Source: an optimization exercise on an open RTL-to-GDS flow (aim: small area). Production flows keep margins and buffers that such runs may drop.
At most, simulation tests tie the RTL to the original design; equivalence was not proved.
The series may have gaps, and a smaller design here may also do less where the tests do not look.
The RTL of runs 3, 4 and 12 to 14 was laid out without a check of its function.

$ cat flow/run.sh
#!/bin/bash
# synth_recipe.tcl (not shown) runs the flow's synth.tcl, then flattens the netlist and writes it again
# the make line also repeats each setting of config.mk as NAME=value (left out here)
make -C /OpenROAD-flow-scripts/flow DESIGN_CONFIG=/design/flow/config.mk WORK_HOME=/design/flow/orfs CLKGATE_MAP_FILE= SYNTH_SCRIPT=/design/flow/synth_recipe.tcl finish
$ cat flow/config.mk
export PLATFORM = sky130hd
export DESIGN_NAME = fpu_top
export DESIGN_NICKNAME = fpu_top
export VERILOG_FILES = /design/flow/design.v
export SDC_FILE = /design/flow/constraint.sdc
export NUM_CORES = 4
export LEC_CHECK = 0
export CAP_MARGIN = 20
export CORE_MARGIN = 2
export CORE_UTILIZATION = 40
export SLEW_MARGIN = 20
export SYNTH_HIERARCHICAL = 1
export SYNTH_MINIMUM_KEEP_SIZE = 0
$ cat flow/constraint.sdc
create_clock -name core_clock -period 7.5 [get_ports {clk}]
set_input_delay 1.5000 -clock core_clock [delete_from_list [all_inputs] [get_ports {clk}]]
set_output_delay 1.5000 -clock core_clock [all_outputs]
set_load 0.01 [all_outputs]
$ cat flow/design.v
`timescale 1ns / 1ps
module fpu_fa(input a, input b, input c, output s, output co);
    assign s = c ^ (a ^ b);
    assign co = (a & b) | (c & (a ^ b));
endmodule
module fpu_ha(input a, input b, output s, output co);
    assign s = a ^ b;
    assign co = a & b;
endmodule
`timescale 1ns / 1ps
module fpu_unpack(
    input [31:0] a,
    input [31:0] b,
    input [1:0] op,
    output [22:0] f1,
    output [22:0] f2,
    output [7:0] e,
    output [4:0] d,
    output s,
    output sub,
    output is_mul,
    output is_add
    );
    wire sa = a[31];
    wire sb = b[31] ^ (op == 2'b01);
    wire swap = a[30:0] < b[30:0];
    wire [7:0] el = swap ? b[30:23] : a[30:23];
    wire [7:0] es = swap ? a[30:23] : b[30:23];
    assign f1 = swap ? b[22:0] : a[22:0];
    assign f2 = swap ? a[22:0] : b[22:0];
    wire [7:0] diff = el - es;
    assign d = diff[4:0] | {5{|diff[7:5]}};
    wire [7:0] em = a[30:23] + b[30:23] + 8'd129;
    assign is_mul = (op == 2'b10);
    assign is_add = ~op[1];
    assign e = is_mul ? em : el;
    assign s = is_add ? (swap ? sb : sa) : (is_mul & (a[31] ^ b[31]));
    assign sub = is_add & (sa ^ sb);
endmodule
`timescale 1ns / 1ps
module fpu_cpa(
    input [47:0] x,
    input [47:0] y,
    output [24:0] u
    );
    wire [22:0] gl = x[22:0] & y[22:0];
    wire [22:0] pl = x[22:0] | y[22:0];
    wire [24:0] gh = x[47:23] & y[47:23];
    wire [24:0] ph = x[47:23] ^ y[47:23];
    wire c1 = gl[1] | (pl[1] & gl[0]);
    wire c2 = pl[1] & pl[0];
    wire c3 = gl[3] | (pl[3] & gl[2]);
    wire c4 = pl[3] & pl[2];
    wire c5 = gl[5] | (pl[5] & gl[4]);
    wire c6 = pl[5] & pl[4];
    wire c7 = gl[7] | (pl[7] & gl[6]);
    wire c8 = pl[7] & pl[6];
    wire c9 = gl[9] | (pl[9] & gl[8]);
    wire c10 = pl[9] & pl[8];
    wire c11 = gl[11] | (pl[11] & gl[10]);
    wire c12 = pl[11] & pl[10];
    wire c13 = gl[13] | (pl[13] & gl[12]);
    wire c14 = pl[13] & pl[12];
    wire c15 = gl[15] | (pl[15] & gl[14]);
    wire c16 = pl[15] & pl[14];
    wire c17 = gl[17] | (pl[17] & gl[16]);
    wire c18 = pl[17] & pl[16];
    wire c19 = gl[19] | (pl[19] & gl[18]);
    wire c20 = pl[19] & pl[18];
    wire c21 = gl[21] | (pl[21] & gl[20]);
    wire c22 = pl[21] & pl[20];
    wire c23 = c3 | (c4 & c1);
    wire c24 = c4 & c2;
    wire c25 = c7 | (c8 & c5);
    wire c26 = c8 & c6;
    wire c27 = c11 | (c12 & c9);
    wire c28 = c12 & c10;
    wire c29 = c15 | (c16 & c13);
    wire c30 = c16 & c14;
    wire c31 = c19 | (c20 & c17);
    wire c32 = c20 & c18;
    wire c33 = gl[22] | (pl[22] & c21);
    wire c34 = pl[22] & c22;
    wire c35 = c25 | (c26 & c23);
    wire c36 = c26 & c24;
    wire c37 = c29 | (c30 & c27);
    wire c38 = c30 & c28;
    wire c39 = c33 | (c34 & c31);
    wire c40 = c34 & c32;
    wire c41 = c37 | (c38 & c35);
    wire c42 = c38 & c36;
    wire c43 = c39 | (c40 & c41);
    wire c44 = c40 & c42;
    wire c45 = gh[1] | (ph[1] & gh[0]);
    wire c46 = ph[1] & ph[0];
    wire c47 = gh[3] | (ph[3] & gh[2]);
    wire c48 = ph[3] & ph[2];
    wire c49 = gh[5] | (ph[5] & gh[4]);
    wire c50 = ph[5] & ph[4];
    wire c51 = gh[7] | (ph[7] & gh[6]);
    wire c52 = ph[7] & ph[6];
    wire c53 = gh[9] | (ph[9] & gh[8]);
    wire c54 = ph[9] & ph[8];
    wire c55 = gh[11] | (ph[11] & gh[10]);
    wire c56 = ph[11] & ph[10];
    wire c57 = gh[13] | (ph[13] & gh[12]);
    wire c58 = ph[13] & ph[12];
    wire c59 = gh[15] | (ph[15] & gh[14]);
    wire c60 = ph[15] & ph[14];
    wire c61 = gh[17] | (ph[17] & gh[16]);
    wire c62 = ph[17] & ph[16];
    wire c63 = gh[19] | (ph[19] & gh[18]);
    wire c64 = ph[19] & ph[18];
    wire c65 = gh[21] | (ph[21] & gh[20]);
    wire c66 = ph[21] & ph[20];
    wire c67 = gh[23] | (ph[23] & gh[22]);
    wire c68 = ph[23] & ph[22];
    wire c69 = gh[2] | (ph[2] & c45);
    wire c70 = ph[2] & c46;
    wire c71 = c47 | (c48 & c45);
    wire c72 = c48 & c46;
    wire c73 = gh[6] | (ph[6] & c49);
    wire c74 = ph[6] & c50;
    wire c75 = c51 | (c52 & c49);
    wire c76 = c52 & c50;
    wire c77 = gh[10] | (ph[10] & c53);
    wire c78 = ph[10] & c54;
    wire c79 = c55 | (c56 & c53);
    wire c80 = c56 & c54;
    wire c81 = gh[14] | (ph[14] & c57);
    wire c82 = ph[14] & c58;
    wire c83 = c59 | (c60 & c57);
    wire c84 = c60 & c58;
    wire c85 = gh[18] | (ph[18] & c61);
    wire c86 = ph[18] & c62;
    wire c87 = c63 | (c64 & c61);
    wire c88 = c64 & c62;
    wire c89 = gh[22] | (ph[22] & c65);
    wire c90 = ph[22] & c66;
    wire c91 = c67 | (c68 & c65);
    wire c92 = c68 & c66;
    wire c93 = gh[4] | (ph[4] & c71);
    wire c94 = ph[4] & c72;
    wire c95 = c49 | (c50 & c71);
    wire c96 = c50 & c72;
    wire c97 = c73 | (c74 & c71);
    wire c98 = c74 & c72;
    wire c99 = c75 | (c76 & c71);
    wire c100 = c76 & c72;
    wire c101 = gh[12] | (ph[12] & c79);
    wire c102 = ph[12] & c80;
    wire c103 = c57 | (c58 & c79);
    wire c104 = c58 & c80;
    wire c105 = c81 | (c82 & c79);
    wire c106 = c82 & c80;
    wire c107 = c83 | (c84 & c79);
    wire c108 = c84 & c80;
    wire c109 = gh[20] | (ph[20] & c87);
    wire c110 = ph[20] & c88;
    wire c111 = c65 | (c66 & c87);
    wire c112 = c66 & c88;
    wire c113 = c89 | (c90 & c87);
    wire c114 = c90 & c88;
    wire c115 = c91 | (c92 & c87);
    wire c116 = c92 & c88;
    wire c117 = gh[8] | (ph[8] & c99);
    wire c118 = ph[8] & c100;
    wire c119 = c53 | (c54 & c99);
    wire c120 = c54 & c100;
    wire c121 = c77 | (c78 & c99);
    wire c122 = c78 & c100;
    wire c123 = c79 | (c80 & c99);
    wire c124 = c80 & c100;
    wire c125 = c101 | (c102 & c99);
    wire c126 = c102 & c100;
    wire c127 = c103 | (c104 & c99);
    wire c128 = c104 & c100;
    wire c129 = c105 | (c106 & c99);
    wire c130 = c106 & c100;
    wire c131 = c107 | (c108 & c99);
    wire c132 = c108 & c100;
    wire c133 = gh[24] | (ph[24] & c115);
    wire c134 = ph[24] & c116;
    wire c135 = gh[16] | (ph[16] & c131);
    wire c136 = ph[16] & c132;
    wire c137 = c61 | (c62 & c131);
    wire c138 = c62 & c132;
    wire c139 = c85 | (c86 & c131);
    wire c140 = c86 & c132;
    wire c141 = c87 | (c88 & c131);
    wire c142 = c88 & c132;
    wire c143 = c109 | (c110 & c131);
    wire c144 = c110 & c132;
    wire c145 = c111 | (c112 & c131);
    wire c146 = c112 & c132;
    wire c147 = c113 | (c114 & c131);
    wire c148 = c114 & c132;
    wire c149 = c115 | (c116 & c131);
    wire c150 = c116 & c132;
    wire c151 = c133 | (c134 & c131);
    wire c152 = c134 & c132;
    wire c153 = gh[0] | (ph[0] & c43);
    wire c154 = c45 | (c46 & c43);
    wire c155 = c69 | (c70 & c43);
    wire c156 = c71 | (c72 & c43);
    wire c157 = c93 | (c94 & c43);
    wire c158 = c95 | (c96 & c43);
    wire c159 = c97 | (c98 & c43);
    wire c160 = c99 | (c100 & c43);
    wire c161 = c117 | (c118 & c43);
    wire c162 = c119 | (c120 & c43);
    wire c163 = c121 | (c122 & c43);
    wire c164 = c123 | (c124 & c43);
    wire c165 = c125 | (c126 & c43);
    wire c166 = c127 | (c128 & c43);
    wire c167 = c129 | (c130 & c43);
    wire c168 = c131 | (c132 & c43);
    wire c169 = c135 | (c136 & c43);
    wire c170 = c137 | (c138 & c43);
    wire c171 = c139 | (c140 & c43);
    wire c172 = c141 | (c142 & c43);
    wire c173 = c143 | (c144 & c43);
    wire c174 = c145 | (c146 & c43);
    wire c175 = c147 | (c148 & c43);
    wire c176 = c149 | (c150 & c43);
    wire [24:0] ci = {c176, c175, c174, c173, c172, c171, c170, c169, c168, c167, c166, c165, c164, c163, c162, c161, c160, c159, c158, c157, c156, c155, c154, c153, c43};
    assign u = ph ^ ci;
endmodule
`timescale 1ns / 1ps
module fpu_compute(
    input [22:0] f1,
    input [22:0] f2,
    input [4:0] d,
    input is_mul,
    input is_add,
    input sub,
    output [24:0] u
    );
    wire [23:0] onehot;
    genvar k;
    generate for (k = 0; k < 24; k = k + 1) begin : g_dec
        assign onehot[k] = is_add & (d == 5'd23 - k);
    end endgenerate
    wire [23:0] A = ({24{is_mul}} & {1'b1, f1}) | onehot;
    wire [24:0] R = {25{is_add}} & ({2'b01, f1} ^ {25{sub}});
    wire neg0 = f2[1];
    wire one0 = f2[0] ^ 1'b0;
    wire two0 = f2[1] ? (~f2[0] & ~1'b0) : (f2[0] & 1'b0);
    wire pp0_0 = ((one0 & A[0]) | (two0 & 1'b0)) ^ neg0;
    wire pp0_1 = ((one0 & A[1]) | (two0 & A[0])) ^ neg0;
    wire pp0_2 = ((one0 & A[2]) | (two0 & A[1])) ^ neg0;
    wire pp0_3 = ((one0 & A[3]) | (two0 & A[2])) ^ neg0;
    wire pp0_4 = ((one0 & A[4]) | (two0 & A[3])) ^ neg0;
    wire pp0_5 = ((one0 & A[5]) | (two0 & A[4])) ^ neg0;
    wire pp0_6 = ((one0 & A[6]) | (two0 & A[5])) ^ neg0;
    wire pp0_7 = ((one0 & A[7]) | (two0 & A[6])) ^ neg0;
    wire pp0_8 = ((one0 & A[8]) | (two0 & A[7])) ^ neg0;
    wire pp0_9 = ((one0 & A[9]) | (two0 & A[8])) ^ neg0;
    wire pp0_10 = ((one0 & A[10]) | (two0 & A[9])) ^ neg0;
    wire pp0_11 = ((one0 & A[11]) | (two0 & A[10])) ^ neg0;
    wire pp0_12 = ((one0 & A[12]) | (two0 & A[11])) ^ neg0;
    wire pp0_13 = ((one0 & A[13]) | (two0 & A[12])) ^ neg0;
    wire pp0_14 = ((one0 & A[14]) | (two0 & A[13])) ^ neg0;
    wire pp0_15 = ((one0 & A[15]) | (two0 & A[14])) ^ neg0;
    wire pp0_16 = ((one0 & A[16]) | (two0 & A[15])) ^ neg0;
    wire pp0_17 = ((one0 & A[17]) | (two0 & A[16])) ^ neg0;
    wire pp0_18 = ((one0 & A[18]) | (two0 & A[17])) ^ neg0;
    wire pp0_19 = ((one0 & A[19]) | (two0 & A[18])) ^ neg0;
    wire pp0_20 = ((one0 & A[20]) | (two0 & A[19])) ^ neg0;
    wire pp0_21 = ((one0 & A[21]) | (two0 & A[20])) ^ neg0;
    wire pp0_22 = ((one0 & A[22]) | (two0 & A[21])) ^ neg0;
    wire pp0_23 = ((one0 & A[23]) | (two0 & A[22])) ^ neg0;
    wire pp0_24 = ((one0 & 1'b0) | (two0 & A[23])) ^ neg0;
    wire nneg0 = ~neg0;
    wire neg1 = f2[3];
    wire one1 = f2[2] ^ f2[1];
    wire two1 = f2[3] ? (~f2[2] & ~f2[1]) : (f2[2] & f2[1]);
    wire pp1_0 = ((one1 & A[0]) | (two1 & 1'b0)) ^ neg1;
    wire pp1_1 = ((one1 & A[1]) | (two1 & A[0])) ^ neg1;
    wire pp1_2 = ((one1 & A[2]) | (two1 & A[1])) ^ neg1;
    wire pp1_3 = ((one1 & A[3]) | (two1 & A[2])) ^ neg1;
    wire pp1_4 = ((one1 & A[4]) | (two1 & A[3])) ^ neg1;
    wire pp1_5 = ((one1 & A[5]) | (two1 & A[4])) ^ neg1;
    wire pp1_6 = ((one1 & A[6]) | (two1 & A[5])) ^ neg1;
    wire pp1_7 = ((one1 & A[7]) | (two1 & A[6])) ^ neg1;
    wire pp1_8 = ((one1 & A[8]) | (two1 & A[7])) ^ neg1;
    wire pp1_9 = ((one1 & A[9]) | (two1 & A[8])) ^ neg1;
    wire pp1_10 = ((one1 & A[10]) | (two1 & A[9])) ^ neg1;
    wire pp1_11 = ((one1 & A[11]) | (two1 & A[10])) ^ neg1;
    wire pp1_12 = ((one1 & A[12]) | (two1 & A[11])) ^ neg1;
    wire pp1_13 = ((one1 & A[13]) | (two1 & A[12])) ^ neg1;
    wire pp1_14 = ((one1 & A[14]) | (two1 & A[13])) ^ neg1;
    wire pp1_15 = ((one1 & A[15]) | (two1 & A[14])) ^ neg1;
    wire pp1_16 = ((one1 & A[16]) | (two1 & A[15])) ^ neg1;
    wire pp1_17 = ((one1 & A[17]) | (two1 & A[16])) ^ neg1;
    wire pp1_18 = ((one1 & A[18]) | (two1 & A[17])) ^ neg1;
    wire pp1_19 = ((one1 & A[19]) | (two1 & A[18])) ^ neg1;
    wire pp1_20 = ((one1 & A[20]) | (two1 & A[19])) ^ neg1;
    wire pp1_21 = ((one1 & A[21]) | (two1 & A[20])) ^ neg1;
    wire pp1_22 = ((one1 & A[22]) | (two1 & A[21])) ^ neg1;
    wire pp1_23 = ((one1 & A[23]) | (two1 & A[22])) ^ neg1;
    wire pp1_24 = ((one1 & 1'b0) | (two1 & A[23])) ^ neg1;
    wire nneg1 = ~neg1;
    wire neg2 = f2[5];
    wire one2 = f2[4] ^ f2[3];
    wire two2 = f2[5] ? (~f2[4] & ~f2[3]) : (f2[4] & f2[3]);
    wire pp2_0 = ((one2 & A[0]) | (two2 & 1'b0)) ^ neg2;
    wire pp2_1 = ((one2 & A[1]) | (two2 & A[0])) ^ neg2;
    wire pp2_2 = ((one2 & A[2]) | (two2 & A[1])) ^ neg2;
    wire pp2_3 = ((one2 & A[3]) | (two2 & A[2])) ^ neg2;
    wire pp2_4 = ((one2 & A[4]) | (two2 & A[3])) ^ neg2;
    wire pp2_5 = ((one2 & A[5]) | (two2 & A[4])) ^ neg2;
    wire pp2_6 = ((one2 & A[6]) | (two2 & A[5])) ^ neg2;
    wire pp2_7 = ((one2 & A[7]) | (two2 & A[6])) ^ neg2;
    wire pp2_8 = ((one2 & A[8]) | (two2 & A[7])) ^ neg2;
    wire pp2_9 = ((one2 & A[9]) | (two2 & A[8])) ^ neg2;
    wire pp2_10 = ((one2 & A[10]) | (two2 & A[9])) ^ neg2;
    wire pp2_11 = ((one2 & A[11]) | (two2 & A[10])) ^ neg2;
    wire pp2_12 = ((one2 & A[12]) | (two2 & A[11])) ^ neg2;
    wire pp2_13 = ((one2 & A[13]) | (two2 & A[12])) ^ neg2;
    wire pp2_14 = ((one2 & A[14]) | (two2 & A[13])) ^ neg2;
    wire pp2_15 = ((one2 & A[15]) | (two2 & A[14])) ^ neg2;
    wire pp2_16 = ((one2 & A[16]) | (two2 & A[15])) ^ neg2;
    wire pp2_17 = ((one2 & A[17]) | (two2 & A[16])) ^ neg2;
    wire pp2_18 = ((one2 & A[18]) | (two2 & A[17])) ^ neg2;
    wire pp2_19 = ((one2 & A[19]) | (two2 & A[18])) ^ neg2;
    wire pp2_20 = ((one2 & A[20]) | (two2 & A[19])) ^ neg2;
    wire pp2_21 = ((one2 & A[21]) | (two2 & A[20])) ^ neg2;
    wire pp2_22 = ((one2 & A[22]) | (two2 & A[21])) ^ neg2;
    wire pp2_23 = ((one2 & A[23]) | (two2 & A[22])) ^ neg2;
    wire pp2_24 = ((one2 & 1'b0) | (two2 & A[23])) ^ neg2;
    wire nneg2 = ~neg2;
    wire neg3 = f2[7];
    wire one3 = f2[6] ^ f2[5];
    wire two3 = f2[7] ? (~f2[6] & ~f2[5]) : (f2[6] & f2[5]);
    wire pp3_0 = ((one3 & A[0]) | (two3 & 1'b0)) ^ neg3;
    wire pp3_1 = ((one3 & A[1]) | (two3 & A[0])) ^ neg3;
    wire pp3_2 = ((one3 & A[2]) | (two3 & A[1])) ^ neg3;
    wire pp3_3 = ((one3 & A[3]) | (two3 & A[2])) ^ neg3;
    wire pp3_4 = ((one3 & A[4]) | (two3 & A[3])) ^ neg3;
    wire pp3_5 = ((one3 & A[5]) | (two3 & A[4])) ^ neg3;
    wire pp3_6 = ((one3 & A[6]) | (two3 & A[5])) ^ neg3;
    wire pp3_7 = ((one3 & A[7]) | (two3 & A[6])) ^ neg3;
    wire pp3_8 = ((one3 & A[8]) | (two3 & A[7])) ^ neg3;
    wire pp3_9 = ((one3 & A[9]) | (two3 & A[8])) ^ neg3;
    wire pp3_10 = ((one3 & A[10]) | (two3 & A[9])) ^ neg3;
    wire pp3_11 = ((one3 & A[11]) | (two3 & A[10])) ^ neg3;
    wire pp3_12 = ((one3 & A[12]) | (two3 & A[11])) ^ neg3;
    wire pp3_13 = ((one3 & A[13]) | (two3 & A[12])) ^ neg3;
    wire pp3_14 = ((one3 & A[14]) | (two3 & A[13])) ^ neg3;
    wire pp3_15 = ((one3 & A[15]) | (two3 & A[14])) ^ neg3;
    wire pp3_16 = ((one3 & A[16]) | (two3 & A[15])) ^ neg3;
    wire pp3_17 = ((one3 & A[17]) | (two3 & A[16])) ^ neg3;
    wire pp3_18 = ((one3 & A[18]) | (two3 & A[17])) ^ neg3;
    wire pp3_19 = ((one3 & A[19]) | (two3 & A[18])) ^ neg3;
    wire pp3_20 = ((one3 & A[20]) | (two3 & A[19])) ^ neg3;
    wire pp3_21 = ((one3 & A[21]) | (two3 & A[20])) ^ neg3;
    wire pp3_22 = ((one3 & A[22]) | (two3 & A[21])) ^ neg3;
    wire pp3_23 = ((one3 & A[23]) | (two3 & A[22])) ^ neg3;
    wire pp3_24 = ((one3 & 1'b0) | (two3 & A[23])) ^ neg3;
    wire nneg3 = ~neg3;
    wire neg4 = f2[9];
    wire one4 = f2[8] ^ f2[7];
    wire two4 = f2[9] ? (~f2[8] & ~f2[7]) : (f2[8] & f2[7]);
    wire pp4_0 = ((one4 & A[0]) | (two4 & 1'b0)) ^ neg4;
    wire pp4_1 = ((one4 & A[1]) | (two4 & A[0])) ^ neg4;
    wire pp4_2 = ((one4 & A[2]) | (two4 & A[1])) ^ neg4;
    wire pp4_3 = ((one4 & A[3]) | (two4 & A[2])) ^ neg4;
    wire pp4_4 = ((one4 & A[4]) | (two4 & A[3])) ^ neg4;
    wire pp4_5 = ((one4 & A[5]) | (two4 & A[4])) ^ neg4;
    wire pp4_6 = ((one4 & A[6]) | (two4 & A[5])) ^ neg4;
    wire pp4_7 = ((one4 & A[7]) | (two4 & A[6])) ^ neg4;
    wire pp4_8 = ((one4 & A[8]) | (two4 & A[7])) ^ neg4;
    wire pp4_9 = ((one4 & A[9]) | (two4 & A[8])) ^ neg4;
    wire pp4_10 = ((one4 & A[10]) | (two4 & A[9])) ^ neg4;
    wire pp4_11 = ((one4 & A[11]) | (two4 & A[10])) ^ neg4;
    wire pp4_12 = ((one4 & A[12]) | (two4 & A[11])) ^ neg4;
    wire pp4_13 = ((one4 & A[13]) | (two4 & A[12])) ^ neg4;
    wire pp4_14 = ((one4 & A[14]) | (two4 & A[13])) ^ neg4;
    wire pp4_15 = ((one4 & A[15]) | (two4 & A[14])) ^ neg4;
    wire pp4_16 = ((one4 & A[16]) | (two4 & A[15])) ^ neg4;
    wire pp4_17 = ((one4 & A[17]) | (two4 & A[16])) ^ neg4;
    wire pp4_18 = ((one4 & A[18]) | (two4 & A[17])) ^ neg4;
    wire pp4_19 = ((one4 & A[19]) | (two4 & A[18])) ^ neg4;
    wire pp4_20 = ((one4 & A[20]) | (two4 & A[19])) ^ neg4;
    wire pp4_21 = ((one4 & A[21]) | (two4 & A[20])) ^ neg4;
    wire pp4_22 = ((one4 & A[22]) | (two4 & A[21])) ^ neg4;
    wire pp4_23 = ((one4 & A[23]) | (two4 & A[22])) ^ neg4;
    wire pp4_24 = ((one4 & 1'b0) | (two4 & A[23])) ^ neg4;
    wire nneg4 = ~neg4;
    wire neg5 = f2[11];
    wire one5 = f2[10] ^ f2[9];
    wire two5 = f2[11] ? (~f2[10] & ~f2[9]) : (f2[10] & f2[9]);
    wire pp5_0 = ((one5 & A[0]) | (two5 & 1'b0)) ^ neg5;
    wire pp5_1 = ((one5 & A[1]) | (two5 & A[0])) ^ neg5;
    wire pp5_2 = ((one5 & A[2]) | (two5 & A[1])) ^ neg5;
    wire pp5_3 = ((one5 & A[3]) | (two5 & A[2])) ^ neg5;
    wire pp5_4 = ((one5 & A[4]) | (two5 & A[3])) ^ neg5;
    wire pp5_5 = ((one5 & A[5]) | (two5 & A[4])) ^ neg5;
    wire pp5_6 = ((one5 & A[6]) | (two5 & A[5])) ^ neg5;
    wire pp5_7 = ((one5 & A[7]) | (two5 & A[6])) ^ neg5;
    wire pp5_8 = ((one5 & A[8]) | (two5 & A[7])) ^ neg5;
    wire pp5_9 = ((one5 & A[9]) | (two5 & A[8])) ^ neg5;
    wire pp5_10 = ((one5 & A[10]) | (two5 & A[9])) ^ neg5;
    wire pp5_11 = ((one5 & A[11]) | (two5 & A[10])) ^ neg5;
    wire pp5_12 = ((one5 & A[12]) | (two5 & A[11])) ^ neg5;
    wire pp5_13 = ((one5 & A[13]) | (two5 & A[12])) ^ neg5;
    wire pp5_14 = ((one5 & A[14]) | (two5 & A[13])) ^ neg5;
    wire pp5_15 = ((one5 & A[15]) | (two5 & A[14])) ^ neg5;
    wire pp5_16 = ((one5 & A[16]) | (two5 & A[15])) ^ neg5;
    wire pp5_17 = ((one5 & A[17]) | (two5 & A[16])) ^ neg5;
    wire pp5_18 = ((one5 & A[18]) | (two5 & A[17])) ^ neg5;
    wire pp5_19 = ((one5 & A[19]) | (two5 & A[18])) ^ neg5;
    wire pp5_20 = ((one5 & A[20]) | (two5 & A[19])) ^ neg5;
    wire pp5_21 = ((one5 & A[21]) | (two5 & A[20])) ^ neg5;
    wire pp5_22 = ((one5 & A[22]) | (two5 & A[21])) ^ neg5;
    wire pp5_23 = ((one5 & A[23]) | (two5 & A[22])) ^ neg5;
    wire pp5_24 = ((one5 & 1'b0) | (two5 & A[23])) ^ neg5;
    wire nneg5 = ~neg5;
    wire neg6 = f2[13];
    wire one6 = f2[12] ^ f2[11];
    wire two6 = f2[13] ? (~f2[12] & ~f2[11]) : (f2[12] & f2[11]);
    wire pp6_0 = ((one6 & A[0]) | (two6 & 1'b0)) ^ neg6;
    wire pp6_1 = ((one6 & A[1]) | (two6 & A[0])) ^ neg6;
    wire pp6_2 = ((one6 & A[2]) | (two6 & A[1])) ^ neg6;
    wire pp6_3 = ((one6 & A[3]) | (two6 & A[2])) ^ neg6;
    wire pp6_4 = ((one6 & A[4]) | (two6 & A[3])) ^ neg6;
    wire pp6_5 = ((one6 & A[5]) | (two6 & A[4])) ^ neg6;
    wire pp6_6 = ((one6 & A[6]) | (two6 & A[5])) ^ neg6;
    wire pp6_7 = ((one6 & A[7]) | (two6 & A[6])) ^ neg6;
    wire pp6_8 = ((one6 & A[8]) | (two6 & A[7])) ^ neg6;
    wire pp6_9 = ((one6 & A[9]) | (two6 & A[8])) ^ neg6;
    wire pp6_10 = ((one6 & A[10]) | (two6 & A[9])) ^ neg6;
    wire pp6_11 = ((one6 & A[11]) | (two6 & A[10])) ^ neg6;
    wire pp6_12 = ((one6 & A[12]) | (two6 & A[11])) ^ neg6;
    wire pp6_13 = ((one6 & A[13]) | (two6 & A[12])) ^ neg6;
    wire pp6_14 = ((one6 & A[14]) | (two6 & A[13])) ^ neg6;
    wire pp6_15 = ((one6 & A[15]) | (two6 & A[14])) ^ neg6;
    wire pp6_16 = ((one6 & A[16]) | (two6 & A[15])) ^ neg6;
    wire pp6_17 = ((one6 & A[17]) | (two6 & A[16])) ^ neg6;
    wire pp6_18 = ((one6 & A[18]) | (two6 & A[17])) ^ neg6;
    wire pp6_19 = ((one6 & A[19]) | (two6 & A[18])) ^ neg6;
    wire pp6_20 = ((one6 & A[20]) | (two6 & A[19])) ^ neg6;
    wire pp6_21 = ((one6 & A[21]) | (two6 & A[20])) ^ neg6;
    wire pp6_22 = ((one6 & A[22]) | (two6 & A[21])) ^ neg6;
    wire pp6_23 = ((one6 & A[23]) | (two6 & A[22])) ^ neg6;
    wire pp6_24 = ((one6 & 1'b0) | (two6 & A[23])) ^ neg6;
    wire nneg6 = ~neg6;
    wire neg7 = f2[15];
    wire one7 = f2[14] ^ f2[13];
    wire two7 = f2[15] ? (~f2[14] & ~f2[13]) : (f2[14] & f2[13]);
    wire pp7_0 = ((one7 & A[0]) | (two7 & 1'b0)) ^ neg7;
    wire pp7_1 = ((one7 & A[1]) | (two7 & A[0])) ^ neg7;
    wire pp7_2 = ((one7 & A[2]) | (two7 & A[1])) ^ neg7;
    wire pp7_3 = ((one7 & A[3]) | (two7 & A[2])) ^ neg7;
    wire pp7_4 = ((one7 & A[4]) | (two7 & A[3])) ^ neg7;
    wire pp7_5 = ((one7 & A[5]) | (two7 & A[4])) ^ neg7;
    wire pp7_6 = ((one7 & A[6]) | (two7 & A[5])) ^ neg7;
    wire pp7_7 = ((one7 & A[7]) | (two7 & A[6])) ^ neg7;
    wire pp7_8 = ((one7 & A[8]) | (two7 & A[7])) ^ neg7;
    wire pp7_9 = ((one7 & A[9]) | (two7 & A[8])) ^ neg7;
    wire pp7_10 = ((one7 & A[10]) | (two7 & A[9])) ^ neg7;
    wire pp7_11 = ((one7 & A[11]) | (two7 & A[10])) ^ neg7;
    wire pp7_12 = ((one7 & A[12]) | (two7 & A[11])) ^ neg7;
    wire pp7_13 = ((one7 & A[13]) | (two7 & A[12])) ^ neg7;
    wire pp7_14 = ((one7 & A[14]) | (two7 & A[13])) ^ neg7;
    wire pp7_15 = ((one7 & A[15]) | (two7 & A[14])) ^ neg7;
    wire pp7_16 = ((one7 & A[16]) | (two7 & A[15])) ^ neg7;
    wire pp7_17 = ((one7 & A[17]) | (two7 & A[16])) ^ neg7;
    wire pp7_18 = ((one7 & A[18]) | (two7 & A[17])) ^ neg7;
    wire pp7_19 = ((one7 & A[19]) | (two7 & A[18])) ^ neg7;
    wire pp7_20 = ((one7 & A[20]) | (two7 & A[19])) ^ neg7;
    wire pp7_21 = ((one7 & A[21]) | (two7 & A[20])) ^ neg7;
    wire pp7_22 = ((one7 & A[22]) | (two7 & A[21])) ^ neg7;
    wire pp7_23 = ((one7 & A[23]) | (two7 & A[22])) ^ neg7;
    wire pp7_24 = ((one7 & 1'b0) | (two7 & A[23])) ^ neg7;
    wire nneg7 = ~neg7;
    wire neg8 = f2[17];
    wire one8 = f2[16] ^ f2[15];
    wire two8 = f2[17] ? (~f2[16] & ~f2[15]) : (f2[16] & f2[15]);
    wire pp8_0 = ((one8 & A[0]) | (two8 & 1'b0)) ^ neg8;
    wire pp8_1 = ((one8 & A[1]) | (two8 & A[0])) ^ neg8;
    wire pp8_2 = ((one8 & A[2]) | (two8 & A[1])) ^ neg8;
    wire pp8_3 = ((one8 & A[3]) | (two8 & A[2])) ^ neg8;
    wire pp8_4 = ((one8 & A[4]) | (two8 & A[3])) ^ neg8;
    wire pp8_5 = ((one8 & A[5]) | (two8 & A[4])) ^ neg8;
    wire pp8_6 = ((one8 & A[6]) | (two8 & A[5])) ^ neg8;
    wire pp8_7 = ((one8 & A[7]) | (two8 & A[6])) ^ neg8;
    wire pp8_8 = ((one8 & A[8]) | (two8 & A[7])) ^ neg8;
    wire pp8_9 = ((one8 & A[9]) | (two8 & A[8])) ^ neg8;
    wire pp8_10 = ((one8 & A[10]) | (two8 & A[9])) ^ neg8;
    wire pp8_11 = ((one8 & A[11]) | (two8 & A[10])) ^ neg8;
    wire pp8_12 = ((one8 & A[12]) | (two8 & A[11])) ^ neg8;
    wire pp8_13 = ((one8 & A[13]) | (two8 & A[12])) ^ neg8;
    wire pp8_14 = ((one8 & A[14]) | (two8 & A[13])) ^ neg8;
    wire pp8_15 = ((one8 & A[15]) | (two8 & A[14])) ^ neg8;
    wire pp8_16 = ((one8 & A[16]) | (two8 & A[15])) ^ neg8;
    wire pp8_17 = ((one8 & A[17]) | (two8 & A[16])) ^ neg8;
    wire pp8_18 = ((one8 & A[18]) | (two8 & A[17])) ^ neg8;
    wire pp8_19 = ((one8 & A[19]) | (two8 & A[18])) ^ neg8;
    wire pp8_20 = ((one8 & A[20]) | (two8 & A[19])) ^ neg8;
    wire pp8_21 = ((one8 & A[21]) | (two8 & A[20])) ^ neg8;
    wire pp8_22 = ((one8 & A[22]) | (two8 & A[21])) ^ neg8;
    wire pp8_23 = ((one8 & A[23]) | (two8 & A[22])) ^ neg8;
    wire pp8_24 = ((one8 & 1'b0) | (two8 & A[23])) ^ neg8;
    wire nneg8 = ~neg8;
    wire neg9 = f2[19];
    wire one9 = f2[18] ^ f2[17];
    wire two9 = f2[19] ? (~f2[18] & ~f2[17]) : (f2[18] & f2[17]);
    wire pp9_0 = ((one9 & A[0]) | (two9 & 1'b0)) ^ neg9;
    wire pp9_1 = ((one9 & A[1]) | (two9 & A[0])) ^ neg9;
    wire pp9_2 = ((one9 & A[2]) | (two9 & A[1])) ^ neg9;
    wire pp9_3 = ((one9 & A[3]) | (two9 & A[2])) ^ neg9;
    wire pp9_4 = ((one9 & A[4]) | (two9 & A[3])) ^ neg9;
    wire pp9_5 = ((one9 & A[5]) | (two9 & A[4])) ^ neg9;
    wire pp9_6 = ((one9 & A[6]) | (two9 & A[5])) ^ neg9;
    wire pp9_7 = ((one9 & A[7]) | (two9 & A[6])) ^ neg9;
    wire pp9_8 = ((one9 & A[8]) | (two9 & A[7])) ^ neg9;
    wire pp9_9 = ((one9 & A[9]) | (two9 & A[8])) ^ neg9;
    wire pp9_10 = ((one9 & A[10]) | (two9 & A[9])) ^ neg9;
    wire pp9_11 = ((one9 & A[11]) | (two9 & A[10])) ^ neg9;
    wire pp9_12 = ((one9 & A[12]) | (two9 & A[11])) ^ neg9;
    wire pp9_13 = ((one9 & A[13]) | (two9 & A[12])) ^ neg9;
    wire pp9_14 = ((one9 & A[14]) | (two9 & A[13])) ^ neg9;
    wire pp9_15 = ((one9 & A[15]) | (two9 & A[14])) ^ neg9;
    wire pp9_16 = ((one9 & A[16]) | (two9 & A[15])) ^ neg9;
    wire pp9_17 = ((one9 & A[17]) | (two9 & A[16])) ^ neg9;
    wire pp9_18 = ((one9 & A[18]) | (two9 & A[17])) ^ neg9;
    wire pp9_19 = ((one9 & A[19]) | (two9 & A[18])) ^ neg9;
    wire pp9_20 = ((one9 & A[20]) | (two9 & A[19])) ^ neg9;
    wire pp9_21 = ((one9 & A[21]) | (two9 & A[20])) ^ neg9;
    wire pp9_22 = ((one9 & A[22]) | (two9 & A[21])) ^ neg9;
    wire pp9_23 = ((one9 & A[23]) | (two9 & A[22])) ^ neg9;
    wire pp9_24 = ((one9 & 1'b0) | (two9 & A[23])) ^ neg9;
    wire nneg9 = ~neg9;
    wire neg10 = f2[21];
    wire one10 = f2[20] ^ f2[19];
    wire two10 = f2[21] ? (~f2[20] & ~f2[19]) : (f2[20] & f2[19]);
    wire pp10_0 = ((one10 & A[0]) | (two10 & 1'b0)) ^ neg10;
    wire pp10_1 = ((one10 & A[1]) | (two10 & A[0])) ^ neg10;
    wire pp10_2 = ((one10 & A[2]) | (two10 & A[1])) ^ neg10;
    wire pp10_3 = ((one10 & A[3]) | (two10 & A[2])) ^ neg10;
    wire pp10_4 = ((one10 & A[4]) | (two10 & A[3])) ^ neg10;
    wire pp10_5 = ((one10 & A[5]) | (two10 & A[4])) ^ neg10;
    wire pp10_6 = ((one10 & A[6]) | (two10 & A[5])) ^ neg10;
    wire pp10_7 = ((one10 & A[7]) | (two10 & A[6])) ^ neg10;
    wire pp10_8 = ((one10 & A[8]) | (two10 & A[7])) ^ neg10;
    wire pp10_9 = ((one10 & A[9]) | (two10 & A[8])) ^ neg10;
    wire pp10_10 = ((one10 & A[10]) | (two10 & A[9])) ^ neg10;
    wire pp10_11 = ((one10 & A[11]) | (two10 & A[10])) ^ neg10;
    wire pp10_12 = ((one10 & A[12]) | (two10 & A[11])) ^ neg10;
    wire pp10_13 = ((one10 & A[13]) | (two10 & A[12])) ^ neg10;
    wire pp10_14 = ((one10 & A[14]) | (two10 & A[13])) ^ neg10;
    wire pp10_15 = ((one10 & A[15]) | (two10 & A[14])) ^ neg10;
    wire pp10_16 = ((one10 & A[16]) | (two10 & A[15])) ^ neg10;
    wire pp10_17 = ((one10 & A[17]) | (two10 & A[16])) ^ neg10;
    wire pp10_18 = ((one10 & A[18]) | (two10 & A[17])) ^ neg10;
    wire pp10_19 = ((one10 & A[19]) | (two10 & A[18])) ^ neg10;
    wire pp10_20 = ((one10 & A[20]) | (two10 & A[19])) ^ neg10;
    wire pp10_21 = ((one10 & A[21]) | (two10 & A[20])) ^ neg10;
    wire pp10_22 = ((one10 & A[22]) | (two10 & A[21])) ^ neg10;
    wire pp10_23 = ((one10 & A[23]) | (two10 & A[22])) ^ neg10;
    wire pp10_24 = ((one10 & 1'b0) | (two10 & A[23])) ^ neg10;
    wire nneg10 = ~neg10;
    wire neg11 = 1'b1;
    wire one11 = f2[22] ^ f2[21];
    wire two11 = 1'b1 ? (~f2[22] & ~f2[21]) : (f2[22] & f2[21]);
    wire pp11_0 = ((one11 & A[0]) | (two11 & 1'b0)) ^ neg11;
    wire pp11_1 = ((one11 & A[1]) | (two11 & A[0])) ^ neg11;
    wire pp11_2 = ((one11 & A[2]) | (two11 & A[1])) ^ neg11;
    wire pp11_3 = ((one11 & A[3]) | (two11 & A[2])) ^ neg11;
    wire pp11_4 = ((one11 & A[4]) | (two11 & A[3])) ^ neg11;
    wire pp11_5 = ((one11 & A[5]) | (two11 & A[4])) ^ neg11;
    wire pp11_6 = ((one11 & A[6]) | (two11 & A[5])) ^ neg11;
    wire pp11_7 = ((one11 & A[7]) | (two11 & A[6])) ^ neg11;
    wire pp11_8 = ((one11 & A[8]) | (two11 & A[7])) ^ neg11;
    wire pp11_9 = ((one11 & A[9]) | (two11 & A[8])) ^ neg11;
    wire pp11_10 = ((one11 & A[10]) | (two11 & A[9])) ^ neg11;
    wire pp11_11 = ((one11 & A[11]) | (two11 & A[10])) ^ neg11;
    wire pp11_12 = ((one11 & A[12]) | (two11 & A[11])) ^ neg11;
    wire pp11_13 = ((one11 & A[13]) | (two11 & A[12])) ^ neg11;
    wire pp11_14 = ((one11 & A[14]) | (two11 & A[13])) ^ neg11;
    wire pp11_15 = ((one11 & A[15]) | (two11 & A[14])) ^ neg11;
    wire pp11_16 = ((one11 & A[16]) | (two11 & A[15])) ^ neg11;
    wire pp11_17 = ((one11 & A[17]) | (two11 & A[16])) ^ neg11;
    wire pp11_18 = ((one11 & A[18]) | (two11 & A[17])) ^ neg11;
    wire pp11_19 = ((one11 & A[19]) | (two11 & A[18])) ^ neg11;
    wire pp11_20 = ((one11 & A[20]) | (two11 & A[19])) ^ neg11;
    wire pp11_21 = ((one11 & A[21]) | (two11 & A[20])) ^ neg11;
    wire pp11_22 = ((one11 & A[22]) | (two11 & A[21])) ^ neg11;
    wire pp11_23 = ((one11 & A[23]) | (two11 & A[22])) ^ neg11;
    wire pp11_24 = ((one11 & 1'b0) | (two11 & A[23])) ^ neg11;
    wire w1, w2;
    fpu_ha ha1 (.a(neg1), .b(pp0_2), .s(w1), .co(w2));
    wire w3, w4;
    fpu_ha ha2 (.a(pp0_3), .b(pp1_1), .s(w3), .co(w4));
    wire w5, w6;
    fpu_fa fa1 (.a(neg2), .b(pp0_4), .c(pp1_2), .s(w5), .co(w6));
    wire w7, w8;
    fpu_ha ha3 (.a(pp2_0), .b(w4), .s(w7), .co(w8));
    wire w9, w10;
    fpu_fa fa2 (.a(pp0_5), .b(pp1_3), .c(pp2_1), .s(w9), .co(w10));
    wire w11, w12;
    fpu_ha ha4 (.a(w8), .b(w6), .s(w11), .co(w12));
    wire w13, w14;
    fpu_fa fa3 (.a(neg3), .b(pp0_6), .c(pp1_4), .s(w13), .co(w14));
    wire w15, w16;
    fpu_fa fa4 (.a(pp2_2), .b(pp3_0), .c(w10), .s(w15), .co(w16));
    wire w17, w18;
    fpu_ha ha5 (.a(w13), .b(w12), .s(w17), .co(w18));
    wire w19, w20;
    fpu_fa fa5 (.a(pp0_7), .b(pp1_5), .c(pp2_3), .s(w19), .co(w20));
    wire w21, w22;
    fpu_fa fa6 (.a(pp3_1), .b(w14), .c(w19), .s(w21), .co(w22));
    wire w23, w24;
    fpu_ha ha6 (.a(w16), .b(w18), .s(w23), .co(w24));
    wire w25, w26;
    fpu_fa fa7 (.a(neg4), .b(pp0_8), .c(pp1_6), .s(w25), .co(w26));
    wire w27, w28;
    fpu_fa fa8 (.a(pp2_4), .b(pp3_2), .c(pp4_0), .s(w27), .co(w28));
    wire w29, w30;
    fpu_fa fa9 (.a(w20), .b(w25), .c(w27), .s(w29), .co(w30));
    wire w31, w32;
    fpu_ha ha7 (.a(w22), .b(w24), .s(w31), .co(w32));
    wire w33, w34;
    fpu_fa fa10 (.a(pp0_9), .b(pp1_7), .c(pp2_5), .s(w33), .co(w34));
    wire w35, w36;
    fpu_fa fa11 (.a(pp3_3), .b(pp4_1), .c(w26), .s(w35), .co(w36));
    wire w37, w38;
    fpu_fa fa12 (.a(w28), .b(w33), .c(w30), .s(w37), .co(w38));
    wire w39, w40;
    fpu_ha ha8 (.a(w35), .b(w32), .s(w39), .co(w40));
    wire w41, w42;
    fpu_fa fa13 (.a(neg5), .b(pp0_10), .c(pp1_8), .s(w41), .co(w42));
    wire w43, w44;
    fpu_fa fa14 (.a(pp2_6), .b(pp3_4), .c(pp4_2), .s(w43), .co(w44));
    wire w45, w46;
    fpu_fa fa15 (.a(pp5_0), .b(w34), .c(w41), .s(w45), .co(w46));
    wire w47, w48;
    fpu_fa fa16 (.a(w43), .b(w36), .c(w45), .s(w47), .co(w48));
    wire w49, w50;
    fpu_ha ha9 (.a(w38), .b(w40), .s(w49), .co(w50));
    wire w51, w52;
    fpu_fa fa17 (.a(pp0_11), .b(pp1_9), .c(pp2_7), .s(w51), .co(w52));
    wire w53, w54;
    fpu_fa fa18 (.a(pp3_5), .b(pp4_3), .c(pp5_1), .s(w53), .co(w54));
    wire w55, w56;
    fpu_fa fa19 (.a(w42), .b(w44), .c(w51), .s(w55), .co(w56));
    wire w57, w58;
    fpu_fa fa20 (.a(w53), .b(w46), .c(w55), .s(w57), .co(w58));
    wire w59, w60;
    fpu_ha ha10 (.a(w48), .b(w57), .s(w59), .co(w60));
    wire w61, w62;
    fpu_fa fa21 (.a(neg6), .b(pp0_12), .c(pp1_10), .s(w61), .co(w62));
    wire w63, w64;
    fpu_fa fa22 (.a(pp2_8), .b(pp3_6), .c(pp4_4), .s(w63), .co(w64));
    wire w65, w66;
    fpu_fa fa23 (.a(pp5_2), .b(pp6_0), .c(w52), .s(w65), .co(w66));
    wire w67, w68;
    fpu_fa fa24 (.a(w54), .b(w61), .c(w63), .s(w67), .co(w68));
    wire w69, w70;
    fpu_fa fa25 (.a(w56), .b(w65), .c(w67), .s(w69), .co(w70));
    wire w71, w72;
    fpu_ha ha11 (.a(w58), .b(w69), .s(w71), .co(w72));
    wire w73, w74;
    fpu_fa fa26 (.a(pp0_13), .b(pp1_11), .c(pp2_9), .s(w73), .co(w74));
    wire w75, w76;
    fpu_fa fa27 (.a(pp3_7), .b(pp4_5), .c(pp5_3), .s(w75), .co(w76));
    wire w77, w78;
    fpu_fa fa28 (.a(pp6_1), .b(w62), .c(w64), .s(w77), .co(w78));
    wire w79, w80;
    fpu_fa fa29 (.a(w73), .b(w75), .c(w66), .s(w79), .co(w80));
    wire w81, w82;
    fpu_fa fa30 (.a(w68), .b(w77), .c(w79), .s(w81), .co(w82));
    wire w83, w84;
    fpu_ha ha12 (.a(w70), .b(w72), .s(w83), .co(w84));
    wire w85, w86;
    fpu_fa fa31 (.a(neg7), .b(pp0_14), .c(pp1_12), .s(w85), .co(w86));
    wire w87, w88;
    fpu_fa fa32 (.a(pp2_10), .b(pp3_8), .c(pp4_6), .s(w87), .co(w88));
    wire w89, w90;
    fpu_fa fa33 (.a(pp5_4), .b(pp6_2), .c(pp7_0), .s(w89), .co(w90));
    wire w91, w92;
    fpu_fa fa34 (.a(w74), .b(w76), .c(w85), .s(w91), .co(w92));
    wire w93, w94;
    fpu_fa fa35 (.a(w87), .b(w89), .c(w78), .s(w93), .co(w94));
    wire w95, w96;
    fpu_fa fa36 (.a(w91), .b(w80), .c(w93), .s(w95), .co(w96));
    wire w97, w98;
    fpu_ha ha13 (.a(w82), .b(w95), .s(w97), .co(w98));
    wire w99, w100;
    fpu_fa fa37 (.a(pp0_15), .b(pp1_13), .c(pp2_11), .s(w99), .co(w100));
    wire w101, w102;
    fpu_fa fa38 (.a(pp3_9), .b(pp4_7), .c(pp5_5), .s(w101), .co(w102));
    wire w103, w104;
    fpu_fa fa39 (.a(pp6_3), .b(pp7_1), .c(w86), .s(w103), .co(w104));
    wire w105, w106;
    fpu_fa fa40 (.a(w88), .b(w90), .c(w99), .s(w105), .co(w106));
    wire w107, w108;
    fpu_fa fa41 (.a(w101), .b(w92), .c(w103), .s(w107), .co(w108));
    wire w109, w110;
    fpu_fa fa42 (.a(w105), .b(w94), .c(w107), .s(w109), .co(w110));
    wire w111, w112;
    fpu_ha ha14 (.a(w96), .b(w109), .s(w111), .co(w112));
    wire w113, w114;
    fpu_fa fa43 (.a(neg8), .b(pp0_16), .c(pp1_14), .s(w113), .co(w114));
    wire w115, w116;
    fpu_fa fa44 (.a(pp2_12), .b(pp3_10), .c(pp4_8), .s(w115), .co(w116));
    wire w117, w118;
    fpu_fa fa45 (.a(pp5_6), .b(pp6_4), .c(pp7_2), .s(w117), .co(w118));
    wire w119, w120;
    fpu_fa fa46 (.a(pp8_0), .b(w100), .c(w102), .s(w119), .co(w120));
    wire w121, w122;
    fpu_fa fa47 (.a(w113), .b(w115), .c(w117), .s(w121), .co(w122));
    wire w123, w124;
    fpu_fa fa48 (.a(w104), .b(w106), .c(w119), .s(w123), .co(w124));
    wire w125, w126;
    fpu_fa fa49 (.a(w121), .b(w108), .c(w123), .s(w125), .co(w126));
    wire w127, w128;
    fpu_ha ha15 (.a(w110), .b(w125), .s(w127), .co(w128));
    wire w129, w130;
    fpu_fa fa50 (.a(pp0_17), .b(pp1_15), .c(pp2_13), .s(w129), .co(w130));
    wire w131, w132;
    fpu_fa fa51 (.a(pp3_11), .b(pp4_9), .c(pp5_7), .s(w131), .co(w132));
    wire w133, w134;
    fpu_fa fa52 (.a(pp6_5), .b(pp7_3), .c(pp8_1), .s(w133), .co(w134));
    wire w135, w136;
    fpu_fa fa53 (.a(w114), .b(w116), .c(w118), .s(w135), .co(w136));
    wire w137, w138;
    fpu_fa fa54 (.a(w129), .b(w131), .c(w133), .s(w137), .co(w138));
    wire w139, w140;
    fpu_fa fa55 (.a(w120), .b(w122), .c(w135), .s(w139), .co(w140));
    wire w141, w142;
    fpu_fa fa56 (.a(w137), .b(w124), .c(w139), .s(w141), .co(w142));
    wire w143, w144;
    fpu_ha ha16 (.a(w126), .b(w141), .s(w143), .co(w144));
    wire w145, w146;
    fpu_fa fa57 (.a(neg9), .b(pp0_18), .c(pp1_16), .s(w145), .co(w146));
    wire w147, w148;
    fpu_fa fa58 (.a(pp2_14), .b(pp3_12), .c(pp4_10), .s(w147), .co(w148));
    wire w149, w150;
    fpu_fa fa59 (.a(pp5_8), .b(pp6_6), .c(pp7_4), .s(w149), .co(w150));
    wire w151, w152;
    fpu_fa fa60 (.a(pp8_2), .b(pp9_0), .c(w130), .s(w151), .co(w152));
    wire w153, w154;
    fpu_fa fa61 (.a(w132), .b(w134), .c(w145), .s(w153), .co(w154));
    wire w155, w156;
    fpu_fa fa62 (.a(w147), .b(w149), .c(w136), .s(w155), .co(w156));
    wire w157, w158;
    fpu_fa fa63 (.a(w138), .b(w151), .c(w153), .s(w157), .co(w158));
    wire w159, w160;
    fpu_fa fa64 (.a(w140), .b(w155), .c(w157), .s(w159), .co(w160));
    wire w161, w162;
    fpu_ha ha17 (.a(w142), .b(w159), .s(w161), .co(w162));
    wire w163, w164;
    fpu_fa fa65 (.a(pp0_19), .b(pp1_17), .c(pp2_15), .s(w163), .co(w164));
    wire w165, w166;
    fpu_fa fa66 (.a(pp3_13), .b(pp4_11), .c(pp5_9), .s(w165), .co(w166));
    wire w167, w168;
    fpu_fa fa67 (.a(pp6_7), .b(pp7_5), .c(pp8_3), .s(w167), .co(w168));
    wire w169, w170;
    fpu_fa fa68 (.a(pp9_1), .b(w146), .c(w148), .s(w169), .co(w170));
    wire w171, w172;
    fpu_fa fa69 (.a(w150), .b(w163), .c(w165), .s(w171), .co(w172));
    wire w173, w174;
    fpu_fa fa70 (.a(w167), .b(w152), .c(w154), .s(w173), .co(w174));
    wire w175, w176;
    fpu_fa fa71 (.a(w169), .b(w171), .c(w156), .s(w175), .co(w176));
    wire w177, w178;
    fpu_fa fa72 (.a(w158), .b(w173), .c(w175), .s(w177), .co(w178));
    wire w179, w180;
    fpu_ha ha18 (.a(w160), .b(w162), .s(w179), .co(w180));
    wire w181, w182;
    fpu_fa fa73 (.a(neg10), .b(pp0_20), .c(pp1_18), .s(w181), .co(w182));
    wire w183, w184;
    fpu_fa fa74 (.a(pp2_16), .b(pp3_14), .c(pp4_12), .s(w183), .co(w184));
    wire w185, w186;
    fpu_fa fa75 (.a(pp5_10), .b(pp6_8), .c(pp7_6), .s(w185), .co(w186));
    wire w187, w188;
    fpu_fa fa76 (.a(pp8_4), .b(pp9_2), .c(pp10_0), .s(w187), .co(w188));
    wire w189, w190;
    fpu_fa fa77 (.a(w164), .b(w166), .c(w168), .s(w189), .co(w190));
    wire w191, w192;
    fpu_fa fa78 (.a(w181), .b(w183), .c(w185), .s(w191), .co(w192));
    wire w193, w194;
    fpu_fa fa79 (.a(w187), .b(w170), .c(w172), .s(w193), .co(w194));
    wire w195, w196;
    fpu_fa fa80 (.a(w189), .b(w191), .c(w174), .s(w195), .co(w196));
    wire w197, w198;
    fpu_fa fa81 (.a(w193), .b(w176), .c(w195), .s(w197), .co(w198));
    wire w199, w200;
    fpu_ha ha19 (.a(w178), .b(w197), .s(w199), .co(w200));
    wire w201, w202;
    fpu_fa fa82 (.a(pp0_21), .b(pp1_19), .c(pp2_17), .s(w201), .co(w202));
    wire w203, w204;
    fpu_fa fa83 (.a(pp3_15), .b(pp4_13), .c(pp5_11), .s(w203), .co(w204));
    wire w205, w206;
    fpu_fa fa84 (.a(pp6_9), .b(pp7_7), .c(pp8_5), .s(w205), .co(w206));
    wire w207, w208;
    fpu_fa fa85 (.a(pp9_3), .b(pp10_1), .c(w182), .s(w207), .co(w208));
    wire w209, w210;
    fpu_fa fa86 (.a(w184), .b(w186), .c(w188), .s(w209), .co(w210));
    wire w211, w212;
    fpu_fa fa87 (.a(w201), .b(w203), .c(w205), .s(w211), .co(w212));
    wire w213, w214;
    fpu_fa fa88 (.a(w190), .b(w192), .c(w207), .s(w213), .co(w214));
    wire w215, w216;
    fpu_fa fa89 (.a(w209), .b(w211), .c(w194), .s(w215), .co(w216));
    wire w217, w218;
    fpu_fa fa90 (.a(w213), .b(w196), .c(w215), .s(w217), .co(w218));
    wire w219, w220;
    fpu_ha ha20 (.a(w198), .b(w217), .s(w219), .co(w220));
    wire w221, w222;
    fpu_fa fa91 (.a(1'b1), .b(pp0_22), .c(pp1_20), .s(w221), .co(w222));
    wire w223, w224;
    fpu_fa fa92 (.a(pp2_18), .b(pp3_16), .c(pp4_14), .s(w223), .co(w224));
    wire w225, w226;
    fpu_fa fa93 (.a(pp5_12), .b(pp6_10), .c(pp7_8), .s(w225), .co(w226));
    wire w227, w228;
    fpu_fa fa94 (.a(pp8_6), .b(pp9_4), .c(pp10_2), .s(w227), .co(w228));
    wire w229, w230;
    fpu_fa fa95 (.a(pp11_0), .b(w202), .c(w204), .s(w229), .co(w230));
    wire w231, w232;
    fpu_fa fa96 (.a(w206), .b(w221), .c(w223), .s(w231), .co(w232));
    wire w233, w234;
    fpu_fa fa97 (.a(w225), .b(w227), .c(w208), .s(w233), .co(w234));
    wire w235, w236;
    fpu_fa fa98 (.a(w210), .b(w212), .c(w229), .s(w235), .co(w236));
    wire w237, w238;
    fpu_fa fa99 (.a(w231), .b(w214), .c(w233), .s(w237), .co(w238));
    wire w239, w240;
    fpu_fa fa100 (.a(w235), .b(w216), .c(w237), .s(w239), .co(w240));
    wire w241, w242;
    fpu_ha ha21 (.a(w218), .b(w239), .s(w241), .co(w242));
    wire w243, w244;
    fpu_fa fa101 (.a(R[0]), .b(pp0_23), .c(pp1_21), .s(w243), .co(w244));
    wire w245, w246;
    fpu_fa fa102 (.a(pp2_19), .b(pp3_17), .c(pp4_15), .s(w245), .co(w246));
    wire w247, w248;
    fpu_fa fa103 (.a(pp5_13), .b(pp6_11), .c(pp7_9), .s(w247), .co(w248));
    wire w249, w250;
    fpu_fa fa104 (.a(pp8_7), .b(pp9_5), .c(pp10_3), .s(w249), .co(w250));
    wire w251, w252;
    fpu_fa fa105 (.a(pp11_1), .b(w222), .c(w224), .s(w251), .co(w252));
    wire w253, w254;
    fpu_fa fa106 (.a(w226), .b(w228), .c(w243), .s(w253), .co(w254));
    wire w255, w256;
    fpu_fa fa107 (.a(w245), .b(w247), .c(w249), .s(w255), .co(w256));
    wire w257, w258;
    fpu_fa fa108 (.a(w230), .b(w232), .c(w251), .s(w257), .co(w258));
    wire w259, w260;
    fpu_fa fa109 (.a(w253), .b(w255), .c(w234), .s(w259), .co(w260));
    wire w261, w262;
    fpu_fa fa110 (.a(w236), .b(w257), .c(w238), .s(w261), .co(w262));
    wire w263, w264;
    fpu_fa fa111 (.a(w259), .b(w240), .c(w261), .s(w263), .co(w264));
    wire w265, w266;
    fpu_fa fa112 (.a(R[1]), .b(A[0]), .c(pp0_24), .s(w265), .co(w266));
    wire w267, w268;
    fpu_fa fa113 (.a(pp1_22), .b(pp2_20), .c(pp3_18), .s(w267), .co(w268));
    wire w269, w270;
    fpu_fa fa114 (.a(pp4_16), .b(pp5_14), .c(pp6_12), .s(w269), .co(w270));
    wire w271, w272;
    fpu_fa fa115 (.a(pp7_10), .b(pp8_8), .c(pp9_6), .s(w271), .co(w272));
    wire w273, w274;
    fpu_fa fa116 (.a(pp10_4), .b(pp11_2), .c(w244), .s(w273), .co(w274));
    wire w275, w276;
    fpu_fa fa117 (.a(w246), .b(w248), .c(w250), .s(w275), .co(w276));
    wire w277, w278;
    fpu_fa fa118 (.a(w265), .b(w267), .c(w269), .s(w277), .co(w278));
    wire w279, w280;
    fpu_fa fa119 (.a(w271), .b(w252), .c(w254), .s(w279), .co(w280));
    wire w281, w282;
    fpu_fa fa120 (.a(w256), .b(w273), .c(w275), .s(w281), .co(w282));
    wire w283, w284;
    fpu_fa fa121 (.a(w277), .b(w258), .c(w279), .s(w283), .co(w284));
    wire w285, w286;
    fpu_fa fa122 (.a(w281), .b(w260), .c(w283), .s(w285), .co(w286));
    wire w287, w288;
    fpu_ha ha22 (.a(w262), .b(w285), .s(w287), .co(w288));
    wire w289, w290;
    fpu_fa fa123 (.a(1'b1), .b(R[2]), .c(A[1]), .s(w289), .co(w290));
    wire w291, w292;
    fpu_fa fa124 (.a(nneg0), .b(pp1_23), .c(pp2_21), .s(w291), .co(w292));
    wire w293, w294;
    fpu_fa fa125 (.a(pp3_19), .b(pp4_17), .c(pp5_15), .s(w293), .co(w294));
    wire w295, w296;
    fpu_fa fa126 (.a(pp6_13), .b(pp7_11), .c(pp8_9), .s(w295), .co(w296));
    wire w297, w298;
    fpu_fa fa127 (.a(pp9_7), .b(pp10_5), .c(pp11_3), .s(w297), .co(w298));
    wire w299, w300;
    fpu_fa fa128 (.a(w289), .b(w266), .c(w268), .s(w299), .co(w300));
    wire w301, w302;
    fpu_fa fa129 (.a(w270), .b(w272), .c(w291), .s(w301), .co(w302));
    wire w303, w304;
    fpu_fa fa130 (.a(w293), .b(w295), .c(w297), .s(w303), .co(w304));
    wire w305, w306;
    fpu_fa fa131 (.a(w274), .b(w276), .c(w278), .s(w305), .co(w306));
    wire w307, w308;
    fpu_fa fa132 (.a(w299), .b(w301), .c(w303), .s(w307), .co(w308));
    wire w309, w310;
    fpu_fa fa133 (.a(w280), .b(w282), .c(w305), .s(w309), .co(w310));
    wire w311, w312;
    fpu_fa fa134 (.a(w307), .b(w284), .c(w309), .s(w311), .co(w312));
    wire w313, w314;
    fpu_ha ha23 (.a(w286), .b(w311), .s(w313), .co(w314));
    wire w315, w316;
    fpu_fa fa135 (.a(1'b1), .b(R[3]), .c(A[2]), .s(w315), .co(w316));
    wire w317, w318;
    fpu_fa fa136 (.a(pp1_24), .b(pp2_22), .c(pp3_20), .s(w317), .co(w318));
    wire w319, w320;
    fpu_fa fa137 (.a(pp4_18), .b(pp5_16), .c(pp6_14), .s(w319), .co(w320));
    wire w321, w322;
    fpu_fa fa138 (.a(pp7_12), .b(pp8_10), .c(pp9_8), .s(w321), .co(w322));
    wire w323, w324;
    fpu_fa fa139 (.a(pp10_6), .b(pp11_4), .c(w290), .s(w323), .co(w324));
    wire w325, w326;
    fpu_fa fa140 (.a(w315), .b(w292), .c(w294), .s(w325), .co(w326));
    wire w327, w328;
    fpu_fa fa141 (.a(w296), .b(w298), .c(w317), .s(w327), .co(w328));
    wire w329, w330;
    fpu_fa fa142 (.a(w319), .b(w321), .c(w323), .s(w329), .co(w330));
    wire w331, w332;
    fpu_fa fa143 (.a(w300), .b(w302), .c(w304), .s(w331), .co(w332));
    wire w333, w334;
    fpu_fa fa144 (.a(w325), .b(w327), .c(w329), .s(w333), .co(w334));
    wire w335, w336;
    fpu_fa fa145 (.a(w306), .b(w308), .c(w331), .s(w335), .co(w336));
    wire w337, w338;
    fpu_fa fa146 (.a(w333), .b(w310), .c(w335), .s(w337), .co(w338));
    wire w339, w340;
    fpu_ha ha24 (.a(w312), .b(w337), .s(w339), .co(w340));
    wire w341, w342;
    fpu_fa fa147 (.a(R[4]), .b(A[3]), .c(nneg1), .s(w341), .co(w342));
    wire w343, w344;
    fpu_fa fa148 (.a(pp2_23), .b(pp3_21), .c(pp4_19), .s(w343), .co(w344));
    wire w345, w346;
    fpu_fa fa149 (.a(pp5_17), .b(pp6_15), .c(pp7_13), .s(w345), .co(w346));
    wire w347, w348;
    fpu_fa fa150 (.a(pp8_11), .b(pp9_9), .c(pp10_7), .s(w347), .co(w348));
    wire w349, w350;
    fpu_fa fa151 (.a(pp11_5), .b(w316), .c(w341), .s(w349), .co(w350));
    wire w351, w352;
    fpu_fa fa152 (.a(w318), .b(w320), .c(w322), .s(w351), .co(w352));
    wire w353, w354;
    fpu_fa fa153 (.a(w324), .b(w343), .c(w345), .s(w353), .co(w354));
    wire w355, w356;
    fpu_fa fa154 (.a(w347), .b(w349), .c(w326), .s(w355), .co(w356));
    wire w357, w358;
    fpu_fa fa155 (.a(w328), .b(w351), .c(w330), .s(w357), .co(w358));
    wire w359, w360;
    fpu_fa fa156 (.a(w353), .b(w332), .c(w355), .s(w359), .co(w360));
    wire w361, w362;
    fpu_fa fa157 (.a(w334), .b(w357), .c(w336), .s(w361), .co(w362));
    wire w363, w364;
    fpu_fa fa158 (.a(w359), .b(w338), .c(w361), .s(w363), .co(w364));
    wire w365, w366;
    fpu_fa fa159 (.a(1'b1), .b(R[5]), .c(A[4]), .s(w365), .co(w366));
    wire w367, w368;
    fpu_fa fa160 (.a(pp2_24), .b(pp3_22), .c(pp4_20), .s(w367), .co(w368));
    wire w369, w370;
    fpu_fa fa161 (.a(pp5_18), .b(pp6_16), .c(pp7_14), .s(w369), .co(w370));
    wire w371, w372;
    fpu_fa fa162 (.a(pp8_12), .b(pp9_10), .c(pp10_8), .s(w371), .co(w372));
    wire w373, w374;
    fpu_fa fa163 (.a(pp11_6), .b(w342), .c(w365), .s(w373), .co(w374));
    wire w375, w376;
    fpu_fa fa164 (.a(w344), .b(w346), .c(w348), .s(w375), .co(w376));
    wire w377, w378;
    fpu_fa fa165 (.a(w367), .b(w369), .c(w371), .s(w377), .co(w378));
    wire w379, w380;
    fpu_fa fa166 (.a(w350), .b(w373), .c(w352), .s(w379), .co(w380));
    wire w381, w382;
    fpu_fa fa167 (.a(w354), .b(w375), .c(w377), .s(w381), .co(w382));
    wire w383, w384;
    fpu_fa fa168 (.a(w356), .b(w379), .c(w358), .s(w383), .co(w384));
    wire w385, w386;
    fpu_fa fa169 (.a(w381), .b(w360), .c(w383), .s(w385), .co(w386));
    wire w387, w388;
    fpu_ha ha25 (.a(w362), .b(w385), .s(w387), .co(w388));
    wire w389, w390;
    fpu_fa fa170 (.a(R[6]), .b(A[5]), .c(nneg2), .s(w389), .co(w390));
    wire w391, w392;
    fpu_fa fa171 (.a(pp3_23), .b(pp4_21), .c(pp5_19), .s(w391), .co(w392));
    wire w393, w394;
    fpu_fa fa172 (.a(pp6_17), .b(pp7_15), .c(pp8_13), .s(w393), .co(w394));
    wire w395, w396;
    fpu_fa fa173 (.a(pp9_11), .b(pp10_9), .c(pp11_7), .s(w395), .co(w396));
    wire w397, w398;
    fpu_fa fa174 (.a(w366), .b(w389), .c(w368), .s(w397), .co(w398));
    wire w399, w400;
    fpu_fa fa175 (.a(w370), .b(w372), .c(w391), .s(w399), .co(w400));
    wire w401, w402;
    fpu_fa fa176 (.a(w393), .b(w395), .c(w374), .s(w401), .co(w402));
    wire w403, w404;
    fpu_fa fa177 (.a(w376), .b(w378), .c(w397), .s(w403), .co(w404));
    wire w405, w406;
    fpu_fa fa178 (.a(w399), .b(w401), .c(w380), .s(w405), .co(w406));
    wire w407, w408;
    fpu_fa fa179 (.a(w382), .b(w403), .c(w405), .s(w407), .co(w408));
    wire w409, w410;
    fpu_fa fa180 (.a(w384), .b(w407), .c(w386), .s(w409), .co(w410));
    wire w411, w412;
    fpu_fa fa181 (.a(1'b1), .b(R[7]), .c(A[6]), .s(w411), .co(w412));
    wire w413, w414;
    fpu_fa fa182 (.a(pp3_24), .b(pp4_22), .c(pp5_20), .s(w413), .co(w414));
    wire w415, w416;
    fpu_fa fa183 (.a(pp6_18), .b(pp7_16), .c(pp8_14), .s(w415), .co(w416));
    wire w417, w418;
    fpu_fa fa184 (.a(pp9_12), .b(pp10_10), .c(pp11_8), .s(w417), .co(w418));
    wire w419, w420;
    fpu_fa fa185 (.a(w390), .b(w411), .c(w392), .s(w419), .co(w420));
    wire w421, w422;
    fpu_fa fa186 (.a(w394), .b(w396), .c(w413), .s(w421), .co(w422));
    wire w423, w424;
    fpu_fa fa187 (.a(w415), .b(w417), .c(w398), .s(w423), .co(w424));
    wire w425, w426;
    fpu_fa fa188 (.a(w400), .b(w419), .c(w402), .s(w425), .co(w426));
    wire w427, w428;
    fpu_fa fa189 (.a(w421), .b(w404), .c(w423), .s(w427), .co(w428));
    wire w429, w430;
    fpu_fa fa190 (.a(w425), .b(w406), .c(w427), .s(w429), .co(w430));
    wire w431, w432;
    fpu_ha ha26 (.a(w408), .b(w429), .s(w431), .co(w432));
    wire w433, w434;
    fpu_fa fa191 (.a(R[8]), .b(A[7]), .c(nneg3), .s(w433), .co(w434));
    wire w435, w436;
    fpu_fa fa192 (.a(pp4_23), .b(pp5_21), .c(pp6_19), .s(w435), .co(w436));
    wire w437, w438;
    fpu_fa fa193 (.a(pp7_17), .b(pp8_15), .c(pp9_13), .s(w437), .co(w438));
    wire w439, w440;
    fpu_fa fa194 (.a(pp10_11), .b(pp11_9), .c(w412), .s(w439), .co(w440));
    wire w441, w442;
    fpu_fa fa195 (.a(w433), .b(w414), .c(w416), .s(w441), .co(w442));
    wire w443, w444;
    fpu_fa fa196 (.a(w418), .b(w435), .c(w437), .s(w443), .co(w444));
    wire w445, w446;
    fpu_fa fa197 (.a(w439), .b(w420), .c(w422), .s(w445), .co(w446));
    wire w447, w448;
    fpu_fa fa198 (.a(w441), .b(w443), .c(w424), .s(w447), .co(w448));
    wire w449, w450;
    fpu_fa fa199 (.a(w426), .b(w445), .c(w428), .s(w449), .co(w450));
    wire w451, w452;
    fpu_fa fa200 (.a(w447), .b(w430), .c(w449), .s(w451), .co(w452));
    wire w453, w454;
    fpu_fa fa201 (.a(1'b1), .b(R[9]), .c(A[8]), .s(w453), .co(w454));
    wire w455, w456;
    fpu_fa fa202 (.a(pp4_24), .b(pp5_22), .c(pp6_20), .s(w455), .co(w456));
    wire w457, w458;
    fpu_fa fa203 (.a(pp7_18), .b(pp8_16), .c(pp9_14), .s(w457), .co(w458));
    wire w459, w460;
    fpu_fa fa204 (.a(pp10_12), .b(pp11_10), .c(w434), .s(w459), .co(w460));
    wire w461, w462;
    fpu_fa fa205 (.a(w453), .b(w436), .c(w438), .s(w461), .co(w462));
    wire w463, w464;
    fpu_fa fa206 (.a(w440), .b(w455), .c(w457), .s(w463), .co(w464));
    wire w465, w466;
    fpu_fa fa207 (.a(w459), .b(w442), .c(w444), .s(w465), .co(w466));
    wire w467, w468;
    fpu_fa fa208 (.a(w461), .b(w463), .c(w446), .s(w467), .co(w468));
    wire w469, w470;
    fpu_fa fa209 (.a(w465), .b(w448), .c(w467), .s(w469), .co(w470));
    wire w471, w472;
    fpu_ha ha27 (.a(w450), .b(w469), .s(w471), .co(w472));
    wire w473, w474;
    fpu_fa fa210 (.a(R[10]), .b(A[9]), .c(nneg4), .s(w473), .co(w474));
    wire w475, w476;
    fpu_fa fa211 (.a(pp5_23), .b(pp6_21), .c(pp7_19), .s(w475), .co(w476));
    wire w477, w478;
    fpu_fa fa212 (.a(pp8_17), .b(pp9_15), .c(pp10_13), .s(w477), .co(w478));
    wire w479, w480;
    fpu_fa fa213 (.a(pp11_11), .b(w454), .c(w473), .s(w479), .co(w480));
    wire w481, w482;
    fpu_fa fa214 (.a(w456), .b(w458), .c(w475), .s(w481), .co(w482));
    wire w483, w484;
    fpu_fa fa215 (.a(w477), .b(w460), .c(w479), .s(w483), .co(w484));
    wire w485, w486;
    fpu_fa fa216 (.a(w462), .b(w464), .c(w481), .s(w485), .co(w486));
    wire w487, w488;
    fpu_fa fa217 (.a(w483), .b(w466), .c(w485), .s(w487), .co(w488));
    wire w489, w490;
    fpu_fa fa218 (.a(w468), .b(w487), .c(w470), .s(w489), .co(w490));
    wire w491, w492;
    fpu_fa fa219 (.a(1'b1), .b(R[11]), .c(A[10]), .s(w491), .co(w492));
    wire w493, w494;
    fpu_fa fa220 (.a(pp5_24), .b(pp6_22), .c(pp7_20), .s(w493), .co(w494));
    wire w495, w496;
    fpu_fa fa221 (.a(pp8_18), .b(pp9_16), .c(pp10_14), .s(w495), .co(w496));
    wire w497, w498;
    fpu_fa fa222 (.a(pp11_12), .b(w474), .c(w491), .s(w497), .co(w498));
    wire w499, w500;
    fpu_fa fa223 (.a(w476), .b(w478), .c(w493), .s(w499), .co(w500));
    wire w501, w502;
    fpu_fa fa224 (.a(w495), .b(w480), .c(w497), .s(w501), .co(w502));
    wire w503, w504;
    fpu_fa fa225 (.a(w482), .b(w499), .c(w484), .s(w503), .co(w504));
    wire w505, w506;
    fpu_fa fa226 (.a(w501), .b(w486), .c(w503), .s(w505), .co(w506));
    wire w507, w508;
    fpu_ha ha28 (.a(w488), .b(w505), .s(w507), .co(w508));
    wire w509, w510;
    fpu_fa fa227 (.a(R[12]), .b(A[11]), .c(nneg5), .s(w509), .co(w510));
    wire w511, w512;
    fpu_fa fa228 (.a(pp6_23), .b(pp7_21), .c(pp8_19), .s(w511), .co(w512));
    wire w513, w514;
    fpu_fa fa229 (.a(pp9_17), .b(pp10_15), .c(pp11_13), .s(w513), .co(w514));
    wire w515, w516;
    fpu_fa fa230 (.a(w492), .b(w509), .c(w494), .s(w515), .co(w516));
    wire w517, w518;
    fpu_fa fa231 (.a(w496), .b(w511), .c(w513), .s(w517), .co(w518));
    wire w519, w520;
    fpu_fa fa232 (.a(w498), .b(w500), .c(w515), .s(w519), .co(w520));
    wire w521, w522;
    fpu_fa fa233 (.a(w517), .b(w502), .c(w519), .s(w521), .co(w522));
    wire w523, w524;
    fpu_fa fa234 (.a(w504), .b(w521), .c(w506), .s(w523), .co(w524));
    wire w525, w526;
    fpu_fa fa235 (.a(1'b1), .b(R[13]), .c(A[12]), .s(w525), .co(w526));
    wire w527, w528;
    fpu_fa fa236 (.a(pp6_24), .b(pp7_22), .c(pp8_20), .s(w527), .co(w528));
    wire w529, w530;
    fpu_fa fa237 (.a(pp9_18), .b(pp10_16), .c(pp11_14), .s(w529), .co(w530));
    wire w531, w532;
    fpu_fa fa238 (.a(w510), .b(w525), .c(w512), .s(w531), .co(w532));
    wire w533, w534;
    fpu_fa fa239 (.a(w514), .b(w527), .c(w529), .s(w533), .co(w534));
    wire w535, w536;
    fpu_fa fa240 (.a(w516), .b(w518), .c(w531), .s(w535), .co(w536));
    wire w537, w538;
    fpu_fa fa241 (.a(w533), .b(w520), .c(w535), .s(w537), .co(w538));
    wire w539, w540;
    fpu_ha ha29 (.a(w522), .b(w537), .s(w539), .co(w540));
    wire w541, w542;
    fpu_fa fa242 (.a(R[14]), .b(A[13]), .c(nneg6), .s(w541), .co(w542));
    wire w543, w544;
    fpu_fa fa243 (.a(pp7_23), .b(pp8_21), .c(pp9_19), .s(w543), .co(w544));
    wire w545, w546;
    fpu_fa fa244 (.a(pp10_17), .b(pp11_15), .c(w526), .s(w545), .co(w546));
    wire w547, w548;
    fpu_fa fa245 (.a(w541), .b(w528), .c(w530), .s(w547), .co(w548));
    wire w549, w550;
    fpu_fa fa246 (.a(w543), .b(w545), .c(w532), .s(w549), .co(w550));
    wire w551, w552;
    fpu_fa fa247 (.a(w534), .b(w547), .c(w536), .s(w551), .co(w552));
    wire w553, w554;
    fpu_fa fa248 (.a(w549), .b(w538), .c(w551), .s(w553), .co(w554));
    wire w555, w556;
    fpu_fa fa249 (.a(1'b1), .b(R[15]), .c(A[14]), .s(w555), .co(w556));
    wire w557, w558;
    fpu_fa fa250 (.a(pp7_24), .b(pp8_22), .c(pp9_20), .s(w557), .co(w558));
    wire w559, w560;
    fpu_fa fa251 (.a(pp10_18), .b(pp11_16), .c(w542), .s(w559), .co(w560));
    wire w561, w562;
    fpu_fa fa252 (.a(w555), .b(w544), .c(w546), .s(w561), .co(w562));
    wire w563, w564;
    fpu_fa fa253 (.a(w557), .b(w559), .c(w548), .s(w563), .co(w564));
    wire w565, w566;
    fpu_fa fa254 (.a(w561), .b(w550), .c(w563), .s(w565), .co(w566));
    wire w567, w568;
    fpu_ha ha30 (.a(w552), .b(w565), .s(w567), .co(w568));
    wire w569, w570;
    fpu_fa fa255 (.a(R[16]), .b(A[15]), .c(nneg7), .s(w569), .co(w570));
    wire w571, w572;
    fpu_fa fa256 (.a(pp8_23), .b(pp9_21), .c(pp10_19), .s(w571), .co(w572));
    wire w573, w574;
    fpu_fa fa257 (.a(pp11_17), .b(w556), .c(w569), .s(w573), .co(w574));
    wire w575, w576;
    fpu_fa fa258 (.a(w558), .b(w571), .c(w560), .s(w575), .co(w576));
    wire w577, w578;
    fpu_fa fa259 (.a(w573), .b(w562), .c(w575), .s(w577), .co(w578));
    wire w579, w580;
    fpu_fa fa260 (.a(w564), .b(w577), .c(w566), .s(w579), .co(w580));
    wire w581, w582;
    fpu_fa fa261 (.a(1'b1), .b(R[17]), .c(A[16]), .s(w581), .co(w582));
    wire w583, w584;
    fpu_fa fa262 (.a(pp8_24), .b(pp9_22), .c(pp10_20), .s(w583), .co(w584));
    wire w585, w586;
    fpu_fa fa263 (.a(pp11_18), .b(w570), .c(w581), .s(w585), .co(w586));
    wire w587, w588;
    fpu_fa fa264 (.a(w572), .b(w583), .c(w574), .s(w587), .co(w588));
    wire w589, w590;
    fpu_fa fa265 (.a(w585), .b(w576), .c(w587), .s(w589), .co(w590));
    wire w591, w592;
    fpu_ha ha31 (.a(w578), .b(w589), .s(w591), .co(w592));
    wire w593, w594;
    fpu_fa fa266 (.a(R[18]), .b(A[17]), .c(nneg8), .s(w593), .co(w594));
    wire w595, w596;
    fpu_fa fa267 (.a(pp9_23), .b(pp10_21), .c(pp11_19), .s(w595), .co(w596));
    wire w597, w598;
    fpu_fa fa268 (.a(w582), .b(w593), .c(w584), .s(w597), .co(w598));
    wire w599, w600;
    fpu_fa fa269 (.a(w595), .b(w586), .c(w597), .s(w599), .co(w600));
    wire w601, w602;
    fpu_fa fa270 (.a(w588), .b(w599), .c(w590), .s(w601), .co(w602));
    wire w603, w604;
    fpu_fa fa271 (.a(1'b1), .b(R[19]), .c(A[18]), .s(w603), .co(w604));
    wire w605, w606;
    fpu_fa fa272 (.a(pp9_24), .b(pp10_22), .c(pp11_20), .s(w605), .co(w606));
    wire w607, w608;
    fpu_fa fa273 (.a(w594), .b(w603), .c(w596), .s(w607), .co(w608));
    wire w609, w610;
    fpu_fa fa274 (.a(w605), .b(w598), .c(w607), .s(w609), .co(w610));
    wire w611, w612;
    fpu_ha ha32 (.a(w600), .b(w609), .s(w611), .co(w612));
    wire w613, w614;
    fpu_fa fa275 (.a(R[20]), .b(A[19]), .c(nneg9), .s(w613), .co(w614));
    wire w615, w616;
    fpu_fa fa276 (.a(pp10_23), .b(pp11_21), .c(w604), .s(w615), .co(w616));
    wire w617, w618;
    fpu_fa fa277 (.a(w613), .b(w606), .c(w615), .s(w617), .co(w618));
    wire w619, w620;
    fpu_fa fa278 (.a(w608), .b(w617), .c(w610), .s(w619), .co(w620));
    wire w621, w622;
    fpu_fa fa279 (.a(1'b1), .b(R[21]), .c(A[20]), .s(w621), .co(w622));
    wire w623, w624;
    fpu_fa fa280 (.a(pp10_24), .b(pp11_22), .c(w614), .s(w623), .co(w624));
    wire w625, w626;
    fpu_fa fa281 (.a(w621), .b(w616), .c(w623), .s(w625), .co(w626));
    wire w627, w628;
    fpu_ha ha33 (.a(w618), .b(w625), .s(w627), .co(w628));
    wire w629, w630;
    fpu_fa fa282 (.a(R[22]), .b(A[21]), .c(nneg10), .s(w629), .co(w630));
    wire w631, w632;
    fpu_fa fa283 (.a(pp11_23), .b(w622), .c(w629), .s(w631), .co(w632));
    wire w633, w634;
    fpu_fa fa284 (.a(w624), .b(w631), .c(w626), .s(w633), .co(w634));
    wire w635, w636;
    fpu_fa fa285 (.a(1'b1), .b(R[23]), .c(A[22]), .s(w635), .co(w636));
    wire w637, w638;
    fpu_fa fa286 (.a(pp11_24), .b(w630), .c(w635), .s(w637), .co(w638));
    wire w639, w640;
    fpu_ha ha34 (.a(w632), .b(w637), .s(w639), .co(w640));
    wire w641 = R[24] ^ A[23];
    wire w642 = w641 ^ w636;
    wire w643 = w642 ^ w638;
    wire [47:0] X = {w640, w634, w628, w620, w612, w602, w592, w580, w568, w554, w540, w524, w508, w490, w472, w452, w432, w410, w388, w364, w340, w314, w288, w264, w242, w220, w200, w180, w177, w144, w128, w112, w98, w84, w81, w60, w50, w47, w37, w29, w21, w15, w9, w5, w2, pp1_0, pp0_1, pp0_0};
    wire [47:0] Y = {w643, w639, w633, w627, w619, w611, w601, w591, w579, w567, w553, w539, w523, w507, w489, w471, w451, w431, w409, w387, w363, w339, w313, w287, w263, w241, w219, w199, w179, w161, w143, w127, w111, w97, w83, w71, w59, w49, w39, w31, w23, w17, w11, w7, w3, w1, 1'b0, neg0};
    fpu_cpa cpa (.x(X), .y(Y), .u(u));
endmodule
`timescale 1ns / 1ps
module fpu_normalize(
    input [24:0] u,
    input sub,
    input [7:0] e,
    output [30:0] res
    );
    wire [24:0] x0 = u ^ {25{sub}};
    wire z16 = ~|x0[24:9];
    wire [24:0] x1 = z16 ? {x0[8:0], 16'b0} : x0;
    wire z8 = ~|x1[24:17];
    wire [24:0] x2 = z8 ? {x1[16:0], 8'b0} : x1;
    wire z4 = ~|x2[24:21];
    wire [24:0] x3 = z4 ? {x2[20:0], 4'b0} : x2;
    wire z2 = ~|x3[24:23];
    wire [24:0] x4 = z2 ? {x3[22:0], 2'b0} : x3;
    wire z1 = ~x4[24];
    wire [23:0] x5 = z1 ? {x4[22:0], 1'b0} : x4[23:0];
    wire [7:0] ex = e + 8'd1 - {3'b0, z16, z8, z4, z2, z1};
    assign res = {ex & {8{x4[24] | x4[23]}}, x5[23:1]};
endmodule
`timescale 1ns / 1ps
module fpu_top(
    input clk,
    input [31:0] a,
    input [31:0] b,
    input [1:0] op,
    output [31:0] out
    );
    wire [22:0] f1_S0, f2_S0;
    wire [7:0] e_S0;
    wire [4:0] d_S0;
    wire s_S0, sub_S0, is_mul_S0, is_add_S0;
    fpu_unpack unpack (.a(a), .b(b), .op(op),
                       .f1(f1_S0), .f2(f2_S0), .e(e_S0), .d(d_S0), .s(s_S0),
                       .sub(sub_S0), .is_mul(is_mul_S0), .is_add(is_add_S0));
    reg [22:0] f1_S1, f2_S1;
    reg [7:0] e_S1;
    reg [4:0] d_S1;
    reg s_S1, sub_S1, is_mul_S1, is_add_S1;
    always @ (posedge clk) begin
        f1_S1 <= f1_S0;
        f2_S1 <= f2_S0;
        e_S1 <= e_S0;
        d_S1 <= d_S0;
        s_S1 <= s_S0;
        sub_S1 <= sub_S0;
        is_mul_S1 <= is_mul_S0;
        is_add_S1 <= is_add_S0;
    end
    wire [24:0] u_S1;
    fpu_compute compute (.f1(f1_S1), .f2(f2_S1), .d(d_S1), .is_mul(is_mul_S1),
                         .is_add(is_add_S1), .sub(sub_S1), .u(u_S1));
    reg [24:0] u_S2;
    reg [7:0] e_S2;
    reg s_S2, sub_S2;
    always @ (posedge clk) begin
        u_S2 <= u_S1;
        e_S2 <= e_S1;
        s_S2 <= s_S1;
        sub_S2 <= sub_S1;
    end
    wire [30:0] res_S2;
    fpu_normalize normalize (.u(u_S2), .sub(sub_S2), .e(e_S2), .res(res_S2));
    reg [31:0] r3, r4, r5;
    always @ (posedge clk) begin
        r3 <= {s_S2, res_S2};
        r4 <= r3;
        r5 <= r4;
    end
    assign out = r5;
endmodule
run_1/layer_met1.png
(2 px per um)
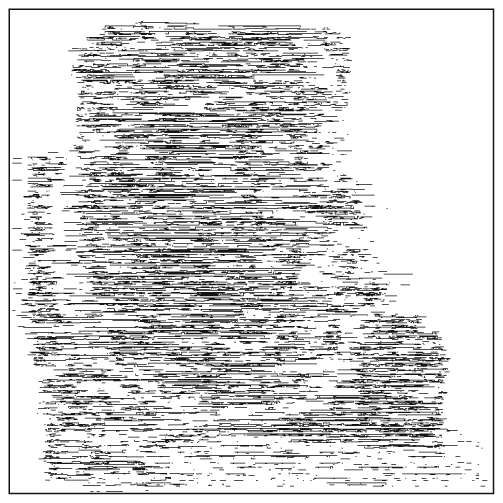
main direction: horizontal
nets with wire on the layer: 2559
wire length on this layer: 29.7 mm
grt met1 use: 32.1%
via count: 17600

run_1/layer_met2.png
(1.5 px per um)
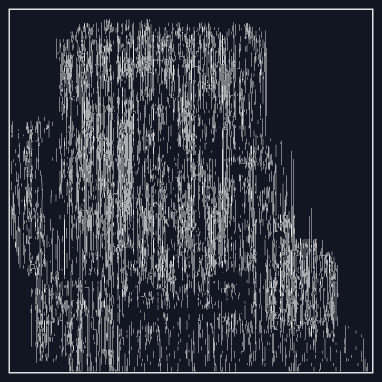
share of all routed wire: 44%
longest straight run: 94.3 um
main direction: vertical
GR Util met2: 35.4%
WL final: 66.0 mm

==> results.json, run 1 <==
{
  "run_status": "finished clean",
  "via_per_inst": 5.73,
  "yosysWarnings": 7,
  "die-area_um2": 58200,
  "synth_top_area_share_pct": 25.7,
  "grt_pass1_wl_mm": 103,
  "grt_overflow": 0,
  "die_w_um": 241,
  "reg2reg_from": "is_add_S1$_DFF_P_",
  "antenna_left": 0,
  "min_from": "r4[26]$_DFF_P_",
  "drtPass1Iterations": 6,
  "final_common_cell": "fa_1",
  "wl_per_cell_um": 21.5,
  "drive_gt1_share_pct": 9.78,
  "nets": 2796,
  "grt_max_degree": 92,
  "die_h_um": 241,
  "dp_cells": 3031,
  "fill_cells": 5238,
  "crit_path_frequent_cell": "fa_1",
  "netlist_instances": 2268,
  "rows": 86,
  "finalHoldViolCount": 0,
  "cap_violations": 0,
  "clkTransAtPathRegs_ns": 0.08,
  "endpoint": "u_S2[24]$_DFF_P_",
  "finClkSkew_ns": 0.0166,
  "yosysTopAreaCell": "fa_1",
  "cp_num_cells": 22,
  "hold_buffers": 0,
  "timing.fmax_mhz": 138,
  "antenna_found_initial": 0,
  "yosys.cell_types.count": 98,
  "synth_async_sr_flop_share_pct": 0,
  "cp-startpoint": "is_add_S1$_DFF_P_",
  "path_delay_family": "adder cells",
  "cts.path.max_buffers": 2,
  "synthesis.area_um2": 22500,
  "timing.final.crit_share_pct": 97.0,
  "cts_tree": "yes",
  "clock-root-buffer": "clkbuf_16",
  "synth-edff-count": 0,
  "drc": 0,
  "final_cells": 3068,
  "critPathLaunchType": "register",
  "core-area_um2": 55400
}
run_1/layer_met3.png
(2 px per um)
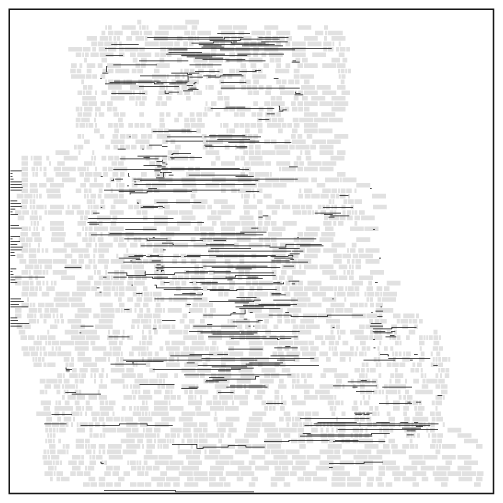
nets with wire on the layer: 247
longest straight run: 113 um
wire length on this layer: 5500 um
met3 Usage GRT: 5.45%

run 1: metrics by stage:
stage                     instance area, um2  utilization [%]  worst slack [ns]
after CTS                              25000             45.0             0.117
after global placement                 24300             43.9             0.211
after floorplan                        22600                -             0.304
after global routing                   25000             45.2            0.0213
after detailed placement               24300             43.9             0.138
final                                  25000             45.2             0.228
run 1: per-module statistics from Yosys (local to each module, per instance):
module         cells  flops+latches  times used  cell area [um2]
fpu_normalize    344              0           1             2320
fpu_top          194            194           1             3880
fpu_fa             1              0         286             20.0
fpu_ha             1              0          34             12.5
fpu_unpack       319              0           1             2260
fpu_compute      889              0           1             6390
fpu_cpa          202              0           1             1520
run 1: routing by layer:
metal  vias up  part of all wire (%)  GRT usage (%)
met5         -                     0              0
met2       748                    44           35.4
met1      8702                    45           32.1
met3       102                   8.3           5.45
met4         0                   2.4           7.18
li1       8042                     -              -
run 1: cell type report:
class	count	area, um2	share of cell area (%)
Inverter	90	343	1.37
Timing Repair Buffer	190	1670	6.67
Clock inverter	15	196	0.784
Sequential cell	194	3880	15.5
Clock buffer	17	425	1.70
Tap cell	748	936	3.74
Multi-Input combinational cell	1814	17600	70.2
run 1: synth_stat cells (23+ instances only):
cell / n
ha_1: 133
nand2_1: 142
clkbuf_1: 82
buf_2: 65
mux2_2: 34
dfxtp_1: 194
inv_1: 86
nand3_1: 23
xnor2_1: 275
o221ai_1: 25
a21oi_1: 66
fa_1: 289
mux2i_1: 55
xor2_1: 44
a22oi_1: 257
nor2_1: 63
o21ai_0: 69
and2_1: 34
run 1: registers in the layout, summed over array words and instances, names as in the netlist:
register   flops
s_S1           1
is_add_S1      1
d_S1           5
sub_S1         1
is_mul_S1      1
e_S1           8
r5            32
r3            32
e_S2           8
sub_S2         1
f1_S1         23
r4            32
s_S2           1
f2_S1         23
u_S2          25
run 1: what timing repair did:
action	in CTS	in global routing
buffers inserted	0	5
endpoints found under the setup margin	0	4
resized for setup	0	8
run 1: cell families after synthesis:
group,share of synthesized area (%)
mux,4.29
flops,17.2
buf+inv,5.33
simple gates,8.16
other cells,0.0333
compound gates,19.4
fa+ha+maj,33.1
xor+xnor,12.4
## Run 2: what changed since run 1
==> flow/config.mk (replaced) <==
export PLATFORM = sky130hd
export DESIGN_NAME = fpu_top
export DESIGN_NICKNAME = fpu_top
export VERILOG_FILES = /design/flow/design.v
export SDC_FILE = /design/flow/constraint.sdc
export NUM_CORES = 4
export LEC_CHECK = 0
export CAP_MARGIN = 5
export CORE_MARGIN = 2
export CORE_UTILIZATION = 60
export SLEW_MARGIN = 5
export SYNTH_HIERARCHICAL = 1
export SYNTH_MINIMUM_KEEP_SIZE = 0
==> run 2 against run 1 <==
  * Still clean
  * Synthesized area unchanged
  * Maximum frequency is essentially flat
  * First-iteration DRC count increased by 13%
  * Global-route usage is 11 points higher
  * Die area down 33%
  * Final area is 0.27% lower
  * Critical endpoint unchanged
==> results.json, run 2 <==
{
  "drc": 0,
  "dpl.hpwl_mm": 50.2,
  "synth_async_sr_flop_share_pct": 0,
  "grt.total_usage_pct": 34.0,
  "drive_gt1_share_pct": 10.4,
  "die_h_um": 198,
  "grt_pass1_wl_mm": 102,
  "placedInstanceArea_um2": 23900,
  "crit_type": "reg2reg",
  "clk_latency_ns": 0.44,
  "arrival_ns": 7.62,
  "final_common_cell": "fa_1",
  "hold_class": "reg2reg",
  "top_layer": "met4",
  "grt_use_met2_pct": 53.3,
  "yosysWarnings": 7,
  "crit_fanout": 17,
  "yosysTopAreaCell": "fa_1",
  "worst_pin_slew_ns": 0.969,
  "initial_core_util_pct": 61.2,
  "finClkSkew_ns": 0.0102,
  "cts.path.max_buffers": 2,
  "dp_cells": 2742,
  "cts_tree": "yes",
  "end_kind": "register",
  "drt-met1-wl_mm": 27.0,
  "ys_seq_area_share_pct": 17.2,
  "slew_headroom_pct": 35.4,
  "netlist_instances": 2268,
  "hold_buffers": 0,
  "grt_pass1_vias": 18200,
  "place_congestion": 0.975,
  "drtPass1Iterations": 7,
  "syn2layout_area_growth_pct": 10.9,
  "core-area_um2": 36800,
  "cts_buffers": 17,
  "critPathLaunchType": "register",
  "timing.fmax_mhz": 137,
  "final_cell_mix": "fa_1, xnor2_1, a22oi_1",
  "wl_per_cell_um": 23.5,
  "antenna_left": 0,
  "via_per_inst": 6.46,
  "grt_max_degree": 71,
  "gr-usage-met1_pct": 45.6,
  "finalHoldViolCount": 0,
  "port_buffers": 98,
  "yosys_register_bits": 194,
  "busiest_layer": "met2",
  "synth.area.top_cells": "fa_1, dfxtp_1, xnor2_1, a22oi_1, ha_1",
  "drt_iter0_markers": 1705,
  "die_w_um": 198,
  "nets": 2805,
  "run_status": "finished clean",
  "rows": 70,
  "final-max-slew-violation-count": 0,
  "wl_met3_mm": 6.33,
  "clkTransAtPathRegs_ns": 0.07,
  "report.final.setup_viol": 0,
  "required_ns": 7.84,
  "synth_most_common_cell": "fa_1",
  "met2_length_mm": 29.8,
  "synth_top_area_share_pct": 25.7,
  "synth_flop_cell": "dfxtp_1",
  "cap_violations": 0,
  "timing.final.crit_share_pct": 97.0,
  "die-area_um2": 39100,
  "reg_top3": "r3 (32), r4 (32), r5 (32)",
  "synthesis.area_um2": 22500,
  "yosys.cell_types.count": 98,
  "cts_sinks": 194,
  "synth-edff-count": 0,
  "yosys-top-cells-count": "fa_1, xnor2_1, a22oi_1",
  "grt_overflow": 0,
  "pin_count": 99,
  "avgSynthCellArea_um2": 9.93,
  "finish.instance_area_um2": 25000,
  "clock-root-buffer": "clkbuf_16",
  "antenna_found_initial": 1,
  "htree_levels": 4
}
run 2: kinds of logic (layout without fill, tap and decap cells):
kind of cell | after synthesis | in the layout | share of synthesized area (%)
DFF | 194 | 194 | 17.2
xor gates and xnor gates | 319 | 319 | 12.4
other | 2 | 15 | 0.0333
adders and majority gates | 423 | 423 | 33.1
and+or+nand+nor | 365 | 365 | 8.16
AOI/OAI and AO/OA | 602 | 602 | 19.4
buffers and inverters | 272 | 321 | 5.33
muxes | 91 | 91 | 4.29
run 2: cell type report:
class | count | area (um2)
Fill cell | 2987 | 11800
Inverter | 90 | 343
Timing Repair Buffer | 199 | 1870
Clock inverter | 15 | 168
Antenna cell | 1 | 2.50
Sequential cell | 194 | 3890
Clock buffer | 17 | 425
Tap cell | 468 | 586
Multi-Input combinational cell | 1814 | 17700
run 2: timing repair:
action / in CTS / in global routing
setup buffers: 0 / 23
gates resized for setup: 0 / 29
endpoints found under the setup margin: 0 / 6
run 2: path summary, 6_finish.rpt:
check	from	endpoint	cells past startpoint	slack [ns]
worst max-delay path	d_S1[0]$_DFF_P_	u_S2[24]$_DFF_P_	21	0.23
worst min-delay path	e_S1[3]$_DFF_P_	e_S2[3]$_DFF_P_	0	0.32
worst max register to register	d_S1[0]$_DFF_P_	u_S2[24]$_DFF_P_	21	0.23
worst min register to register	e_S1[3]$_DFF_P_	e_S2[3]$_DFF_P_	0	0.32
run 2: stage by stage:
step                setup slack (ns)  hold WS (ns)
floorplan                      0.304         0.310
global placement               0.225         0.310
detailed placement             0.114         0.312
CTS                           0.0384         0.323
global route                -0.00375         0.328
finish                         0.227         0.324
run 2: critical path, cell delays in order (launching register included):
cell	delay, ns
dfxtp_1	0.39
or4b_4	0.63
o21ai_4	0.33
buf_4	0.33
a22oi_1	0.13
xnor2_1	0.21
fa_1	0.46
fa_1	0.46
fa_1	0.44
fa_1	0.50
fa_1	0.43
fa_1	0.41
ha_1	0.37
a21oi_1	0.21
o21ai_0	0.20
a221oi_1	0.28
o21ai_1	0.18
a221oi_2	0.26
o21ai_1	0.19
o41ai_4	0.43
nor2_1	0.11
a211oi_2	0.20
run_2/worst_path.png
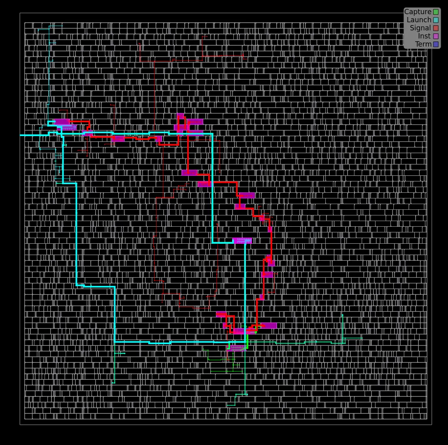
non-filler instance count after layout: 2798
setup ws final: 0.227 ns
Final TNS setup: 0 ns
Final min period: 7.27 ns
post-route core utilization: 67.9%

run_2/layer_met3.png
(2 px per um)
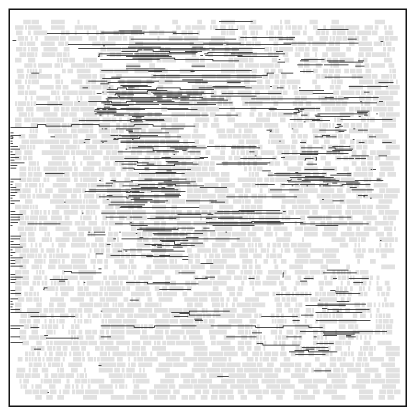
nets with wire on the layer: 289
main direction: horizontal
wire length on this layer: 6330 um
share of all routed wire: 9.6%
met3 Usage GRT: 8.01%
WL final: 65.8 mm
via count: 18100

run_2/layer_met4.png
(2 px per um)
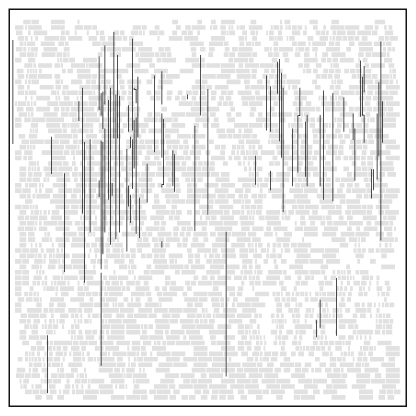
wire length on this layer: 2610 um
longest straight run: 99.3 um

## Run 3: what changed since run 2
--- a/flow/design.v
+++ b/flow/design.v
@@ -1,11 +1,33 @@
 `timescale 1ns / 1ps
-module fpu_fa(input a, input b, input c, output s, output co);
-    assign s = c ^ (a ^ b);
-    assign co = (a & b) | (c & (a ^ b));
-endmodule
-module fpu_ha(input a, input b, output s, output co);
-    assign s = a ^ b;
-    assign co = a & b;
+module fpu_fetch(
+    input clk,
+    input [22:0] in_f1,
+    input [22:0] in_f2,
+    input [7:0] in_e,
+    input [4:0] in_d,
+    input in_s,
+    input in_sub,
+    input in_is_mul,
+    input in_is_add,
+    output reg [22:0] f1,
+    output reg [22:0] f2,
+    output reg [7:0] e,
+    output reg [4:0] d,
+    output reg s,
+    output reg sub,
+    output reg is_mul,
+    output reg is_add
+    );
+    always @ (posedge clk) begin
+        f1 <= in_f1;
+        f2 <= in_f2;
+        e <= in_e;
+        d <= in_d;
+        s <= in_s;
+        sub <= in_sub;
+        is_mul <= in_is_mul;
+        is_add <= in_is_add;
+    end
 endmodule
 `timescale 1ns / 1ps
 module fpu_unpack(
@@ -38,193 +60,14 @@
     assign sub = is_add & (sa ^ sb);
 endmodule
 `timescale 1ns / 1ps
-module fpu_cpa(
-    input [47:0] x,
-    input [47:0] y,
-    output [24:0] u
+module fpu_align(
+    input clk,
+    input [31:0] in_result,
+    output reg [31:0] result
     );
-    wire [22:0] gl = x[22:0] & y[22:0];
-    wire [22:0] pl = x[22:0] | y[22:0];
-    wire [24:0] gh = x[47:23] & y[47:23];
-    wire [24:0] ph = x[47:23] ^ y[47:23];
-    wire c1 = gl[1] | (pl[1] & gl[0]);
-    wire c2 = pl[1] & pl[0];
-    wire c3 = gl[3] | (pl[3] & gl[2]);
-    wire c4 = pl[3] & pl[2];
-    wire c5 = gl[5] | (pl[5] & gl[4]);
-    wire c6 = pl[5] & pl[4];
-    wire c7 = gl[7] | (pl[7] & gl[6]);
-    wire c8 = pl[7] & pl[6];
-    wire c9 = gl[9] | (pl[9] & gl[8]);
-    wire c10 = pl[9] & pl[8];
-    wire c11 = gl[11] | (pl[11] & gl[10]);
-    wire c12 = pl[11] & pl[10];
-    wire c13 = gl[13] | (pl[13] & gl[12]);
-    wire c14 = pl[13] & pl[12];
-    wire c15 = gl[15] | (pl[15] & gl[14]);
-    wire c16 = pl[15] & pl[14];
-    wire c17 = gl[17] | (pl[17] & gl[16]);
-    wire c18 = pl[17] & pl[16];
-    wire c19 = gl[19] | (pl[19] & gl[18]);
-    wire c20 = pl[19] & pl[18];
-    wire c21 = gl[21] | (pl[21] & gl[20]);
-    wire c22 = pl[21] & pl[20];
-    wire c23 = c3 | (c4 & c1);
-    wire c24 = c4 & c2;
-    wire c25 = c7 | (c8 & c5);
-    wire c26 = c8 & c6;
-    wire c27 = c11 | (c12 & c9);
-    wire c28 = c12 & c10;
-    wire c29 = c15 | (c16 & c13);
-    wire c30 = c16 & c14;
-    wire c31 = c19 | (c20 & c17);
-    wire c32 = c20 & c18;
-    wire c33 = gl[22] | (pl[22] & c21);
-    wire c34 = pl[22] & c22;
-    wire c35 = c25 | (c26 & c23);
-    wire c36 = c26 & c24;
-    wire c37 = c29 | (c30 & c27);
-    wire c38 = c30 & c28;
-    wire c39 = c33 | (c34 & c31);
-    wire c40 = c34 & c32;
-    wire c41 = c37 | (c38 & c35);
-    wire c42 = c38 & c36;
-    wire c43 = c39 | (c40 & c41);
-    wire c44 = c40 & c42;
-    wire c45 = gh[1] | (ph[1] & gh[0]);
-    wire c46 = ph[1] & ph[0];
-    wire c47 = gh[3] | (ph[3] & gh[2]);
-    wire c48 = ph[3] & ph[2];
-    wire c49 = gh[5] | (ph[5] & gh[4]);
-    wire c50 = ph[5] & ph[4];
-    wire c51 = gh[7] | (ph[7] & gh[6]);
-    wire c52 = ph[7] & ph[6];
-    wire c53 = gh[9] | (ph[9] & gh[8]);
-    wire c54 = ph[9] & ph[8];
-    wire c55 = gh[11] | (ph[11] & gh[10]);
-    wire c56 = ph[11] & ph[10];
-    wire c57 = gh[13] | (ph[13] & gh[12]);
-    wire c58 = ph[13] & ph[12];
-    wire c59 = gh[15] | (ph[15] & gh[14]);
-    wire c60 = ph[15] & ph[14];
-    wire c61 = gh[17] | (ph[17] & gh[16]);
-    wire c62 = ph[17] & ph[16];
-    wire c63 = gh[19] | (ph[19] & gh[18]);
-    wire c64 = ph[19] & ph[18];
-    wire c65 = gh[21] | (ph[21] & gh[20]);
-    wire c66 = ph[21] & ph[20];
-    wire c67 = gh[23] | (ph[23] & gh[22]);
-    wire c68 = ph[23] & ph[22];
-    wire c69 = gh[2] | (ph[2] & c45);
-    wire c70 = ph[2] & c46;
-    wire c71 = c47 | (c48 & c45);
-    wire c72 = c48 & c46;
-    wire c73 = gh[6] | (ph[6] & c49);
-    wire c74 = ph[6] & c50;
-    wire c75 = c51 | (c52 & c49);
-    wire c76 = c52 & c50;
-    wire c77 = gh[10] | (ph[10] & c53);
-    wire c78 = ph[10] & c54;
-    wire c79 = c55 | (c56 & c53);
-    wire c80 = c56 & c54;
-    wire c81 = gh[14] | (ph[14] & c57);
-    wire c82 = ph[14] & c58;
-    wire c83 = c59 | (c60 & c57);
-    wire c84 = c60 & c58;
-    wire c85 = gh[18] | (ph[18] & c61);
-    wire c86 = ph[18] & c62;
-    wire c87 = c63 | (c64 & c61);
-    wire c88 = c64 & c62;
-    wire c89 = gh[22] | (ph[22] & c65);
-    wire c90 = ph[22] & c66;
-    wire c91 = c67 | (c68 & c65);
-    wire c92 = c68 & c66;
-    wire c93 = gh[4] | (ph[4] & c71);
-    wire c94 = ph[4] & c72;
-    wire c95 = c49 | (c50 & c71);
-    wire c96 = c50 & c72;
-    wire c97 = c73 | (c74 & c71);
-    wire c98 = c74 & c72;
-    wire c99 = c75 | (c76 & c71);
-    wire c100 = c76 & c72;
-    wire c101 = gh[12] | (ph[12] & c79);
-    wire c102 = ph[12] & c80;
-    wire c103 = c57 | (c58 & c79);
-    wire c104 = c58 & c80;
-    wire c105 = c81 | (c82 & c79);
-    wire c106 = c82 & c80;
-    wire c107 = c83 | (c84 & c79);
-    wire c108 = c84 & c80;
-    wire c109 = gh[20] | (ph[20] & c87);
-    wire c110 = ph[20] & c88;
-    wire c111 = c65 | (c66 & c87);
-    wire c112 = c66 & c88;
-    wire c113 = c89 | (c90 & c87);
-    wire c114 = c90 & c88;
-    wire c115 = c91 | (c92 & c87);
-    wire c116 = c92 & c88;
-    wire c117 = gh[8] | (ph[8] & c99);
-    wire c118 = ph[8] & c100;
-    wire c119 = c53 | (c54 & c99);
-    wire c120 = c54 & c100;
-    wire c121 = c77 | (c78 & c99);
-    wire c122 = c78 & c100;
-    wire c123 = c79 | (c80 & c99);
-    wire c124 = c80 & c100;
-    wire c125 = c101 | (c102 & c99);
-    wire c126 = c102 & c100;
-    wire c127 = c103 | (c104 & c99);
-    wire c128 = c104 & c100;
-    wire c129 = c105 | (c106 & c99);
-    wire c130 = c106 & c100;
-    wire c131 = c107 | (c108 & c99);
-    wire c132 = c108 & c100;
-    wire c133 = gh[24] | (ph[24] & c115);
-    wire c134 = ph[24] & c116;
-    wire c135 = gh[16] | (ph[16] & c131);
-    wire c136 = ph[16] & c132;
-    wire c137 = c61 | (c62 & c131);
-    wire c138 = c62 & c132;
-    wire c139 = c85 | (c86 & c131);
-    wire c140 = c86 & c132;
-    wire c141 = c87 | (c88 & c131);
-    wire c142 = c88 & c132;
-    wire c143 = c109 | (c110 & c131);
-    wire c144 = c110 & c132;
-    wire c145 = c111 | (c112 & c131);
-    wire c146 = c112 & c132;
-    wire c147 = c113 | (c114 & c131);
-    wire c148 = c114 & c132;
-    wire c149 = c115 | (c116 & c131);
-    wire c150 = c116 & c132;
-    wire c151 = c133 | (c134 & c131);
-    wire c152 = c134 & c132;
-    wire c153 = gh[0] | (ph[0] & c43);
-    wire c154 = c45 | (c46 & c43);
-    wire c155 = c69 | (c70 & c43);
-    wire c156 = c71 | (c72 & c43);
-    wire c157 = c93 | (c94 & c43);
-    wire c158 = c95 | (c96 & c43);
-    wire c159 = c97 | (c98 & c43);
-    wire c160 = c99 | (c100 & c43);
-    wire c161 = c117 | (c118 & c43);
-    wire c162 = c119 | (c120 & c43);
-    wire c163 = c121 | (c122 & c43);
-    wire c164 = c123 | (c124 & c43);
-    wire c165 = c125 | (c126 & c43);
-    wire c166 = c127 | (c128 & c43);
-    wire c167 = c129 | (c130 & c43);
-    wire c168 = c131 | (c132 & c43);
-    wire c169 = c135 | (c136 & c43);
-    wire c170 = c137 | (c138 & c43);
-    wire c171 = c139 | (c140 & c43);
-    wire c172 = c141 | (c142 & c43);
-    wire c173 = c143 | (c144 & c43);
-    wire c174 = c145 | (c146 & c43);
-    wire c175 = c147 | (c148 & c43);
-    wire c176 = c149 | (c150 & c43);
-    wire [24:0] ci = {c176, c175, c174, c173, c172, c171, c170, c169, c168, c167, c166, c165, c164, c163, c162, c161, c160, c159, c158, c157, c156, c155, c154, c153, c43};
-    assign u = ph ^ ci;
+    always @ (posedge clk) begin
+        result <= in_result;
+    end
 endmodule
 `timescale 1ns / 1ps
 module fpu_compute(
@@ -1235,7 +1078,149 @@
     wire w643 = w642 ^ w638;
     wire [47:0] X = {w640, w634, w628, w620, w612, w602, w592, w580, w568, w554, w540, w524, w508, w490, w472, w452, w432, w410, w388, w364, w340, w314, w288, w264, w242, w220, w200, w180, w177, w144, w128, w112, w98, w84, w81, w60, w50, w47, w37, w29, w21, w15, w9, w5, w2, pp1_0, pp0_1, pp0_0};
     wire [47:0] Y = {w643, w639, w633, w627, w619, w611, w601, w591, w579, w567, w553, w539, w523, w507, w489, w471, w451, w431, w409, w387, w363, w339, w313, w287, w263, w241, w219, w199, w179, w161, w143, w127, w111, w97, w83, w71, w59, w49, w39, w31, w23, w17, w11, w7, w3, w1, 1'b0, neg0};
-    fpu_cpa cpa (.x(X), .y(Y), .u(u));
+    wire [22:0] gl = X[22:0] & Y[22:0];
+    wire [22:0] pl = X[22:0] | Y[22:0];
+    wire w644 = gl[1] | (pl[1] & gl[0]);
+    wire w645 = pl[1] & pl[0];
+    wire w646 = gl[3] | (pl[3] & gl[2]);
+    wire w647 = pl[3] & pl[2];
+    wire w648 = gl[5] | (pl[5] & gl[4]);
+    wire w649 = pl[5] & pl[4];
+    wire w650 = gl[7] | (pl[7] & gl[6]);
+    wire w651 = pl[7] & pl[6];
+    wire w652 = gl[9] | (pl[9] & gl[8]);
+    wire w653 = pl[9] & pl[8];
+    wire w654 = gl[11] | (pl[11] & gl[10]);
+    wire w655 = pl[11] & pl[10];
+    wire w656 = gl[13] | (pl[13] & gl[12]);
+    wire w657 = pl[13] & pl[12];
+    wire w658 = gl[15] | (pl[15] & gl[14]);
+    wire w659 = pl[15] & pl[14];
+    wire w660 = gl[17] | (pl[17] & gl[16]);
+    wire w661 = pl[17] & pl[16];
+    wire w662 = gl[19] | (pl[19] & gl[18]);
+    wire w663 = pl[19] & pl[18];
+    wire w664 = gl[21] | (pl[21] & gl[20]);
+    wire w665 = pl[21] & pl[20];
+    wire w666 = w646 | (w647 & w644);
+    wire w667 = w647 & w645;
+    wire w668 = w650 | (w651 & w648);
+    wire w669 = w651 & w649;
+    wire w670 = w654 | (w655 & w652);
+    wire w671 = w655 & w653;
+    wire w672 = w658 | (w659 & w656);
+    wire w673 = w659 & w657;
+    wire w674 = w662 | (w663 & w660);
+    wire w675 = w663 & w661;
+    wire w676 = gl[22] | (pl[22] & w664);
+    wire w677 = pl[22] & w665;
+    wire w678 = w668 | (w669 & w666);
+    wire w679 = w669 & w667;
+    wire w680 = w672 | (w673 & w670);
+    wire w681 = w673 & w671;
+    wire w682 = w676 | (w677 & w674);
+    wire w683 = w677 & w675;
+    wire w684 = w680 | (w681 & w678);
+    wire w685 = w681 & w679;
+    wire w686 = w682 | (w683 & w684);
+    wire w687 = w683 & w685;
+    wire [24:0] gh = X[47:23] & Y[47:23];
+    wire [24:0] ph = X[47:23] ^ Y[47:23];
+    wire w688 = gh[0] | (ph[0] & w686);
+    wire w689 = gh[1] | (ph[1] & w688);
+    wire w690 = ph[1] & ph[0];
+    wire w691 = gh[3] | (ph[3] & gh[2]);
+    wire w692 = ph[3] & ph[2];
+    wire w693 = gh[5] | (ph[5] & gh[4]);
+    wire w694 = ph[5] & ph[4];
+    wire w695 = gh[7] | (ph[7] & gh[6]);
+    wire w696 = ph[7] & ph[6];
+    wire w697 = gh[9] | (ph[9] & gh[8]);
+    wire w698 = ph[9] & ph[8];
+    wire w699 = gh[11] | (ph[11] & gh[10]);
+    wire w700 = ph[11] & ph[10];
+    wire w701 = gh[13] | (ph[13] & gh[12]);
+    wire w702 = ph[13] & ph[12];
+    wire w703 = gh[15] | (ph[15] & gh[14]);
+    wire w704 = ph[15] & ph[14];
+    wire w705 = gh[17] | (ph[17] & gh[16]);
+    wire w706 = ph[17] & ph[16];
+    wire w707 = gh[19] | (ph[19] & gh[18]);
+    wire w708 = ph[19] & ph[18];
+    wire w709 = gh[21] | (ph[21] & gh[20]);
+    wire w710 = ph[21] & ph[20];
+    wire w711 = gh[23] | (ph[23] & gh[22]);
+    wire w712 = ph[23] & ph[22];
+    wire w713 = w691 | (w692 & w689);
+    wire w714 = w692 & w690;
+    wire w715 = w695 | (w696 & w693);
+    wire w716 = w696 & w694;
+    wire w717 = w699 | (w700 & w697);
+    wire w718 = w700 & w698;
+    wire w719 = w703 | (w704 & w701);
+    wire w720 = w704 & w702;
+    wire w721 = w707 | (w708 & w705);
+    wire w722 = w708 & w706;
+    wire w723 = w711 | (w712 & w709);
+    wire w724 = w712 & w710;
+    wire w725 = w715 | (w716 & w713);
+    wire w726 = w716 & w714;
+    wire w727 = w719 | (w720 & w717);
+    wire w728 = w720 & w718;
+    wire w729 = w723 | (w724 & w721);
+    wire w730 = w724 & w722;
+    wire w731 = w727 | (w728 & w725);
+    wire w732 = w728 & w726;
+    wire w733 = w729 | (w730 & w731);
+    wire w734 = w730 & w732;
+    wire w735 = w717 | (w718 & w725);
+    wire w736 = w718 & w726;
+    wire w737 = w721 | (w722 & w731);
+    wire w738 = w722 & w732;
+    wire w739 = w693 | (w694 & w713);
+    wire w740 = w694 & w714;
+    wire w741 = w697 | (w698 & w725);
+    wire w742 = w698 & w726;
+    wire w743 = w701 | (w702 & w735);
+    wire w744 = w702 & w736;
+    wire w745 = w705 | (w706 & w731);
+    wire w746 = w706 & w732;
+    wire w747 = w709 | (w710 & w737);
+    wire w748 = w710 & w738;
+    wire w749 = gh[2] | (ph[2] & w689);
+    wire w750 = ph[2] & w690;
+    wire w751 = gh[4] | (ph[4] & w713);
+    wire w752 = ph[4] & w714;
+    wire w753 = gh[6] | (ph[6] & w739);
+    wire w754 = ph[6] & w740;
+    wire w755 = gh[8] | (ph[8] & w725);
+    wire w756 = ph[8] & w726;
+    wire w757 = gh[10] | (ph[10] & w741);
+    wire w758 = ph[10] & w742;
+    wire w759 = gh[12] | (ph[12] & w735);
+    wire w760 = ph[12] & w736;
+    wire w761 = gh[14] | (ph[14] & w743);
+    wire w762 = ph[14] & w744;
+    wire w763 = gh[16] | (ph[16] & w731);
+    wire w764 = ph[16] & w732;
+    wire w765 = gh[18] | (ph[18] & w745);
+    wire w766 = ph[18] & w746;
+    wire w767 = gh[20] | (ph[20] & w737);
+    wire w768 = ph[20] & w738;
+    wire w769 = gh[22] | (ph[22] & w747);
+    wire w770 = ph[22] & w748;
+    wire w771 = gh[24] | (ph[24] & w733);
+    wire w772 = ph[24] & w734;
+    wire [24:0] ci = {w733, w769, w747, w767, w737, w765, w745, w763, w731, w761, w743, w759, w735, w757, w741, w755, w725, w753, w739, w751, w713, w749, w689, w688, w686};
+    assign u = ph ^ ci;
+endmodule
+module fpu_fa(input a, input b, input c, output s, output co);
+    assign s = c ^ (a ^ b);
+    assign co = (a & b) | (c & (a ^ b));
+endmodule
+module fpu_ha(input a, input b, output s, output co);
+    assign s = a ^ b;
+    assign co = a & b;
 endmodule
 `timescale 1ns / 1ps
 module fpu_normalize(
@@ -1273,20 +1258,15 @@
     fpu_unpack unpack (.a(a), .b(b), .op(op),
                        .f1(f1_S0), .f2(f2_S0), .e(e_S0), .d(d_S0), .s(s_S0),
                        .sub(sub_S0), .is_mul(is_mul_S0), .is_add(is_add_S0));
-    reg [22:0] f1_S1, f2_S1;
-    reg [7:0] e_S1;
-    reg [4:0] d_S1;
-    reg s_S1, sub_S1, is_mul_S1, is_add_S1;
-    always @ (posedge clk) begin
-        f1_S1 <= f1_S0;
-        f2_S1 <= f2_S0;
-        e_S1 <= e_S0;
-        d_S1 <= d_S0;
-        s_S1 <= s_S0;
-        sub_S1 <= sub_S0;
-        is_mul_S1 <= is_mul_S0;
-        is_add_S1 <= is_add_S0;
-    end
+    wire [22:0] f1_S1, f2_S1;
+    wire [7:0] e_S1;
+    wire [4:0] d_S1;
+    wire s_S1, sub_S1, is_mul_S1, is_add_S1;
+    fpu_fetch fetch (.clk(clk),
+                     .in_f1(f1_S0), .in_f2(f2_S0), .in_e(e_S0), .in_d(d_S0), .in_s(s_S0),
+                     .in_sub(sub_S0), .in_is_mul(is_mul_S0), .in_is_add(is_add_S0),
+                     .f1(f1_S1), .f2(f2_S1), .e(e_S1), .d(d_S1), .s(s_S1),
+                     .sub(sub_S1), .is_mul(is_mul_S1), .is_add(is_add_S1));
     wire [24:0] u_S1;
     fpu_compute compute (.f1(f1_S1), .f2(f2_S1), .d(d_S1), .is_mul(is_mul_S1),
                          .is_add(is_add_S1), .sub(sub_S1), .u(u_S1));
@@ -1301,11 +1281,9 @@
     end
     wire [30:0] res_S2;
     fpu_normalize normalize (.u(u_S2), .sub(sub_S2), .e(e_S2), .res(res_S2));
-    reg [31:0] r3, r4, r5;
-    always @ (posedge clk) begin
-        r3 <= {s_S2, res_S2};
-        r4 <= r3;
-        r5 <= r4;
-    end
+    wire [31:0] r3, r4, r5;
+    fpu_align delay3 (.clk(clk), .in_result({s_S2, res_S2}), .result(r3));
+    fpu_align delay4 (.clk(clk), .in_result(r3), .result(r4));
+    fpu_align delay5 (.clk(clk), .in_result(r4), .result(r5));
     assign out = r5;
 endmodule
==> flow/config.mk (replaced) <==
export PLATFORM = sky130hd
export DESIGN_NAME = fpu_top
export DESIGN_NICKNAME = fpu_top
export VERILOG_FILES = /design/flow/design.v
export SDC_FILE = /design/flow/constraint.sdc
export NUM_CORES = 4
export LEC_CHECK = 0
export CAP_MARGIN = 20
export CORE_MARGIN = 2
export CORE_UTILIZATION = 40
export SLEW_MARGIN = 20
export SYNTH_HIERARCHICAL = 1
export SYNTH_MINIMUM_KEEP_SIZE = 0
run_3/layer_met2.png
(1.5 px per um)
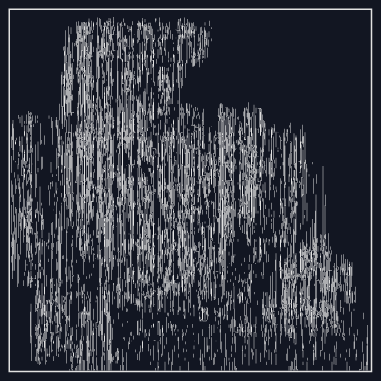
main direction: vertical
wire length on this layer: 30.6 mm
via count: 18000
WL final: 69.1 mm
GR Util met2: 36.9%

run_3/worst_path.png
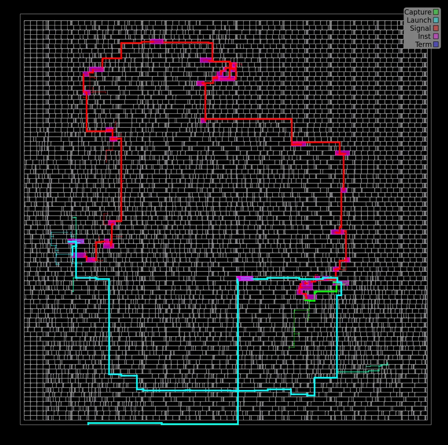
non-filler instance count after layout: 3123
Final min period: 7.41 ns
post-route core utilization: 47.8%
setup ws final: 0.0933 ns

run_3/layer_met3.png
(2 px per um)
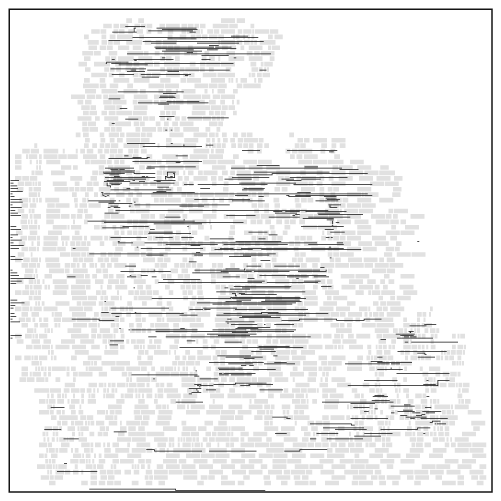
main direction: horizontal
nets with wire on the layer: 289
longest straight run: 132 um
wire length on this layer: 6050 um
share of all routed wire: 8.8%
met3 Usage GRT: 5.40%

==> run 3 against run 2 <==
  * Synthesized cell count shrank 2.6%
  * Clock skew grew 0.016 ns
  * Non-clock buffer count grew 122
  * Largest cell class unchanged
  * Critical endpoint is now u_S2[15]$_DFF_P_
==> results.json, run 3 <==
{
  "run_status": "finished clean",
  "slew_headroom_pct": 31.0,
  "grt_pass1_wl_mm": 106,
  "rows": 86,
  "cap_violations": 0,
  "met2_length_mm": 30.6,
  "synth_top_area_share_pct": 26.9,
  "drive_gt1_share_pct": 18.9,
  "rrSetupSlack_ns": 0.09,
  "final_cell_mix": "fa_1, xnor2_1, a22oi_1",
  "clkTransAtPathRegs_ns": 0.07,
  "die_h_um": 241,
  "fill_cells": 5077,
  "cts_sinks": 194,
  "finalHoldViolCount": 0,
  "port_buffers": 98,
  "crit_slowest_cell": "fa_2",
  "cts.path.max_buffers": 2,
  "gr-usage-met1_pct": 34.0,
  "synth.area.top_cells": "fa_1, dfxtp_1, xnor2_1, a22oi_1, ha_1",
  "worst-path-buf-inv": 4,
  "yosysWarnings": 9,
  "clock-root-buffer": "clkbuf_16",
  "cp-startpoint": "fetch.d[4]$_DFF_P_",
  "crit_type": "reg2reg",
  "seqCellArea_um2": 3890,
  "crit_path_frequent_cell": "a21o_1",
  "arrival_ns": 7.73,
  "n_antenna_cell": 0,
  "syn2layout_area_growth_pct": 17.9,
  "timing.final.crit_share_pct": 98.8,
  "pin_count": 99,
  "nets": 2862,
  "timing.fmax_mhz": 135,
  "htree_levels": 4,
  "crit_fanout": 6,
  "report.final.setup_viol": 0,
  "synth_most_common_cell": "fa_1",
  "grt.total_usage_pct": 23.9,
  "synth-edff-count": 0,
  "endpoint": "u_S2[15]$_DFF_P_",
  "synthesis.area_um2": 22400,
  "final_common_cell": "fa_1",
  "cp_num_cells": 31,
  "yosys-top-cells-count": "fa_1, xnor2_1, a22oi_1",
  "r2r-end": "u_S2[15]$_DFF_P_",
  "via_per_inst": 5.75,
  "cts_tree": "yes",
  "r2r_cells": 31,
  "worst_pin_slew_ns": 1.03,
  "finClkSkew_ns": 0.0263,
  "pre_cts_ws_ns": -0.251,
  "min_from": "delay3.result[31]$_DFF_P_",
  "drtPass1Iterations": 7,
  "yosysTopAreaCell": "fa_1",
  "reg_top3": "delay3.result (32), delay4.result (32), delay5.result (32)",
  "yosys_register_bits": 194,
  "die-area_um2": 57900,
  "netlist_instances": 2209,
  "place_congestion": 0.960,
  "path_delay_family": "adder cells",
  "antenna_found_initial": 1,
  "avgSynthCellArea_um2": 10.1
}
-- run 3: changes by cell type after synthesis, moves of 12 or more --
| cell | previous run | this run |
|---|---|---|
| a22o_1 | 4 | 38 |
| buf_2 | 65 | 78 |
| fa_1 | 289 | 301 |
| mux2i_1 | 55 | 76 |
| nand2_1 | 142 | 94 |
| o21ai_1 | 19 | 5 |
| o221ai_1 | 25 | 2 |
-- run 3: worst min-delay path by stage --
stage | to | depth (start not counted)
2_1_floorplan | delay3.result[31]$_DFF_P_ | 0
3_3_place_gp | delay3.result[31]$_DFF_P_ | 0
3_5_place_dp | e_S2[2]$_DFF_P_ | 0
4_1_cts | delay3.result[31]$_DFF_P_ | 0
5_1_grt | delay5.result[26]$_DFF_P_ | 0
6_report | delay4.result[31]$_DFF_P_ | 0
-- run 3: per-module statistics from Yosys, one instance, submodules excluded, a selection --
module,cell area (um2),cells inside,flops+latches,copies in the design
fpu_fa,20.0,1,0,286
fpu_align,641,32,32,3
fpu_fetch,1260,63,63,1
fpu_unpack,2260,319,0,1
fpu_compute,7770,1032,0,1
fpu_normalize,2320,344,0,1
fpu_ha,12.5,1,0,34
-- run 3: repair_timing --
item | 4_1_cts | 5_1_grt
setup buffers | 1 | 13
pin swaps | 10 | 43
gates cloned | 0 | 0
resized for setup | 44 | 107
setup endpoints to repair | 7 | 10
-- run 3: cell type report --
type	instances	share of cell area [%]
well taps	748	3.55
clock buffers	18	1.66
repair buffers	321	10.5
multi-input cells	1750	67.9
clock inverters	13	0.450
flip-flops and latches	194	14.8
inverters	79	1.14
-- run 3: stage by stage --
stage / TNS, ns / util, % / area [um2]
after detailed placement: -0.881 / 45.5 / 25100
after global placement: -0.491 / 45.5 / 25100
after CTS: 0 / 46.8 / 25800
final: 0 / 47.8 / 26400
after global routing: -0.299 / 47.8 / 26400
after floorplan: 0 / - / 22500
-- run 3: cells by family after synthesis --
kind of cell	synth area share, %
fa+ha+maj	34.3
mux	5.26
flops	17.3
compound gates	18.9
xor+xnor	12.1
other cells	0.0168
buf+inv	5.38
simple gates	6.77
run_3/layer_met4.png
(2 px per um)
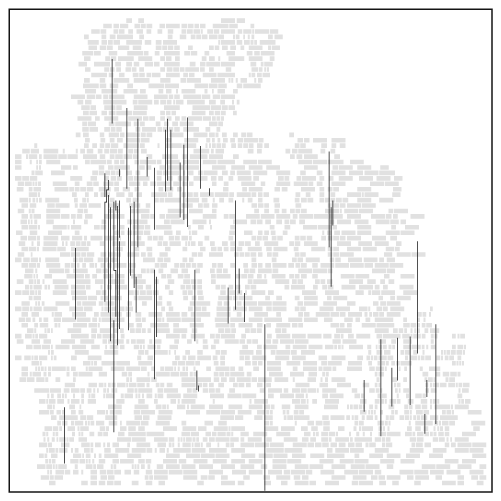

## Run 4: files that changed since run 3, shown whole
==> flow/design.v <==
`timescale 1ns / 1ps
module fpu_fetch(
    input clk,
    input [31:0] in_operand_a,
    input [31:0] in_operand_b,
    input [1:0] in_operator,
    output reg [31:0] operand_a,
    output reg [31:0] operand_b,
    output reg [1:0] operator
    );
    always @ (posedge clk) begin
        operand_a <= in_operand_a;
        operand_b <= in_operand_b;
        operator <= in_operator;
    end
endmodule
`timescale 1ns / 1ps
module fpu_unpack(
    input clk,
    input [31:0] in_operand_a,
    input [31:0] in_operand_b,
    input [1:0] in_operator,
    output reg sign_1,
    output reg sign_2,
    output reg [7:0] exponent_1,
    output reg [7:0] exponent_2,
    output reg [23:0] mantissa_1,
    output reg [23:0] mantissa_2,
    output reg [1:0] operator
    );
    reg larger_sign;
    reg smaller_sign;
    reg [7:0] larger_exponent;
    reg [7:0] smaller_exponent;
    reg [23:0] larger_mantissa;
    reg [23:0] smaller_mantissa;
    wire sign_a, sign_b;
    wire [7:0] exponent_a, exponent_b;
    wire [22:0] mantissa_a, mantissa_b;
    assign sign_a = in_operand_a[31];
    assign sign_b = in_operand_b[31];
    assign exponent_a = in_operand_a[30:23];
    assign exponent_b = in_operand_b[30:23];
    assign mantissa_a = in_operand_a[22:0];
    assign mantissa_b = in_operand_b[22:0];
    always @ (*) begin
        case (in_operator)
            2'b00: begin
                if ((exponent_a < exponent_b) || ((exponent_a == exponent_b) && (mantissa_a < mantissa_b))) begin
                    larger_sign = sign_b;
                    larger_exponent = exponent_b;
                    larger_mantissa = {1'b1, mantissa_b};
                    smaller_sign = sign_a;
                    smaller_exponent = exponent_a;
                    smaller_mantissa = {1'b1, mantissa_a};
                end else begin
                    larger_sign = sign_a;
                    larger_exponent = exponent_a;
                    larger_mantissa = {1'b1, mantissa_a};
                    smaller_sign = sign_b;
                    smaller_exponent = exponent_b;
                    smaller_mantissa = {1'b1, mantissa_b};
                end
            end
            2'b01 : begin
                if ((exponent_a < exponent_b) || ((exponent_a == exponent_b) && (mantissa_a < mantissa_b))) begin
                    larger_sign = ~sign_b;
                    larger_exponent = exponent_b;
                    larger_mantissa = {1'b1, mantissa_b};
                    smaller_sign = sign_a;
                    smaller_exponent = exponent_a;
                    smaller_mantissa = {1'b1, mantissa_a};
                end else begin
                    larger_sign = sign_a;
                    larger_exponent = exponent_a;
                    larger_mantissa = {1'b1, mantissa_a};
                    smaller_sign = ~sign_b;
                    smaller_exponent = exponent_b;
                    smaller_mantissa = {1'b1, mantissa_b};
                end
            end
            default : begin
                larger_sign = sign_a;
                larger_exponent = exponent_a;
                larger_mantissa = {1'b1, mantissa_a};
                smaller_sign = sign_b;
                smaller_exponent = exponent_b;
                smaller_mantissa = {1'b1, mantissa_b};
            end
        endcase
    end
    always @ (posedge clk) begin
        sign_1 <= larger_sign;
        exponent_1 <= larger_exponent;
        mantissa_1 <= larger_mantissa;
        sign_2 <= smaller_sign;
        exponent_2 <= smaller_exponent;
        mantissa_2 <= smaller_mantissa;
        operator <= in_operator;
    end
endmodule
`timescale 1ns / 1ps
module fpu_align(
    input clk,
    input in_sign_1,
    input in_sign_2,
    input [7:0] in_exponent_1,
    input [7:0] in_exponent_2,
    input [23:0] in_mantissa_1,
    input [23:0] in_mantissa_2,
    input [1:0] in_operator,
    output reg sign_1,
    output reg sign_2,
    output reg [7:0] exponent,
    output reg [23:0] mantissa_1,
    output reg [23:0] mantissa_2,
    output reg [1:0] operator
    );
    reg [23:0] shifted_mantissa;
    reg [7:0] modified_exponent;
    always @ (*) begin
        case (in_operator)
            2'b00, 2'b01 : begin
                shifted_mantissa = in_mantissa_2 >> (in_exponent_1 - in_exponent_2);
                modified_exponent = in_exponent_1;
            end
            2'b10 : begin
                shifted_mantissa = in_mantissa_2;
                modified_exponent = in_exponent_1 + in_exponent_2 - 8'd127;
            end
            default: begin
                shifted_mantissa = 0;
                modified_exponent = 0;
            end
        endcase
    end
    always @ (posedge clk) begin
        sign_1 <= in_sign_1;
        sign_2 <= in_sign_2;
        exponent <= modified_exponent;
        mantissa_1 <= in_mantissa_1;
        mantissa_2 <= shifted_mantissa;
        operator <= in_operator;
    end
endmodule
`timescale 1ns / 1ps
module fpu_compute(
    input clk,
    input in_sign_1,
    input in_sign_2,
    input [7:0] in_exponent,
    input [23:0] in_mantissa_1,
    input [23:0] in_mantissa_2,
    input [1:0] in_operator,
    output reg sign,
    output reg [7:0] exponent,
    output reg [47:0] mantissa,
    output reg [1:0] operator
    );
    reg [47:0] computed_mantissa;
    reg computed_sign;
    always @ (*) begin
        case (in_operator)
            2'b00, 2'b01 : begin
                case ({in_sign_1, in_sign_2})
                    2'b00 : begin
                        computed_mantissa = in_mantissa_1 + in_mantissa_2;
                        computed_sign = 0;
                    end
                    2'b01 : begin
                        computed_mantissa = in_mantissa_1 - in_mantissa_2;
                        computed_sign = 0;
                    end
                    2'b10 : begin
                        computed_mantissa = in_mantissa_1 - in_mantissa_2;
                        computed_sign = 1;
                    end
                    2'b11 : begin
                        computed_mantissa = in_mantissa_1 + in_mantissa_2;
                        computed_sign = 1;
                    end
                endcase
            end
            2'b10 : begin
                computed_mantissa = in_mantissa_1 * in_mantissa_2;
                computed_sign =  in_sign_1 ^ in_sign_2;
            end
            default : begin
                computed_mantissa = 0;
                computed_sign = 0;
            end
        endcase
    end
    always @ (posedge clk) begin
        sign <= computed_sign;
        exponent <= in_exponent;
        mantissa <= computed_mantissa;
        operator <= in_operator;
    end
endmodule
`timescale 1ns / 1ps
module fpu_normalize(
    input clk,
    input in_sign,
    input [7:0] in_exponent,
    input [47:0] in_mantissa,
    input [1:0] in_operator,
    output reg sign,
    output reg [7:0] exponent,
    output reg [22:0] mantissa
    );
    reg [47:0] temp_mantissa;
    reg [22:0] output_mantissa;
    reg [7:0] modified_exponent;
    reg [4:0] shift_amount;
    always @ (*) begin
        temp_mantissa = 0;
        shift_amount = 0;
        case (in_operator)
            2'b00, 2'b01 : begin
                if (in_mantissa == 0) begin
                    output_mantissa = 0;
                    modified_exponent = 0;
                end else if (in_mantissa[24]) begin
                    temp_mantissa = in_mantissa >> 1;
                    output_mantissa = temp_mantissa [22:0];
                    modified_exponent = in_exponent + 1'b1;
                end else begin
                    casez (in_mantissa[23:0])
                        24'b1??????????????????????? : shift_amount = 0;
                        24'b01?????????????????????? : shift_amount = 1;
                        24'b001????????????????????? : shift_amount = 2;
                        24'b0001???????????????????? : shift_amount = 3;
                        24'b00001??????????????????? : shift_amount = 4;
                        24'b000001?????????????????? : shift_amount = 5;
                        24'b0000001????????????????? : shift_amount = 6;
                        24'b00000001???????????????? : shift_amount = 7;
                        24'b000000001??????????????? : shift_amount = 8;
                        24'b0000000001?????????????? : shift_amount = 9;
                        24'b00000000001????????????? : shift_amount = 10;
                        24'b000000000001???????????? : shift_amount = 11;
                        24'b0000000000001??????????? : shift_amount = 12;
                        24'b00000000000001?????????? : shift_amount = 13;
                        24'b000000000000001????????? : shift_amount = 14;
                        24'b0000000000000001???????? : shift_amount = 15;
                        24'b00000000000000001??????? : shift_amount = 16;
                        24'b000000000000000001?????? : shift_amount = 17;
                        24'b0000000000000000001????? : shift_amount = 18;
                        24'b00000000000000000001???? : shift_amount = 19;
                        24'b000000000000000000001??? : shift_amount = 20;
                        24'b0000000000000000000001?? : shift_amount = 21;
                        24'b00000000000000000000001? : shift_amount = 22;
                        24'b000000000000000000000001 : shift_amount = 23;
                        default: shift_amount = 0;
                    endcase
                    temp_mantissa = in_mantissa << shift_amount;
                    output_mantissa = temp_mantissa[22:0];
                    modified_exponent = in_exponent - shift_amount;
                end
            end
            2'b10 : begin
                if (in_mantissa[47]) begin
                    output_mantissa = in_mantissa[47:24];
                    modified_exponent = in_exponent + 1;
                end else begin
                    output_mantissa = in_mantissa[46:23];
                    modified_exponent = in_exponent;
                end
            end
            default: begin
                modified_exponent = 0;
                output_mantissa = 0;
            end
        endcase
    end
    always @ (posedge clk) begin
        sign <= in_sign;
        exponent <= modified_exponent;
        mantissa <= output_mantissa;
    end
endmodule
`timescale 1ns / 1ps
module fpu_top(
    input clk,
    input [31:0] a,
    input [31:0] b,
    input [1:0] op,
    output [31:0] out
    );
    wire [31:0] operand_a_S1, operand_b_S1;
    wire [1:0] operator_S1;
    fpu_fetch fetch (.clk(clk),
                     .in_operand_a(a),
                     .in_operand_b(b),
                     .in_operator(op),
                     .operand_a(operand_a_S1),
                     .operand_b(operand_b_S1),
                     .operator(operator_S1));
    wire sign_1_S2, sign_2_S2;
    wire [7:0] exponent_1_S2, exponent_2_S2;
    wire [23:0] mantissa_1_S2, mantissa_2_S2;
    wire [1:0] operator_S2;
    fpu_unpack unpack (.clk(clk),
                       .in_operand_a(operand_a_S1),
                       .in_operand_b(operand_b_S1),
                       .in_operator(operator_S1),
                       .sign_1(sign_1_S2),
                       .sign_2(sign_2_S2),
                       .exponent_1(exponent_1_S2),
                       .exponent_2(exponent_2_S2),
                       .mantissa_1(mantissa_1_S2),
                       .mantissa_2(mantissa_2_S2),
                       .operator(operator_S2));
    wire sign_1_S3, sign_2_S3;
    wire [7:0] exponent_S3;
    wire [23:0] mantissa_1_S3, mantissa_2_S3;
    wire [1:0] operator_S3;
    fpu_align align (.clk(clk),
                     .in_sign_1(sign_1_S2),
                     .in_sign_2(sign_2_S2),
                     .in_exponent_1(exponent_1_S2),
                     .in_exponent_2(exponent_2_S2),
                     .in_mantissa_1(mantissa_1_S2),
                     .in_mantissa_2(mantissa_2_S2),
                     .in_operator(operator_S2),
                     .sign_1(sign_1_S3),
                     .sign_2(sign_2_S3),
                     .exponent(exponent_S3),
                     .mantissa_1(mantissa_1_S3),
                     .mantissa_2(mantissa_2_S3),
                     .operator(operator_S3));
    wire sign_S4;
    wire [7:0] exponent_S4;
    wire [47:0] mantissa_S4;
    wire [1:0] operator_S4;
    fpu_compute compute (.clk(clk),
                         .in_sign_1(sign_1_S3),
                         .in_sign_2(sign_2_S3),
                         .in_exponent(exponent_S3),
                         .in_mantissa_1(mantissa_1_S3),
                         .in_mantissa_2(mantissa_2_S3),
                         .in_operator(operator_S3),
                         .sign(sign_S4),
                         .exponent(exponent_S4),
                         .mantissa(mantissa_S4),
                         .operator(operator_S4));
    wire out_sign;
    wire [7:0] out_exponent;
    wire [22:0] out_mantissa;
    fpu_normalize normalize (.clk(clk),
                             .in_sign(sign_S4),
                             .in_exponent(exponent_S4),
                             .in_mantissa(mantissa_S4),
                             .in_operator(operator_S4),
                             .sign(out_sign),
                             .exponent(out_exponent),
                             .mantissa(out_mantissa));
    assign out = {out_sign, out_exponent, out_mantissa};
endmodule
==> flow/config.mk <==
export PLATFORM = sky130hd
export DESIGN_NAME = fpu_top
export DESIGN_NICKNAME = fpu_top
export VERILOG_FILES = /design/flow/design.v
export SDC_FILE = /design/flow/constraint.sdc
export NUM_CORES = 4
export LEC_CHECK = 0
export CAP_MARGIN = 20
export CORE_MARGIN = 2
export CORE_UTILIZATION = 40
export SLEW_MARGIN = 20
run_4/layer_met4.png
(1.5 px per um)
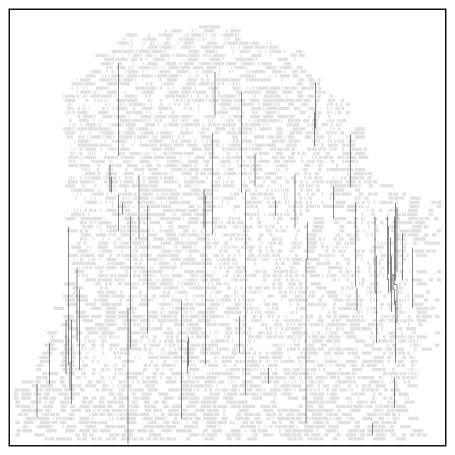
nets with wire on the layer: 41
wire length on this layer: 2340 um
longest straight run: 135 um
share of all routed wire: 2.5%
via count: 25100
WL final: 94.2 mm

run_4/layer_met1.png
(1.5 px per um)
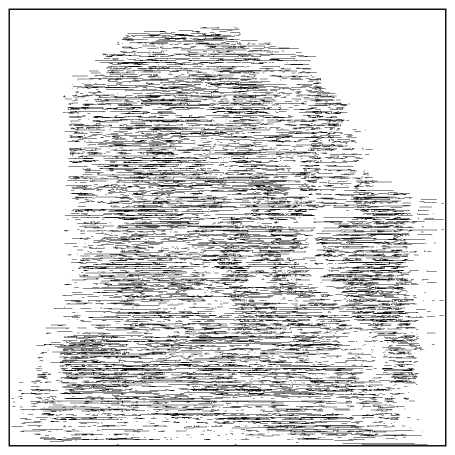
share of all routed wire: 46%
main direction: horizontal
nets with wire on the layer: 4220
longest straight run: 97.1 um
wire length on this layer: 43.5 mm
grt met1 use: 32.4%

run_4/layer_met2.png
(1 px per um)
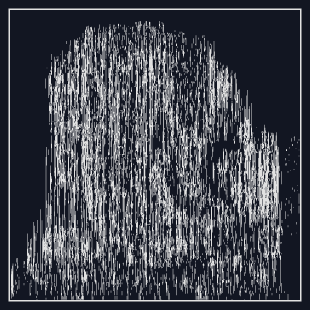
wire length on this layer: 42.3 mm
share of all routed wire: 45%
GR Util met2: 36.1%

==> run 4 against run 3 <==
  * Still clean
  * Synthesized cell count grew 64%
  * Maximum frequency grew 2.0%
  * Clock skew shrank 0.011 ns
  * Critical path depth shrank 7
  * Core utilization shrank 2.5 points
  * Global-route usage shrank 1.3 points
  * Synthesized area grew 46%
  * Critical endpoint is now compute.mantissa[31]$_DFF_P_
  * Largest cell class unchanged
==> results.json, run 4 <==
{
  "via_per_inst": 5.24,
  "period_minus_slack_ns": 7.26,
  "syn2layout_area_growth_pct": 11.9,
  "yosysTopAreaCell": "fa_1",
  "synth_top_area_share_pct": 29.8,
  "rsz0062_at_grt": "yes",
  "synth_flop_cell": "dfxtp_1",
  "grt_overflow": 0,
  "worst_pin_slew_ns": 1.03,
  "drt_iter0_markers": 1801,
  "dpl.hpwl_mm": 78.4,
  "cts.path.max_buffers": 3,
  "grt_max_degree": 55,
  "drc": 0,
  "crit_slowest_cell": "dfxtp_1",
  "final-max-slew-violation-count": 0,
  "synth_async_sr_flop_share_pct": 0,
  "pin_count": 99,
  "report.final.setup_viol": 0,
  "cts_tree": "yes",
  "reg2reg_from": "align.mantissa_2[5]$_DFF_P_",
  "die-area_um2": 84100,
  "hold_class": "reg2reg",
  "grt_pass1_vias": 26000,
  "yosys-top-cells-count": "inv_1, fa_1, nand2_1",
  "crit_type": "reg2reg",
  "final_common_cell": "inv_1",
  "htree_levels": 1,
  "grt.total_usage_pct": 22.6,
  "synth-edff-count": 0,
  "path_delay_family": "adder cells",
  "largest_reg_flops": 48,
  "critPathLaunchType": "register",
  "die_w_um": 290,
  "avgSynthCellArea_um2": 9.02,
  "port_buffers": 98,
  "finClkSkew_ns": 0.0153,
  "yosys_register_bits": 282,
  "top_register": "compute.mantissa",
  "ys_seq_area_share_pct": 17.3,
  "antenna_left": 0,
  "synth.area.top_cells": "fa_1, dfxtp_1, ha_1, inv_1, and2_1",
  "slowest_delay_ns": 0.55,
  "place_congestion": 0.943,
  "top_layer": "met4",
  "arrival_ns": 7.71,
  "required_ns": 7.95,
  "slew_headroom_pct": 31.3,
  "cap_violations": 0,
  "crit_path_frequent_cell": "fa_1",
  "synth_most_common_cell": "inv_1",
  "drt-met1-wl_mm": 43.5,
  "core-area_um2": 80800,
  "drtPass1Iterations": 6,
  "nets": 4546,
  "cts_sinks": 282,
  "initial_core_util_pct": 40.5,
  "cp_cell_sequence": "buf_4, nand2_1, fa_1, fa_1, inv_1, fa_1, fa_1, fa_1, fa_1, inv_1, fa_1, inv_1, ha_1, and3_1, a221o_1, a211o_1, o21ai_0, a31oi_1, or2_4, buf_4, a21o_1, a21oi_1, xor2_1, o21ai_0",
  "met2_length_mm": 42.3,
  "clk_latency_ns": 0.58,
  "worst-path-buf-inv": 5,
  "min_from": "unpack.mantissa_1[10]$_DFF_P_",
  "cts_buffers": 31,
  "die_h_um": 290,
  "antenna_found_initial": 0,
  "crit_fanout": 10,
  "finalHoldViolCount": 0,
  "yosys.cell_types.count": 84,
  "rows": 104,
  "cp-startpoint": "align.mantissa_2[5]$_DFF_P_",
  "reg_top3": "compute.mantissa (48), fetch.operand_a (32), fetch.operand_b (32)",
  "synthesis.area_um2": 32700,
  "fin_util_pct": 45.3,
  "end_kind": "register",
  "clkTransAtPathRegs_ns": 0.07,
  "netlist_instances": 3627,
  "yosysWarnings": 5,
  "wl_per_cell_um": 19.6,
  "timing.fmax_mhz": 138,
  "wl_met3_mm": 6.08,
  "drive_gt1_share_pct": 8.24,
  "grt_pass1_wl_mm": 151,
  "final_cell_mix": "inv_1, fa_1, nand2_1",
  "run_status": "finished clean",
  "timing.final.crit_share_pct": 96.8,
  "clock-root-buffer": "clkbuf_16"
}
[run 4: cell count changes after synthesis, moves of 186 or more]
cell / delta
xnor2_1: -214
a22oi_1: -241
fa_1: +186
inv_1: +604
nand2_1: +286
and2_1: +230
[run 4: repair_timing]
action | CTS | global route
gates resized for setup | 0 | 41
hold buffers | 0 | 0
setup buffers | 0 | 1
setup endpoints to repair | 0 | 11
[run 4: per-stage QoR]
step | setup TNS (ns) | hold WS (ns) | setup slack [ns] | cells | instance area [um2]
floorplan | 0 | 0.310 | 0.541 | 3627 | 32700
global placement | 0 | 0.311 | 0.127 | 4740 | 35400
detailed placement | 0 | 0.312 | 0.141 | 4740 | 35400
CTS | 0 | 0.327 | 0.119 | 4797 | 36500
global route | -0.0162 | 0.332 | -0.0162 | 4798 | 36600
finish | 0 | 0.325 | 0.242 | 4799 | 36600
[run 4: path summary, 6_finish.rpt]
kind,endpoint,slack [ns],depth (start not counted)
min reg2reg,align.mantissa_1[10]$_DFF_P_,0.33,0
max,compute.mantissa[31]$_DFF_P_,0.24,24
max reg2reg,compute.mantissa[31]$_DFF_P_,0.24,24
min,align.mantissa_1[10]$_DFF_P_,0.33,0
[run 4: cell type report]
type	instances	area (um2)
Sequential cell	282	5670
Clock inverter	21	259
Multi-Input combinational cell	2493	23900
Clock buffer	36	845
Timing Repair Buffer	221	2040
Fill cell	7810	44200
Tap cell	1060	1330
Antenna cell	1	2.50
Inverter	685	2570
[run 4: kinds of logic (layout without fill, tap and decap cells)]
logic type,after synthesis,in the layout,share of synthesized area (%)
AO/OA/AOI/OAI,548,548,11.0
XOR/XNOR,83,83,2.22
adder cells (fa/ha/maj),765,765,40.4
buffers and inverters,852,963,9.88
flip-flops,282,282,17.3
multiplexers,158,158,5.22
other,0,1,0
AND/OR/NAND/NOR,939,939,14.0
[run 4: routing by layer]
| layer | vias up | GRT usage (%) |
|---|---|---|
| met5 | - | 0 |
| met4 | 0 | 5.25 |
| met3 | 118 | 3.17 |
| met2 | 845 | 36.1 |
| met1 | 12500 | 32.4 |
| li1 | 11700 | - |
==> run 5: too many edits to list; what changed since run 4 <==
flow/design.v: 359 -> 1415 lines; modules unchanged: 0
  fpu_fa: new, 4 lines
  fpu_ha: new, 4 lines
  fpu_unpack: edited, 84 -> 29 lines
  fpu_compute: edited, 54 -> 1302 lines
  fpu_normalize: edited, 80 -> 20 lines
  fpu_top: edited, 77 -> 50 lines
  removed: fpu_fetch, fpu_align
==> module fpu_fa as of run 5 <==
module fpu_fa(input a, input b, input c, output s, output co);
    assign s = c ^ (a ^ b);
    assign co = (a & b) | (c & (a ^ b));
endmodule
==> module fpu_normalize as of run 5 <==
module fpu_normalize(
    input [24:0] u,
    input sub,
    input [7:0] e,
    output [30:0] res
    );
    wire [24:0] x0 = u ^ {25{sub}};
    wire z16 = ~|x0[24:9];
    wire [24:0] x1 = z16 ? {x0[8:0], 16'b0} : x0;
    wire z8 = ~|x1[24:17];
    wire [24:0] x2 = z8 ? {x1[16:0], 8'b0} : x1;
    wire z4 = ~|x2[24:21];
    wire [24:0] x3 = z4 ? {x2[20:0], 4'b0} : x2;
    wire z2 = ~|x3[24:23];
    wire [24:0] x4 = z2 ? {x3[22:0], 2'b0} : x3;
    wire z1 = ~x4[24];
    wire [23:0] x5 = z1 ? {x4[22:0], 1'b0} : x4[23:0];
    wire [7:0] ex = e + 8'd1 - {3'b0, z16, z8, z4, z2, z1};
    assign res = {ex & {8{x4[24] | x4[23]}}, x5[23:1]};
endmodule
==> module fpu_ha as of run 5 <==
module fpu_ha(input a, input b, output s, output co);
    assign s = a ^ b;
    assign co = a & b;
endmodule
==> module fpu_unpack as of run 5 <==
module fpu_unpack(
    input [31:0] a,
    input [31:0] b,
    input [1:0] op,
    output [22:0] f1,
    output [22:0] f2,
    output [7:0] e,
    output [4:0] d,
    output s,
    output sub,
    output is_mul,
    output is_add
    );
    wire sa = a[31];
    wire sb = b[31] ^ (op == 2'b01);
    wire swap = a[30:0] < b[30:0];
    wire [7:0] el = swap ? b[30:23] : a[30:23];
    wire [7:0] es = swap ? a[30:23] : b[30:23];
    assign f1 = swap ? b[22:0] : a[22:0];
    assign f2 = swap ? a[22:0] : b[22:0];
    wire [7:0] diff = el - es;
    assign d = diff[4:0] | {5{|diff[7:5]}};
    wire [7:0] em = a[30:23] + b[30:23] + 8'd129;
    assign is_mul = (op == 2'b10);
    assign is_add = ~op[1];
    assign e = is_mul ? em : el;
    assign s = is_add ? (swap ? sb : sa) : (is_mul & (a[31] ^ b[31]));
    assign sub = is_add & (sa ^ sb);
endmodule
==> module fpu_top as of run 5 <==
module fpu_top(
    input clk,
    input [31:0] a,
    input [31:0] b,
    input [1:0] op,
    output [31:0] out
    );
    wire [22:0] f1_S0, f2_S0;
    wire [7:0] e_S0;
    wire [4:0] d_S0;
    wire s_S0, sub_S0, is_mul_S0, is_add_S0;
    fpu_unpack unpack (.a(a), .b(b), .op(op),
                       .f1(f1_S0), .f2(f2_S0), .e(e_S0), .d(d_S0), .s(s_S0),
                       .sub(sub_S0), .is_mul(is_mul_S0), .is_add(is_add_S0));
    reg [22:0] f1_S1, f2_S1;
    reg [7:0] e_S1;
    reg [4:0] d_S1;
    reg s_S1, sub_S1, is_mul_S1, is_add_S1;
    always @ (posedge clk) begin
        f1_S1 <= f1_S0;
        f2_S1 <= f2_S0;
        e_S1 <= e_S0;
        d_S1 <= d_S0;
        s_S1 <= s_S0;
        sub_S1 <= sub_S0;
        is_mul_S1 <= is_mul_S0;
        is_add_S1 <= is_add_S0;
    end
    wire [24:0] u_S1;
    fpu_compute compute (.f1(f1_S1), .f2(f2_S1), .d(d_S1), .is_mul(is_mul_S1),
                         .is_add(is_add_S1), .sub(sub_S1), .u(u_S1));
    reg [24:0] u_S2;
    reg [7:0] e_S2;
    reg s_S2, sub_S2;
    always @ (posedge clk) begin
        u_S2 <= u_S1;
        e_S2 <= e_S1;
        s_S2 <= s_S1;
        sub_S2 <= sub_S1;
    end
    wire [30:0] res_S2;
    fpu_normalize normalize (.u(u_S2), .sub(sub_S2), .e(e_S2), .res(res_S2));
    reg [31:0] r3, r4, r5;
    always @ (posedge clk) begin
        r3 <= {s_S2, res_S2};
        r4 <= r3;
        r5 <= r4;
    end
    assign out = r5;
endmodule
--- a/flow/config.mk
+++ b/flow/config.mk
@@ -10,2 +10,4 @@
 export CORE_UTILIZATION = 40
 export SLEW_MARGIN = 20
+export SYNTH_HIERARCHICAL = 1
+export SYNTH_MINIMUM_KEEP_SIZE = 0
==> run 5 against run 4 <==
  * Routed wire length is 27% lower
  * Global-route usage is 1.3 points higher
  * Maximum frequency is 1.9% higher
  * Largest cell class unchanged
  * Final cell count is 36% lower
  * Synthesized cell count is 37% lower
  * Synthesized area is 32% lower
  * Worst setup slack better by 0.13 ns
  * Still clean on timing, DRC and antenna
  * Flip-flop and latch count is 88 lower
==> results.json, run 5 <==
{
  "syn2layout_area_growth_pct": 11.1,
  "final_cell_mix": "xnor2_1, fa_1, a22oi_1",
  "cts_tree": "yes",
  "netlist_instances": 2277,
  "yosys.cell_types.count": 91,
  "synth-edff-count": 0,
  "path_delay_family": "compound AO/OA/AOI/OAI gates",
  "synth_top_area_share_pct": 24.7,
  "yosys-top-cells-count": "fa_1, xnor2_1, a22oi_1",
  "worst-path-buf-inv": 1,
  "postLayoutSetupSlackWorst_ns": 0.376,
  "cap_violations": 0,
  "critPathLaunchType": "register",
  "yosysTopAreaCell": "fa_1",
  "cts.path.max_buffers": 2,
  "cts_sinks": 194,
  "antenna_found_initial": 1,
  "clk_latency_ns": 0.46,
  "cts_setup_buffers": 0,
  "htree_levels": 4,
  "slowest_delay_ns": 0.72,
  "synth_flop_cell": "dfxtp_1",
  "required_ns": 7.89,
  "final-max-slew-violation-count": 0,
  "grt_pass1_vias": 17800,
  "timing.fmax_mhz": 140,
  "clock-root-buffer": "clkbuf_16",
  "avgSynthCellArea_um2": 9.78,
  "cts_buffers": 17,
  "initial_core_util_pct": 40.4,
  "synth.area.top_cells": "fa_1, dfxtp_1, xnor2_1, a22oi_1, ha_1",
  "worst_pin_slew_ns": 0.947,
  "fin_util_pct": 44.9,
  "synthesis.area_um2": 22300,
  "cp_cell_sequence": "buf_4, a22o_1, a22oi_1, xnor2_1, fa_1, fa_1, fa_1, fa_1, fa_1, ha_1, o22ai_1, nor3_2, o211a_1, o21ai_2, a211oi_2, o21ai_2, a21boi_2, o211ai_4, o31ai_1, a211oi_1, nor2_1",
  "wl_per_cell_um": 22.4,
  "drtPass1Iterations": 6,
  "antenna_left": 0,
  "slew_headroom_pct": 36.9,
  "crit_path_frequent_cell": "fa_1",
  "die-area_um2": 57600,
  "grt_overflow": 0,
  "yosys_register_bits": 194,
  "clkTransAtPathRegs_ns": 0.08,
  "nets": 2778,
  "timing.final.crit_share_pct": 95.0,
  "ys_seq_area_share_pct": 17.4,
  "drc": 0,
  "run_status": "finished clean",
  "grt_pass1_wl_mm": 106,
  "pre_cts_ws_ns": 0.282,
  "die_h_um": 240,
  "crit_slowest_cell": "a22o_1",
  "finalHoldViolCount": 0,
  "period_minus_slack_ns": 7.12,
  "grt.total_usage_pct": 23.9
}
==> run 5: stage by stage <==
| stage | TNS [ns] | instance area [um2] | hold WS, ns | std cells |
|---|---|---|---|---|
| final | 0 | 24700 | 0.323 | 3049 |
| after global routing | -0.0800 | 24700 | 0.326 | 3049 |
| after CTS | 0 | 24700 | 0.326 | 3049 |
| after detailed placement | 0 | 24100 | 0.312 | 3017 |
| after global placement | 0 | 24100 | 0.310 | 3017 |
| after floorplan | 0 | 22300 | 0.310 | 2277 |
==> run 5: layout make-up <==
class                      instances  area (um2)
inverter                         118         448
tap                              748         936
timing repair buffer             185        1650
clock inverter                    15         231
clock buffer                      17         425
fill                            5242       30300
sequential                       194        3880
multi-input combinational       1772       17200
==> run 5: cell families after synthesis <==
logic type | synth area share [%]
DFF | 17.4
AOI/OAI and AO/OA | 19.8
and+or+nand+nor | 6.82
buffers and inverters | 5.52
xor gates and xnor gates | 12.4
adders and majority gates | 33.0
muxes | 4.91
==> run 5: worst paths after layout <==
path | end | cells past startpoint | slack, ns | startpoint
max | u_S2[21]$_DFF_P_ | 21 | 0.38 | is_mul_S1$_DFF_P_
min reg2reg | r4[16]$_DFF_P_ | 0 | 0.32 | r3[16]$_DFF_P_
max reg2reg | u_S2[21]$_DFF_P_ | 21 | 0.38 | is_mul_S1$_DFF_P_
min | r4[16]$_DFF_P_ | 0 | 0.32 | r3[16]$_DFF_P_
==> run 5: routing by layer <==
| layer | wire [um] | track usage [%] |
|---|---|---|
| met5 | 10 | 0 |
| met1 | 30500 | 33.4 |
| met2 | 30900 | 37.4 |
| met4 | 1440 | 5.97 |
| met3 | 5640 | 5.32 |
==> run 5: repair_timing <==
item | in CTS | in global routing
setup endpoints to repair | 0 | 14
resized for setup | 0 | 5
hold buffers | 0 | 0
==> run 5: modules after synthesis (local to each module, per instance) <==
module	flip-flops and latches	area, um2
fpu_compute	0	7600
fpu_top	194	3880
fpu_normalize	0	2320
fpu_unpack	0	2260
fpu_fa	0	20.0
fpu_ha	0	12.5
run_5/layer_met1.png
(2 px per um)
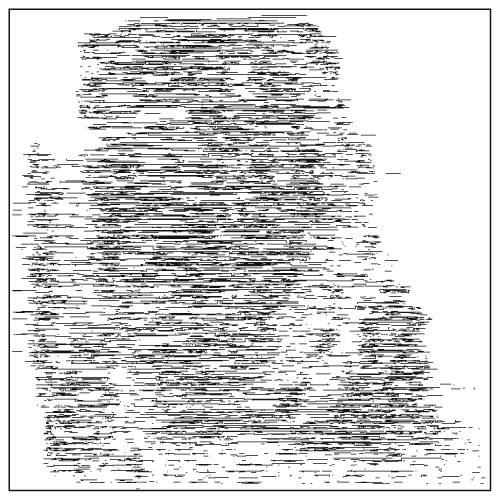
share of all routed wire: 45%
main direction: horizontal
nets with wire on the layer: 2553
WL final: 68.4 mm
via count: 17500

run_5/layer_met4.png
(2 px per um)
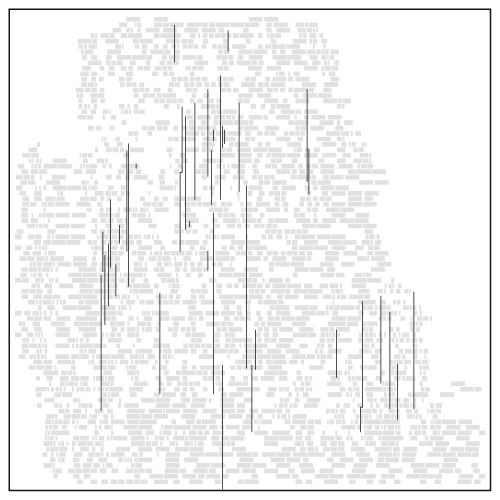
main direction: vertical
share of all routed wire: 2.1%

run_5/layer_met2.png
(1.5 px per um)
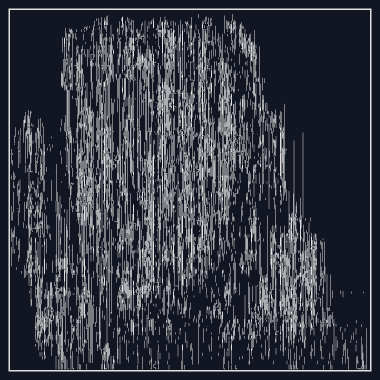
longest straight run: 83.1 um
nets with wire on the layer: 2334
GR Util met2: 37.4%

## Run 6: what changed since run 5
--- a/flow/config.mk
+++ b/flow/config.mk
@@ -8,6 +8,7 @@
 export CAP_MARGIN = 20
 export CORE_MARGIN = 2
 export CORE_UTILIZATION = 40
+export CTS_BUF_LIST = sky130_fd_sc_hd__clkbuf_8
 export SLEW_MARGIN = 20
 export SYNTH_HIERARCHICAL = 1
 export SYNTH_MINIMUM_KEEP_SIZE = 0
run_6/worst_path.png
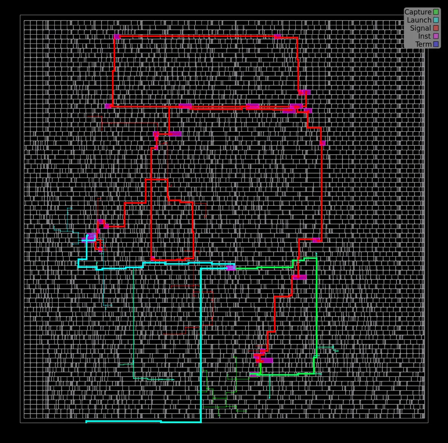
Final min period: 7.12 ns
post-route core utilization: 44.6%
setup ws final: 0.377 ns

run_6/layer_met3.png
(2 px per um)
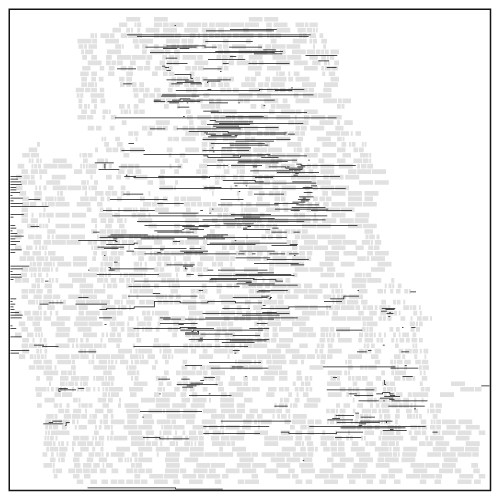
nets with wire on the layer: 279
wire length on this layer: 5810 um
longest straight run: 110 um
met3 Usage GRT: 5.57%
WL final: 68.2 mm

run_6/layer_met4.png
(2 px per um)
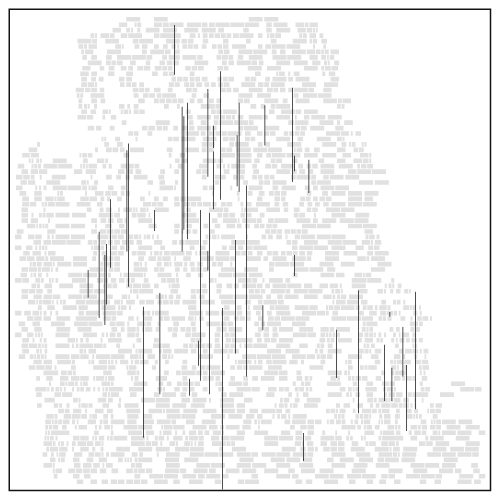
nets with wire on the layer: 39
main direction: vertical
via count: 17600

==> run 6 against run 5 <==
  * Highest routed layer is now met4
  * Clock-buffer cell count unchanged
  * Global-route usage hardly changed
  * Core utilization fell by 0.35 points
  * Routed wire length down 0.30%
  * Worst setup slack improved by 0.0012 ns
  * Still clean
  * Flip-flop and latch count stayed put
==> results.json, run 6 <==
{
  "clock-root-buffer": "clkbuf_8",
  "dp_cells": 3017,
  "antenna_found_initial": 0,
  "grt.total_usage_pct": 23.9,
  "timing.final.crit_share_pct": 95.0,
  "arrival_ns": 7.57,
  "crit_type": "reg2reg",
  "netlist_instances": 2277,
  "antenna_left": 0,
  "slew_headroom_pct": 36.8,
  "nets": 2778,
  "finalHoldViolCount": 0,
  "die_h_um": 240,
  "cts_setup_buffers": 0,
  "synth_flop_cell": "dfxtp_1",
  "wl_per_cell_um": 22.4,
  "cap_violations": 0,
  "syn2layout_area_growth_pct": 10.3,
  "required_ns": 7.95,
  "critPathLaunchType": "register",
  "initial_core_util_pct": 40.4,
  "place_congestion": 0.973,
  "port_buffers": 98,
  "clkTransAtPathRegs_ns": 0.11,
  "fill_cells": 5265,
  "run_status": "finished clean",
  "grt_max_degree": 92,
  "final_cell_mix": "xnor2_1, fa_1, a22oi_1",
  "synthesis.area_um2": 22300,
  "worst_pin_slew_ns": 0.948,
  "cts_sinks": 194,
  "avgSynthCellArea_um2": 9.78,
  "synth-edff-count": 0,
  "crit_fanout": 25,
  "synth_async_sr_flop_share_pct": 0,
  "finClkSkew_ns": 0.0245,
  "via_per_inst": 5.76,
  "setup_tns_ns": 0,
  "final-max-slew-violation-count": 0,
  "grt_overflow": 0,
  "hold-worst-slack_ns": 0.325,
  "drt_iter0_markers": 1704,
  "yosys-top-cells-count": "fa_1, xnor2_1, a22oi_1",
  "synth.area.top_cells": "fa_1, dfxtp_1, xnor2_1, a22oi_1, ha_1",
  "yosys.cell_types.count": 91,
  "grt_pass1_vias": 17700,
  "die-area_um2": 57600,
  "grt_pass1_wl_mm": 106,
  "yosys_register_bits": 194,
  "cts_tree": "yes",
  "drive_gt1_share_pct": 8.47,
  "cts.path.max_buffers": 2,
  "htree_levels": 4,
  "pre_cts_ws_ns": 0.282,
  "yosysWarnings": 7,
  "drc": 0,
  "yosysTopAreaCell": "fa_1",
  "clk_latency_ns": 0.51,
  "ys_seq_area_share_pct": 17.4,
  "cts_buffers": 17,
  "synth_top_area_share_pct": 24.7,
  "n_antenna_cell": 0,
  "final_cells": 3049,
  "drtPass1Iterations": 6,
  "timing.fmax_mhz": 140
}
## run 6: cell counts after synthesis
No cell type changed its count.
## run 6: final cells by class
cell class / count / area [um2] / share of cell area [%]
inverter: 118 / 448 / 1.82
multi-input combinational: 1772 / 17200 / 69.9
sequential: 194 / 3880 / 15.8
clock inverter: 15 / 231 / 0.943
tap: 748 / 936 / 3.81
timing repair buffer: 185 / 1650 / 6.71
clock buffer: 17 / 234 / 0.953
## run 6: through the flow
step	instance area [um2]	util (%)
3_3_place_gp	24100	43.7
3_5_place_dp	24100	43.7
5_1_grt	24600	44.6
4_1_cts	24500	44.5
2_1_floorplan	22300	-
6_report	24600	44.6
## run 6: worst paths after layout
check | start | end | slack, ns | depth (start not counted)
hold / removal | r4[31]$_DFF_P_ | r5[31]$_DFF_P_ | 0.32 | 0
hold reg to reg | r4[31]$_DFF_P_ | r5[31]$_DFF_P_ | 0.32 | 0
setup reg to reg | is_add_S1$_DFF_P_ | u_S2[21]$_DFF_P_ | 0.38 | 25
setup / recovery | is_add_S1$_DFF_P_ | u_S2[21]$_DFF_P_ | 0.38 | 25
## run 6: routing by layer
| layer | global-route usage [%] | part of all wire (%) |
|---|---|---|
| met2 | 37.0 | 45 |
| met3 | 5.57 | 8.5 |
| met4 | 6.40 | 2.4 |
| met5 | 0 | 0 |
| met1 | 33.4 | 44 |
## run 6: cells by family after synthesis
kind of cell,count (synthesis),synth area share [%]
AOI/OAI and AO/OA,616,19.8
adders and majority gates,423,33.0
xor gates and xnor gates,316,12.4
and+or+nand+nor,314,6.82
buffers and inverters,311,5.52
DFF,194,17.4
muxes,103,4.91
## run 6: critical path: stages (launching register included)
cell,delay (ns)
dfxtp_1,0.40
nand2_1,0.10
nor3_1,0.38
a22o_1,0.20
buf_4,0.33
inv_1,0.17
nand2_1,0.10
o21ai_0,0.07
a22o_1,0.21
fa_1,0.44
fa_1,0.48
fa_1,0.46
fa_1,0.51
fa_1,0.42
ha_1,0.32
o22ai_1,0.14
nor3_2,0.41
o211a_1,0.26
o21ai_2,0.13
a211oi_2,0.31
o21ai_2,0.14
a21boi_2,0.26
o211ai_4,0.16
o31ai_1,0.40
a211oi_1,0.13
nor2_1,0.09
## run 6: repair_timing
item / in CTS / in global routing
hold buffers: 0 / 0
endpoints found under the hold margin: 0 / 0
endpoints found under the setup margin: 0 / 14
gates resized for setup: 0 / 6
## Run 7: what changed since run 6
--- a/flow/config.mk
+++ b/flow/config.mk
@@ -8,7 +8,8 @@
 export CAP_MARGIN = 20
 export CORE_MARGIN = 2
 export CORE_UTILIZATION = 40
-export CTS_BUF_LIST = sky130_fd_sc_hd__clkbuf_8
+export CTS_BUF_LIST = sky130_fd_sc_hd__clkbuf_4 sky130_fd_sc_hd__clkbuf_8
+export CTS_CLUSTER_SIZE = 8
 export SLEW_MARGIN = 20
 export SYNTH_HIERARCHICAL = 1
 export SYNTH_MINIMUM_KEEP_SIZE = 0
run_7/layer_met1.png
(2 px per um)
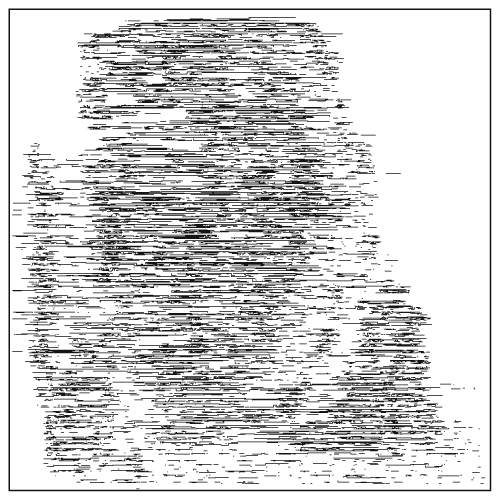
nets with wire on the layer: 2547
share of all routed wire: 44%
grt met1 use: 33.4%

==> run 7 against run 6 <==
  * Hold slack is the same
  * Global-route usage unchanged
  * Final area unchanged
  * Core utilization unchanged
  * Worst setup slack stayed put
  * Maximum frequency stayed put
  * Flip-flop and latch count unchanged
  * Routed wire length is the same
  * Sequential share of layout area stayed put
  * Synthesized area unchanged
==> results.json, run 7 <==
{
  "period_minus_slack_ns": 7.12,
  "yosys_register_bits": 194,
  "synth-edff-count": 0,
  "cts_sinks": 194,
  "worst_pin_slew_ns": 0.948,
  "yosys.cell_types.count": 91,
  "yosysTopAreaCell": "fa_1",
  "yosys-top-cells-count": "fa_1, xnor2_1, a22oi_1",
  "synth_top_area_share_pct": 24.7,
  "r2r_cells": 25,
  "finish.instance_area_um2": 24600,
  "grt_pass1_wl_mm": 106,
  "cts_setup_buffers": 0,
  "placedInstanceArea_um2": 24100,
  "die-area_um2": 57600,
  "crit_slowest_cell": "fa_1",
  "drtPass1Iterations": 6,
  "synth_async_sr_flop_share_pct": 0,
  "cap_violations": 0,
  "syn2layout_area_growth_pct": 10.3,
  "htree_levels": 4,
  "grt_max_degree": 92,
  "slew_headroom_pct": 36.8,
  "clk_latency_ns": 0.51,
  "avgSynthCellArea_um2": 9.78,
  "n_antenna_cell": 0,
  "run_status": "finished clean",
  "nets": 2778,
  "finClkSkew_ns": 0.0245,
  "crit_type": "reg2reg",
  "via_per_inst": 5.76,
  "min_path_cells": 0,
  "ys_seq_area_share_pct": 17.4,
  "path_delay_family": "adder cells",
  "endpoint": "u_S2[21]$_DFF_P_",
  "timing.final.crit_share_pct": 95.0,
  "place_congestion": 0.973,
  "required_ns": 7.95,
  "antenna_found_initial": 0,
  "arrival_ns": 7.57,
  "critPathLaunchType": "register",
  "cts_buffers": 17,
  "final_cell_mix": "xnor2_1, fa_1, a22oi_1",
  "hold-worst-slack_ns": 0.325,
  "synth_flop_cell": "dfxtp_1",
  "reg2reg_from": "is_add_S1$_DFF_P_",
  "antenna_left": 0,
  "worst-path-buf-inv": 2,
  "cts_tree": "yes",
  "die_h_um": 240,
  "grt_overflow": 0,
  "vias": 17600,
  "drive_gt1_share_pct": 8.47,
  "finalHoldViolCount": 0,
  "drt_wl_total_mm": 68.2,
  "final-max-slew-violation-count": 0,
  "drc": 0,
  "cts.path.max_buffers": 2,
  "hold_buffers": 0,
  "grt_pass1_vias": 17700,
  "initial_core_util_pct": 40.4,
  "synth.area.top_cells": "fa_1, dfxtp_1, xnor2_1, a22oi_1, ha_1",
  "yosysWarnings": 7,
  "clkTransAtPathRegs_ns": 0.11,
  "netlist_instances": 2277,
  "synthesis.area_um2": 22300,
  "cp_num_cells": 25
}
run_7/layer_met2.png
(1.5 px per um)
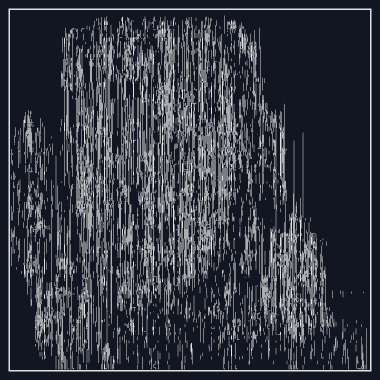
nets with wire on the layer: 2333
longest straight run: 70.4 um
wire length on this layer: 30.5 mm
GR Util met2: 37.0%

==> run 7: cell counts in the layout (fill, tap and decap cells not counted) <==
No cell type changed its count.
==> run 7: per-stage QoR <==
stage,worst slack (ns),utilization [%],instances,setup TNS (ns)
3_5_place_dp,0.282,43.7,3017,0
2_1_floorplan,0.543,-,2277,0
6_report,0.377,44.6,3049,0
3_3_place_gp,0.377,43.7,3017,0
4_1_cts,0.217,44.5,3049,0
5_1_grt,-0.0367,44.6,3049,-0.0655
==> run 7: worst register-to-register path: cells and delay by family (launching register included) <==
kind,cells,cell delay (ns)
buffers and inverters,2,0.52
AOI/OAI and AO/OA,12,2.43
DFF,1,0.40
and+or+nand+nor,5,1.08
adders and majority gates,6,2.63
==> run 7: layout make-up <==
cell class,instances,area (um2)
clock buffers,17,234
clock inverters,15,231
fillers,5265,30500
inverters,118,448
multi-input cells,1772,17200
flip-flops and latches,194,3880
well taps,748,936
repair buffers,185,1650
==> run 7: routing by layer <==
metal	vias to the layer above	global-route usage, %	routed length, um
li1	7990	-	-
met1	8712	33.4	30200
met2	775	37.0	30500
met3	91	5.57	5810
met4	0	6.40	1660
met5	-	0	0
==> run 7: logic make-up (layout without fill, tap and decap cells) <==
group	count (synthesis)	after routing	synth area share (%)
AO/OA/AOI/OAI	616	616	19.8
flip-flops	194	194	17.4
XOR/XNOR	316	316	12.4
AND/OR/NAND/NOR	314	314	6.82
adder cells (fa/ha/maj)	423	423	33.0
buffers and inverters	311	335	5.52
multiplexers	103	103	4.91
==> run 7: worst min path at each step <==
stage / endpoint / slack (ns) / start
floorplan: e_S2[0]$_DFF_P_ / 0.31 / e_S1[0]$_DFF_P_
global placement: r5[31]$_DFF_P_ / 0.31 / r4[31]$_DFF_P_
detailed placement: r3[31]$_DFF_P_ / 0.31 / s_S2$_DFF_P_
CTS: r5[31]$_DFF_P_ / 0.33 / r4[31]$_DFF_P_
global route: r5[31]$_DFF_P_ / 0.33 / r4[31]$_DFF_P_
finish: r5[31]$_DFF_P_ / 0.32 / r4[31]$_DFF_P_
## Run 8: what changed since run 7
==> flow/flow/run.sh (new file) <==
#!/bin/bash
# Standard ORFS layout; the input and output ports are buffered with the
# smallest buffer (sky130_fd_sc_hd__buf_1) instead of the delay buffer that
# buffer_ports picks by default. make's full output goes to flow.log.
bash standard.sh "BUFFER_PORTS_ARGS=-buffer_cell sky130_fd_sc_hd__buf_1" finish > flow.log 2>&1
==> flow/standard.sh (new file) <==
#!/bin/bash
# synth_recipe.tcl (not shown) runs the flow's synth.tcl, then flattens the netlist and writes it again
# the make line also repeats each setting of config.mk as NAME=value (left out here)
make -C /OpenROAD-flow-scripts/flow DESIGN_CONFIG=/design/flow/config.mk WORK_HOME=/design/flow/orfs CLKGATE_MAP_FILE= SYNTH_SCRIPT=/design/flow/synth_recipe.tcl "${@:-finish}"
--- a/flow/config.mk
+++ b/flow/config.mk
@@ -8,8 +8,6 @@
 export CAP_MARGIN = 20
 export CORE_MARGIN = 2
 export CORE_UTILIZATION = 40
-export CTS_BUF_LIST = sky130_fd_sc_hd__clkbuf_4 sky130_fd_sc_hd__clkbuf_8
-export CTS_CLUSTER_SIZE = 8
 export SLEW_MARGIN = 20
 export SYNTH_HIERARCHICAL = 1
 export SYNTH_MINIMUM_KEEP_SIZE = 0
removed: flow/run.sh
run_8/layer_met3.png
(2 px per um)
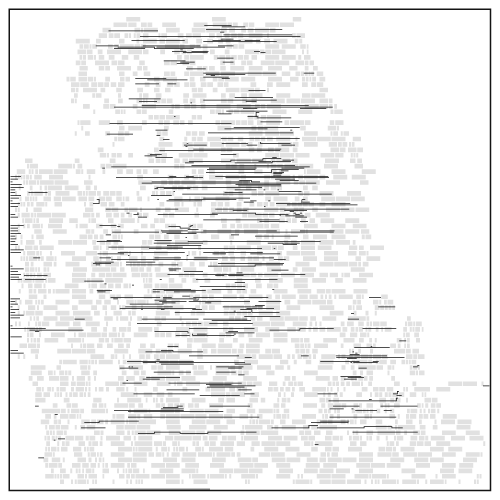
wire length on this layer: 5990 um
share of all routed wire: 8.8%
main direction: horizontal
longest straight run: 109 um
nets with wire on the layer: 287
WL final: 67.8 mm
met3 Usage GRT: 5.69%
via count: 17600

run_8/layer_met4.png
(2 px per um)
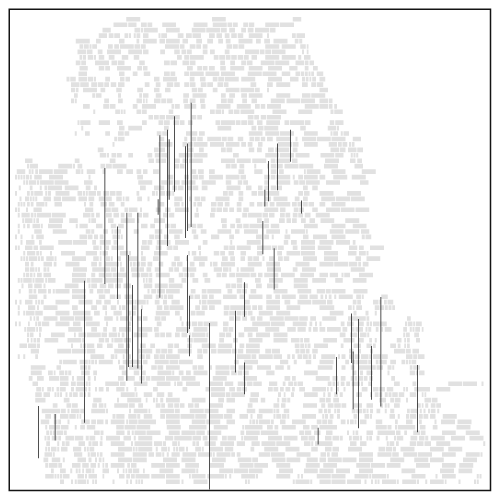
longest straight run: 83.6 um
share of all routed wire: 2.1%
main direction: vertical
wire length on this layer: 1430 um

==> run 8 against run 7 <==
  * Synthesized cell count unchanged
  * Flip-flop and latch count unchanged
  * Clock skew decreased by 0.010 ns
  * Synthesized area unchanged
  * Clock-buffer cell count unchanged
  * Non-clock buffer count decreased by 2
==> results.json, run 8 <==
{
  "crit_slowest_cell": "a22o_1",
  "crit_type": "reg2reg",
  "die_h_um": 240,
  "finClkSkew_ns": 0.0143,
  "timing.final.crit_share_pct": 96.0,
  "finalHoldViolCount": 0,
  "worst_pin_slew_ns": 0.909,
  "drive_gt1_share_pct": 8.61,
  "wl_per_cell_um": 22.2,
  "clkTransAtPathRegs_ns": 0.09,
  "synth_async_sr_flop_share_pct": 0,
  "avgSynthCellArea_um2": 9.78,
  "yosysWarnings": 7,
  "run_status": "finished clean",
  "synth-edff-count": 0,
  "synth.area.top_cells": "fa_1, dfxtp_1, xnor2_1, a22oi_1, ha_1",
  "clock-root-buffer": "clkbuf_16",
  "hold-worst-slack_ns": 0.312,
  "core-area_um2": 55100,
  "grt_pass1_vias": 17600,
  "drc": 0,
  "synthesis.area_um2": 22300,
  "clk_latency_ns": 0.45,
  "synth_flop_cell": "dfxtp_1",
  "ys_seq_area_share_pct": 17.4,
  "cts_buffers": 17,
  "cap_violations": 0,
  "dp_cells": 3015,
  "grt_pass1_wl_mm": 105,
  "yosysTopAreaCell": "fa_1",
  "grt_max_degree": 64,
  "initial_core_util_pct": 40.4,
  "required_ns": 7.84,
  "slew_headroom_pct": 39.2,
  "yosys_register_bits": 194,
  "port_buffers": 98,
  "final_common_cell": "fa_1",
  "fill_cells": 5359,
  "critPathLaunchType": "register",
  "final_cell_mix": "fa_1, xnor2_1, a22oi_1",
  "crit_fanout": 11,
  "htree_levels": 4,
  "cts_tree": "yes",
  "period_minus_slack_ns": 7.20,
  "final_cells": 3047,
  "syn2layout_area_growth_pct": 8.22,
  "cts_sinks": 194,
  "antenna_left": 0,
  "synth_top_area_share_pct": 24.7,
  "setup_tns_ns": 0,
  "antenna_found_initial": 0,
  "worst-path-buf-inv": 1,
  "fin_util_pct": 43.7,
  "via_per_inst": 5.77,
  "n_antenna_cell": 0,
  "netlist_instances": 2277,
  "path_delay_family": "adder cells",
  "cts.path.max_buffers": 2,
  "yosys-top-cells-count": "fa_1, xnor2_1, a22oi_1",
  "final-max-slew-violation-count": 0,
  "min_to": "r4[15]$_DFF_P_",
  "reg2reg_from": "d_S1[1]$_DFF_P_",
  "die_w_um": 240,
  "grt.total_usage_pct": 23.6,
  "min_path_cells": 0,
  "slowest_delay_ns": 0.61,
  "yosys.cell_types.count": 91,
  "seqCellArea_um2": 3880,
  "die-area_um2": 57600,
  "arrival_ns": 7.54,
  "nets": 2776,
  "pin_count": 99,
  "grt_overflow": 0,
  "drtPass1Iterations": 6,
  "dpl.hpwl_mm": 53.4,
  "r2r_cells": 22,
  "multi_input_area_um2": 17200,
  "min_from": "r3[15]$_DFF_P_",
  "place_congestion": 0.987,
  "hold_buffers": 0
}
run_8/layer_met1.png
(2 px per um)
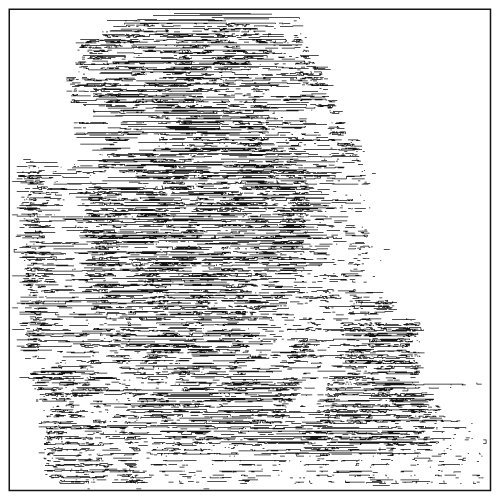
nets with wire on the layer: 2533
main direction: horizontal
share of all routed wire: 45%
grt met1 use: 33.2%

==> run 8: per-layer routing <==
metal,up-vias,GRT usage (%),wire length (um)
li1,7991,-,-
met5,-,0,0
met4,0,5.38,1430
met2,749,36.6,29900
met3,85,5.69,5990
met1,8771,33.2,30500
==> run 8: logic make-up (layout without fill, tap and decap cells) <==
group | Yosys count | count (layout) | share of synthesized area, %
multiplexers | 103 | 103 | 4.91
adder cells (fa/ha/maj) | 423 | 423 | 33.0
AND/OR/NAND/NOR | 314 | 314 | 6.82
AO/OA/AOI/OAI | 616 | 616 | 19.8
XOR/XNOR | 316 | 316 | 12.4
buffers and inverters | 311 | 333 | 5.52
flip-flops | 194 | 194 | 17.4
==> run 8: how the worst max path moves through the flow <==
stage                      startpoint               end  slack, ns  depth (start not counted)
floorplan            f2_S1[5]$_DFF_P_  u_S2[17]$_DFF_P_       0.54                         24
global placement      d_S1[1]$_DFF_P_  u_S2[21]$_DFF_P_       0.14                         21
detailed placement  is_add_S1$_DFF_P_  u_S2[19]$_DFF_P_       0.13                         23
CTS                 is_add_S1$_DFF_P_  u_S2[19]$_DFF_P_       0.07                         23
global route        is_add_S1$_DFF_P_  u_S2[21]$_DFF_P_      0.002                         23
finish                d_S1[1]$_DFF_P_  u_S2[19]$_DFF_P_       0.30                         22
==> run 8: area by class of cell <==
type / count / share of cell area [%]
Timing Repair Buffer: 183 / 4.18
Clock inverter: 15 / 0.878
Clock buffer: 17 / 1.77
Sequential cell: 194 / 16.1
Multi-Input combinational cell: 1772 / 71.3
Inverter: 118 / 1.86
Tap cell: 748 / 3.88
==> run 8: Yosys stat by module (local to each module, per instance) <==
module | flops+latches | cells inside | area, um2 | times used
fpu_unpack | 0 | 319 | 2260 | 1
fpu_compute | 0 | 1088 | 7600 | 1
fpu_ha | 0 | 1 | 12.5 | 59
fpu_top | 194 | 194 | 3880 | 1
fpu_normalize | 0 | 344 | 2320 | 1
fpu_fa | 0 | 1 | 20.0 | 273
==> run 8: repair_timing <==
item / in CTS / in global routing
endpoints found under the setup margin: 0 / 16
gates resized for setup: 0 / 11
buffers inserted: 0 / 0
==> run 8: through the flow <==
stage	area (um2)	setup WS, ns
finish	24100	0.297
global route	24100	0.00230
CTS	24100	0.0703
detailed placement	23400	0.133
global placement	23400	0.138
floorplan	22300	0.543
run_8/layer_met2.png
(1.5 px per um)
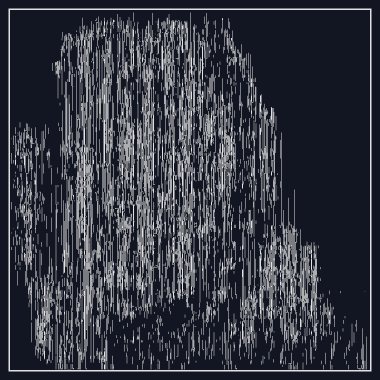

## Run 9: what changed since run 8
==> flow/flow/run.sh (replaced) <==
#!/bin/bash
# Standard ORFS layout; the input and output ports are buffered with the
# smallest buffer (sky130_fd_sc_hd__buf_1) instead of the delay buffer that
# buffer_ports picks by default, and after global routing the cells off the
# critical paths are downsized (ORFS's RECOVER_POWER step).
# make's full output goes to flow.log.
bash standard.sh "BUFFER_PORTS_ARGS=-buffer_cell sky130_fd_sc_hd__buf_1" RECOVER_POWER=100 finish > flow.log 2>&1
run_9/layer_met2.png
(1.5 px per um)
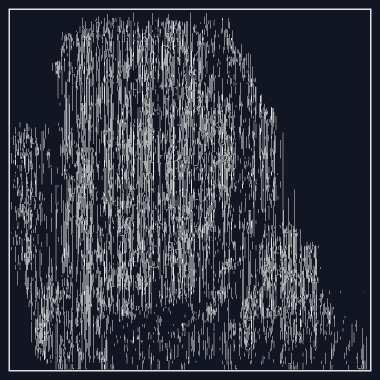
nets with wire on the layer: 2312
longest straight run: 94.2 um
share of all routed wire: 44%
via count: 17600
GR Util met2: 36.6%
WL final: 67.8 mm

run_9/layer_met1.png
(2 px per um)
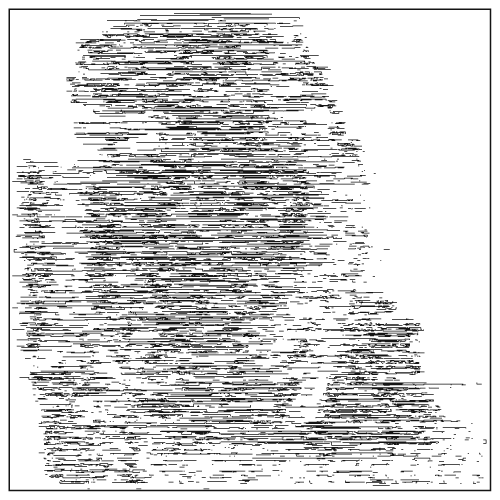
main direction: horizontal
wire length on this layer: 30.6 mm
nets with wire on the layer: 2529
share of all routed wire: 45%
longest straight run: 88.3 um

==> run 9 against run 8 <==
  * Now fails the layout checks on max-capacitance violations, max-slew violations
  * Final cell count unchanged
  * Final area decreased by 0.24%
  * Die area unchanged
  * Clock-buffer cell count unchanged
  * Synthesized area unchanged
  * Global-route usage unchanged
  * Routed wire length about the same
  * Hold slack improved by 0.0029 ns
  * Register-to-register slack about the same
  * Largest cell class unchanged
  * Highest routed layer unchanged
==> results.json, run 9 <==
{
  "grt.total_usage_pct": 23.6,
  "arrival_ns": 7.54,
  "synthesis.area_um2": 22300,
  "synth.area.top_cells": "fa_1, dfxtp_1, xnor2_1, a22oi_1, ha_1",
  "hold_buffers": 0,
  "port_buffers": 98,
  "yosys-top-cells-count": "fa_1, xnor2_1, a22oi_1",
  "slew_headroom_pct": -74.2,
  "critPathLaunchType": "register",
  "yosysTopAreaCell": "fa_1",
  "yosys.cell_types.count": 91,
  "initial_core_util_pct": 40.4,
  "cts_tree": "yes",
  "grt_pass1_vias": 17600,
  "nets": 2776,
  "clock-root-buffer": "clkbuf_16",
  "final_common_cell": "fa_1",
  "met2_length_mm": 30.0,
  "so_faults": "max-capacitance violations, max-slew violations",
  "setup_tns_ns": 0,
  "final_cell_mix": "fa_1, xnor2_1, a22oi_1",
  "via_per_inst": 5.78,
  "pin_count": 99,
  "antenna_found_initial": 0,
  "clk_latency_ns": 0.46,
  "cts_buffers": 17,
  "grt_max_degree": 64,
  "core-area_um2": 55100,
  "drc": 0,
  "required_ns": 7.84,
  "final-max-slew-violation-count": 88,
  "busiest_layer": "met2",
  "gr-usage-met1_pct": 33.2,
  "netlist_instances": 2277,
  "die_h_um": 240,
  "synth-edff-count": 0,
  "synth_fa_ha_area_share_pct": 33.0,
  "cap_violations": 3,
  "antenna_left": 0,
  "cts_sinks": 194,
  "yosys_register_bits": 194,
  "synth_xor_area_share_pct": 12.4,
  "n_antenna_cell": 0,
  "finish.instance_area_um2": 24000,
  "finClkSkew_ns": 0.0128,
  "clkTransAtPathRegs_ns": 0.09,
  "muxShareOfSynthArea_pct": 4.91,
  "grt_pass1_wl_mm": 105,
  "drive_gt1_share_pct": 8.22,
  "synth_compound_area_share_pct": 19.8,
  "die-area_um2": 57600,
  "run_status": "finished with violations",
  "met3_usage_pct": 5.69,
  "timing.final.crit_share_pct": 96.1,
  "wl_met3_mm": 5.86,
  "die_w_um": 240,
  "ys_seq_area_share_pct": 17.4,
  "dp_cells": 3015,
  "syn2layout_area_growth_pct": 7.95,
  "crit_type": "reg2reg",
  "pre_cts_ws_ns": 0.133,
  "drt-met1-wl_mm": 30.6,
  "worst_pin_slew_ns": 2.61,
  "synth_flop_cell": "dfxtp_1",
  "dpl.hpwl_mm": 53.4,
  "grt_overflow": 0,
  "place_congestion": 0.987,
  "finalHoldViolCount": 0,
  "avgSynthCellArea_um2": 9.78,
  "cts.path.max_buffers": 2,
  "synth_top_area_share_pct": 24.7,
  "drtPass1Iterations": 6,
  "yosysWarnings": 7,
  "crit_fanout": 11,
  "top_layer": "met4",
  "synth_top_family_by_area": "adder cells"
}
run_9/worst_path.png
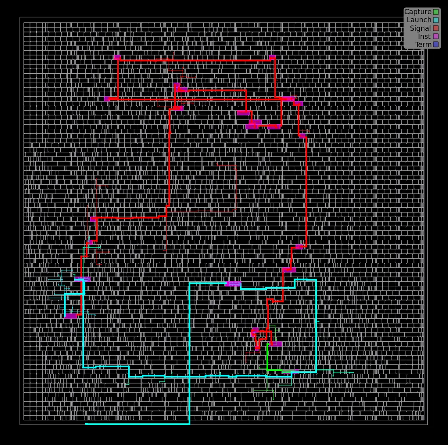
non-filler instance count after layout: 3047
setup ws final: 0.296 ns
Final min period: 7.20 ns
post-route core utilization: 43.6%

run 9: Yosys stat by module, one instance, submodules excluded:
module         cells  copies in the design
fpu_compute     1088                     1
fpu_fa             1                   273
fpu_ha             1                    59
fpu_normalize    344                     1
fpu_top          194                     1
fpu_unpack       319                     1
run 9: per-stage QoR:
| stage | hold slack [ns] |
|---|---|
| finish | 0.315 |
| global route | 0.316 |
| CTS | 0.312 |
| detailed placement | 0.312 |
| global placement | 0.310 |
| floorplan | 0.310 |
run 9: path summary, 6_finish.rpt:
check / start / endpoint / slack [ns] / cells past startpoint
hold / removal: r3[14]$_DFF_P_ / r4[14]$_DFF_P_ / 0.32 / 0
setup / recovery: d_S1[1]$_DFF_P_ / u_S2[19]$_DFF_P_ / 0.30 / 22
setup reg to reg: d_S1[1]$_DFF_P_ / u_S2[19]$_DFF_P_ / 0.30 / 22
hold reg to reg: r3[14]$_DFF_P_ / r4[14]$_DFF_P_ / 0.32 / 0
run 9: area by class of cell:
| cell class | instances | area, um2 |
|---|---|---|
| Timing Repair Buffer | 183 | 996 |
| Inverter | 118 | 448 |
| Sequential cell | 194 | 3880 |
| Multi-Input combinational cell | 1772 | 17100 |
| Tap cell | 748 | 936 |
| Clock buffer | 17 | 425 |
| Clock inverter | 15 | 211 |
| Fill cell | 5368 | 31100 |
run 9: cell families after synthesis:
logic type      Yosys count
fa+ha+maj               423
simple gates            314
flops                   194
mux                     103
buf+inv                 311
compound gates          616
xor+xnor                316
run 9: critical path, stage by stage, from the launching register on:
cell	delay, ns
dfxtp_1	0.44
nor2b_1	0.49
a22o_1	0.62
buf_4	0.30
a22oi_1	0.11
xnor2_1	0.18
fa_1	0.46
fa_1	0.43
fa_1	0.42
fa_1	0.52
fa_1	0.43
ha_1	0.33
o22ai_1	0.14
nor3_2	0.39
o211a_1	0.25
o21ai_2	0.14
a211oi_2	0.32
o21ai_2	0.15
a21boi_2	0.25
o211ai_4	0.16
o21ai_1	0.28
a21oi_1	0.12
xnor2_1	0.14
run 9: timing repair:
action | in CTS | in global routing
setup endpoints to repair | 0 | 16
resized for setup | 0 | 11
setup buffers | 0 | 0
## Run 10: what changed since run 9
==> flow/flow/run.sh (replaced) <==
#!/bin/bash
# Standard ORFS layout with two changes:
#  - synthesis runs flow/synth.tcl: the standard flow's synthesis script, except that the
#    final ABC mapping of the modules outside the multiplier stage uses an
#    area-oriented ABC script (flow/area.abc);
#  - the input and output ports are buffered with sky130_fd_sc_hd__buf_1
#    instead of the delay buffer that buffer_ports picks by default.
# make's full output goes to flow.log (ORFS's per-step logs are in orfs/logs).
bash standard.sh SYNTH_SCRIPT=$PWD/flow/synth.tcl "BUFFER_PORTS_ARGS=-buffer_cell sky130_fd_sc_hd__buf_1" finish > flow.log 2>&1
==> flow/flow/area.abc (new file) <==
strash
dch
map -a
topo
stime -c
==> flow/flow/synth.tcl (new file) <==
# The standard flow's synthesis script (synth_recipe.tcl), with one change: the final ABC
# mapping of the modules outside the multiplier stage (fpu_compute) uses an
# area-oriented ABC script (area.abc, next to this file) instead of ORFS's
# speed script. Everything else, registers included, is as in synth_recipe.tcl.
proc synth {args} { yosys synth -nofsm -noshare {*}$args }
set my_area_abc [file join [file dirname [file normalize [info script]]] area.abc]
set my_speed_modules {fpu_compute}
set my_area_modules {fpu_top fpu_unpack fpu_normalize fpu_fa fpu_ha}
proc abc {args} {
  set i [lsearch -exact $args -script]
  set area_args [lreplace $args [expr {$i + 1}] [expr {$i + 1}] $::my_area_abc]
  yosys abc {*}$args {*}$::my_speed_modules
  yosys abc {*}$area_args {*}$::my_area_modules
}
source $::env(SCRIPTS_DIR)/synth.tcl
# left out here: clear keep_hierarchy, flatten, clean up, hide names made inside functions, write 1_2_yosys.v
run_10/layer_met3.png
(2 px per um)
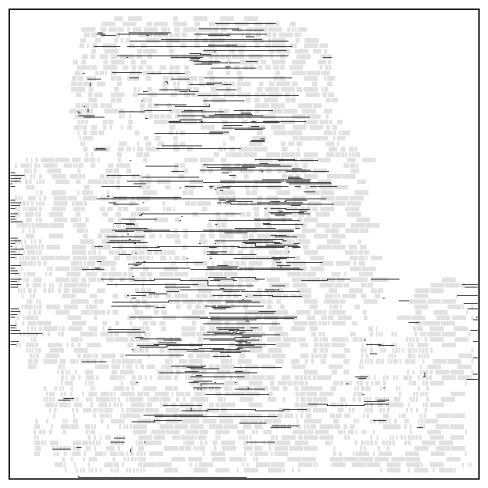
nets with wire on the layer: 283
main direction: horizontal
longest straight run: 115 um
share of all routed wire: 8.5%
via count: 17100
met3 Usage GRT: 4.74%

run_10/layer_met2.png
(1.5 px per um)
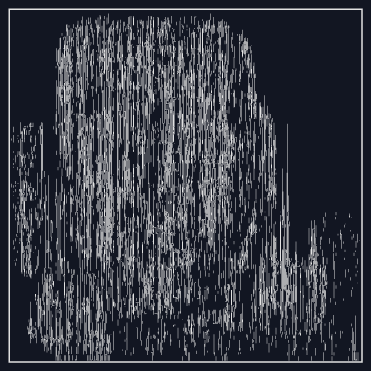
longest straight run: 88.4 um
nets with wire on the layer: 2308
main direction: vertical
wire length on this layer: 28.9 mm
GR Util met2: 37.2%
WL final: 65.3 mm

run_10/layer_met1.png
(2 px per um)
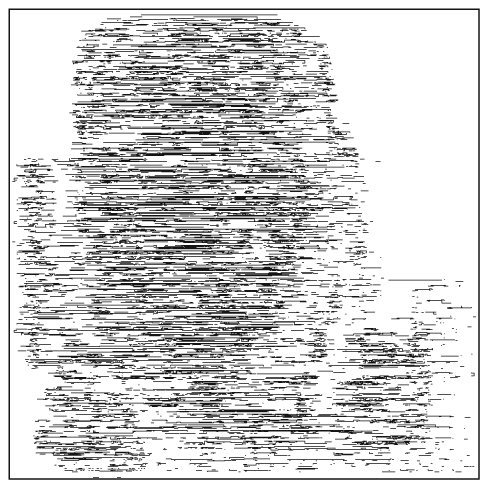
longest straight run: 80.0 um
wire length on this layer: 29.2 mm
grt met1 use: 34.6%

==> run 10 against run 9 <==
  * The run now finishes clean
  * Maximum frequency rose by 1.6%
  * Synthesized cell count fell by 1.6%
  * Die area fell by 4.8%
  * Flip-flop and latch count did not move
  * Register-to-register slack improved by 0.11 ns
  * Sequential share of layout area rose by 0.62 points
  * Routed wire length fell by 3.8%
==> results.json, run 10 <==
{
  "run_status": "finished clean",
  "die-area_um2": 54800,
  "synthesis.area_um2": 21200,
  "drc": 0,
  "pin_count": 99,
  "slowest_delay_ns": 0.61,
  "syn2layout_area_growth_pct": 9.31,
  "final-max-slew-violation-count": 0,
  "drive_gt1_share_pct": 6.94,
  "clock-root-buffer": "clkbuf_16",
  "arrival_ns": 7.48,
  "critPathLaunchType": "register",
  "final_cell_mix": "fa_1, xnor2_1, a22oi_1",
  "crit_path_frequent_cell": "fa_1",
  "finalHoldViolCount": 0,
  "slew_headroom_pct": 37.6,
  "yosys_register_bits": 194,
  "yosys.cell_types.count": 64,
  "dpl.hpwl_mm": 51.5,
  "clkTransAtPathRegs_ns": 0.08,
  "reg2reg_from": "d_S1[0]$_DFF_P_",
  "grt_pass1_wl_mm": 101,
  "synth_flop_cell": "dfxtp_1",
  "min_to": "r5[28]$_DFF_P_",
  "worst-path-buf-inv": 0,
  "path_delay_family": "compound AO/OA/AOI/OAI gates",
  "antenna_left": 0,
  "grt_pass1_vias": 16700,
  "core-area_um2": 52400,
  "finish.instance_area_um2": 23200,
  "synth.area.top_cells": "fa_1, dfxtp_1, xnor2_1, a22oi_1, ha_1",
  "r2r-end": "u_S2[21]$_DFF_P_",
  "worst_pin_slew_ns": 0.932,
  "nets": 2781,
  "antenna_found_initial": 0,
  "synth_top_area_share_pct": 26.0,
  "yosysWarnings": 7,
  "die_w_um": 234,
  "port_buffers": 98,
  "setup_tns_ns": 0,
  "yosys-top-cells-count": "fa_1, xnor2_1, a22oi_1"
}
-- run 10: cells by family after synthesis --
family,count (synthesis),share of synthesized area (%)
multiplexers,27,1.36
AO/OA/AOI/OAI,617,19.7
flip-flops,194,18.3
buffers and inverters,303,5.42
adder cells (fa/ha/maj),423,34.7
AND/OR/NAND/NOR,352,7.05
XOR/XNOR,325,13.4
-- run 10: area by class of cell --
type | instances | area [um2] | area share, %
flip-flops and latches | 194 | 3880 | 16.8
well taps | 688 | 861 | 3.72
repair buffers | 186 | 1030 | 4.44
clock buffers | 17 | 425 | 1.84
multi-input cells | 1744 | 16200 | 69.9
clock inverters | 15 | 220 | 0.951
inverters | 148 | 556 | 2.40
-- run 10: metrics by stage --
| stage | instances | setup slack [ns] | utilization [%] |
|---|---|---|---|
| after detailed placement | 2958 | 0.0989 | 42.9 |
| final | 2992 | 0.409 | 44.2 |
| after global placement | 2958 | 0.241 | 42.9 |
| after global routing | 2992 | 0.00788 | 44.2 |
| after floorplan | 2241 | 0.0746 | - |
| after CTS | 2990 | 0.0362 | 44.1 |
-- run 10: worst max path at each step --
| stage | slack (ns) | endpoint | startpoint | depth (start not counted) |
|---|---|---|---|---|
| 2_1_floorplan | 0.07 | r3[30]$_DFF_P_ | sub_S2$_DFF_P_ | 26 |
| 4_1_cts | 0.04 | u_S2[21]$_DFF_P_ | is_add_S1$_DFF_P_ | 24 |
| 5_1_grt | 0.008 | u_S2[21]$_DFF_P_ | d_S1[0]$_DFF_P_ | 21 |
| 6_report | 0.41 | u_S2[21]$_DFF_P_ | d_S1[0]$_DFF_P_ | 21 |
| 3_5_place_dp | 0.1 | u_S2[21]$_DFF_P_ | is_add_S1$_DFF_P_ | 24 |
| 3_3_place_gp | 0.24 | u_S2[21]$_DFF_P_ | is_add_S1$_DFF_P_ | 24 |
-- run 10: timing repair --
action                                  CTS  global route
resized for setup                         0            10
buffers inserted                          0             2
endpoints found under the setup margin    0            17
-- run 10: routing by layer --
metal	wire [um]	track usage, %	vias to the layer above
li1	-	-	7801
met1	29200	34.6	8418
met4	1540	6.15	0
met2	28900	37.2	770
met5	0	0	-
met3	5570	4.74	84
## Run 11: what changed since run 10
==> flow/flow/synth.tcl (replaced) <==
# The standard flow's synthesis script (synth_recipe.tcl), with one change: the final ABC
# mapping of the modules outside the multiplier stage (fpu_compute) uses an
# area-oriented ABC script (area.abc, next to this file) instead of ORFS's
# speed script. Everything else, registers included, is as in synth_recipe.tcl.
proc synth {args} { yosys synth -nofsm -noshare {*}$args }
set my_area_abc [file join [file dirname [file normalize [info script]]] area.abc]
set my_speed_modules {}
set my_area_modules {fpu_compute fpu_top fpu_unpack fpu_normalize fpu_fa fpu_ha}
proc abc {args} {
  set i [lsearch -exact $args -script]
  set area_args [lreplace $args [expr {$i + 1}] [expr {$i + 1}] $::my_area_abc]
  if {[llength $::my_speed_modules]} { yosys abc {*}$args {*}$::my_speed_modules }
  if {[llength $::my_area_modules]} { yosys abc {*}$area_args {*}$::my_area_modules }
}
source $::env(SCRIPTS_DIR)/synth.tcl
# left out here: clear keep_hierarchy, flatten, clean up, hide names made inside functions, write 1_2_yosys.v
==> run 11 against run 10 <==
  * Flip-flop and latch count is the same
  * Die area shrank 4.3%
  * Core utilization grew 2.1 points
  * Clock skew shrank 0.0068 ns
  * Non-clock buffer count grew 34
  * Worst setup slack gained 0.099 ns
  * Register-to-register slack gained 0.099 ns
  * Clock-buffer cell count is the same
  * Routed wire length shrank 0.59%
  * Critical endpoint is now u_S2[14]$_DFF_P_
==> results.json, run 11 <==
{
  "finalHoldViolCount": 0,
  "htree_levels": 4,
  "slew_headroom_pct": 32.2,
  "n_antenna_cell": 0,
  "hold_buffers": 0,
  "critPathLaunchType": "register",
  "drt-met1-wl_mm": 27.8,
  "cts_sinks": 194,
  "cap_violations": 0,
  "clkTransAtPathRegs_ns": 0.08,
  "drt_iter0_markers": 1333,
  "initial_core_util_pct": 40.5,
  "hold-worst-slack_ns": 0.320,
  "grt_max_degree": 65,
  "required_ns": 7.86,
  "report.final.setup_viol": 0,
  "cts_tree": "yes",
  "synth_flop_cell": "dfxtp_1",
  "yosysWarnings": 7,
  "cts.path.max_buffers": 2,
  "via_per_inst": 5.53,
  "wl_per_cell_um": 21.0,
  "met2_length_mm": 30.7,
  "synthesis.area_um2": 20300,
  "yosysTopAreaCell": "fa_1",
  "grt_overflow": 0,
  "antenna_left": 0,
  "clk_latency_ns": 0.48,
  "nets": 2901,
  "period_minus_slack_ns": 6.99,
  "cts_buffers": 17,
  "top_layer": "met4",
  "final_cells": 3096,
  "rows": 82,
  "die_h_um": 229,
  "worst_pin_slew_ns": 0.997,
  "setup_tns_ns": 0,
  "synth_most_common_cell": "xor2_1",
  "finClkSkew_ns": 0.00976,
  "final-max-slew-violation-count": 0,
  "placedInstanceArea_um2": 22500,
  "arrival_ns": 7.35,
  "grt_pass1_wl_mm": 101,
  "avgSynthCellArea_um2": 9.33,
  "final_cell_mix": "xor2_1, fa_1, o22ai_1",
  "yosys-top-cells-count": "xor2_1, fa_1, o22ai_1",
  "place_congestion": 0.933,
  "dpl.hpwl_mm": 52.4,
  "hold_class": "reg2reg",
  "reg_top3": "r3 (32), r4 (32), r5 (32)",
  "drc": 0,
  "post_cts_resized": 0,
  "grt_pass1_vias": 17400,
  "timing.final.crit_share_pct": 93.2,
  "core-area_um2": 50100,
  "run_status": "finished clean",
  "grt.total_usage_pct": 25.0,
  "clock-root-buffer": "clkbuf_16",
  "drive_gt1_share_pct": 7.92,
  "port_buffers": 98,
  "final_common_cell": "xor2_1",
  "yosys.cell_types.count": 36,
  "dp_cells": 3064,
  "synth_async_sr_flop_share_pct": 0,
  "synth-edff-count": 0,
  "ys_seq_area_share_pct": 19.2,
  "end_kind": "register",
  "pin_count": 99,
  "cts_setup_buffers": 0,
  "die_w_um": 229,
  "netlist_instances": 2172,
  "die-area_um2": 52500,
  "crit_type": "reg2reg",
  "timing.fmax_mhz": 143,
  "wl_met3_mm": 4.61,
  "synth.area.top_cells": "fa_1, dfxtp_1, xor2_1, ha_1, o22ai_1",
  "syn2layout_area_growth_pct": 14.4,
  "crit_fanout": 13,
  "synth_top_area_share_pct": 27.2,
  "yosys_register_bits": 194,
  "drtPass1Iterations": 5,
  "fill_cells": 4955,
  "finish.instance_area_um2": 23200,
  "antenna_found_initial": 0
}
==> run 11: cell type report <==
class	count	area (um2)	share of cell area, %
flip-flops and latches	194	3890	16.8
clock inverters	15	223	0.961
multi-input cells	1747	15600	67.3
well taps	672	841	3.63
clock buffers	17	425	1.84
inverters	231	875	3.77
repair buffers	220	1340	5.77
==> run 11: worst max-delay path: stages (launching register included) <==
cell	delay [ns]
dfxtp_1	0.42
clkinv_1	0.27
ha_1	0.44
clkinvlp_4	0.25
buf_4	0.28
o22ai_1	0.20
xor2_1	0.11
fa_1	0.48
fa_1	0.47
fa_1	0.45
fa_1	0.53
fa_1	0.44
fa_1	0.47
ha_1	0.29
clkinv_1	0.10
nor2_1	0.12
clkinv_1	0.11
o21ai_0	0.21
a21oi_1	0.11
nor2_1	0.14
a211oi_1	0.07
buf_4	0.16
o21ai_0	0.40
a31oi_1	0.17
xor2_1	0.18
==> run 11: metal layers <==
layer	global-route usage, %	vias to the layer above
met5	0	-
met4	7.91	0
met3	4.63	120
met2	41.9	699
met1	32.6	8291
li1	-	7996
==> run 11: path summary, 6_finish.rpt <==
kind	start	endpoint	slack [ns]	cells past startpoint
max	f2_S1[9]$_DFF_P_	u_S2[14]$_DFF_P_	0.51	24
max reg2reg	f2_S1[9]$_DFF_P_	u_S2[14]$_DFF_P_	0.51	24
min	r3[13]$_DFF_P_	r4[13]$_DFF_P_	0.32	0
min reg2reg	r3[13]$_DFF_P_	r4[13]$_DFF_P_	0.32	0
==> run 11: cell families after synthesis <==
family / after synthesis / share of synthesized area (%)
xor+xnor: 339 / 14.7
flops: 194 / 19.2
mux: 15 / 0.741
simple gates: 366 / 7.28
fa+ha+maj: 423 / 36.3
buf+inv: 231 / 4.28
compound gates: 604 / 17.6
==> run 11: stage by stage <==
step	util, %	setup WS [ns]
global placement	44.9	0.151
global route	46.3	-0.00585
detailed placement	44.9	0.201
finish	46.3	0.508
floorplan	-	0.0138
CTS	46.2	0.203
==> run 11: Yosys stat by module, one instance, submodules excluded <==
module	copies in the design	flops+latches
fpu_fa	273	0
fpu_unpack	1	0
fpu_normalize	1	0
fpu_ha	59	0
fpu_compute	1	0
fpu_top	1	194
run_11/layer_met1.png
(2 px per um)
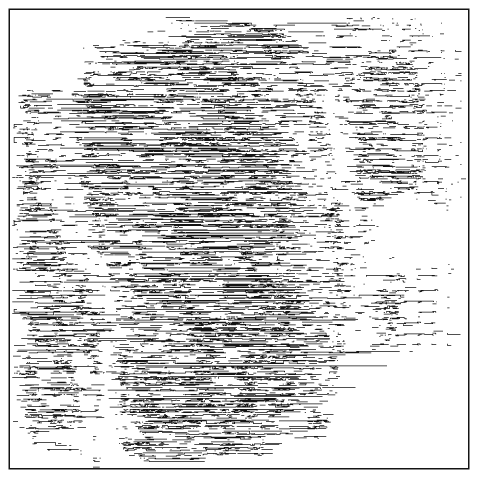
wire length on this layer: 27.8 mm
share of all routed wire: 43%
nets with wire on the layer: 2600
main direction: horizontal
grt met1 use: 32.6%
WL final: 64.9 mm
via count: 17100

run_11/layer_met4.png
(2 px per um)
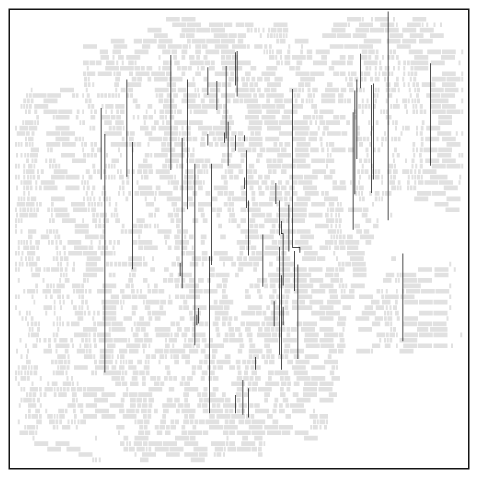
nets with wire on the layer: 41
wire length on this layer: 1800 um
share of all routed wire: 2.8%

run_11/layer_met3.png
(2 px per um)
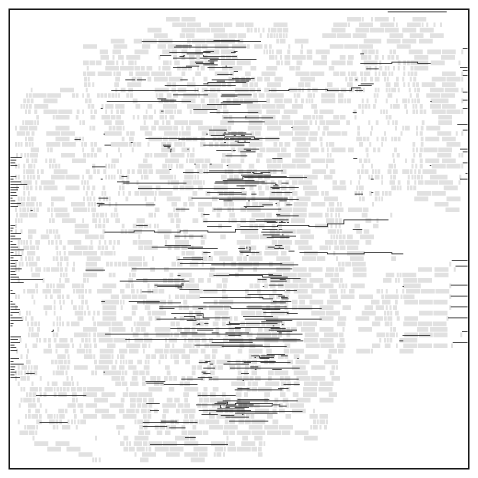
main direction: horizontal
nets with wire on the layer: 260
longest straight run: 98.4 um
met3 Usage GRT: 4.63%

run_11/worst_path.png
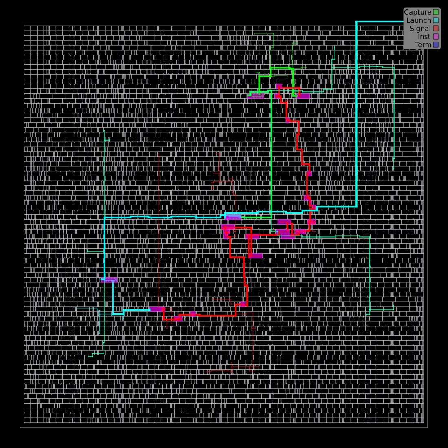

--- run 12: outline of the changes from run 11 ---
flow/design.v: 1415 -> 1421 lines; modules unchanged: 5
  fpu_compute: edited, 1302 -> 1008 lines
  fpu_cpa: new, 300 lines
==> module fpu_cpa as of run 12 <==
module fpu_cpa(
    input [94:0] v,
    output [24:0] u
    );
    wire w1 = v[0] & v[1];
    wire w2 = v[0] | v[1];
    wire w3 = v[3] & v[4];
    wire w4 = v[3] | v[4];
    wire w5 = v[5] & v[6];
    wire w6 = v[5] | v[6];
    wire w7 = v[7] & v[8];
    wire w8 = v[7] | v[8];
    wire w9 = v[9] & v[10];
    wire w10 = v[9] | v[10];
    wire w11 = v[11] & v[12];
    wire w12 = v[11] | v[12];
    wire w13 = v[13] & v[14];
    wire w14 = v[13] | v[14];
    wire w15 = v[15] & v[16];
    wire w16 = v[15] | v[16];
    wire w17 = v[17] & v[18];
    wire w18 = v[17] | v[18];
    wire w19 = v[19] & v[20];
    wire w20 = v[19] | v[20];
    wire w21 = v[21] & v[22];
    wire w22 = v[21] | v[22];
    wire w23 = v[23] & v[24];
    wire w24 = v[23] | v[24];
    wire w25 = v[25] & v[26];
    wire w26 = v[25] | v[26];
    wire w27 = v[27] & v[28];
    wire w28 = v[27] | v[28];
    wire w29 = v[29] & v[30];
    wire w30 = v[29] | v[30];
    wire w31 = v[31] & v[32];
    wire w32 = v[31] | v[32];
    wire w33 = v[33] & v[34];
    wire w34 = v[33] | v[34];
    wire w35 = v[35] & v[36];
    wire w36 = v[35] | v[36];
    wire w37 = v[37] & v[38];
    wire w38 = v[37] | v[38];
    wire w39 = v[39] & v[40];
    wire w40 = v[39] | v[40];
    wire w41 = v[41] & v[42];
    wire w42 = v[41] | v[42];
    wire w43 = v[43] & v[44];
    wire w44 = v[43] | v[44];
    wire w45 = 1'b0 | (v[2] & w1);
    wire w46 = v[2] & w2;
    wire w47 = w3 | (w4 & w45);
    wire w48 = w4 & w46;
    wire w49 = w5 | (w6 & w47);
    wire w50 = w6 & w48;
    wire w51 = w7 | (w8 & w49);
    wire w52 = w8 & w50;
    wire w53 = w9 | (w10 & w51);
    wire w54 = w10 & w52;
    wire w55 = w11 | (w12 & w53);
    wire w56 = w12 & w54;
    wire w57 = w15 | (w16 & w13);
    wire w58 = w16 & w14;
    wire w59 = w57 | (w58 & w55);
    wire w60 = w58 & w56;
    wire w61 = w17 | (w18 & w59);
    wire w62 = w18 & w60;
    wire w63 = w21 | (w22 & w19);
    wire w64 = w22 & w20;
    wire w65 = w63 | (w64 & w61);
    wire w66 = w64 & w62;
    wire w67 = w25 | (w26 & w23);
    wire w68 = w26 & w24;
    wire w69 = w67 | (w68 & w65);
    wire w70 = w68 & w66;
    wire w71 = w29 | (w30 & w27);
    wire w72 = w30 & w28;
    wire w73 = w33 | (w34 & w31);
    wire w74 = w34 & w32;
    wire w75 = w71 | (w72 & w69);
    wire w76 = w72 & w70;
    wire w77 = w35 | (w36 & w73);
    wire w78 = w36 & w74;
    wire w79 = w77 | (w78 & w75);
    wire w80 = w78 & w76;
    wire w81 = w39 | (w40 & w37);
    wire w82 = w40 & w38;
    wire w83 = w43 | (w44 & w41);
    wire w84 = w44 & w42;
    wire w85 = w81 | (w82 & w79);
    wire w86 = w82 & w80;
    wire w87 = w83 | (w84 & w85);
    wire w88 = w84 & w86;
    wire hs1, hc1;
    fpu_ha ha1 (.a(v[45]), .b(v[46]), .s(hs1), .co(hc1));
    wire hs2, hc2;
    fpu_ha ha2 (.a(v[47]), .b(v[48]), .s(hs2), .co(hc2));
    wire hs3, hc3;
    fpu_ha ha3 (.a(v[49]), .b(v[50]), .s(hs3), .co(hc3));
    wire hs4, hc4;
    fpu_ha ha4 (.a(v[51]), .b(v[52]), .s(hs4), .co(hc4));
    wire hs5, hc5;
    fpu_ha ha5 (.a(v[53]), .b(v[54]), .s(hs5), .co(hc5));
    wire hs6, hc6;
    fpu_ha ha6 (.a(v[55]), .b(v[56]), .s(hs6), .co(hc6));
    wire hs7, hc7;
    fpu_ha ha7 (.a(v[57]), .b(v[58]), .s(hs7), .co(hc7));
    wire hs8, hc8;
    fpu_ha ha8 (.a(v[59]), .b(v[60]), .s(hs8), .co(hc8));
    wire hs9, hc9;
    fpu_ha ha9 (.a(v[61]), .b(v[62]), .s(hs9), .co(hc9));
    wire hs10, hc10;
    fpu_ha ha10 (.a(v[63]), .b(v[64]), .s(hs10), .co(hc10));
    wire hs11, hc11;
    fpu_ha ha11 (.a(v[65]), .b(v[66]), .s(hs11), .co(hc11));
    wire hs12, hc12;
    fpu_ha ha12 (.a(v[67]), .b(v[68]), .s(hs12), .co(hc12));
    wire hs13, hc13;
    fpu_ha ha13 (.a(v[69]), .b(v[70]), .s(hs13), .co(hc13));
    wire hs14, hc14;
    fpu_ha ha14 (.a(v[71]), .b(v[72]), .s(hs14), .co(hc14));
    wire hs15, hc15;
    fpu_ha ha15 (.a(v[73]), .b(v[74]), .s(hs15), .co(hc15));
    wire hs16, hc16;
    fpu_ha ha16 (.a(v[75]), .b(v[76]), .s(hs16), .co(hc16));
    wire hs17, hc17;
    fpu_ha ha17 (.a(v[77]), .b(v[78]), .s(hs17), .co(hc17));
    wire hs18, hc18;
    fpu_ha ha18 (.a(v[79]), .b(v[80]), .s(hs18), .co(hc18));
    wire hs19, hc19;
    fpu_ha ha19 (.a(v[81]), .b(v[82]), .s(hs19), .co(hc19));
    wire hs20, hc20;
    fpu_ha ha20 (.a(v[83]), .b(v[84]), .s(hs20), .co(hc20));
    wire hs21, hc21;
    fpu_ha ha21 (.a(v[85]), .b(v[86]), .s(hs21), .co(hc21));
    wire hs22, hc22;
    fpu_ha ha22 (.a(v[87]), .b(v[88]), .s(hs22), .co(hc22));
    wire hs23, hc23;
    fpu_ha ha23 (.a(v[89]), .b(v[90]), .s(hs23), .co(hc23));
    wire hs24, hc24;
    fpu_ha ha24 (.a(v[91]), .b(v[92]), .s(hs24), .co(hc24));
    wire hs25, hc25;
    fpu_ha ha25 (.a(v[93]), .b(v[94]), .s(hs25), .co(hc25));
    wire w89 = hc2 | (hs2 & hc1);
    wire w90 = hs2 & hs1;
    wire w91 = hc4 | (hs4 & hc3);
    wire w92 = hs4 & hs3;
    wire w93 = hc6 | (hs6 & hc5);
    wire w94 = hs6 & hs5;
    wire w95 = hc8 | (hs8 & hc7);
    wire w96 = hs8 & hs7;
    wire w97 = hc10 | (hs10 & hc9);
    wire w98 = hs10 & hs9;
    wire w99 = hc12 | (hs12 & hc11);
    wire w100 = hs12 & hs11;
    wire w101 = hc14 | (hs14 & hc13);
    wire w102 = hs14 & hs13;
    wire w103 = hc16 | (hs16 & hc15);
    wire w104 = hs16 & hs15;
    wire w105 = hc18 | (hs18 & hc17);
    wire w106 = hs18 & hs17;
    wire w107 = hc20 | (hs20 & hc19);
    wire w108 = hs20 & hs19;
    wire w109 = hc22 | (hs22 & hc21);
    wire w110 = hs22 & hs21;
    wire w111 = hc24 | (hs24 & hc23);
    wire w112 = hs24 & hs23;
    wire w113 = hc3 | (hs3 & w89);
    wire w114 = hs3 & w90;
    wire w115 = w91 | (w92 & w89);
    wire w116 = w92 & w90;
    wire w117 = hc7 | (hs7 & w93);
    wire w118 = hs7 & w94;
    wire w119 = w95 | (w96 & w93);
    wire w120 = w96 & w94;
    wire w121 = hc11 | (hs11 & w97);
    wire w122 = hs11 & w98;
    wire w123 = w99 | (w100 & w97);
    wire w124 = w100 & w98;
    wire w125 = hc15 | (hs15 & w101);
    wire w126 = hs15 & w102;
    wire w127 = w103 | (w104 & w101);
    wire w128 = w104 & w102;
    wire w129 = hc19 | (hs19 & w105);
    wire w130 = hs19 & w106;
    wire w131 = w107 | (w108 & w105);
    wire w132 = w108 & w106;
    wire w133 = hc23 | (hs23 & w109);
    wire w134 = hs23 & w110;
    wire w135 = w111 | (w112 & w109);
    wire w136 = w112 & w110;
    wire w137 = hc5 | (hs5 & w115);
    wire w138 = hs5 & w116;
    wire w139 = w93 | (w94 & w115);
    wire w140 = w94 & w116;
    wire w141 = w117 | (w118 & w115);
    wire w142 = w118 & w116;
    wire w143 = w119 | (w120 & w115);
    wire w144 = w120 & w116;
    wire w145 = hc13 | (hs13 & w123);
    wire w146 = hs13 & w124;
    wire w147 = w101 | (w102 & w123);
    wire w148 = w102 & w124;
    wire w149 = w125 | (w126 & w123);
    wire w150 = w126 & w124;
    wire w151 = w127 | (w128 & w123);
    wire w152 = w128 & w124;
    wire w153 = hc21 | (hs21 & w131);
    wire w154 = hs21 & w132;
    wire w155 = w109 | (w110 & w131);
    wire w156 = w110 & w132;
    wire w157 = w133 | (w134 & w131);
    wire w158 = w134 & w132;
    wire w159 = w135 | (w136 & w131);
    wire w160 = w136 & w132;
    wire w161 = hc9 | (hs9 & w143);
    wire w162 = hs9 & w144;
    wire w163 = w97 | (w98 & w143);
    wire w164 = w98 & w144;
    wire w165 = w121 | (w122 & w143);
    wire w166 = w122 & w144;
    wire w167 = w123 | (w124 & w143);
    wire w168 = w124 & w144;
    wire w169 = w145 | (w146 & w143);
    wire w170 = w146 & w144;
    wire w171 = w147 | (w148 & w143);
    wire w172 = w148 & w144;
    wire w173 = w149 | (w150 & w143);
    wire w174 = w150 & w144;
    wire w175 = w151 | (w152 & w143);
    wire w176 = w152 & w144;
    wire w177 = hc25 | (hs25 & w159);
    wire w178 = hs25 & w160;
    wire w179 = hc17 | (hs17 & w175);
    wire w180 = hs17 & w176;
    wire w181 = w105 | (w106 & w175);
    wire w182 = w106 & w176;
    wire w183 = w129 | (w130 & w175);
    wire w184 = w130 & w176;
    wire w185 = w131 | (w132 & w175);
    wire w186 = w132 & w176;
    wire w187 = w153 | (w154 & w175);
    wire w188 = w154 & w176;
    wire w189 = w155 | (w156 & w175);
    wire w190 = w156 & w176;
    wire w191 = w157 | (w158 & w175);
    wire w192 = w158 & w176;
    wire w193 = w159 | (w160 & w175);
    wire w194 = w160 & w176;
    wire w195 = w177 | (w178 & w175);
    wire w196 = w178 & w176;
    wire w197 = hc1 | (hs1 & w87);
    wire w198 = w89 | (w90 & w87);
    wire w199 = w113 | (w114 & w87);
    wire w200 = w115 | (w116 & w87);
    wire w201 = w137 | (w138 & w87);
    wire w202 = w139 | (w140 & w87);
    wire w203 = w141 | (w142 & w87);
    wire w204 = w143 | (w144 & w87);
    wire w205 = w161 | (w162 & w87);
    wire w206 = w163 | (w164 & w87);
    wire w207 = w165 | (w166 & w87);
    wire w208 = w167 | (w168 & w87);
    wire w209 = w169 | (w170 & w87);
    wire w210 = w171 | (w172 & w87);
    wire w211 = w173 | (w174 & w87);
    wire w212 = w175 | (w176 & w87);
    wire w213 = w179 | (w180 & w87);
    wire w214 = w181 | (w182 & w87);
    wire w215 = w183 | (w184 & w87);
    wire w216 = w185 | (w186 & w87);
    wire w217 = w187 | (w188 & w87);
    wire w218 = w189 | (w190 & w87);
    wire w219 = w191 | (w192 & w87);
    wire w220 = w193 | (w194 & w87);
    assign u[0] = hs1 ^ w87;
    assign u[1] = hs2 ^ w197;
    assign u[2] = hs3 ^ w198;
    assign u[3] = hs4 ^ w199;
    assign u[4] = hs5 ^ w200;
    assign u[5] = hs6 ^ w201;
    assign u[6] = hs7 ^ w202;
    assign u[7] = hs8 ^ w203;
    assign u[8] = hs9 ^ w204;
    assign u[9] = hs10 ^ w205;
    assign u[10] = hs11 ^ w206;
    assign u[11] = hs12 ^ w207;
    assign u[12] = hs13 ^ w208;
    assign u[13] = hs14 ^ w209;
    assign u[14] = hs15 ^ w210;
    assign u[15] = hs16 ^ w211;
    assign u[16] = hs17 ^ w212;
    assign u[17] = hs18 ^ w213;
    assign u[18] = hs19 ^ w214;
    assign u[19] = hs20 ^ w215;
    assign u[20] = hs21 ^ w216;
    assign u[21] = hs22 ^ w217;
    assign u[22] = hs23 ^ w218;
    assign u[23] = hs24 ^ w219;
    assign u[24] = hs25 ^ w220;
endmodule
--- a/flow/flow/synth.tcl
+++ b/flow/flow/synth.tcl
@@ -5,5 +5,5 @@
 proc synth {args} { yosys synth -nofsm -noshare {*}$args }
 set my_area_abc [file join [file dirname [file normalize [info script]]] area.abc]
-set my_speed_modules {}
+set my_speed_modules {fpu_cpa}
 set my_area_modules {fpu_compute fpu_top fpu_unpack fpu_normalize fpu_fa fpu_ha}
 proc abc {args} {
run_12/worst_path.png
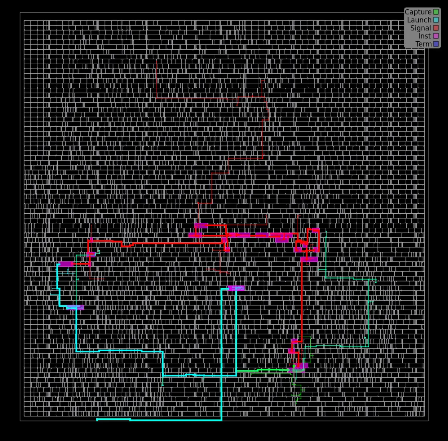
setup ws final: 0.367 ns
non-filler instance count after layout: 3088

run_12/layer_met3.png
(2 px per um)
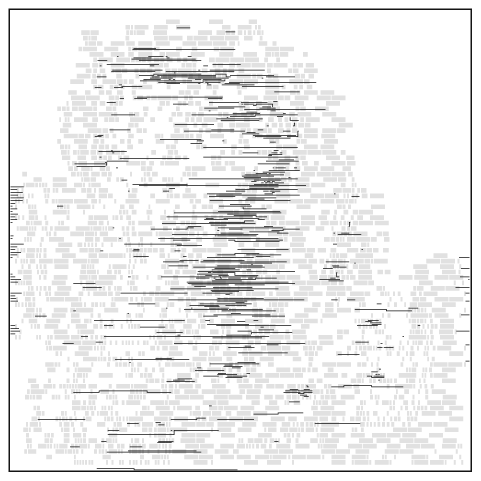
main direction: horizontal
nets with wire on the layer: 250
wire length on this layer: 5200 um
share of all routed wire: 8.2%
WL final: 63.6 mm
via count: 17400
met3 Usage GRT: 4.60%

==> run 12 against run 11 <==
  * Critical endpoint is now u_S2[21]$_DFF_P_
  * Critical path type unchanged
  * Clock skew grew 0.0028 ns
  * Register-to-register slack worse by 0.14 ns
  * Routed wire length down 2.0%
  * Core utilization fell by 0.38 points
  * Flip-flop and latch count did not move
  * Maximum frequency is 2.0% lower
  * Sequential share of layout area rose by 0.072 points
  * Final area decreased by 0.21%
  * Clock-buffer cell count is the same
  * Die area increased by 1.1%
==> results.json, run 12 <==
{
  "synth-edff-count": 0,
  "htree_levels": 4,
  "synth_async_sr_flop_share_pct": 0,
  "port_buffers": 98,
  "hold_class": "reg2reg",
  "slew_headroom_pct": 46.3,
  "nets": 2886,
  "via_per_inst": 5.64,
  "ys_seq_area_share_pct": 19.0,
  "final_common_cell": "xor2_1",
  "initial_core_util_pct": 40.7,
  "dpl.hpwl_mm": 48.7,
  "n_antenna_cell": 0,
  "finClkSkew_ns": 0.0126,
  "avgSynthCellArea_um2": 9.36,
  "min_path_cells": 0,
  "placedInstanceArea_um2": 22500,
  "core-area_um2": 50400,
  "clkTransAtPathRegs_ns": 0.08,
  "cp_num_cells": 20,
  "worst_pin_slew_ns": 0.806,
  "setup_tns_ns": 0,
  "timing.fmax_mhz": 140,
  "drtPass1Iterations": 6,
  "synth.area.top_cells": "fa_1, dfxtp_1, xor2_1, ha_1, o22ai_1",
  "synth_top_area_share_pct": 26.9,
  "die-area_um2": 53000,
  "r2r_cells": 20,
  "cts.path.max_buffers": 2,
  "syn2layout_area_growth_pct": 12.9,
  "reg_top3": "r3 (32), r4 (32), r5 (32)",
  "crit_type": "reg2reg",
  "worst-path-buf-inv": 3,
  "arrival_ns": 7.47,
  "rsz0062_at_grt": "no",
  "netlist_instances": 2188,
  "synth-simple-area-share_pct": 7.99,
  "synth_flop_cell": "dfxtp_1",
  "endpoint": "u_S2[21]$_DFF_P_",
  "fin_util_pct": 45.9,
  "drt_iter0_markers": 1426,
  "synth_top_family_by_area": "adder cells",
  "yosysTopAreaCell": "fa_1",
  "crit_fanout": 13,
  "pre_cts_ws_ns": 0.307,
  "yosysWarnings": 7,
  "antenna_found_initial": 1,
  "final_cell_mix": "xor2_1, fa_1, o22ai_1",
  "grt_pass1_vias": 17500,
  "final-max-slew-violation-count": 0,
  "run_status": "finished clean",
  "period_minus_slack_ns": 7.13,
  "synth_xor_area_share_pct": 14.6,
  "muxShareOfSynthArea_pct": 0.782,
  "cts_sinks": 194,
  "crit_path_frequent_cell": "fa_1",
  "drc": 0,
  "rrSetupSlack_ns": 0.37,
  "pin_count": 99,
  "place_congestion": 0.953,
  "synth_compound_area_share_pct": 18.5,
  "rows": 82,
  "cap_violations": 0,
  "yosys.cell_types.count": 62,
  "grt_overflow": 0,
  "finish.instance_area_um2": 23100,
  "grt_max_degree": 73,
  "cp_cell_sequence": "clkinv_1, ha_1, clkinv_1, buf_4, o22ai_1, xor2_1, fa_1, fa_1, fa_1, fa_1, fa_1, fa_1, ha_1, and3_1, and4_4, nand2_2, or4_4, o221ai_4, o21ai_2, a311o_1",
  "wl_per_cell_um": 20.6,
  "synth_most_common_cell": "xor2_1",
  "critPathLaunchType": "register",
  "grt_pass1_wl_mm": 99.2,
  "cts_tree": "yes",
  "synthesis.area_um2": 20500,
  "hold_buffers": 0,
  "path_delay_family": "adder cells",
  "drive_gt1_share_pct": 7.28,
  "r2r-end": "u_S2[21]$_DFF_P_",
  "timing.final.crit_share_pct": 95.1,
  "end_kind": "register",
  "finalHoldViolCount": 0,
  "cts_buffers": 17,
  "die_h_um": 230,
  "required_ns": 7.84,
  "report.final.setup_viol": 0,
  "antenna_left": 0,
  "yosys-top-cells-count": "xor2_1, fa_1, o22ai_1",
  "die_w_um": 230,
  "reg2reg_from": "f2_S1[11]$_DFF_P_",
  "cp-startpoint": "f2_S1[11]$_DFF_P_",
  "synth_fa_ha_area_share_pct": 35.5,
  "crit_slowest_cell": "clkinv_1",
  "clock-root-buffer": "clkbuf_16",
  "grt.total_usage_pct": 24.0,
  "yosys_register_bits": 194,
  "clk_latency_ns": 0.45,
  "slowest_delay_ns": 0.59
}
run_12/layer_met1.png
(2 px per um)
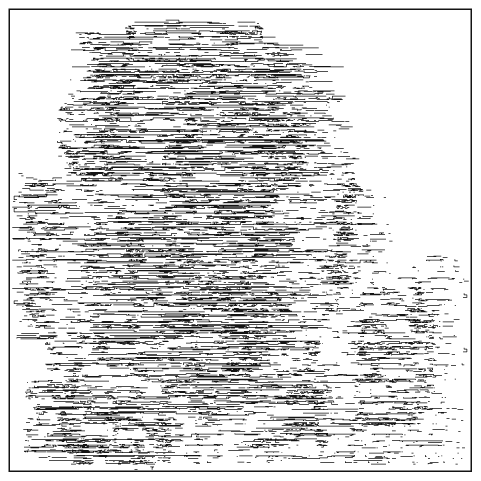
main direction: horizontal
share of all routed wire: 44%
longest straight run: 63.9 um
wire length on this layer: 27.9 mm
grt met1 use: 32.9%

## run 12: cell types whose count changed in the layout (fill, tap and decap cells not counted), sizes merged, moves of 7 or more
cell,before,now
nand2,158,173
clkinv,225,193
xnor2,13,21
ha,148,141
buf,220,198
nor2,150,142
## run 12: logic make-up after synthesis
family	count (synthesis)
xor+xnor	342
simple gates	393
flops	194
buf+inv	198
fa+ha+maj	417
mux	16
compound gates	628
## run 12: modules after synthesis (local to each module, per instance), excerpt
| module | flip-flops and latches | copies in the design | cells |
|---|---|---|---|
| fpu_ha | 0 | 59 | 1 |
| fpu_normalize | 0 | 1 | 294 |
| fpu_fa | 0 | 273 | 1 |
| fpu_cpa | 0 | 1 | 186 |
| fpu_unpack | 0 | 1 | 333 |
| fpu_compute | 0 | 1 | 849 |
## run 12: final cells by class
| type | instances | area, um2 |
|---|---|---|
| fill | 4876 | 27200 |
| sequential | 194 | 3890 |
| clock inverter | 15 | 195 |
| clock buffer | 17 | 425 |
| timing repair buffer | 198 | 1130 |
| inverter | 196 | 736 |
| multi-input combinational | 1796 | 15900 |
| tap | 672 | 841 |
## run 12: layer usage
layer,GRT usage [%],routed length [um],vias up
met3,4.60,5200,131
li1,-,-,8092
met5,0,0,-
met1,32.9,27900,8399
met4,8.21,1990,0
met2,38.0,28500,801
## run 12: worst min-delay path by stage
stage / startpoint / to
6_report: r3[21]$_DFF_P_ / r4[21]$_DFF_P_
5_1_grt: r3[23]$_DFF_P_ / r4[23]$_DFF_P_
4_1_cts: r3[23]$_DFF_P_ / r4[23]$_DFF_P_
3_5_place_dp: r3[12]$_DFF_P_ / r4[12]$_DFF_P_
3_3_place_gp: r4[30]$_DFF_P_ / r5[30]$_DFF_P_
2_1_floorplan: e_S1[0]$_DFF_P_ / e_S2[0]$_DFF_P_
## run 12: stage by stage
stage,hold WS (ns),std cells
floorplan,0.310,2188
global placement,0.310,3056
detailed placement,0.312,3056
CTS,0.327,3088
global route,0.329,3088
finish,0.325,3088
## run 12: timing repair
item / 4_1_cts / 5_1_grt
setup buffers: 0 / 0
setup endpoints to repair: 0 / 7
gates resized for setup: 0 / 4
## Run 13: what changed since run 12
--- a/flow/config.mk
+++ b/flow/config.mk
@@ -8,6 +8,7 @@
 export CAP_MARGIN = 20
 export CORE_MARGIN = 2
 export CORE_UTILIZATION = 40
+export GPL_TIMING_DRIVEN = 0
 export SLEW_MARGIN = 20
 export SYNTH_HIERARCHICAL = 1
 export SYNTH_MINIMUM_KEEP_SIZE = 0
run_13/layer_met4.png
(2 px per um)
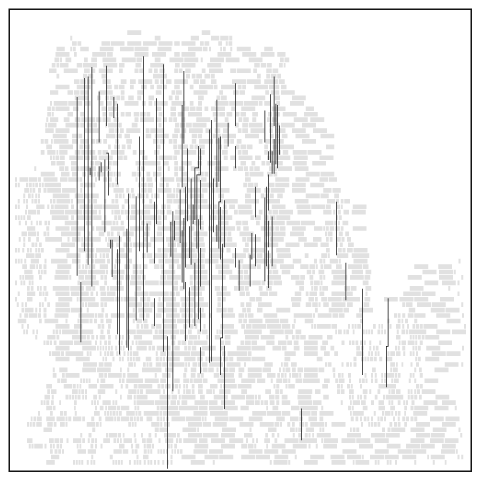
wire length on this layer: 3290 um
longest straight run: 144 um
WL final: 64.0 mm
via count: 17700

run_13/worst_path.png
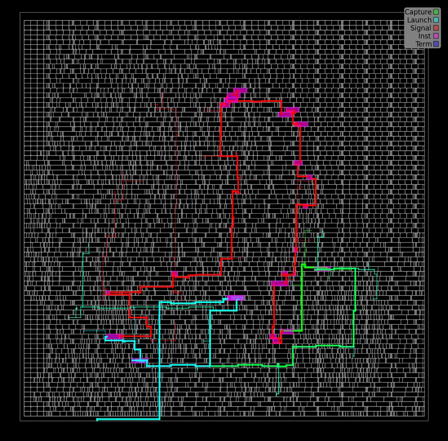
non-filler instance count after layout: 3057
setup ws final: 0.347 ns

==> run 13 against run 12 <==
  * Die area unchanged
  * Routed wire length rose by 0.64%
  * Global-route usage decreased by 0.38 points
  * Clock skew is 0.00057 ns higher
  * Hold slack better by 0.00055 ns
==> results.json, run 13 <==
{
  "run_status": "finished clean",
  "crit_fanout": 23,
  "crit_type": "reg2reg",
  "pin_count": 99,
  "synth_top_area_share_pct": 26.9,
  "place_congestion": 0.895,
  "drt_iter0_markers": 1615,
  "synth_flop_cell": "dfxtp_1",
  "yosys_register_bits": 194,
  "muxShareOfSynthArea_pct": 0.782,
  "min_path_cells": 0,
  "clock-root-buffer": "clkbuf_16",
  "cts_sinks": 194,
  "synth_compound_area_share_pct": 18.5,
  "rrSetupSlack_ns": 0.35,
  "synth_most_common_cell": "xor2_1",
  "dpl.hpwl_mm": 45.2,
  "core-area_um2": 50400,
  "initial_core_util_pct": 40.7,
  "cp_num_cells": 20,
  "slowest_delay_ns": 0.58,
  "cts.path.max_buffers": 2,
  "finClkSkew_ns": 0.0132,
  "synth_top_family_by_area": "adder cells",
  "syn2layout_area_growth_pct": 15.0,
  "crit_path_frequent_cell": "fa_1",
  "antenna_found_initial": 0,
  "worst-path-buf-inv": 2,
  "antenna_left": 0,
  "yosysWarnings": 7,
  "cts_tree": "yes",
  "reg_top3": "r3 (32), r4 (32), r5 (32)",
  "hold_buffers": 0,
  "drtPass1Iterations": 7,
  "synth_async_sr_flop_share_pct": 0,
  "clkTransAtPathRegs_ns": 0.08,
  "yosys-top-cells-count": "xor2_1, fa_1, o22ai_1",
  "final_cell_mix": "xor2_1, fa_1, o22ai_1",
  "cp_cell_sequence": "clkinv_2, o21ai_1, clkinv_4, o22ai_1, xor2_1, fa_1, fa_1, fa_1, fa_1, fa_1, fa_1, ha_1, a211oi_1, o211ai_1, nand3_1, nand2_1, a21oi_2, o221ai_4, o211a_1, a311o_1",
  "via_per_inst": 5.79,
  "cap_violations": 0,
  "r2r-end": "u_S2[21]$_DFF_P_",
  "synth_fa_ha_area_share_pct": 35.5,
  "synth-simple-area-share_pct": 7.99,
  "min_to": "s_S2$_DFF_P_",
  "yosys.cell_types.count": 62,
  "cts_buffers": 17,
  "final_common_cell": "xor2_1",
  "synth_xor_area_share_pct": 14.6,
  "drc": 0,
  "end_kind": "register",
  "r2r_cells": 20,
  "die_w_um": 230
}
run_13/layer_met1.png
(2 px per um)
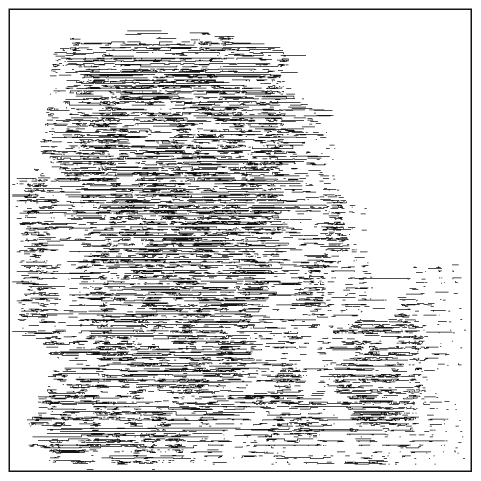
longest straight run: 63.5 um
main direction: horizontal
wire length on this layer: 26.6 mm
grt met1 use: 31.1%

-- run 13: worst max-delay path by stage --
| stage | end | slack, ns | from |
|---|---|---|---|
| 2_1_floorplan | u_S2[21]$_DFF_P_ | 0.02 | f2_S1[13]$_DFF_P_ |
| 3_3_place_gp | u_S2[13]$_DFF_P_ | -2.04 | f2_S1[13]$_DFF_P_ |
| 3_5_place_dp | u_S2[13]$_DFF_P_ | -2.11 | is_add_S1$_DFF_P_ |
| 4_1_cts | r3[30]$_DFF_P_ | 0.001 | sub_S2$_DFF_P_ |
| 5_1_grt | u_S2[24]$_DFF_P_ | -0.01 | f2_S1[5]$_DFF_P_ |
| 6_report | u_S2[21]$_DFF_P_ | 0.35 | is_mul_S1$_DFF_P_ |
-- run 13: area by class of cell --
cell class / instances / share of cell area [%]
well taps: 672 / 3.57
multi-input cells: 1800 / 68.5
repair buffers: 151 / 4.62
plain buffers: 2 / 0.0319
flip-flops and latches: 194 / 16.7
inverters: 196 / 3.64
clock inverters: 15 / 0.935
clock buffers: 17 / 1.81
repair inverters: 10 / 0.191
-- run 13: routing by layer --
layer / part of all wire (%) / track usage [%] / wire length, um
met5: 0 / 0 / 0
met4: 5.1 / 11.4 / 3290
met3: 9.5 / 5.49 / 6090
met2: 44 / 36.7 / 28100
met1: 42 / 31.1 / 26600
-- run 13: Yosys stat by module, one instance, submodules excluded, excerpt --
module / times used / flops+latches / cells / cell area, um2
fpu_compute: 1 / 0 / 849 / 5720
fpu_top: 1 / 194 / 194 / 3880
fpu_unpack: 1 / 0 / 333 / 1940
fpu_normalize: 1 / 0 / 294 / 1570
fpu_cpa: 1 / 0 / 186 / 1180
fpu_fa: 273 / 0 / 1 / 20.0
-- run 13: per-stage QoR --
step                instances  util [%]  area (um2)  setup slack (ns)  setup TNS, ns
detailed placement       2973      44.0       22100             -2.11         -50.06
global placement         2958      43.2       21700             -2.04         -63.21
global route             3057      46.8       23600           -0.0124        -0.0124
finish                   3057      46.8       23600             0.347              0
CTS                      3035      46.1       23200           0.00115              0
floorplan                2188         -       20500            0.0214              0
-- run 13: kinds of logic after synthesis --
logic type               count (synthesis)
buffers and inverters                  198
AO/OA/AOI/OAI                          628
multiplexers                            16
adder cells (fa/ha/maj)                417
flip-flops                             194
XOR/XNOR                               342
AND/OR/NAND/NOR                        393
## Run 14: what changed since run 13
==> flow/config.mk (replaced) <==
export PLATFORM = sky130hd
export DESIGN_NAME = fpu_top
export DESIGN_NICKNAME = fpu_top
export VERILOG_FILES = /design/flow/design.v
export SDC_FILE = /design/flow/constraint.sdc
export NUM_CORES = 4
export LEC_CHECK = 0
export CAP_MARGIN = 0
export CORE_MARGIN = 2
export CORE_UTILIZATION = 40
export SLEW_MARGIN = 0
export SYNTH_HIERARCHICAL = 1
export SYNTH_MINIMUM_KEEP_SIZE = 0
run_14/layer_met4.png
(2 px per um)
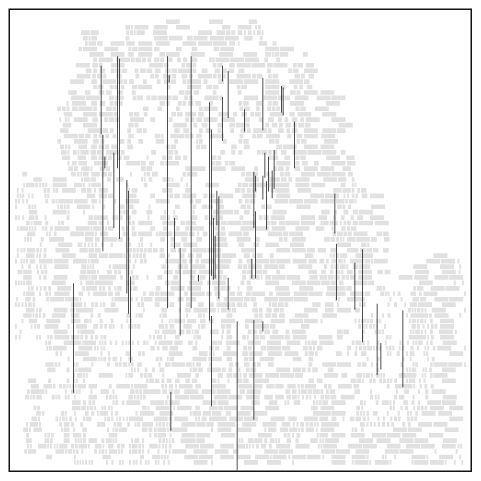
nets with wire on the layer: 43
longest straight run: 126 um
via count: 17400
WL final: 63.7 mm

run_14/layer_met2.png
(1.5 px per um)
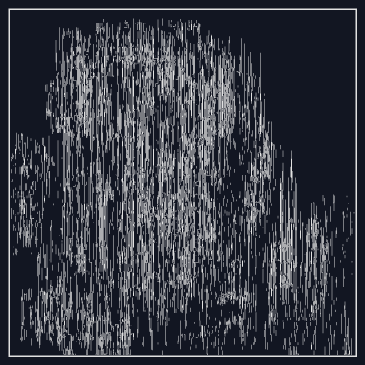
share of all routed wire: 45%
nets with wire on the layer: 2366
main direction: vertical
wire length on this layer: 28.6 mm
longest straight run: 67.0 um
GR Util met2: 38.0%

==> run 14 against run 13 <==
  * Still clean on timing, DRC and antenna
  * Sequential share of layout area is 0.17 points higher
  * Die area unchanged
  * Hold slack got worse by 0.00087 ns
  * Critical path type unchanged
==> results.json, run 14 <==
{
  "initial_core_util_pct": 40.7,
  "report.final.setup_viol": 0,
  "grt.total_usage_pct": 24.0,
  "synth.area.top_cells": "fa_1, dfxtp_1, xor2_1, ha_1, o22ai_1",
  "die_h_um": 230,
  "period_minus_slack_ns": 7.12,
  "crit_type": "reg2reg",
  "pre_cts_ws_ns": 0.307,
  "grt_max_degree": 73,
  "port_buffers": 98,
  "synth_async_sr_flop_share_pct": 0,
  "placedInstanceArea_um2": 22500,
  "cts_buffers": 17,
  "final_cell_mix": "xor2_1, fa_1, o22ai_1",
  "required_ns": 7.84,
  "wl_per_cell_um": 20.6,
  "core-area_um2": 50400,
  "timing.fmax_mhz": 140,
  "hold_class": "reg2reg",
  "dpl.hpwl_mm": 48.7,
  "drc": 0,
  "final_common_cell": "xor2_1",
  "cts.path.max_buffers": 2,
  "netlist_instances": 2188,
  "yosys-top-cells-count": "xor2_1, fa_1, o22ai_1",
  "fill_cells": 4876,
  "clkTransAtPathRegs_ns": 0.08,
  "reg_top3": "r3 (32), r4 (32), r5 (32)",
  "clk_latency_ns": 0.45,
  "crit_fanout": 13,
  "rows": 82,
  "seqCellArea_um2": 3890,
  "finClkSkew_ns": 0.0126,
  "arrival_ns": 7.46,
  "cts_sinks": 194,
  "antenna_found_initial": 1,
  "critPathLaunchType": "register",
  "setup_tns_ns": 0,
  "final_cells": 3088,
  "hold_buffers": 0,
  "pin_count": 99,
  "synth-edff-count": 0,
  "grt_pass1_wl_mm": 99.2,
  "cap_violations": 0,
  "htree_levels": 4,
  "timing.final.crit_share_pct": 94.9,
  "yosysWarnings": 7,
  "syn2layout_area_growth_pct": 12.9,
  "die-area_um2": 53000,
  "n_antenna_cell": 0,
  "via_per_inst": 5.64,
  "drive_gt1_share_pct": 7.24,
  "rsz0062_at_grt": "no",
  "ys_seq_area_share_pct": 19.0,
  "run_status": "finished clean",
  "antenna_left": 0,
  "postLayoutSetupSlackWorst_ns": 0.380,
  "cts_tree": "yes",
  "grt_overflow": 0,
  "finalHoldViolCount": 0,
  "avgSynthCellArea_um2": 9.36,
  "synthesis.area_um2": 20500,
  "nets": 2886,
  "grt_pass1_vias": 17500,
  "yosys.cell_types.count": 62,
  "final-max-slew-violation-count": 0,
  "yosys_register_bits": 194,
  "die_w_um": 230,
  "drt_iter0_markers": 1418,
  "synth_top_area_share_pct": 26.9,
  "synth_most_common_cell": "xor2_1",
  "slew_headroom_pct": 24.7,
  "fin_util_pct": 45.9,
  "drtPass1Iterations": 6,
  "rrSetupSlack_ns": 0.38,
  "synth_flop_cell": "dfxtp_1",
  "dp_cells": 3056,
  "end_kind": "register",
  "clock-root-buffer": "clkbuf_16",
  "finish.instance_area_um2": 23100,
  "multi_input_area_um2": 15900,
  "worst_pin_slew_ns": 1.13,
  "place_congestion": 0.953,
  "yosysTopAreaCell": "fa_1",
  "hold-worst-slack_ns": 0.324,
  "cts_setup_buffers": 0
}
run_14/layer_met1.png
(2 px per um)
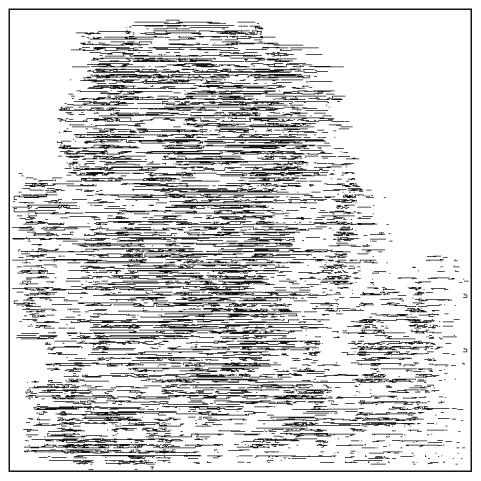
share of all routed wire: 44%
wire length on this layer: 27.9 mm
main direction: horizontal
nets with wire on the layer: 2614
longest straight run: 63.0 um
grt met1 use: 32.9%

run 14: path summary, 6_finish.rpt:
check                    start          endpoint  depth (start not counted)
max          f2_S1[11]$_DFF_P_  u_S2[21]$_DFF_P_                         20
min             r3[21]$_DFF_P_    r4[21]$_DFF_P_                          0
max reg2reg  f2_S1[11]$_DFF_P_  u_S2[21]$_DFF_P_                         20
min reg2reg     r3[21]$_DFF_P_    r4[21]$_DFF_P_                          0
run 14: timing repair:
| action | in CTS | in global routing |
|---|---|---|
| resized for setup | 0 | 4 |
| setup endpoints to repair | 0 | 7 |
| endpoints found under the hold margin | 0 | 0 |
run 14: final cells by class:
| type | count | share of cell area, % |
|---|---|---|
| clock inverters | 15 | 0.844 |
| flip-flops and latches | 194 | 16.8 |
| inverters | 196 | 3.18 |
| well taps | 672 | 3.64 |
| multi-input cells | 1796 | 68.8 |
| repair buffers | 198 | 4.89 |
| clock buffers | 17 | 1.84 |
run 14: worst max-delay path, cell delays in order (launching register included):
cell and delay [ns]:
dfxtp_2 0.33, clkinv_1 0.15, ha_1 0.35, clkinv_1 0.59, buf_4 0.42, o22ai_1 0.21
xor2_1 0.12, fa_1 0.50, fa_1 0.45, fa_1 0.44, fa_1 0.47, fa_1 0.40
fa_1 0.44, ha_1 0.35, and3_1 0.22, and4_4 0.25, nand2_2 0.06, or4_4 0.52
o221ai_4 0.29, o21ai_2 0.12, a311o_1 0.33
run 14: cell families after synthesis:
family                     count (synthesis)  synth area share (%)
AOI/OAI and AO/OA                        628                  18.5
adders and majority gates                417                  35.5
and+or+nand+nor                          393                  7.99
xor gates and xnor gates                 342                  14.6
buffers and inverters                    198                  3.63
DFF                                      194                  19.0
muxes                                     16                 0.782
run 14: modules after synthesis, one instance, submodules excluded:
module	cells	cell area, um2	copies in the design
fpu_ha	1	12.5	59
fpu_compute	849	5720	1
fpu_unpack	333	1940	1
fpu_cpa	186	1180	1
fpu_top	194	3880	1
fpu_fa	1	20.0	273
fpu_normalize	294	1570	1
run 14: routing by layer:
metal / routed length [um] / GRT usage [%]
met1: 27900 / 32.9
met2: 28600 / 38.0
met3: 5320 / 4.60
met4: 1840 / 8.21
met5: 0 / 0
run_14/worst_path.png
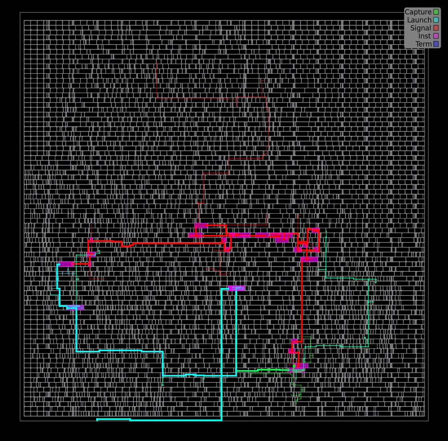

--- run 15: outline of the changes from run 14 ---
flow/design.v: 1421 -> 1420 lines; modules unchanged: 6
  fpu_cpa: edited, 300 -> 299 lines
--- a/flow/flow/synth.tcl
+++ b/flow/flow/synth.tcl
@@ -5,6 +5,6 @@
 proc synth {args} { yosys synth -nofsm -noshare {*}$args }
 set my_area_abc [file join [file dirname [file normalize [info script]]] area.abc]
-set my_speed_modules {fpu_cpa}
-set my_area_modules {fpu_compute fpu_top fpu_unpack fpu_normalize fpu_fa fpu_ha}
+set my_speed_modules {}
+set my_area_modules {fpu_cpa fpu_compute fpu_top fpu_unpack fpu_normalize fpu_fa fpu_ha}
 proc abc {args} {
   set i [lsearch -exact $args -script]
@@ -13,4 +13,6 @@
   if {[llength $::my_area_modules]} { yosys abc {*}$area_args {*}$::my_area_modules }
 }
+# full and half adder cells are taken only from the adder modules
+proc extract_fa {args} { yosys extract_fa {*}$args fpu_fa fpu_ha }
 source $::env(SCRIPTS_DIR)/synth.tcl
 # left out here: clear keep_hierarchy, flatten, clean up, hide names made inside functions, write 1_2_yosys.v
--- a/flow/config.mk
+++ b/flow/config.mk
@@ -6,8 +6,8 @@
 export NUM_CORES = 4
 export LEC_CHECK = 0
-export CAP_MARGIN = 0
+export CAP_MARGIN = 20
 export CORE_MARGIN = 2
 export CORE_UTILIZATION = 40
-export SLEW_MARGIN = 0
+export SLEW_MARGIN = 20
 export SYNTH_HIERARCHICAL = 1
 export SYNTH_MINIMUM_KEEP_SIZE = 0
run_15/worst_path.png
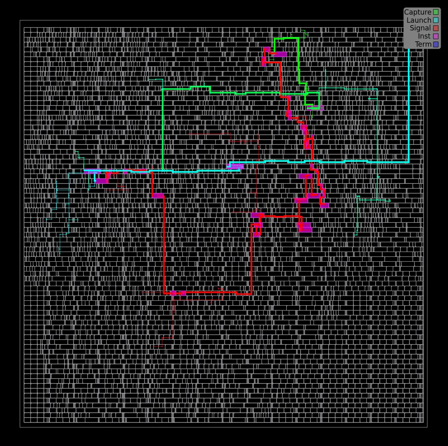
setup ws final: 0.422 ns
Final min period: 7.08 ns
non-filler instance count after layout: 3275

run_15/layer_met1.png
(2 px per um)
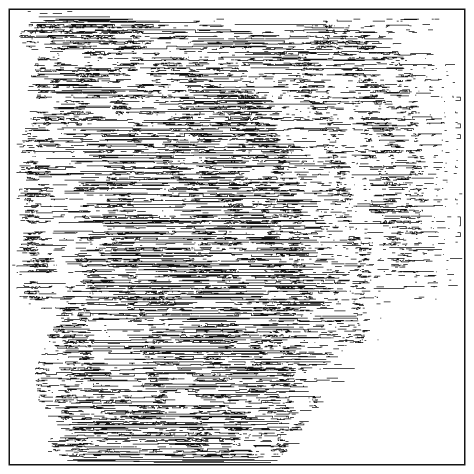
nets with wire on the layer: 2786
longest straight run: 90.6 um
grt met1 use: 37.2%
via count: 18100

run_15/layer_met4.png
(2 px per um)
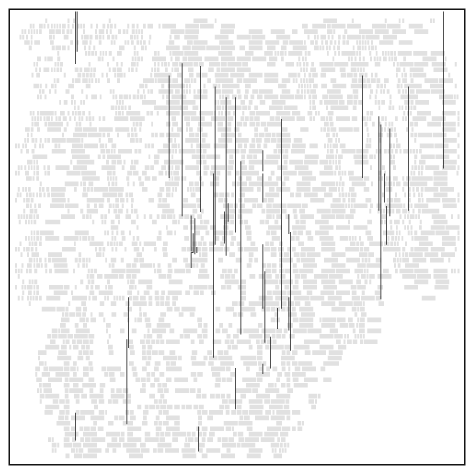
wire length on this layer: 1550 um
main direction: vertical
nets with wire on the layer: 31
share of all routed wire: 2.3%
WL final: 67.2 mm

==> run 15 against run 14 <==
  * Core utilization grew 2.1 points
  * Highest routed layer unchanged
  * Global-route usage rose by 2.4 points
  * Critical endpoint is now u_S2[24]$_DFF_P_
  * Maximum frequency increased by 0.60%
  * Hold slack got worse by 0.0011 ns
  * Sequential share of layout area fell by 0.29 points
  * First-iteration DRC count grew 10%
  * Final cell count grew 6.1%
  * Synthesized area fell by 2.8%
  * Via count is 3.7% higher
==> results.json, run 15 <==
{
  "nets": 2996,
  "via_per_inst": 5.52,
  "reg2reg_from": "d_S1[3]$_DFF_P_",
  "met2_length_mm": 30.5,
  "drive_gt1_share_pct": 12.5,
  "core-area_um2": 49100,
  "required_ns": 7.89,
  "top_layer": "met4",
  "grt_pass1_wl_mm": 104,
  "yosysTopAreaCell": "fa_1",
  "grt_use_met2_pct": 42.3,
  "rows": 81,
  "yosys-top-cells-count": "xor2_1, o22ai_1, fa_1",
  "rrSetupSlack_ns": 0.42,
  "dp_cells": 3241,
  "multi_input_area_um2": 15400,
  "clk_latency_ns": 0.46,
  "seqCellArea_um2": 3900,
  "finalHoldViolCount": 0,
  "synth_compound_area_share_pct": 19.2,
  "pre_cts_ws_ns": 0.0861,
  "synth_top_area_share_pct": 27.5,
  "synth-simple-area-share_pct": 10.4,
  "timing.final.crit_share_pct": 94.4,
  "finClkSkew_ns": 0.0199,
  "rsz0062_at_grt": "yes",
  "yosys_register_bits": 194,
  "yosysWarnings": 7,
  "final-max-slew-violation-count": 0,
  "slew_headroom_pct": 30.9,
  "synth_xor_area_share_pct": 15.2,
  "reg_top3": "r3 (32), r4 (32), r5 (32)",
  "met3_usage_pct": 4.67,
  "n_antenna_cell": 0,
  "cts_buffers": 17,
  "grt_overflow": 0,
  "report.final.setup_viol": 0,
  "fin_util_pct": 48.0,
  "finish.instance_area_um2": 23600,
  "wl_per_cell_um": 20.5,
  "grt.total_usage_pct": 26.4,
  "grt_max_degree": 75,
  "min_from": "r3[31]$_DFF_P_",
  "grt_pass1_vias": 17900,
  "initial_core_util_pct": 40.6,
  "syn2layout_area_growth_pct": 18.4,
  "drtPass1Iterations": 6,
  "antenna_left": 0,
  "muxShareOfSynthArea_pct": 0.201,
  "synth_fa_ha_area_share_pct": 31.1,
  "cts_sinks": 194,
  "cts_tree": "yes",
  "crit_type": "reg2reg",
  "timing.fmax_mhz": 141,
  "run_status": "finished clean",
  "htree_levels": 4,
  "synth_async_sr_flop_share_pct": 0,
  "netlist_instances": 2281,
  "crit_slowest_cell": "fa_1",
  "synth_top_family_by_area": "adder cells",
  "clkTransAtPathRegs_ns": 0.08,
  "cp-startpoint": "d_S1[3]$_DFF_P_",
  "die-area_um2": 51600,
  "drt-met1-wl_mm": 30.5,
  "synth.area.top_cells": "fa_1, dfxtp_1, xor2_1, o22ai_1, o21ai_0",
  "final_common_cell": "xor2_1",
  "synth_flop_cell": "dfxtp_1",
  "ys_seq_area_share_pct": 19.5,
  "die_h_um": 227,
  "final_cell_mix": "xor2_1, o22ai_1, fa_1",
  "arrival_ns": 7.47,
  "critPathLaunchType": "register",
  "drt_iter0_markers": 1565,
  "synth-edff-count": 0,
  "cts.path.max_buffers": 2,
  "dpl.hpwl_mm": 54.8,
  "busiest_layer": "met2",
  "synth_most_common_cell": "xor2_1",
  "crit_fanout": 12,
  "clock-root-buffer": "clkbuf_16",
  "yosys.cell_types.count": 36,
  "antenna_found_initial": 0,
  "avgSynthCellArea_um2": 8.72,
  "pin_count": 99,
  "place_congestion": 0.975,
  "end_kind": "register",
  "slowest_delay_ns": 0.52,
  "fill_cells": 4830,
  "hold_buffers": 0,
  "cap_violations": 0,
  "hold_class": "reg2reg",
  "port_buffers": 98
}
-- run 15: cell types whose count changed after synthesis, sizes merged, moves of 7 or more --
cell and change:
a21oi -34, nand2 +76, ha -83, o21ai +50
nand3 -17, o31ai +9, nor2 +83, xor2 +16
mux2i -12, inv -7, o22ai +8, xnor2 -12
clkinv +44
-- run 15: worst max-delay path: cells and delay by family (launching register included) --
family	cells	cell delay [ns]
xor gates and xnor gates	2	0.36
buffers and inverters	10	1.26
AOI/OAI and AO/OA	8	1.05
DFF	1	0.32
and+or+nand+nor	7	0.96
adders and majority gates	7	3.03
-- run 15: final timing paths --
check                          end  cells after the start
setup / recovery  u_S2[24]$_DFF_P_                     34
hold reg to reg     r4[31]$_DFF_P_                      0
hold / removal      r4[31]$_DFF_P_                      0
setup reg to reg  u_S2[24]$_DFF_P_                     34
-- run 15: timing repair --
action	4_1_cts	5_1_grt
buffers inserted	0	2
gates resized for setup	0	72
endpoints found under the setup margin	0	10
-- run 15: kinds of logic after synthesis --
group | after synthesis
AO/OA/AOI/OAI | 647
XOR/XNOR | 346
adder cells (fa/ha/maj) | 331
buffers and inverters | 233
flip-flops | 194
multiplexers | 4
AND/OR/NAND/NOR | 526
-- run 15: Yosys stat by module (local to each module, per instance) --
| module | flip-flops and latches | cells | times used |
|---|---|---|---|
| fpu_unpack | 0 | 373 | 1 |
| fpu_cpa | 0 | 201 | 1 |
| fpu_ha | 0 | 1 | 58 |
| fpu_top | 194 | 194 | 1 |
| fpu_fa | 0 | 1 | 273 |
| fpu_normalize | 0 | 329 | 1 |
| fpu_compute | 0 | 853 | 1 |
-- run 15: area by class of cell --
class | instances | share of cell area (%)
clock buffers | 17 | 1.81
clock inverters | 15 | 0.908
multi-input cells | 1854 | 65.2
repair buffers | 298 | 8.00
well taps | 664 | 3.53
flip-flops and latches | 194 | 16.6
inverters | 233 | 4.00
-- run 15: per-stage QoR --
| stage | setup TNS, ns | hold slack (ns) |
|---|---|---|
| after floorplan | 0 | 0.310 |
| after global placement | 0 | 0.310 |
| after detailed placement | 0 | 0.312 |
| after CTS | 0 | 0.323 |
| after global routing | -0.0432 | 0.325 |
| final | 0 | 0.323 |

## Gallery

The metal 2 layer.
picture 1
(1.5 px per um)
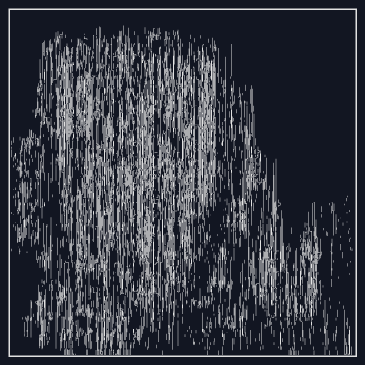
picture 2
(2 px per um)
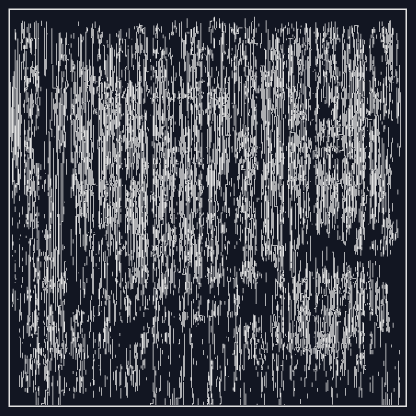
picture 3
(1.5 px per um)
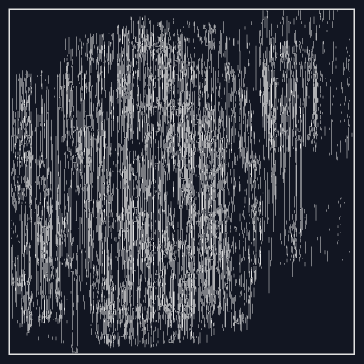
picture 4
(1.5 px per um)
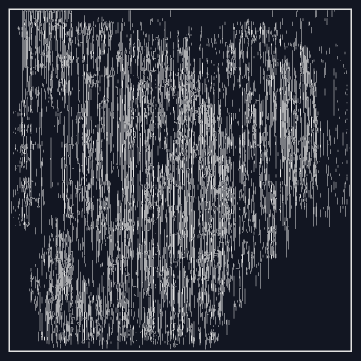
- smallest die: picture 2
picture 1: run 13
picture 2: run 2
picture 4: run 15
picture 3: run 11

-- re-timing with driven ports --
No port has a modelled driver above. Below, the same layouts with a new extraction and two added sets of constraints. Step 1: set_driving_cell puts a clkbuf_16 on clk and a buf_2 on each other input, an assumption about the parent block. Step 2, shift: input delay + t, output delay - t, t = (earliest + latest rising clock arrival at the registers) / 2. This alone moves slack from input paths to output paths. Slacks: no drivers / after step 1 / after step 2; pairs: no drivers / after step 1.
run | shift t [ns] | setup slack, ns | worst setup path at the end | slew at the worst register clock pin (ns) | pins driven straight from the clock port
run 1 | 0.502 | 0.228 / 0.228 / 0.228 | register to register | 0.08 / 0.08 | 1
run 2 | 0.491 | 0.227 / 0.227 / 0.227 | register to register | 0.08 / 0.08 | 1
run 3 | 0.495 | 0.093 / 0.093 / 0.093 | register to register | 0.07 / 0.07 | 1
run 4 | 0.631 | 0.242 / 0.242 / 0.242 | register to register | 0.07 / 0.07 | 1
run 5 | 0.492 | 0.376 / 0.376 / 0.376 | register to register | 0.08 / 0.08 | 1
run 6 | 0.542 | 0.377 / 0.377 / 0.377 | register to register | 0.12 / 0.12 | 1
run 7 | 0.542 | 0.377 / 0.377 / 0.377 | register to register | 0.12 / 0.12 | 1
run 8 | 0.498 | 0.297 / 0.297 / 0.297 | register to register | 0.09 / 0.09 | 1
run 9 | 0.499 | 0.296 / 0.296 / 0.296 | register to register | 0.09 / 0.09 | 1
run 10 | 0.504 | 0.409 / 0.409 / 0.409 | register to register | 0.09 / 0.09 | 1
run 11 | 0.531 | 0.508 / 0.508 / 0.508 | register to register | 0.08 / 0.08 | 1
run 12 | 0.493 | 0.367 / 0.367 / 0.367 | register to register | 0.08 / 0.08 | 1
run 13 | 0.506 | 0.347 / 0.347 / 0.347 | register to register | 0.09 / 0.09 | 1
run 14 | 0.493 | 0.380 / 0.380 / 0.380 | register to register | 0.08 / 0.08 | 1
run 15 | 0.506 | 0.422 / 0.422 / 0.422 | register to register | 0.08 / 0.08 | 1
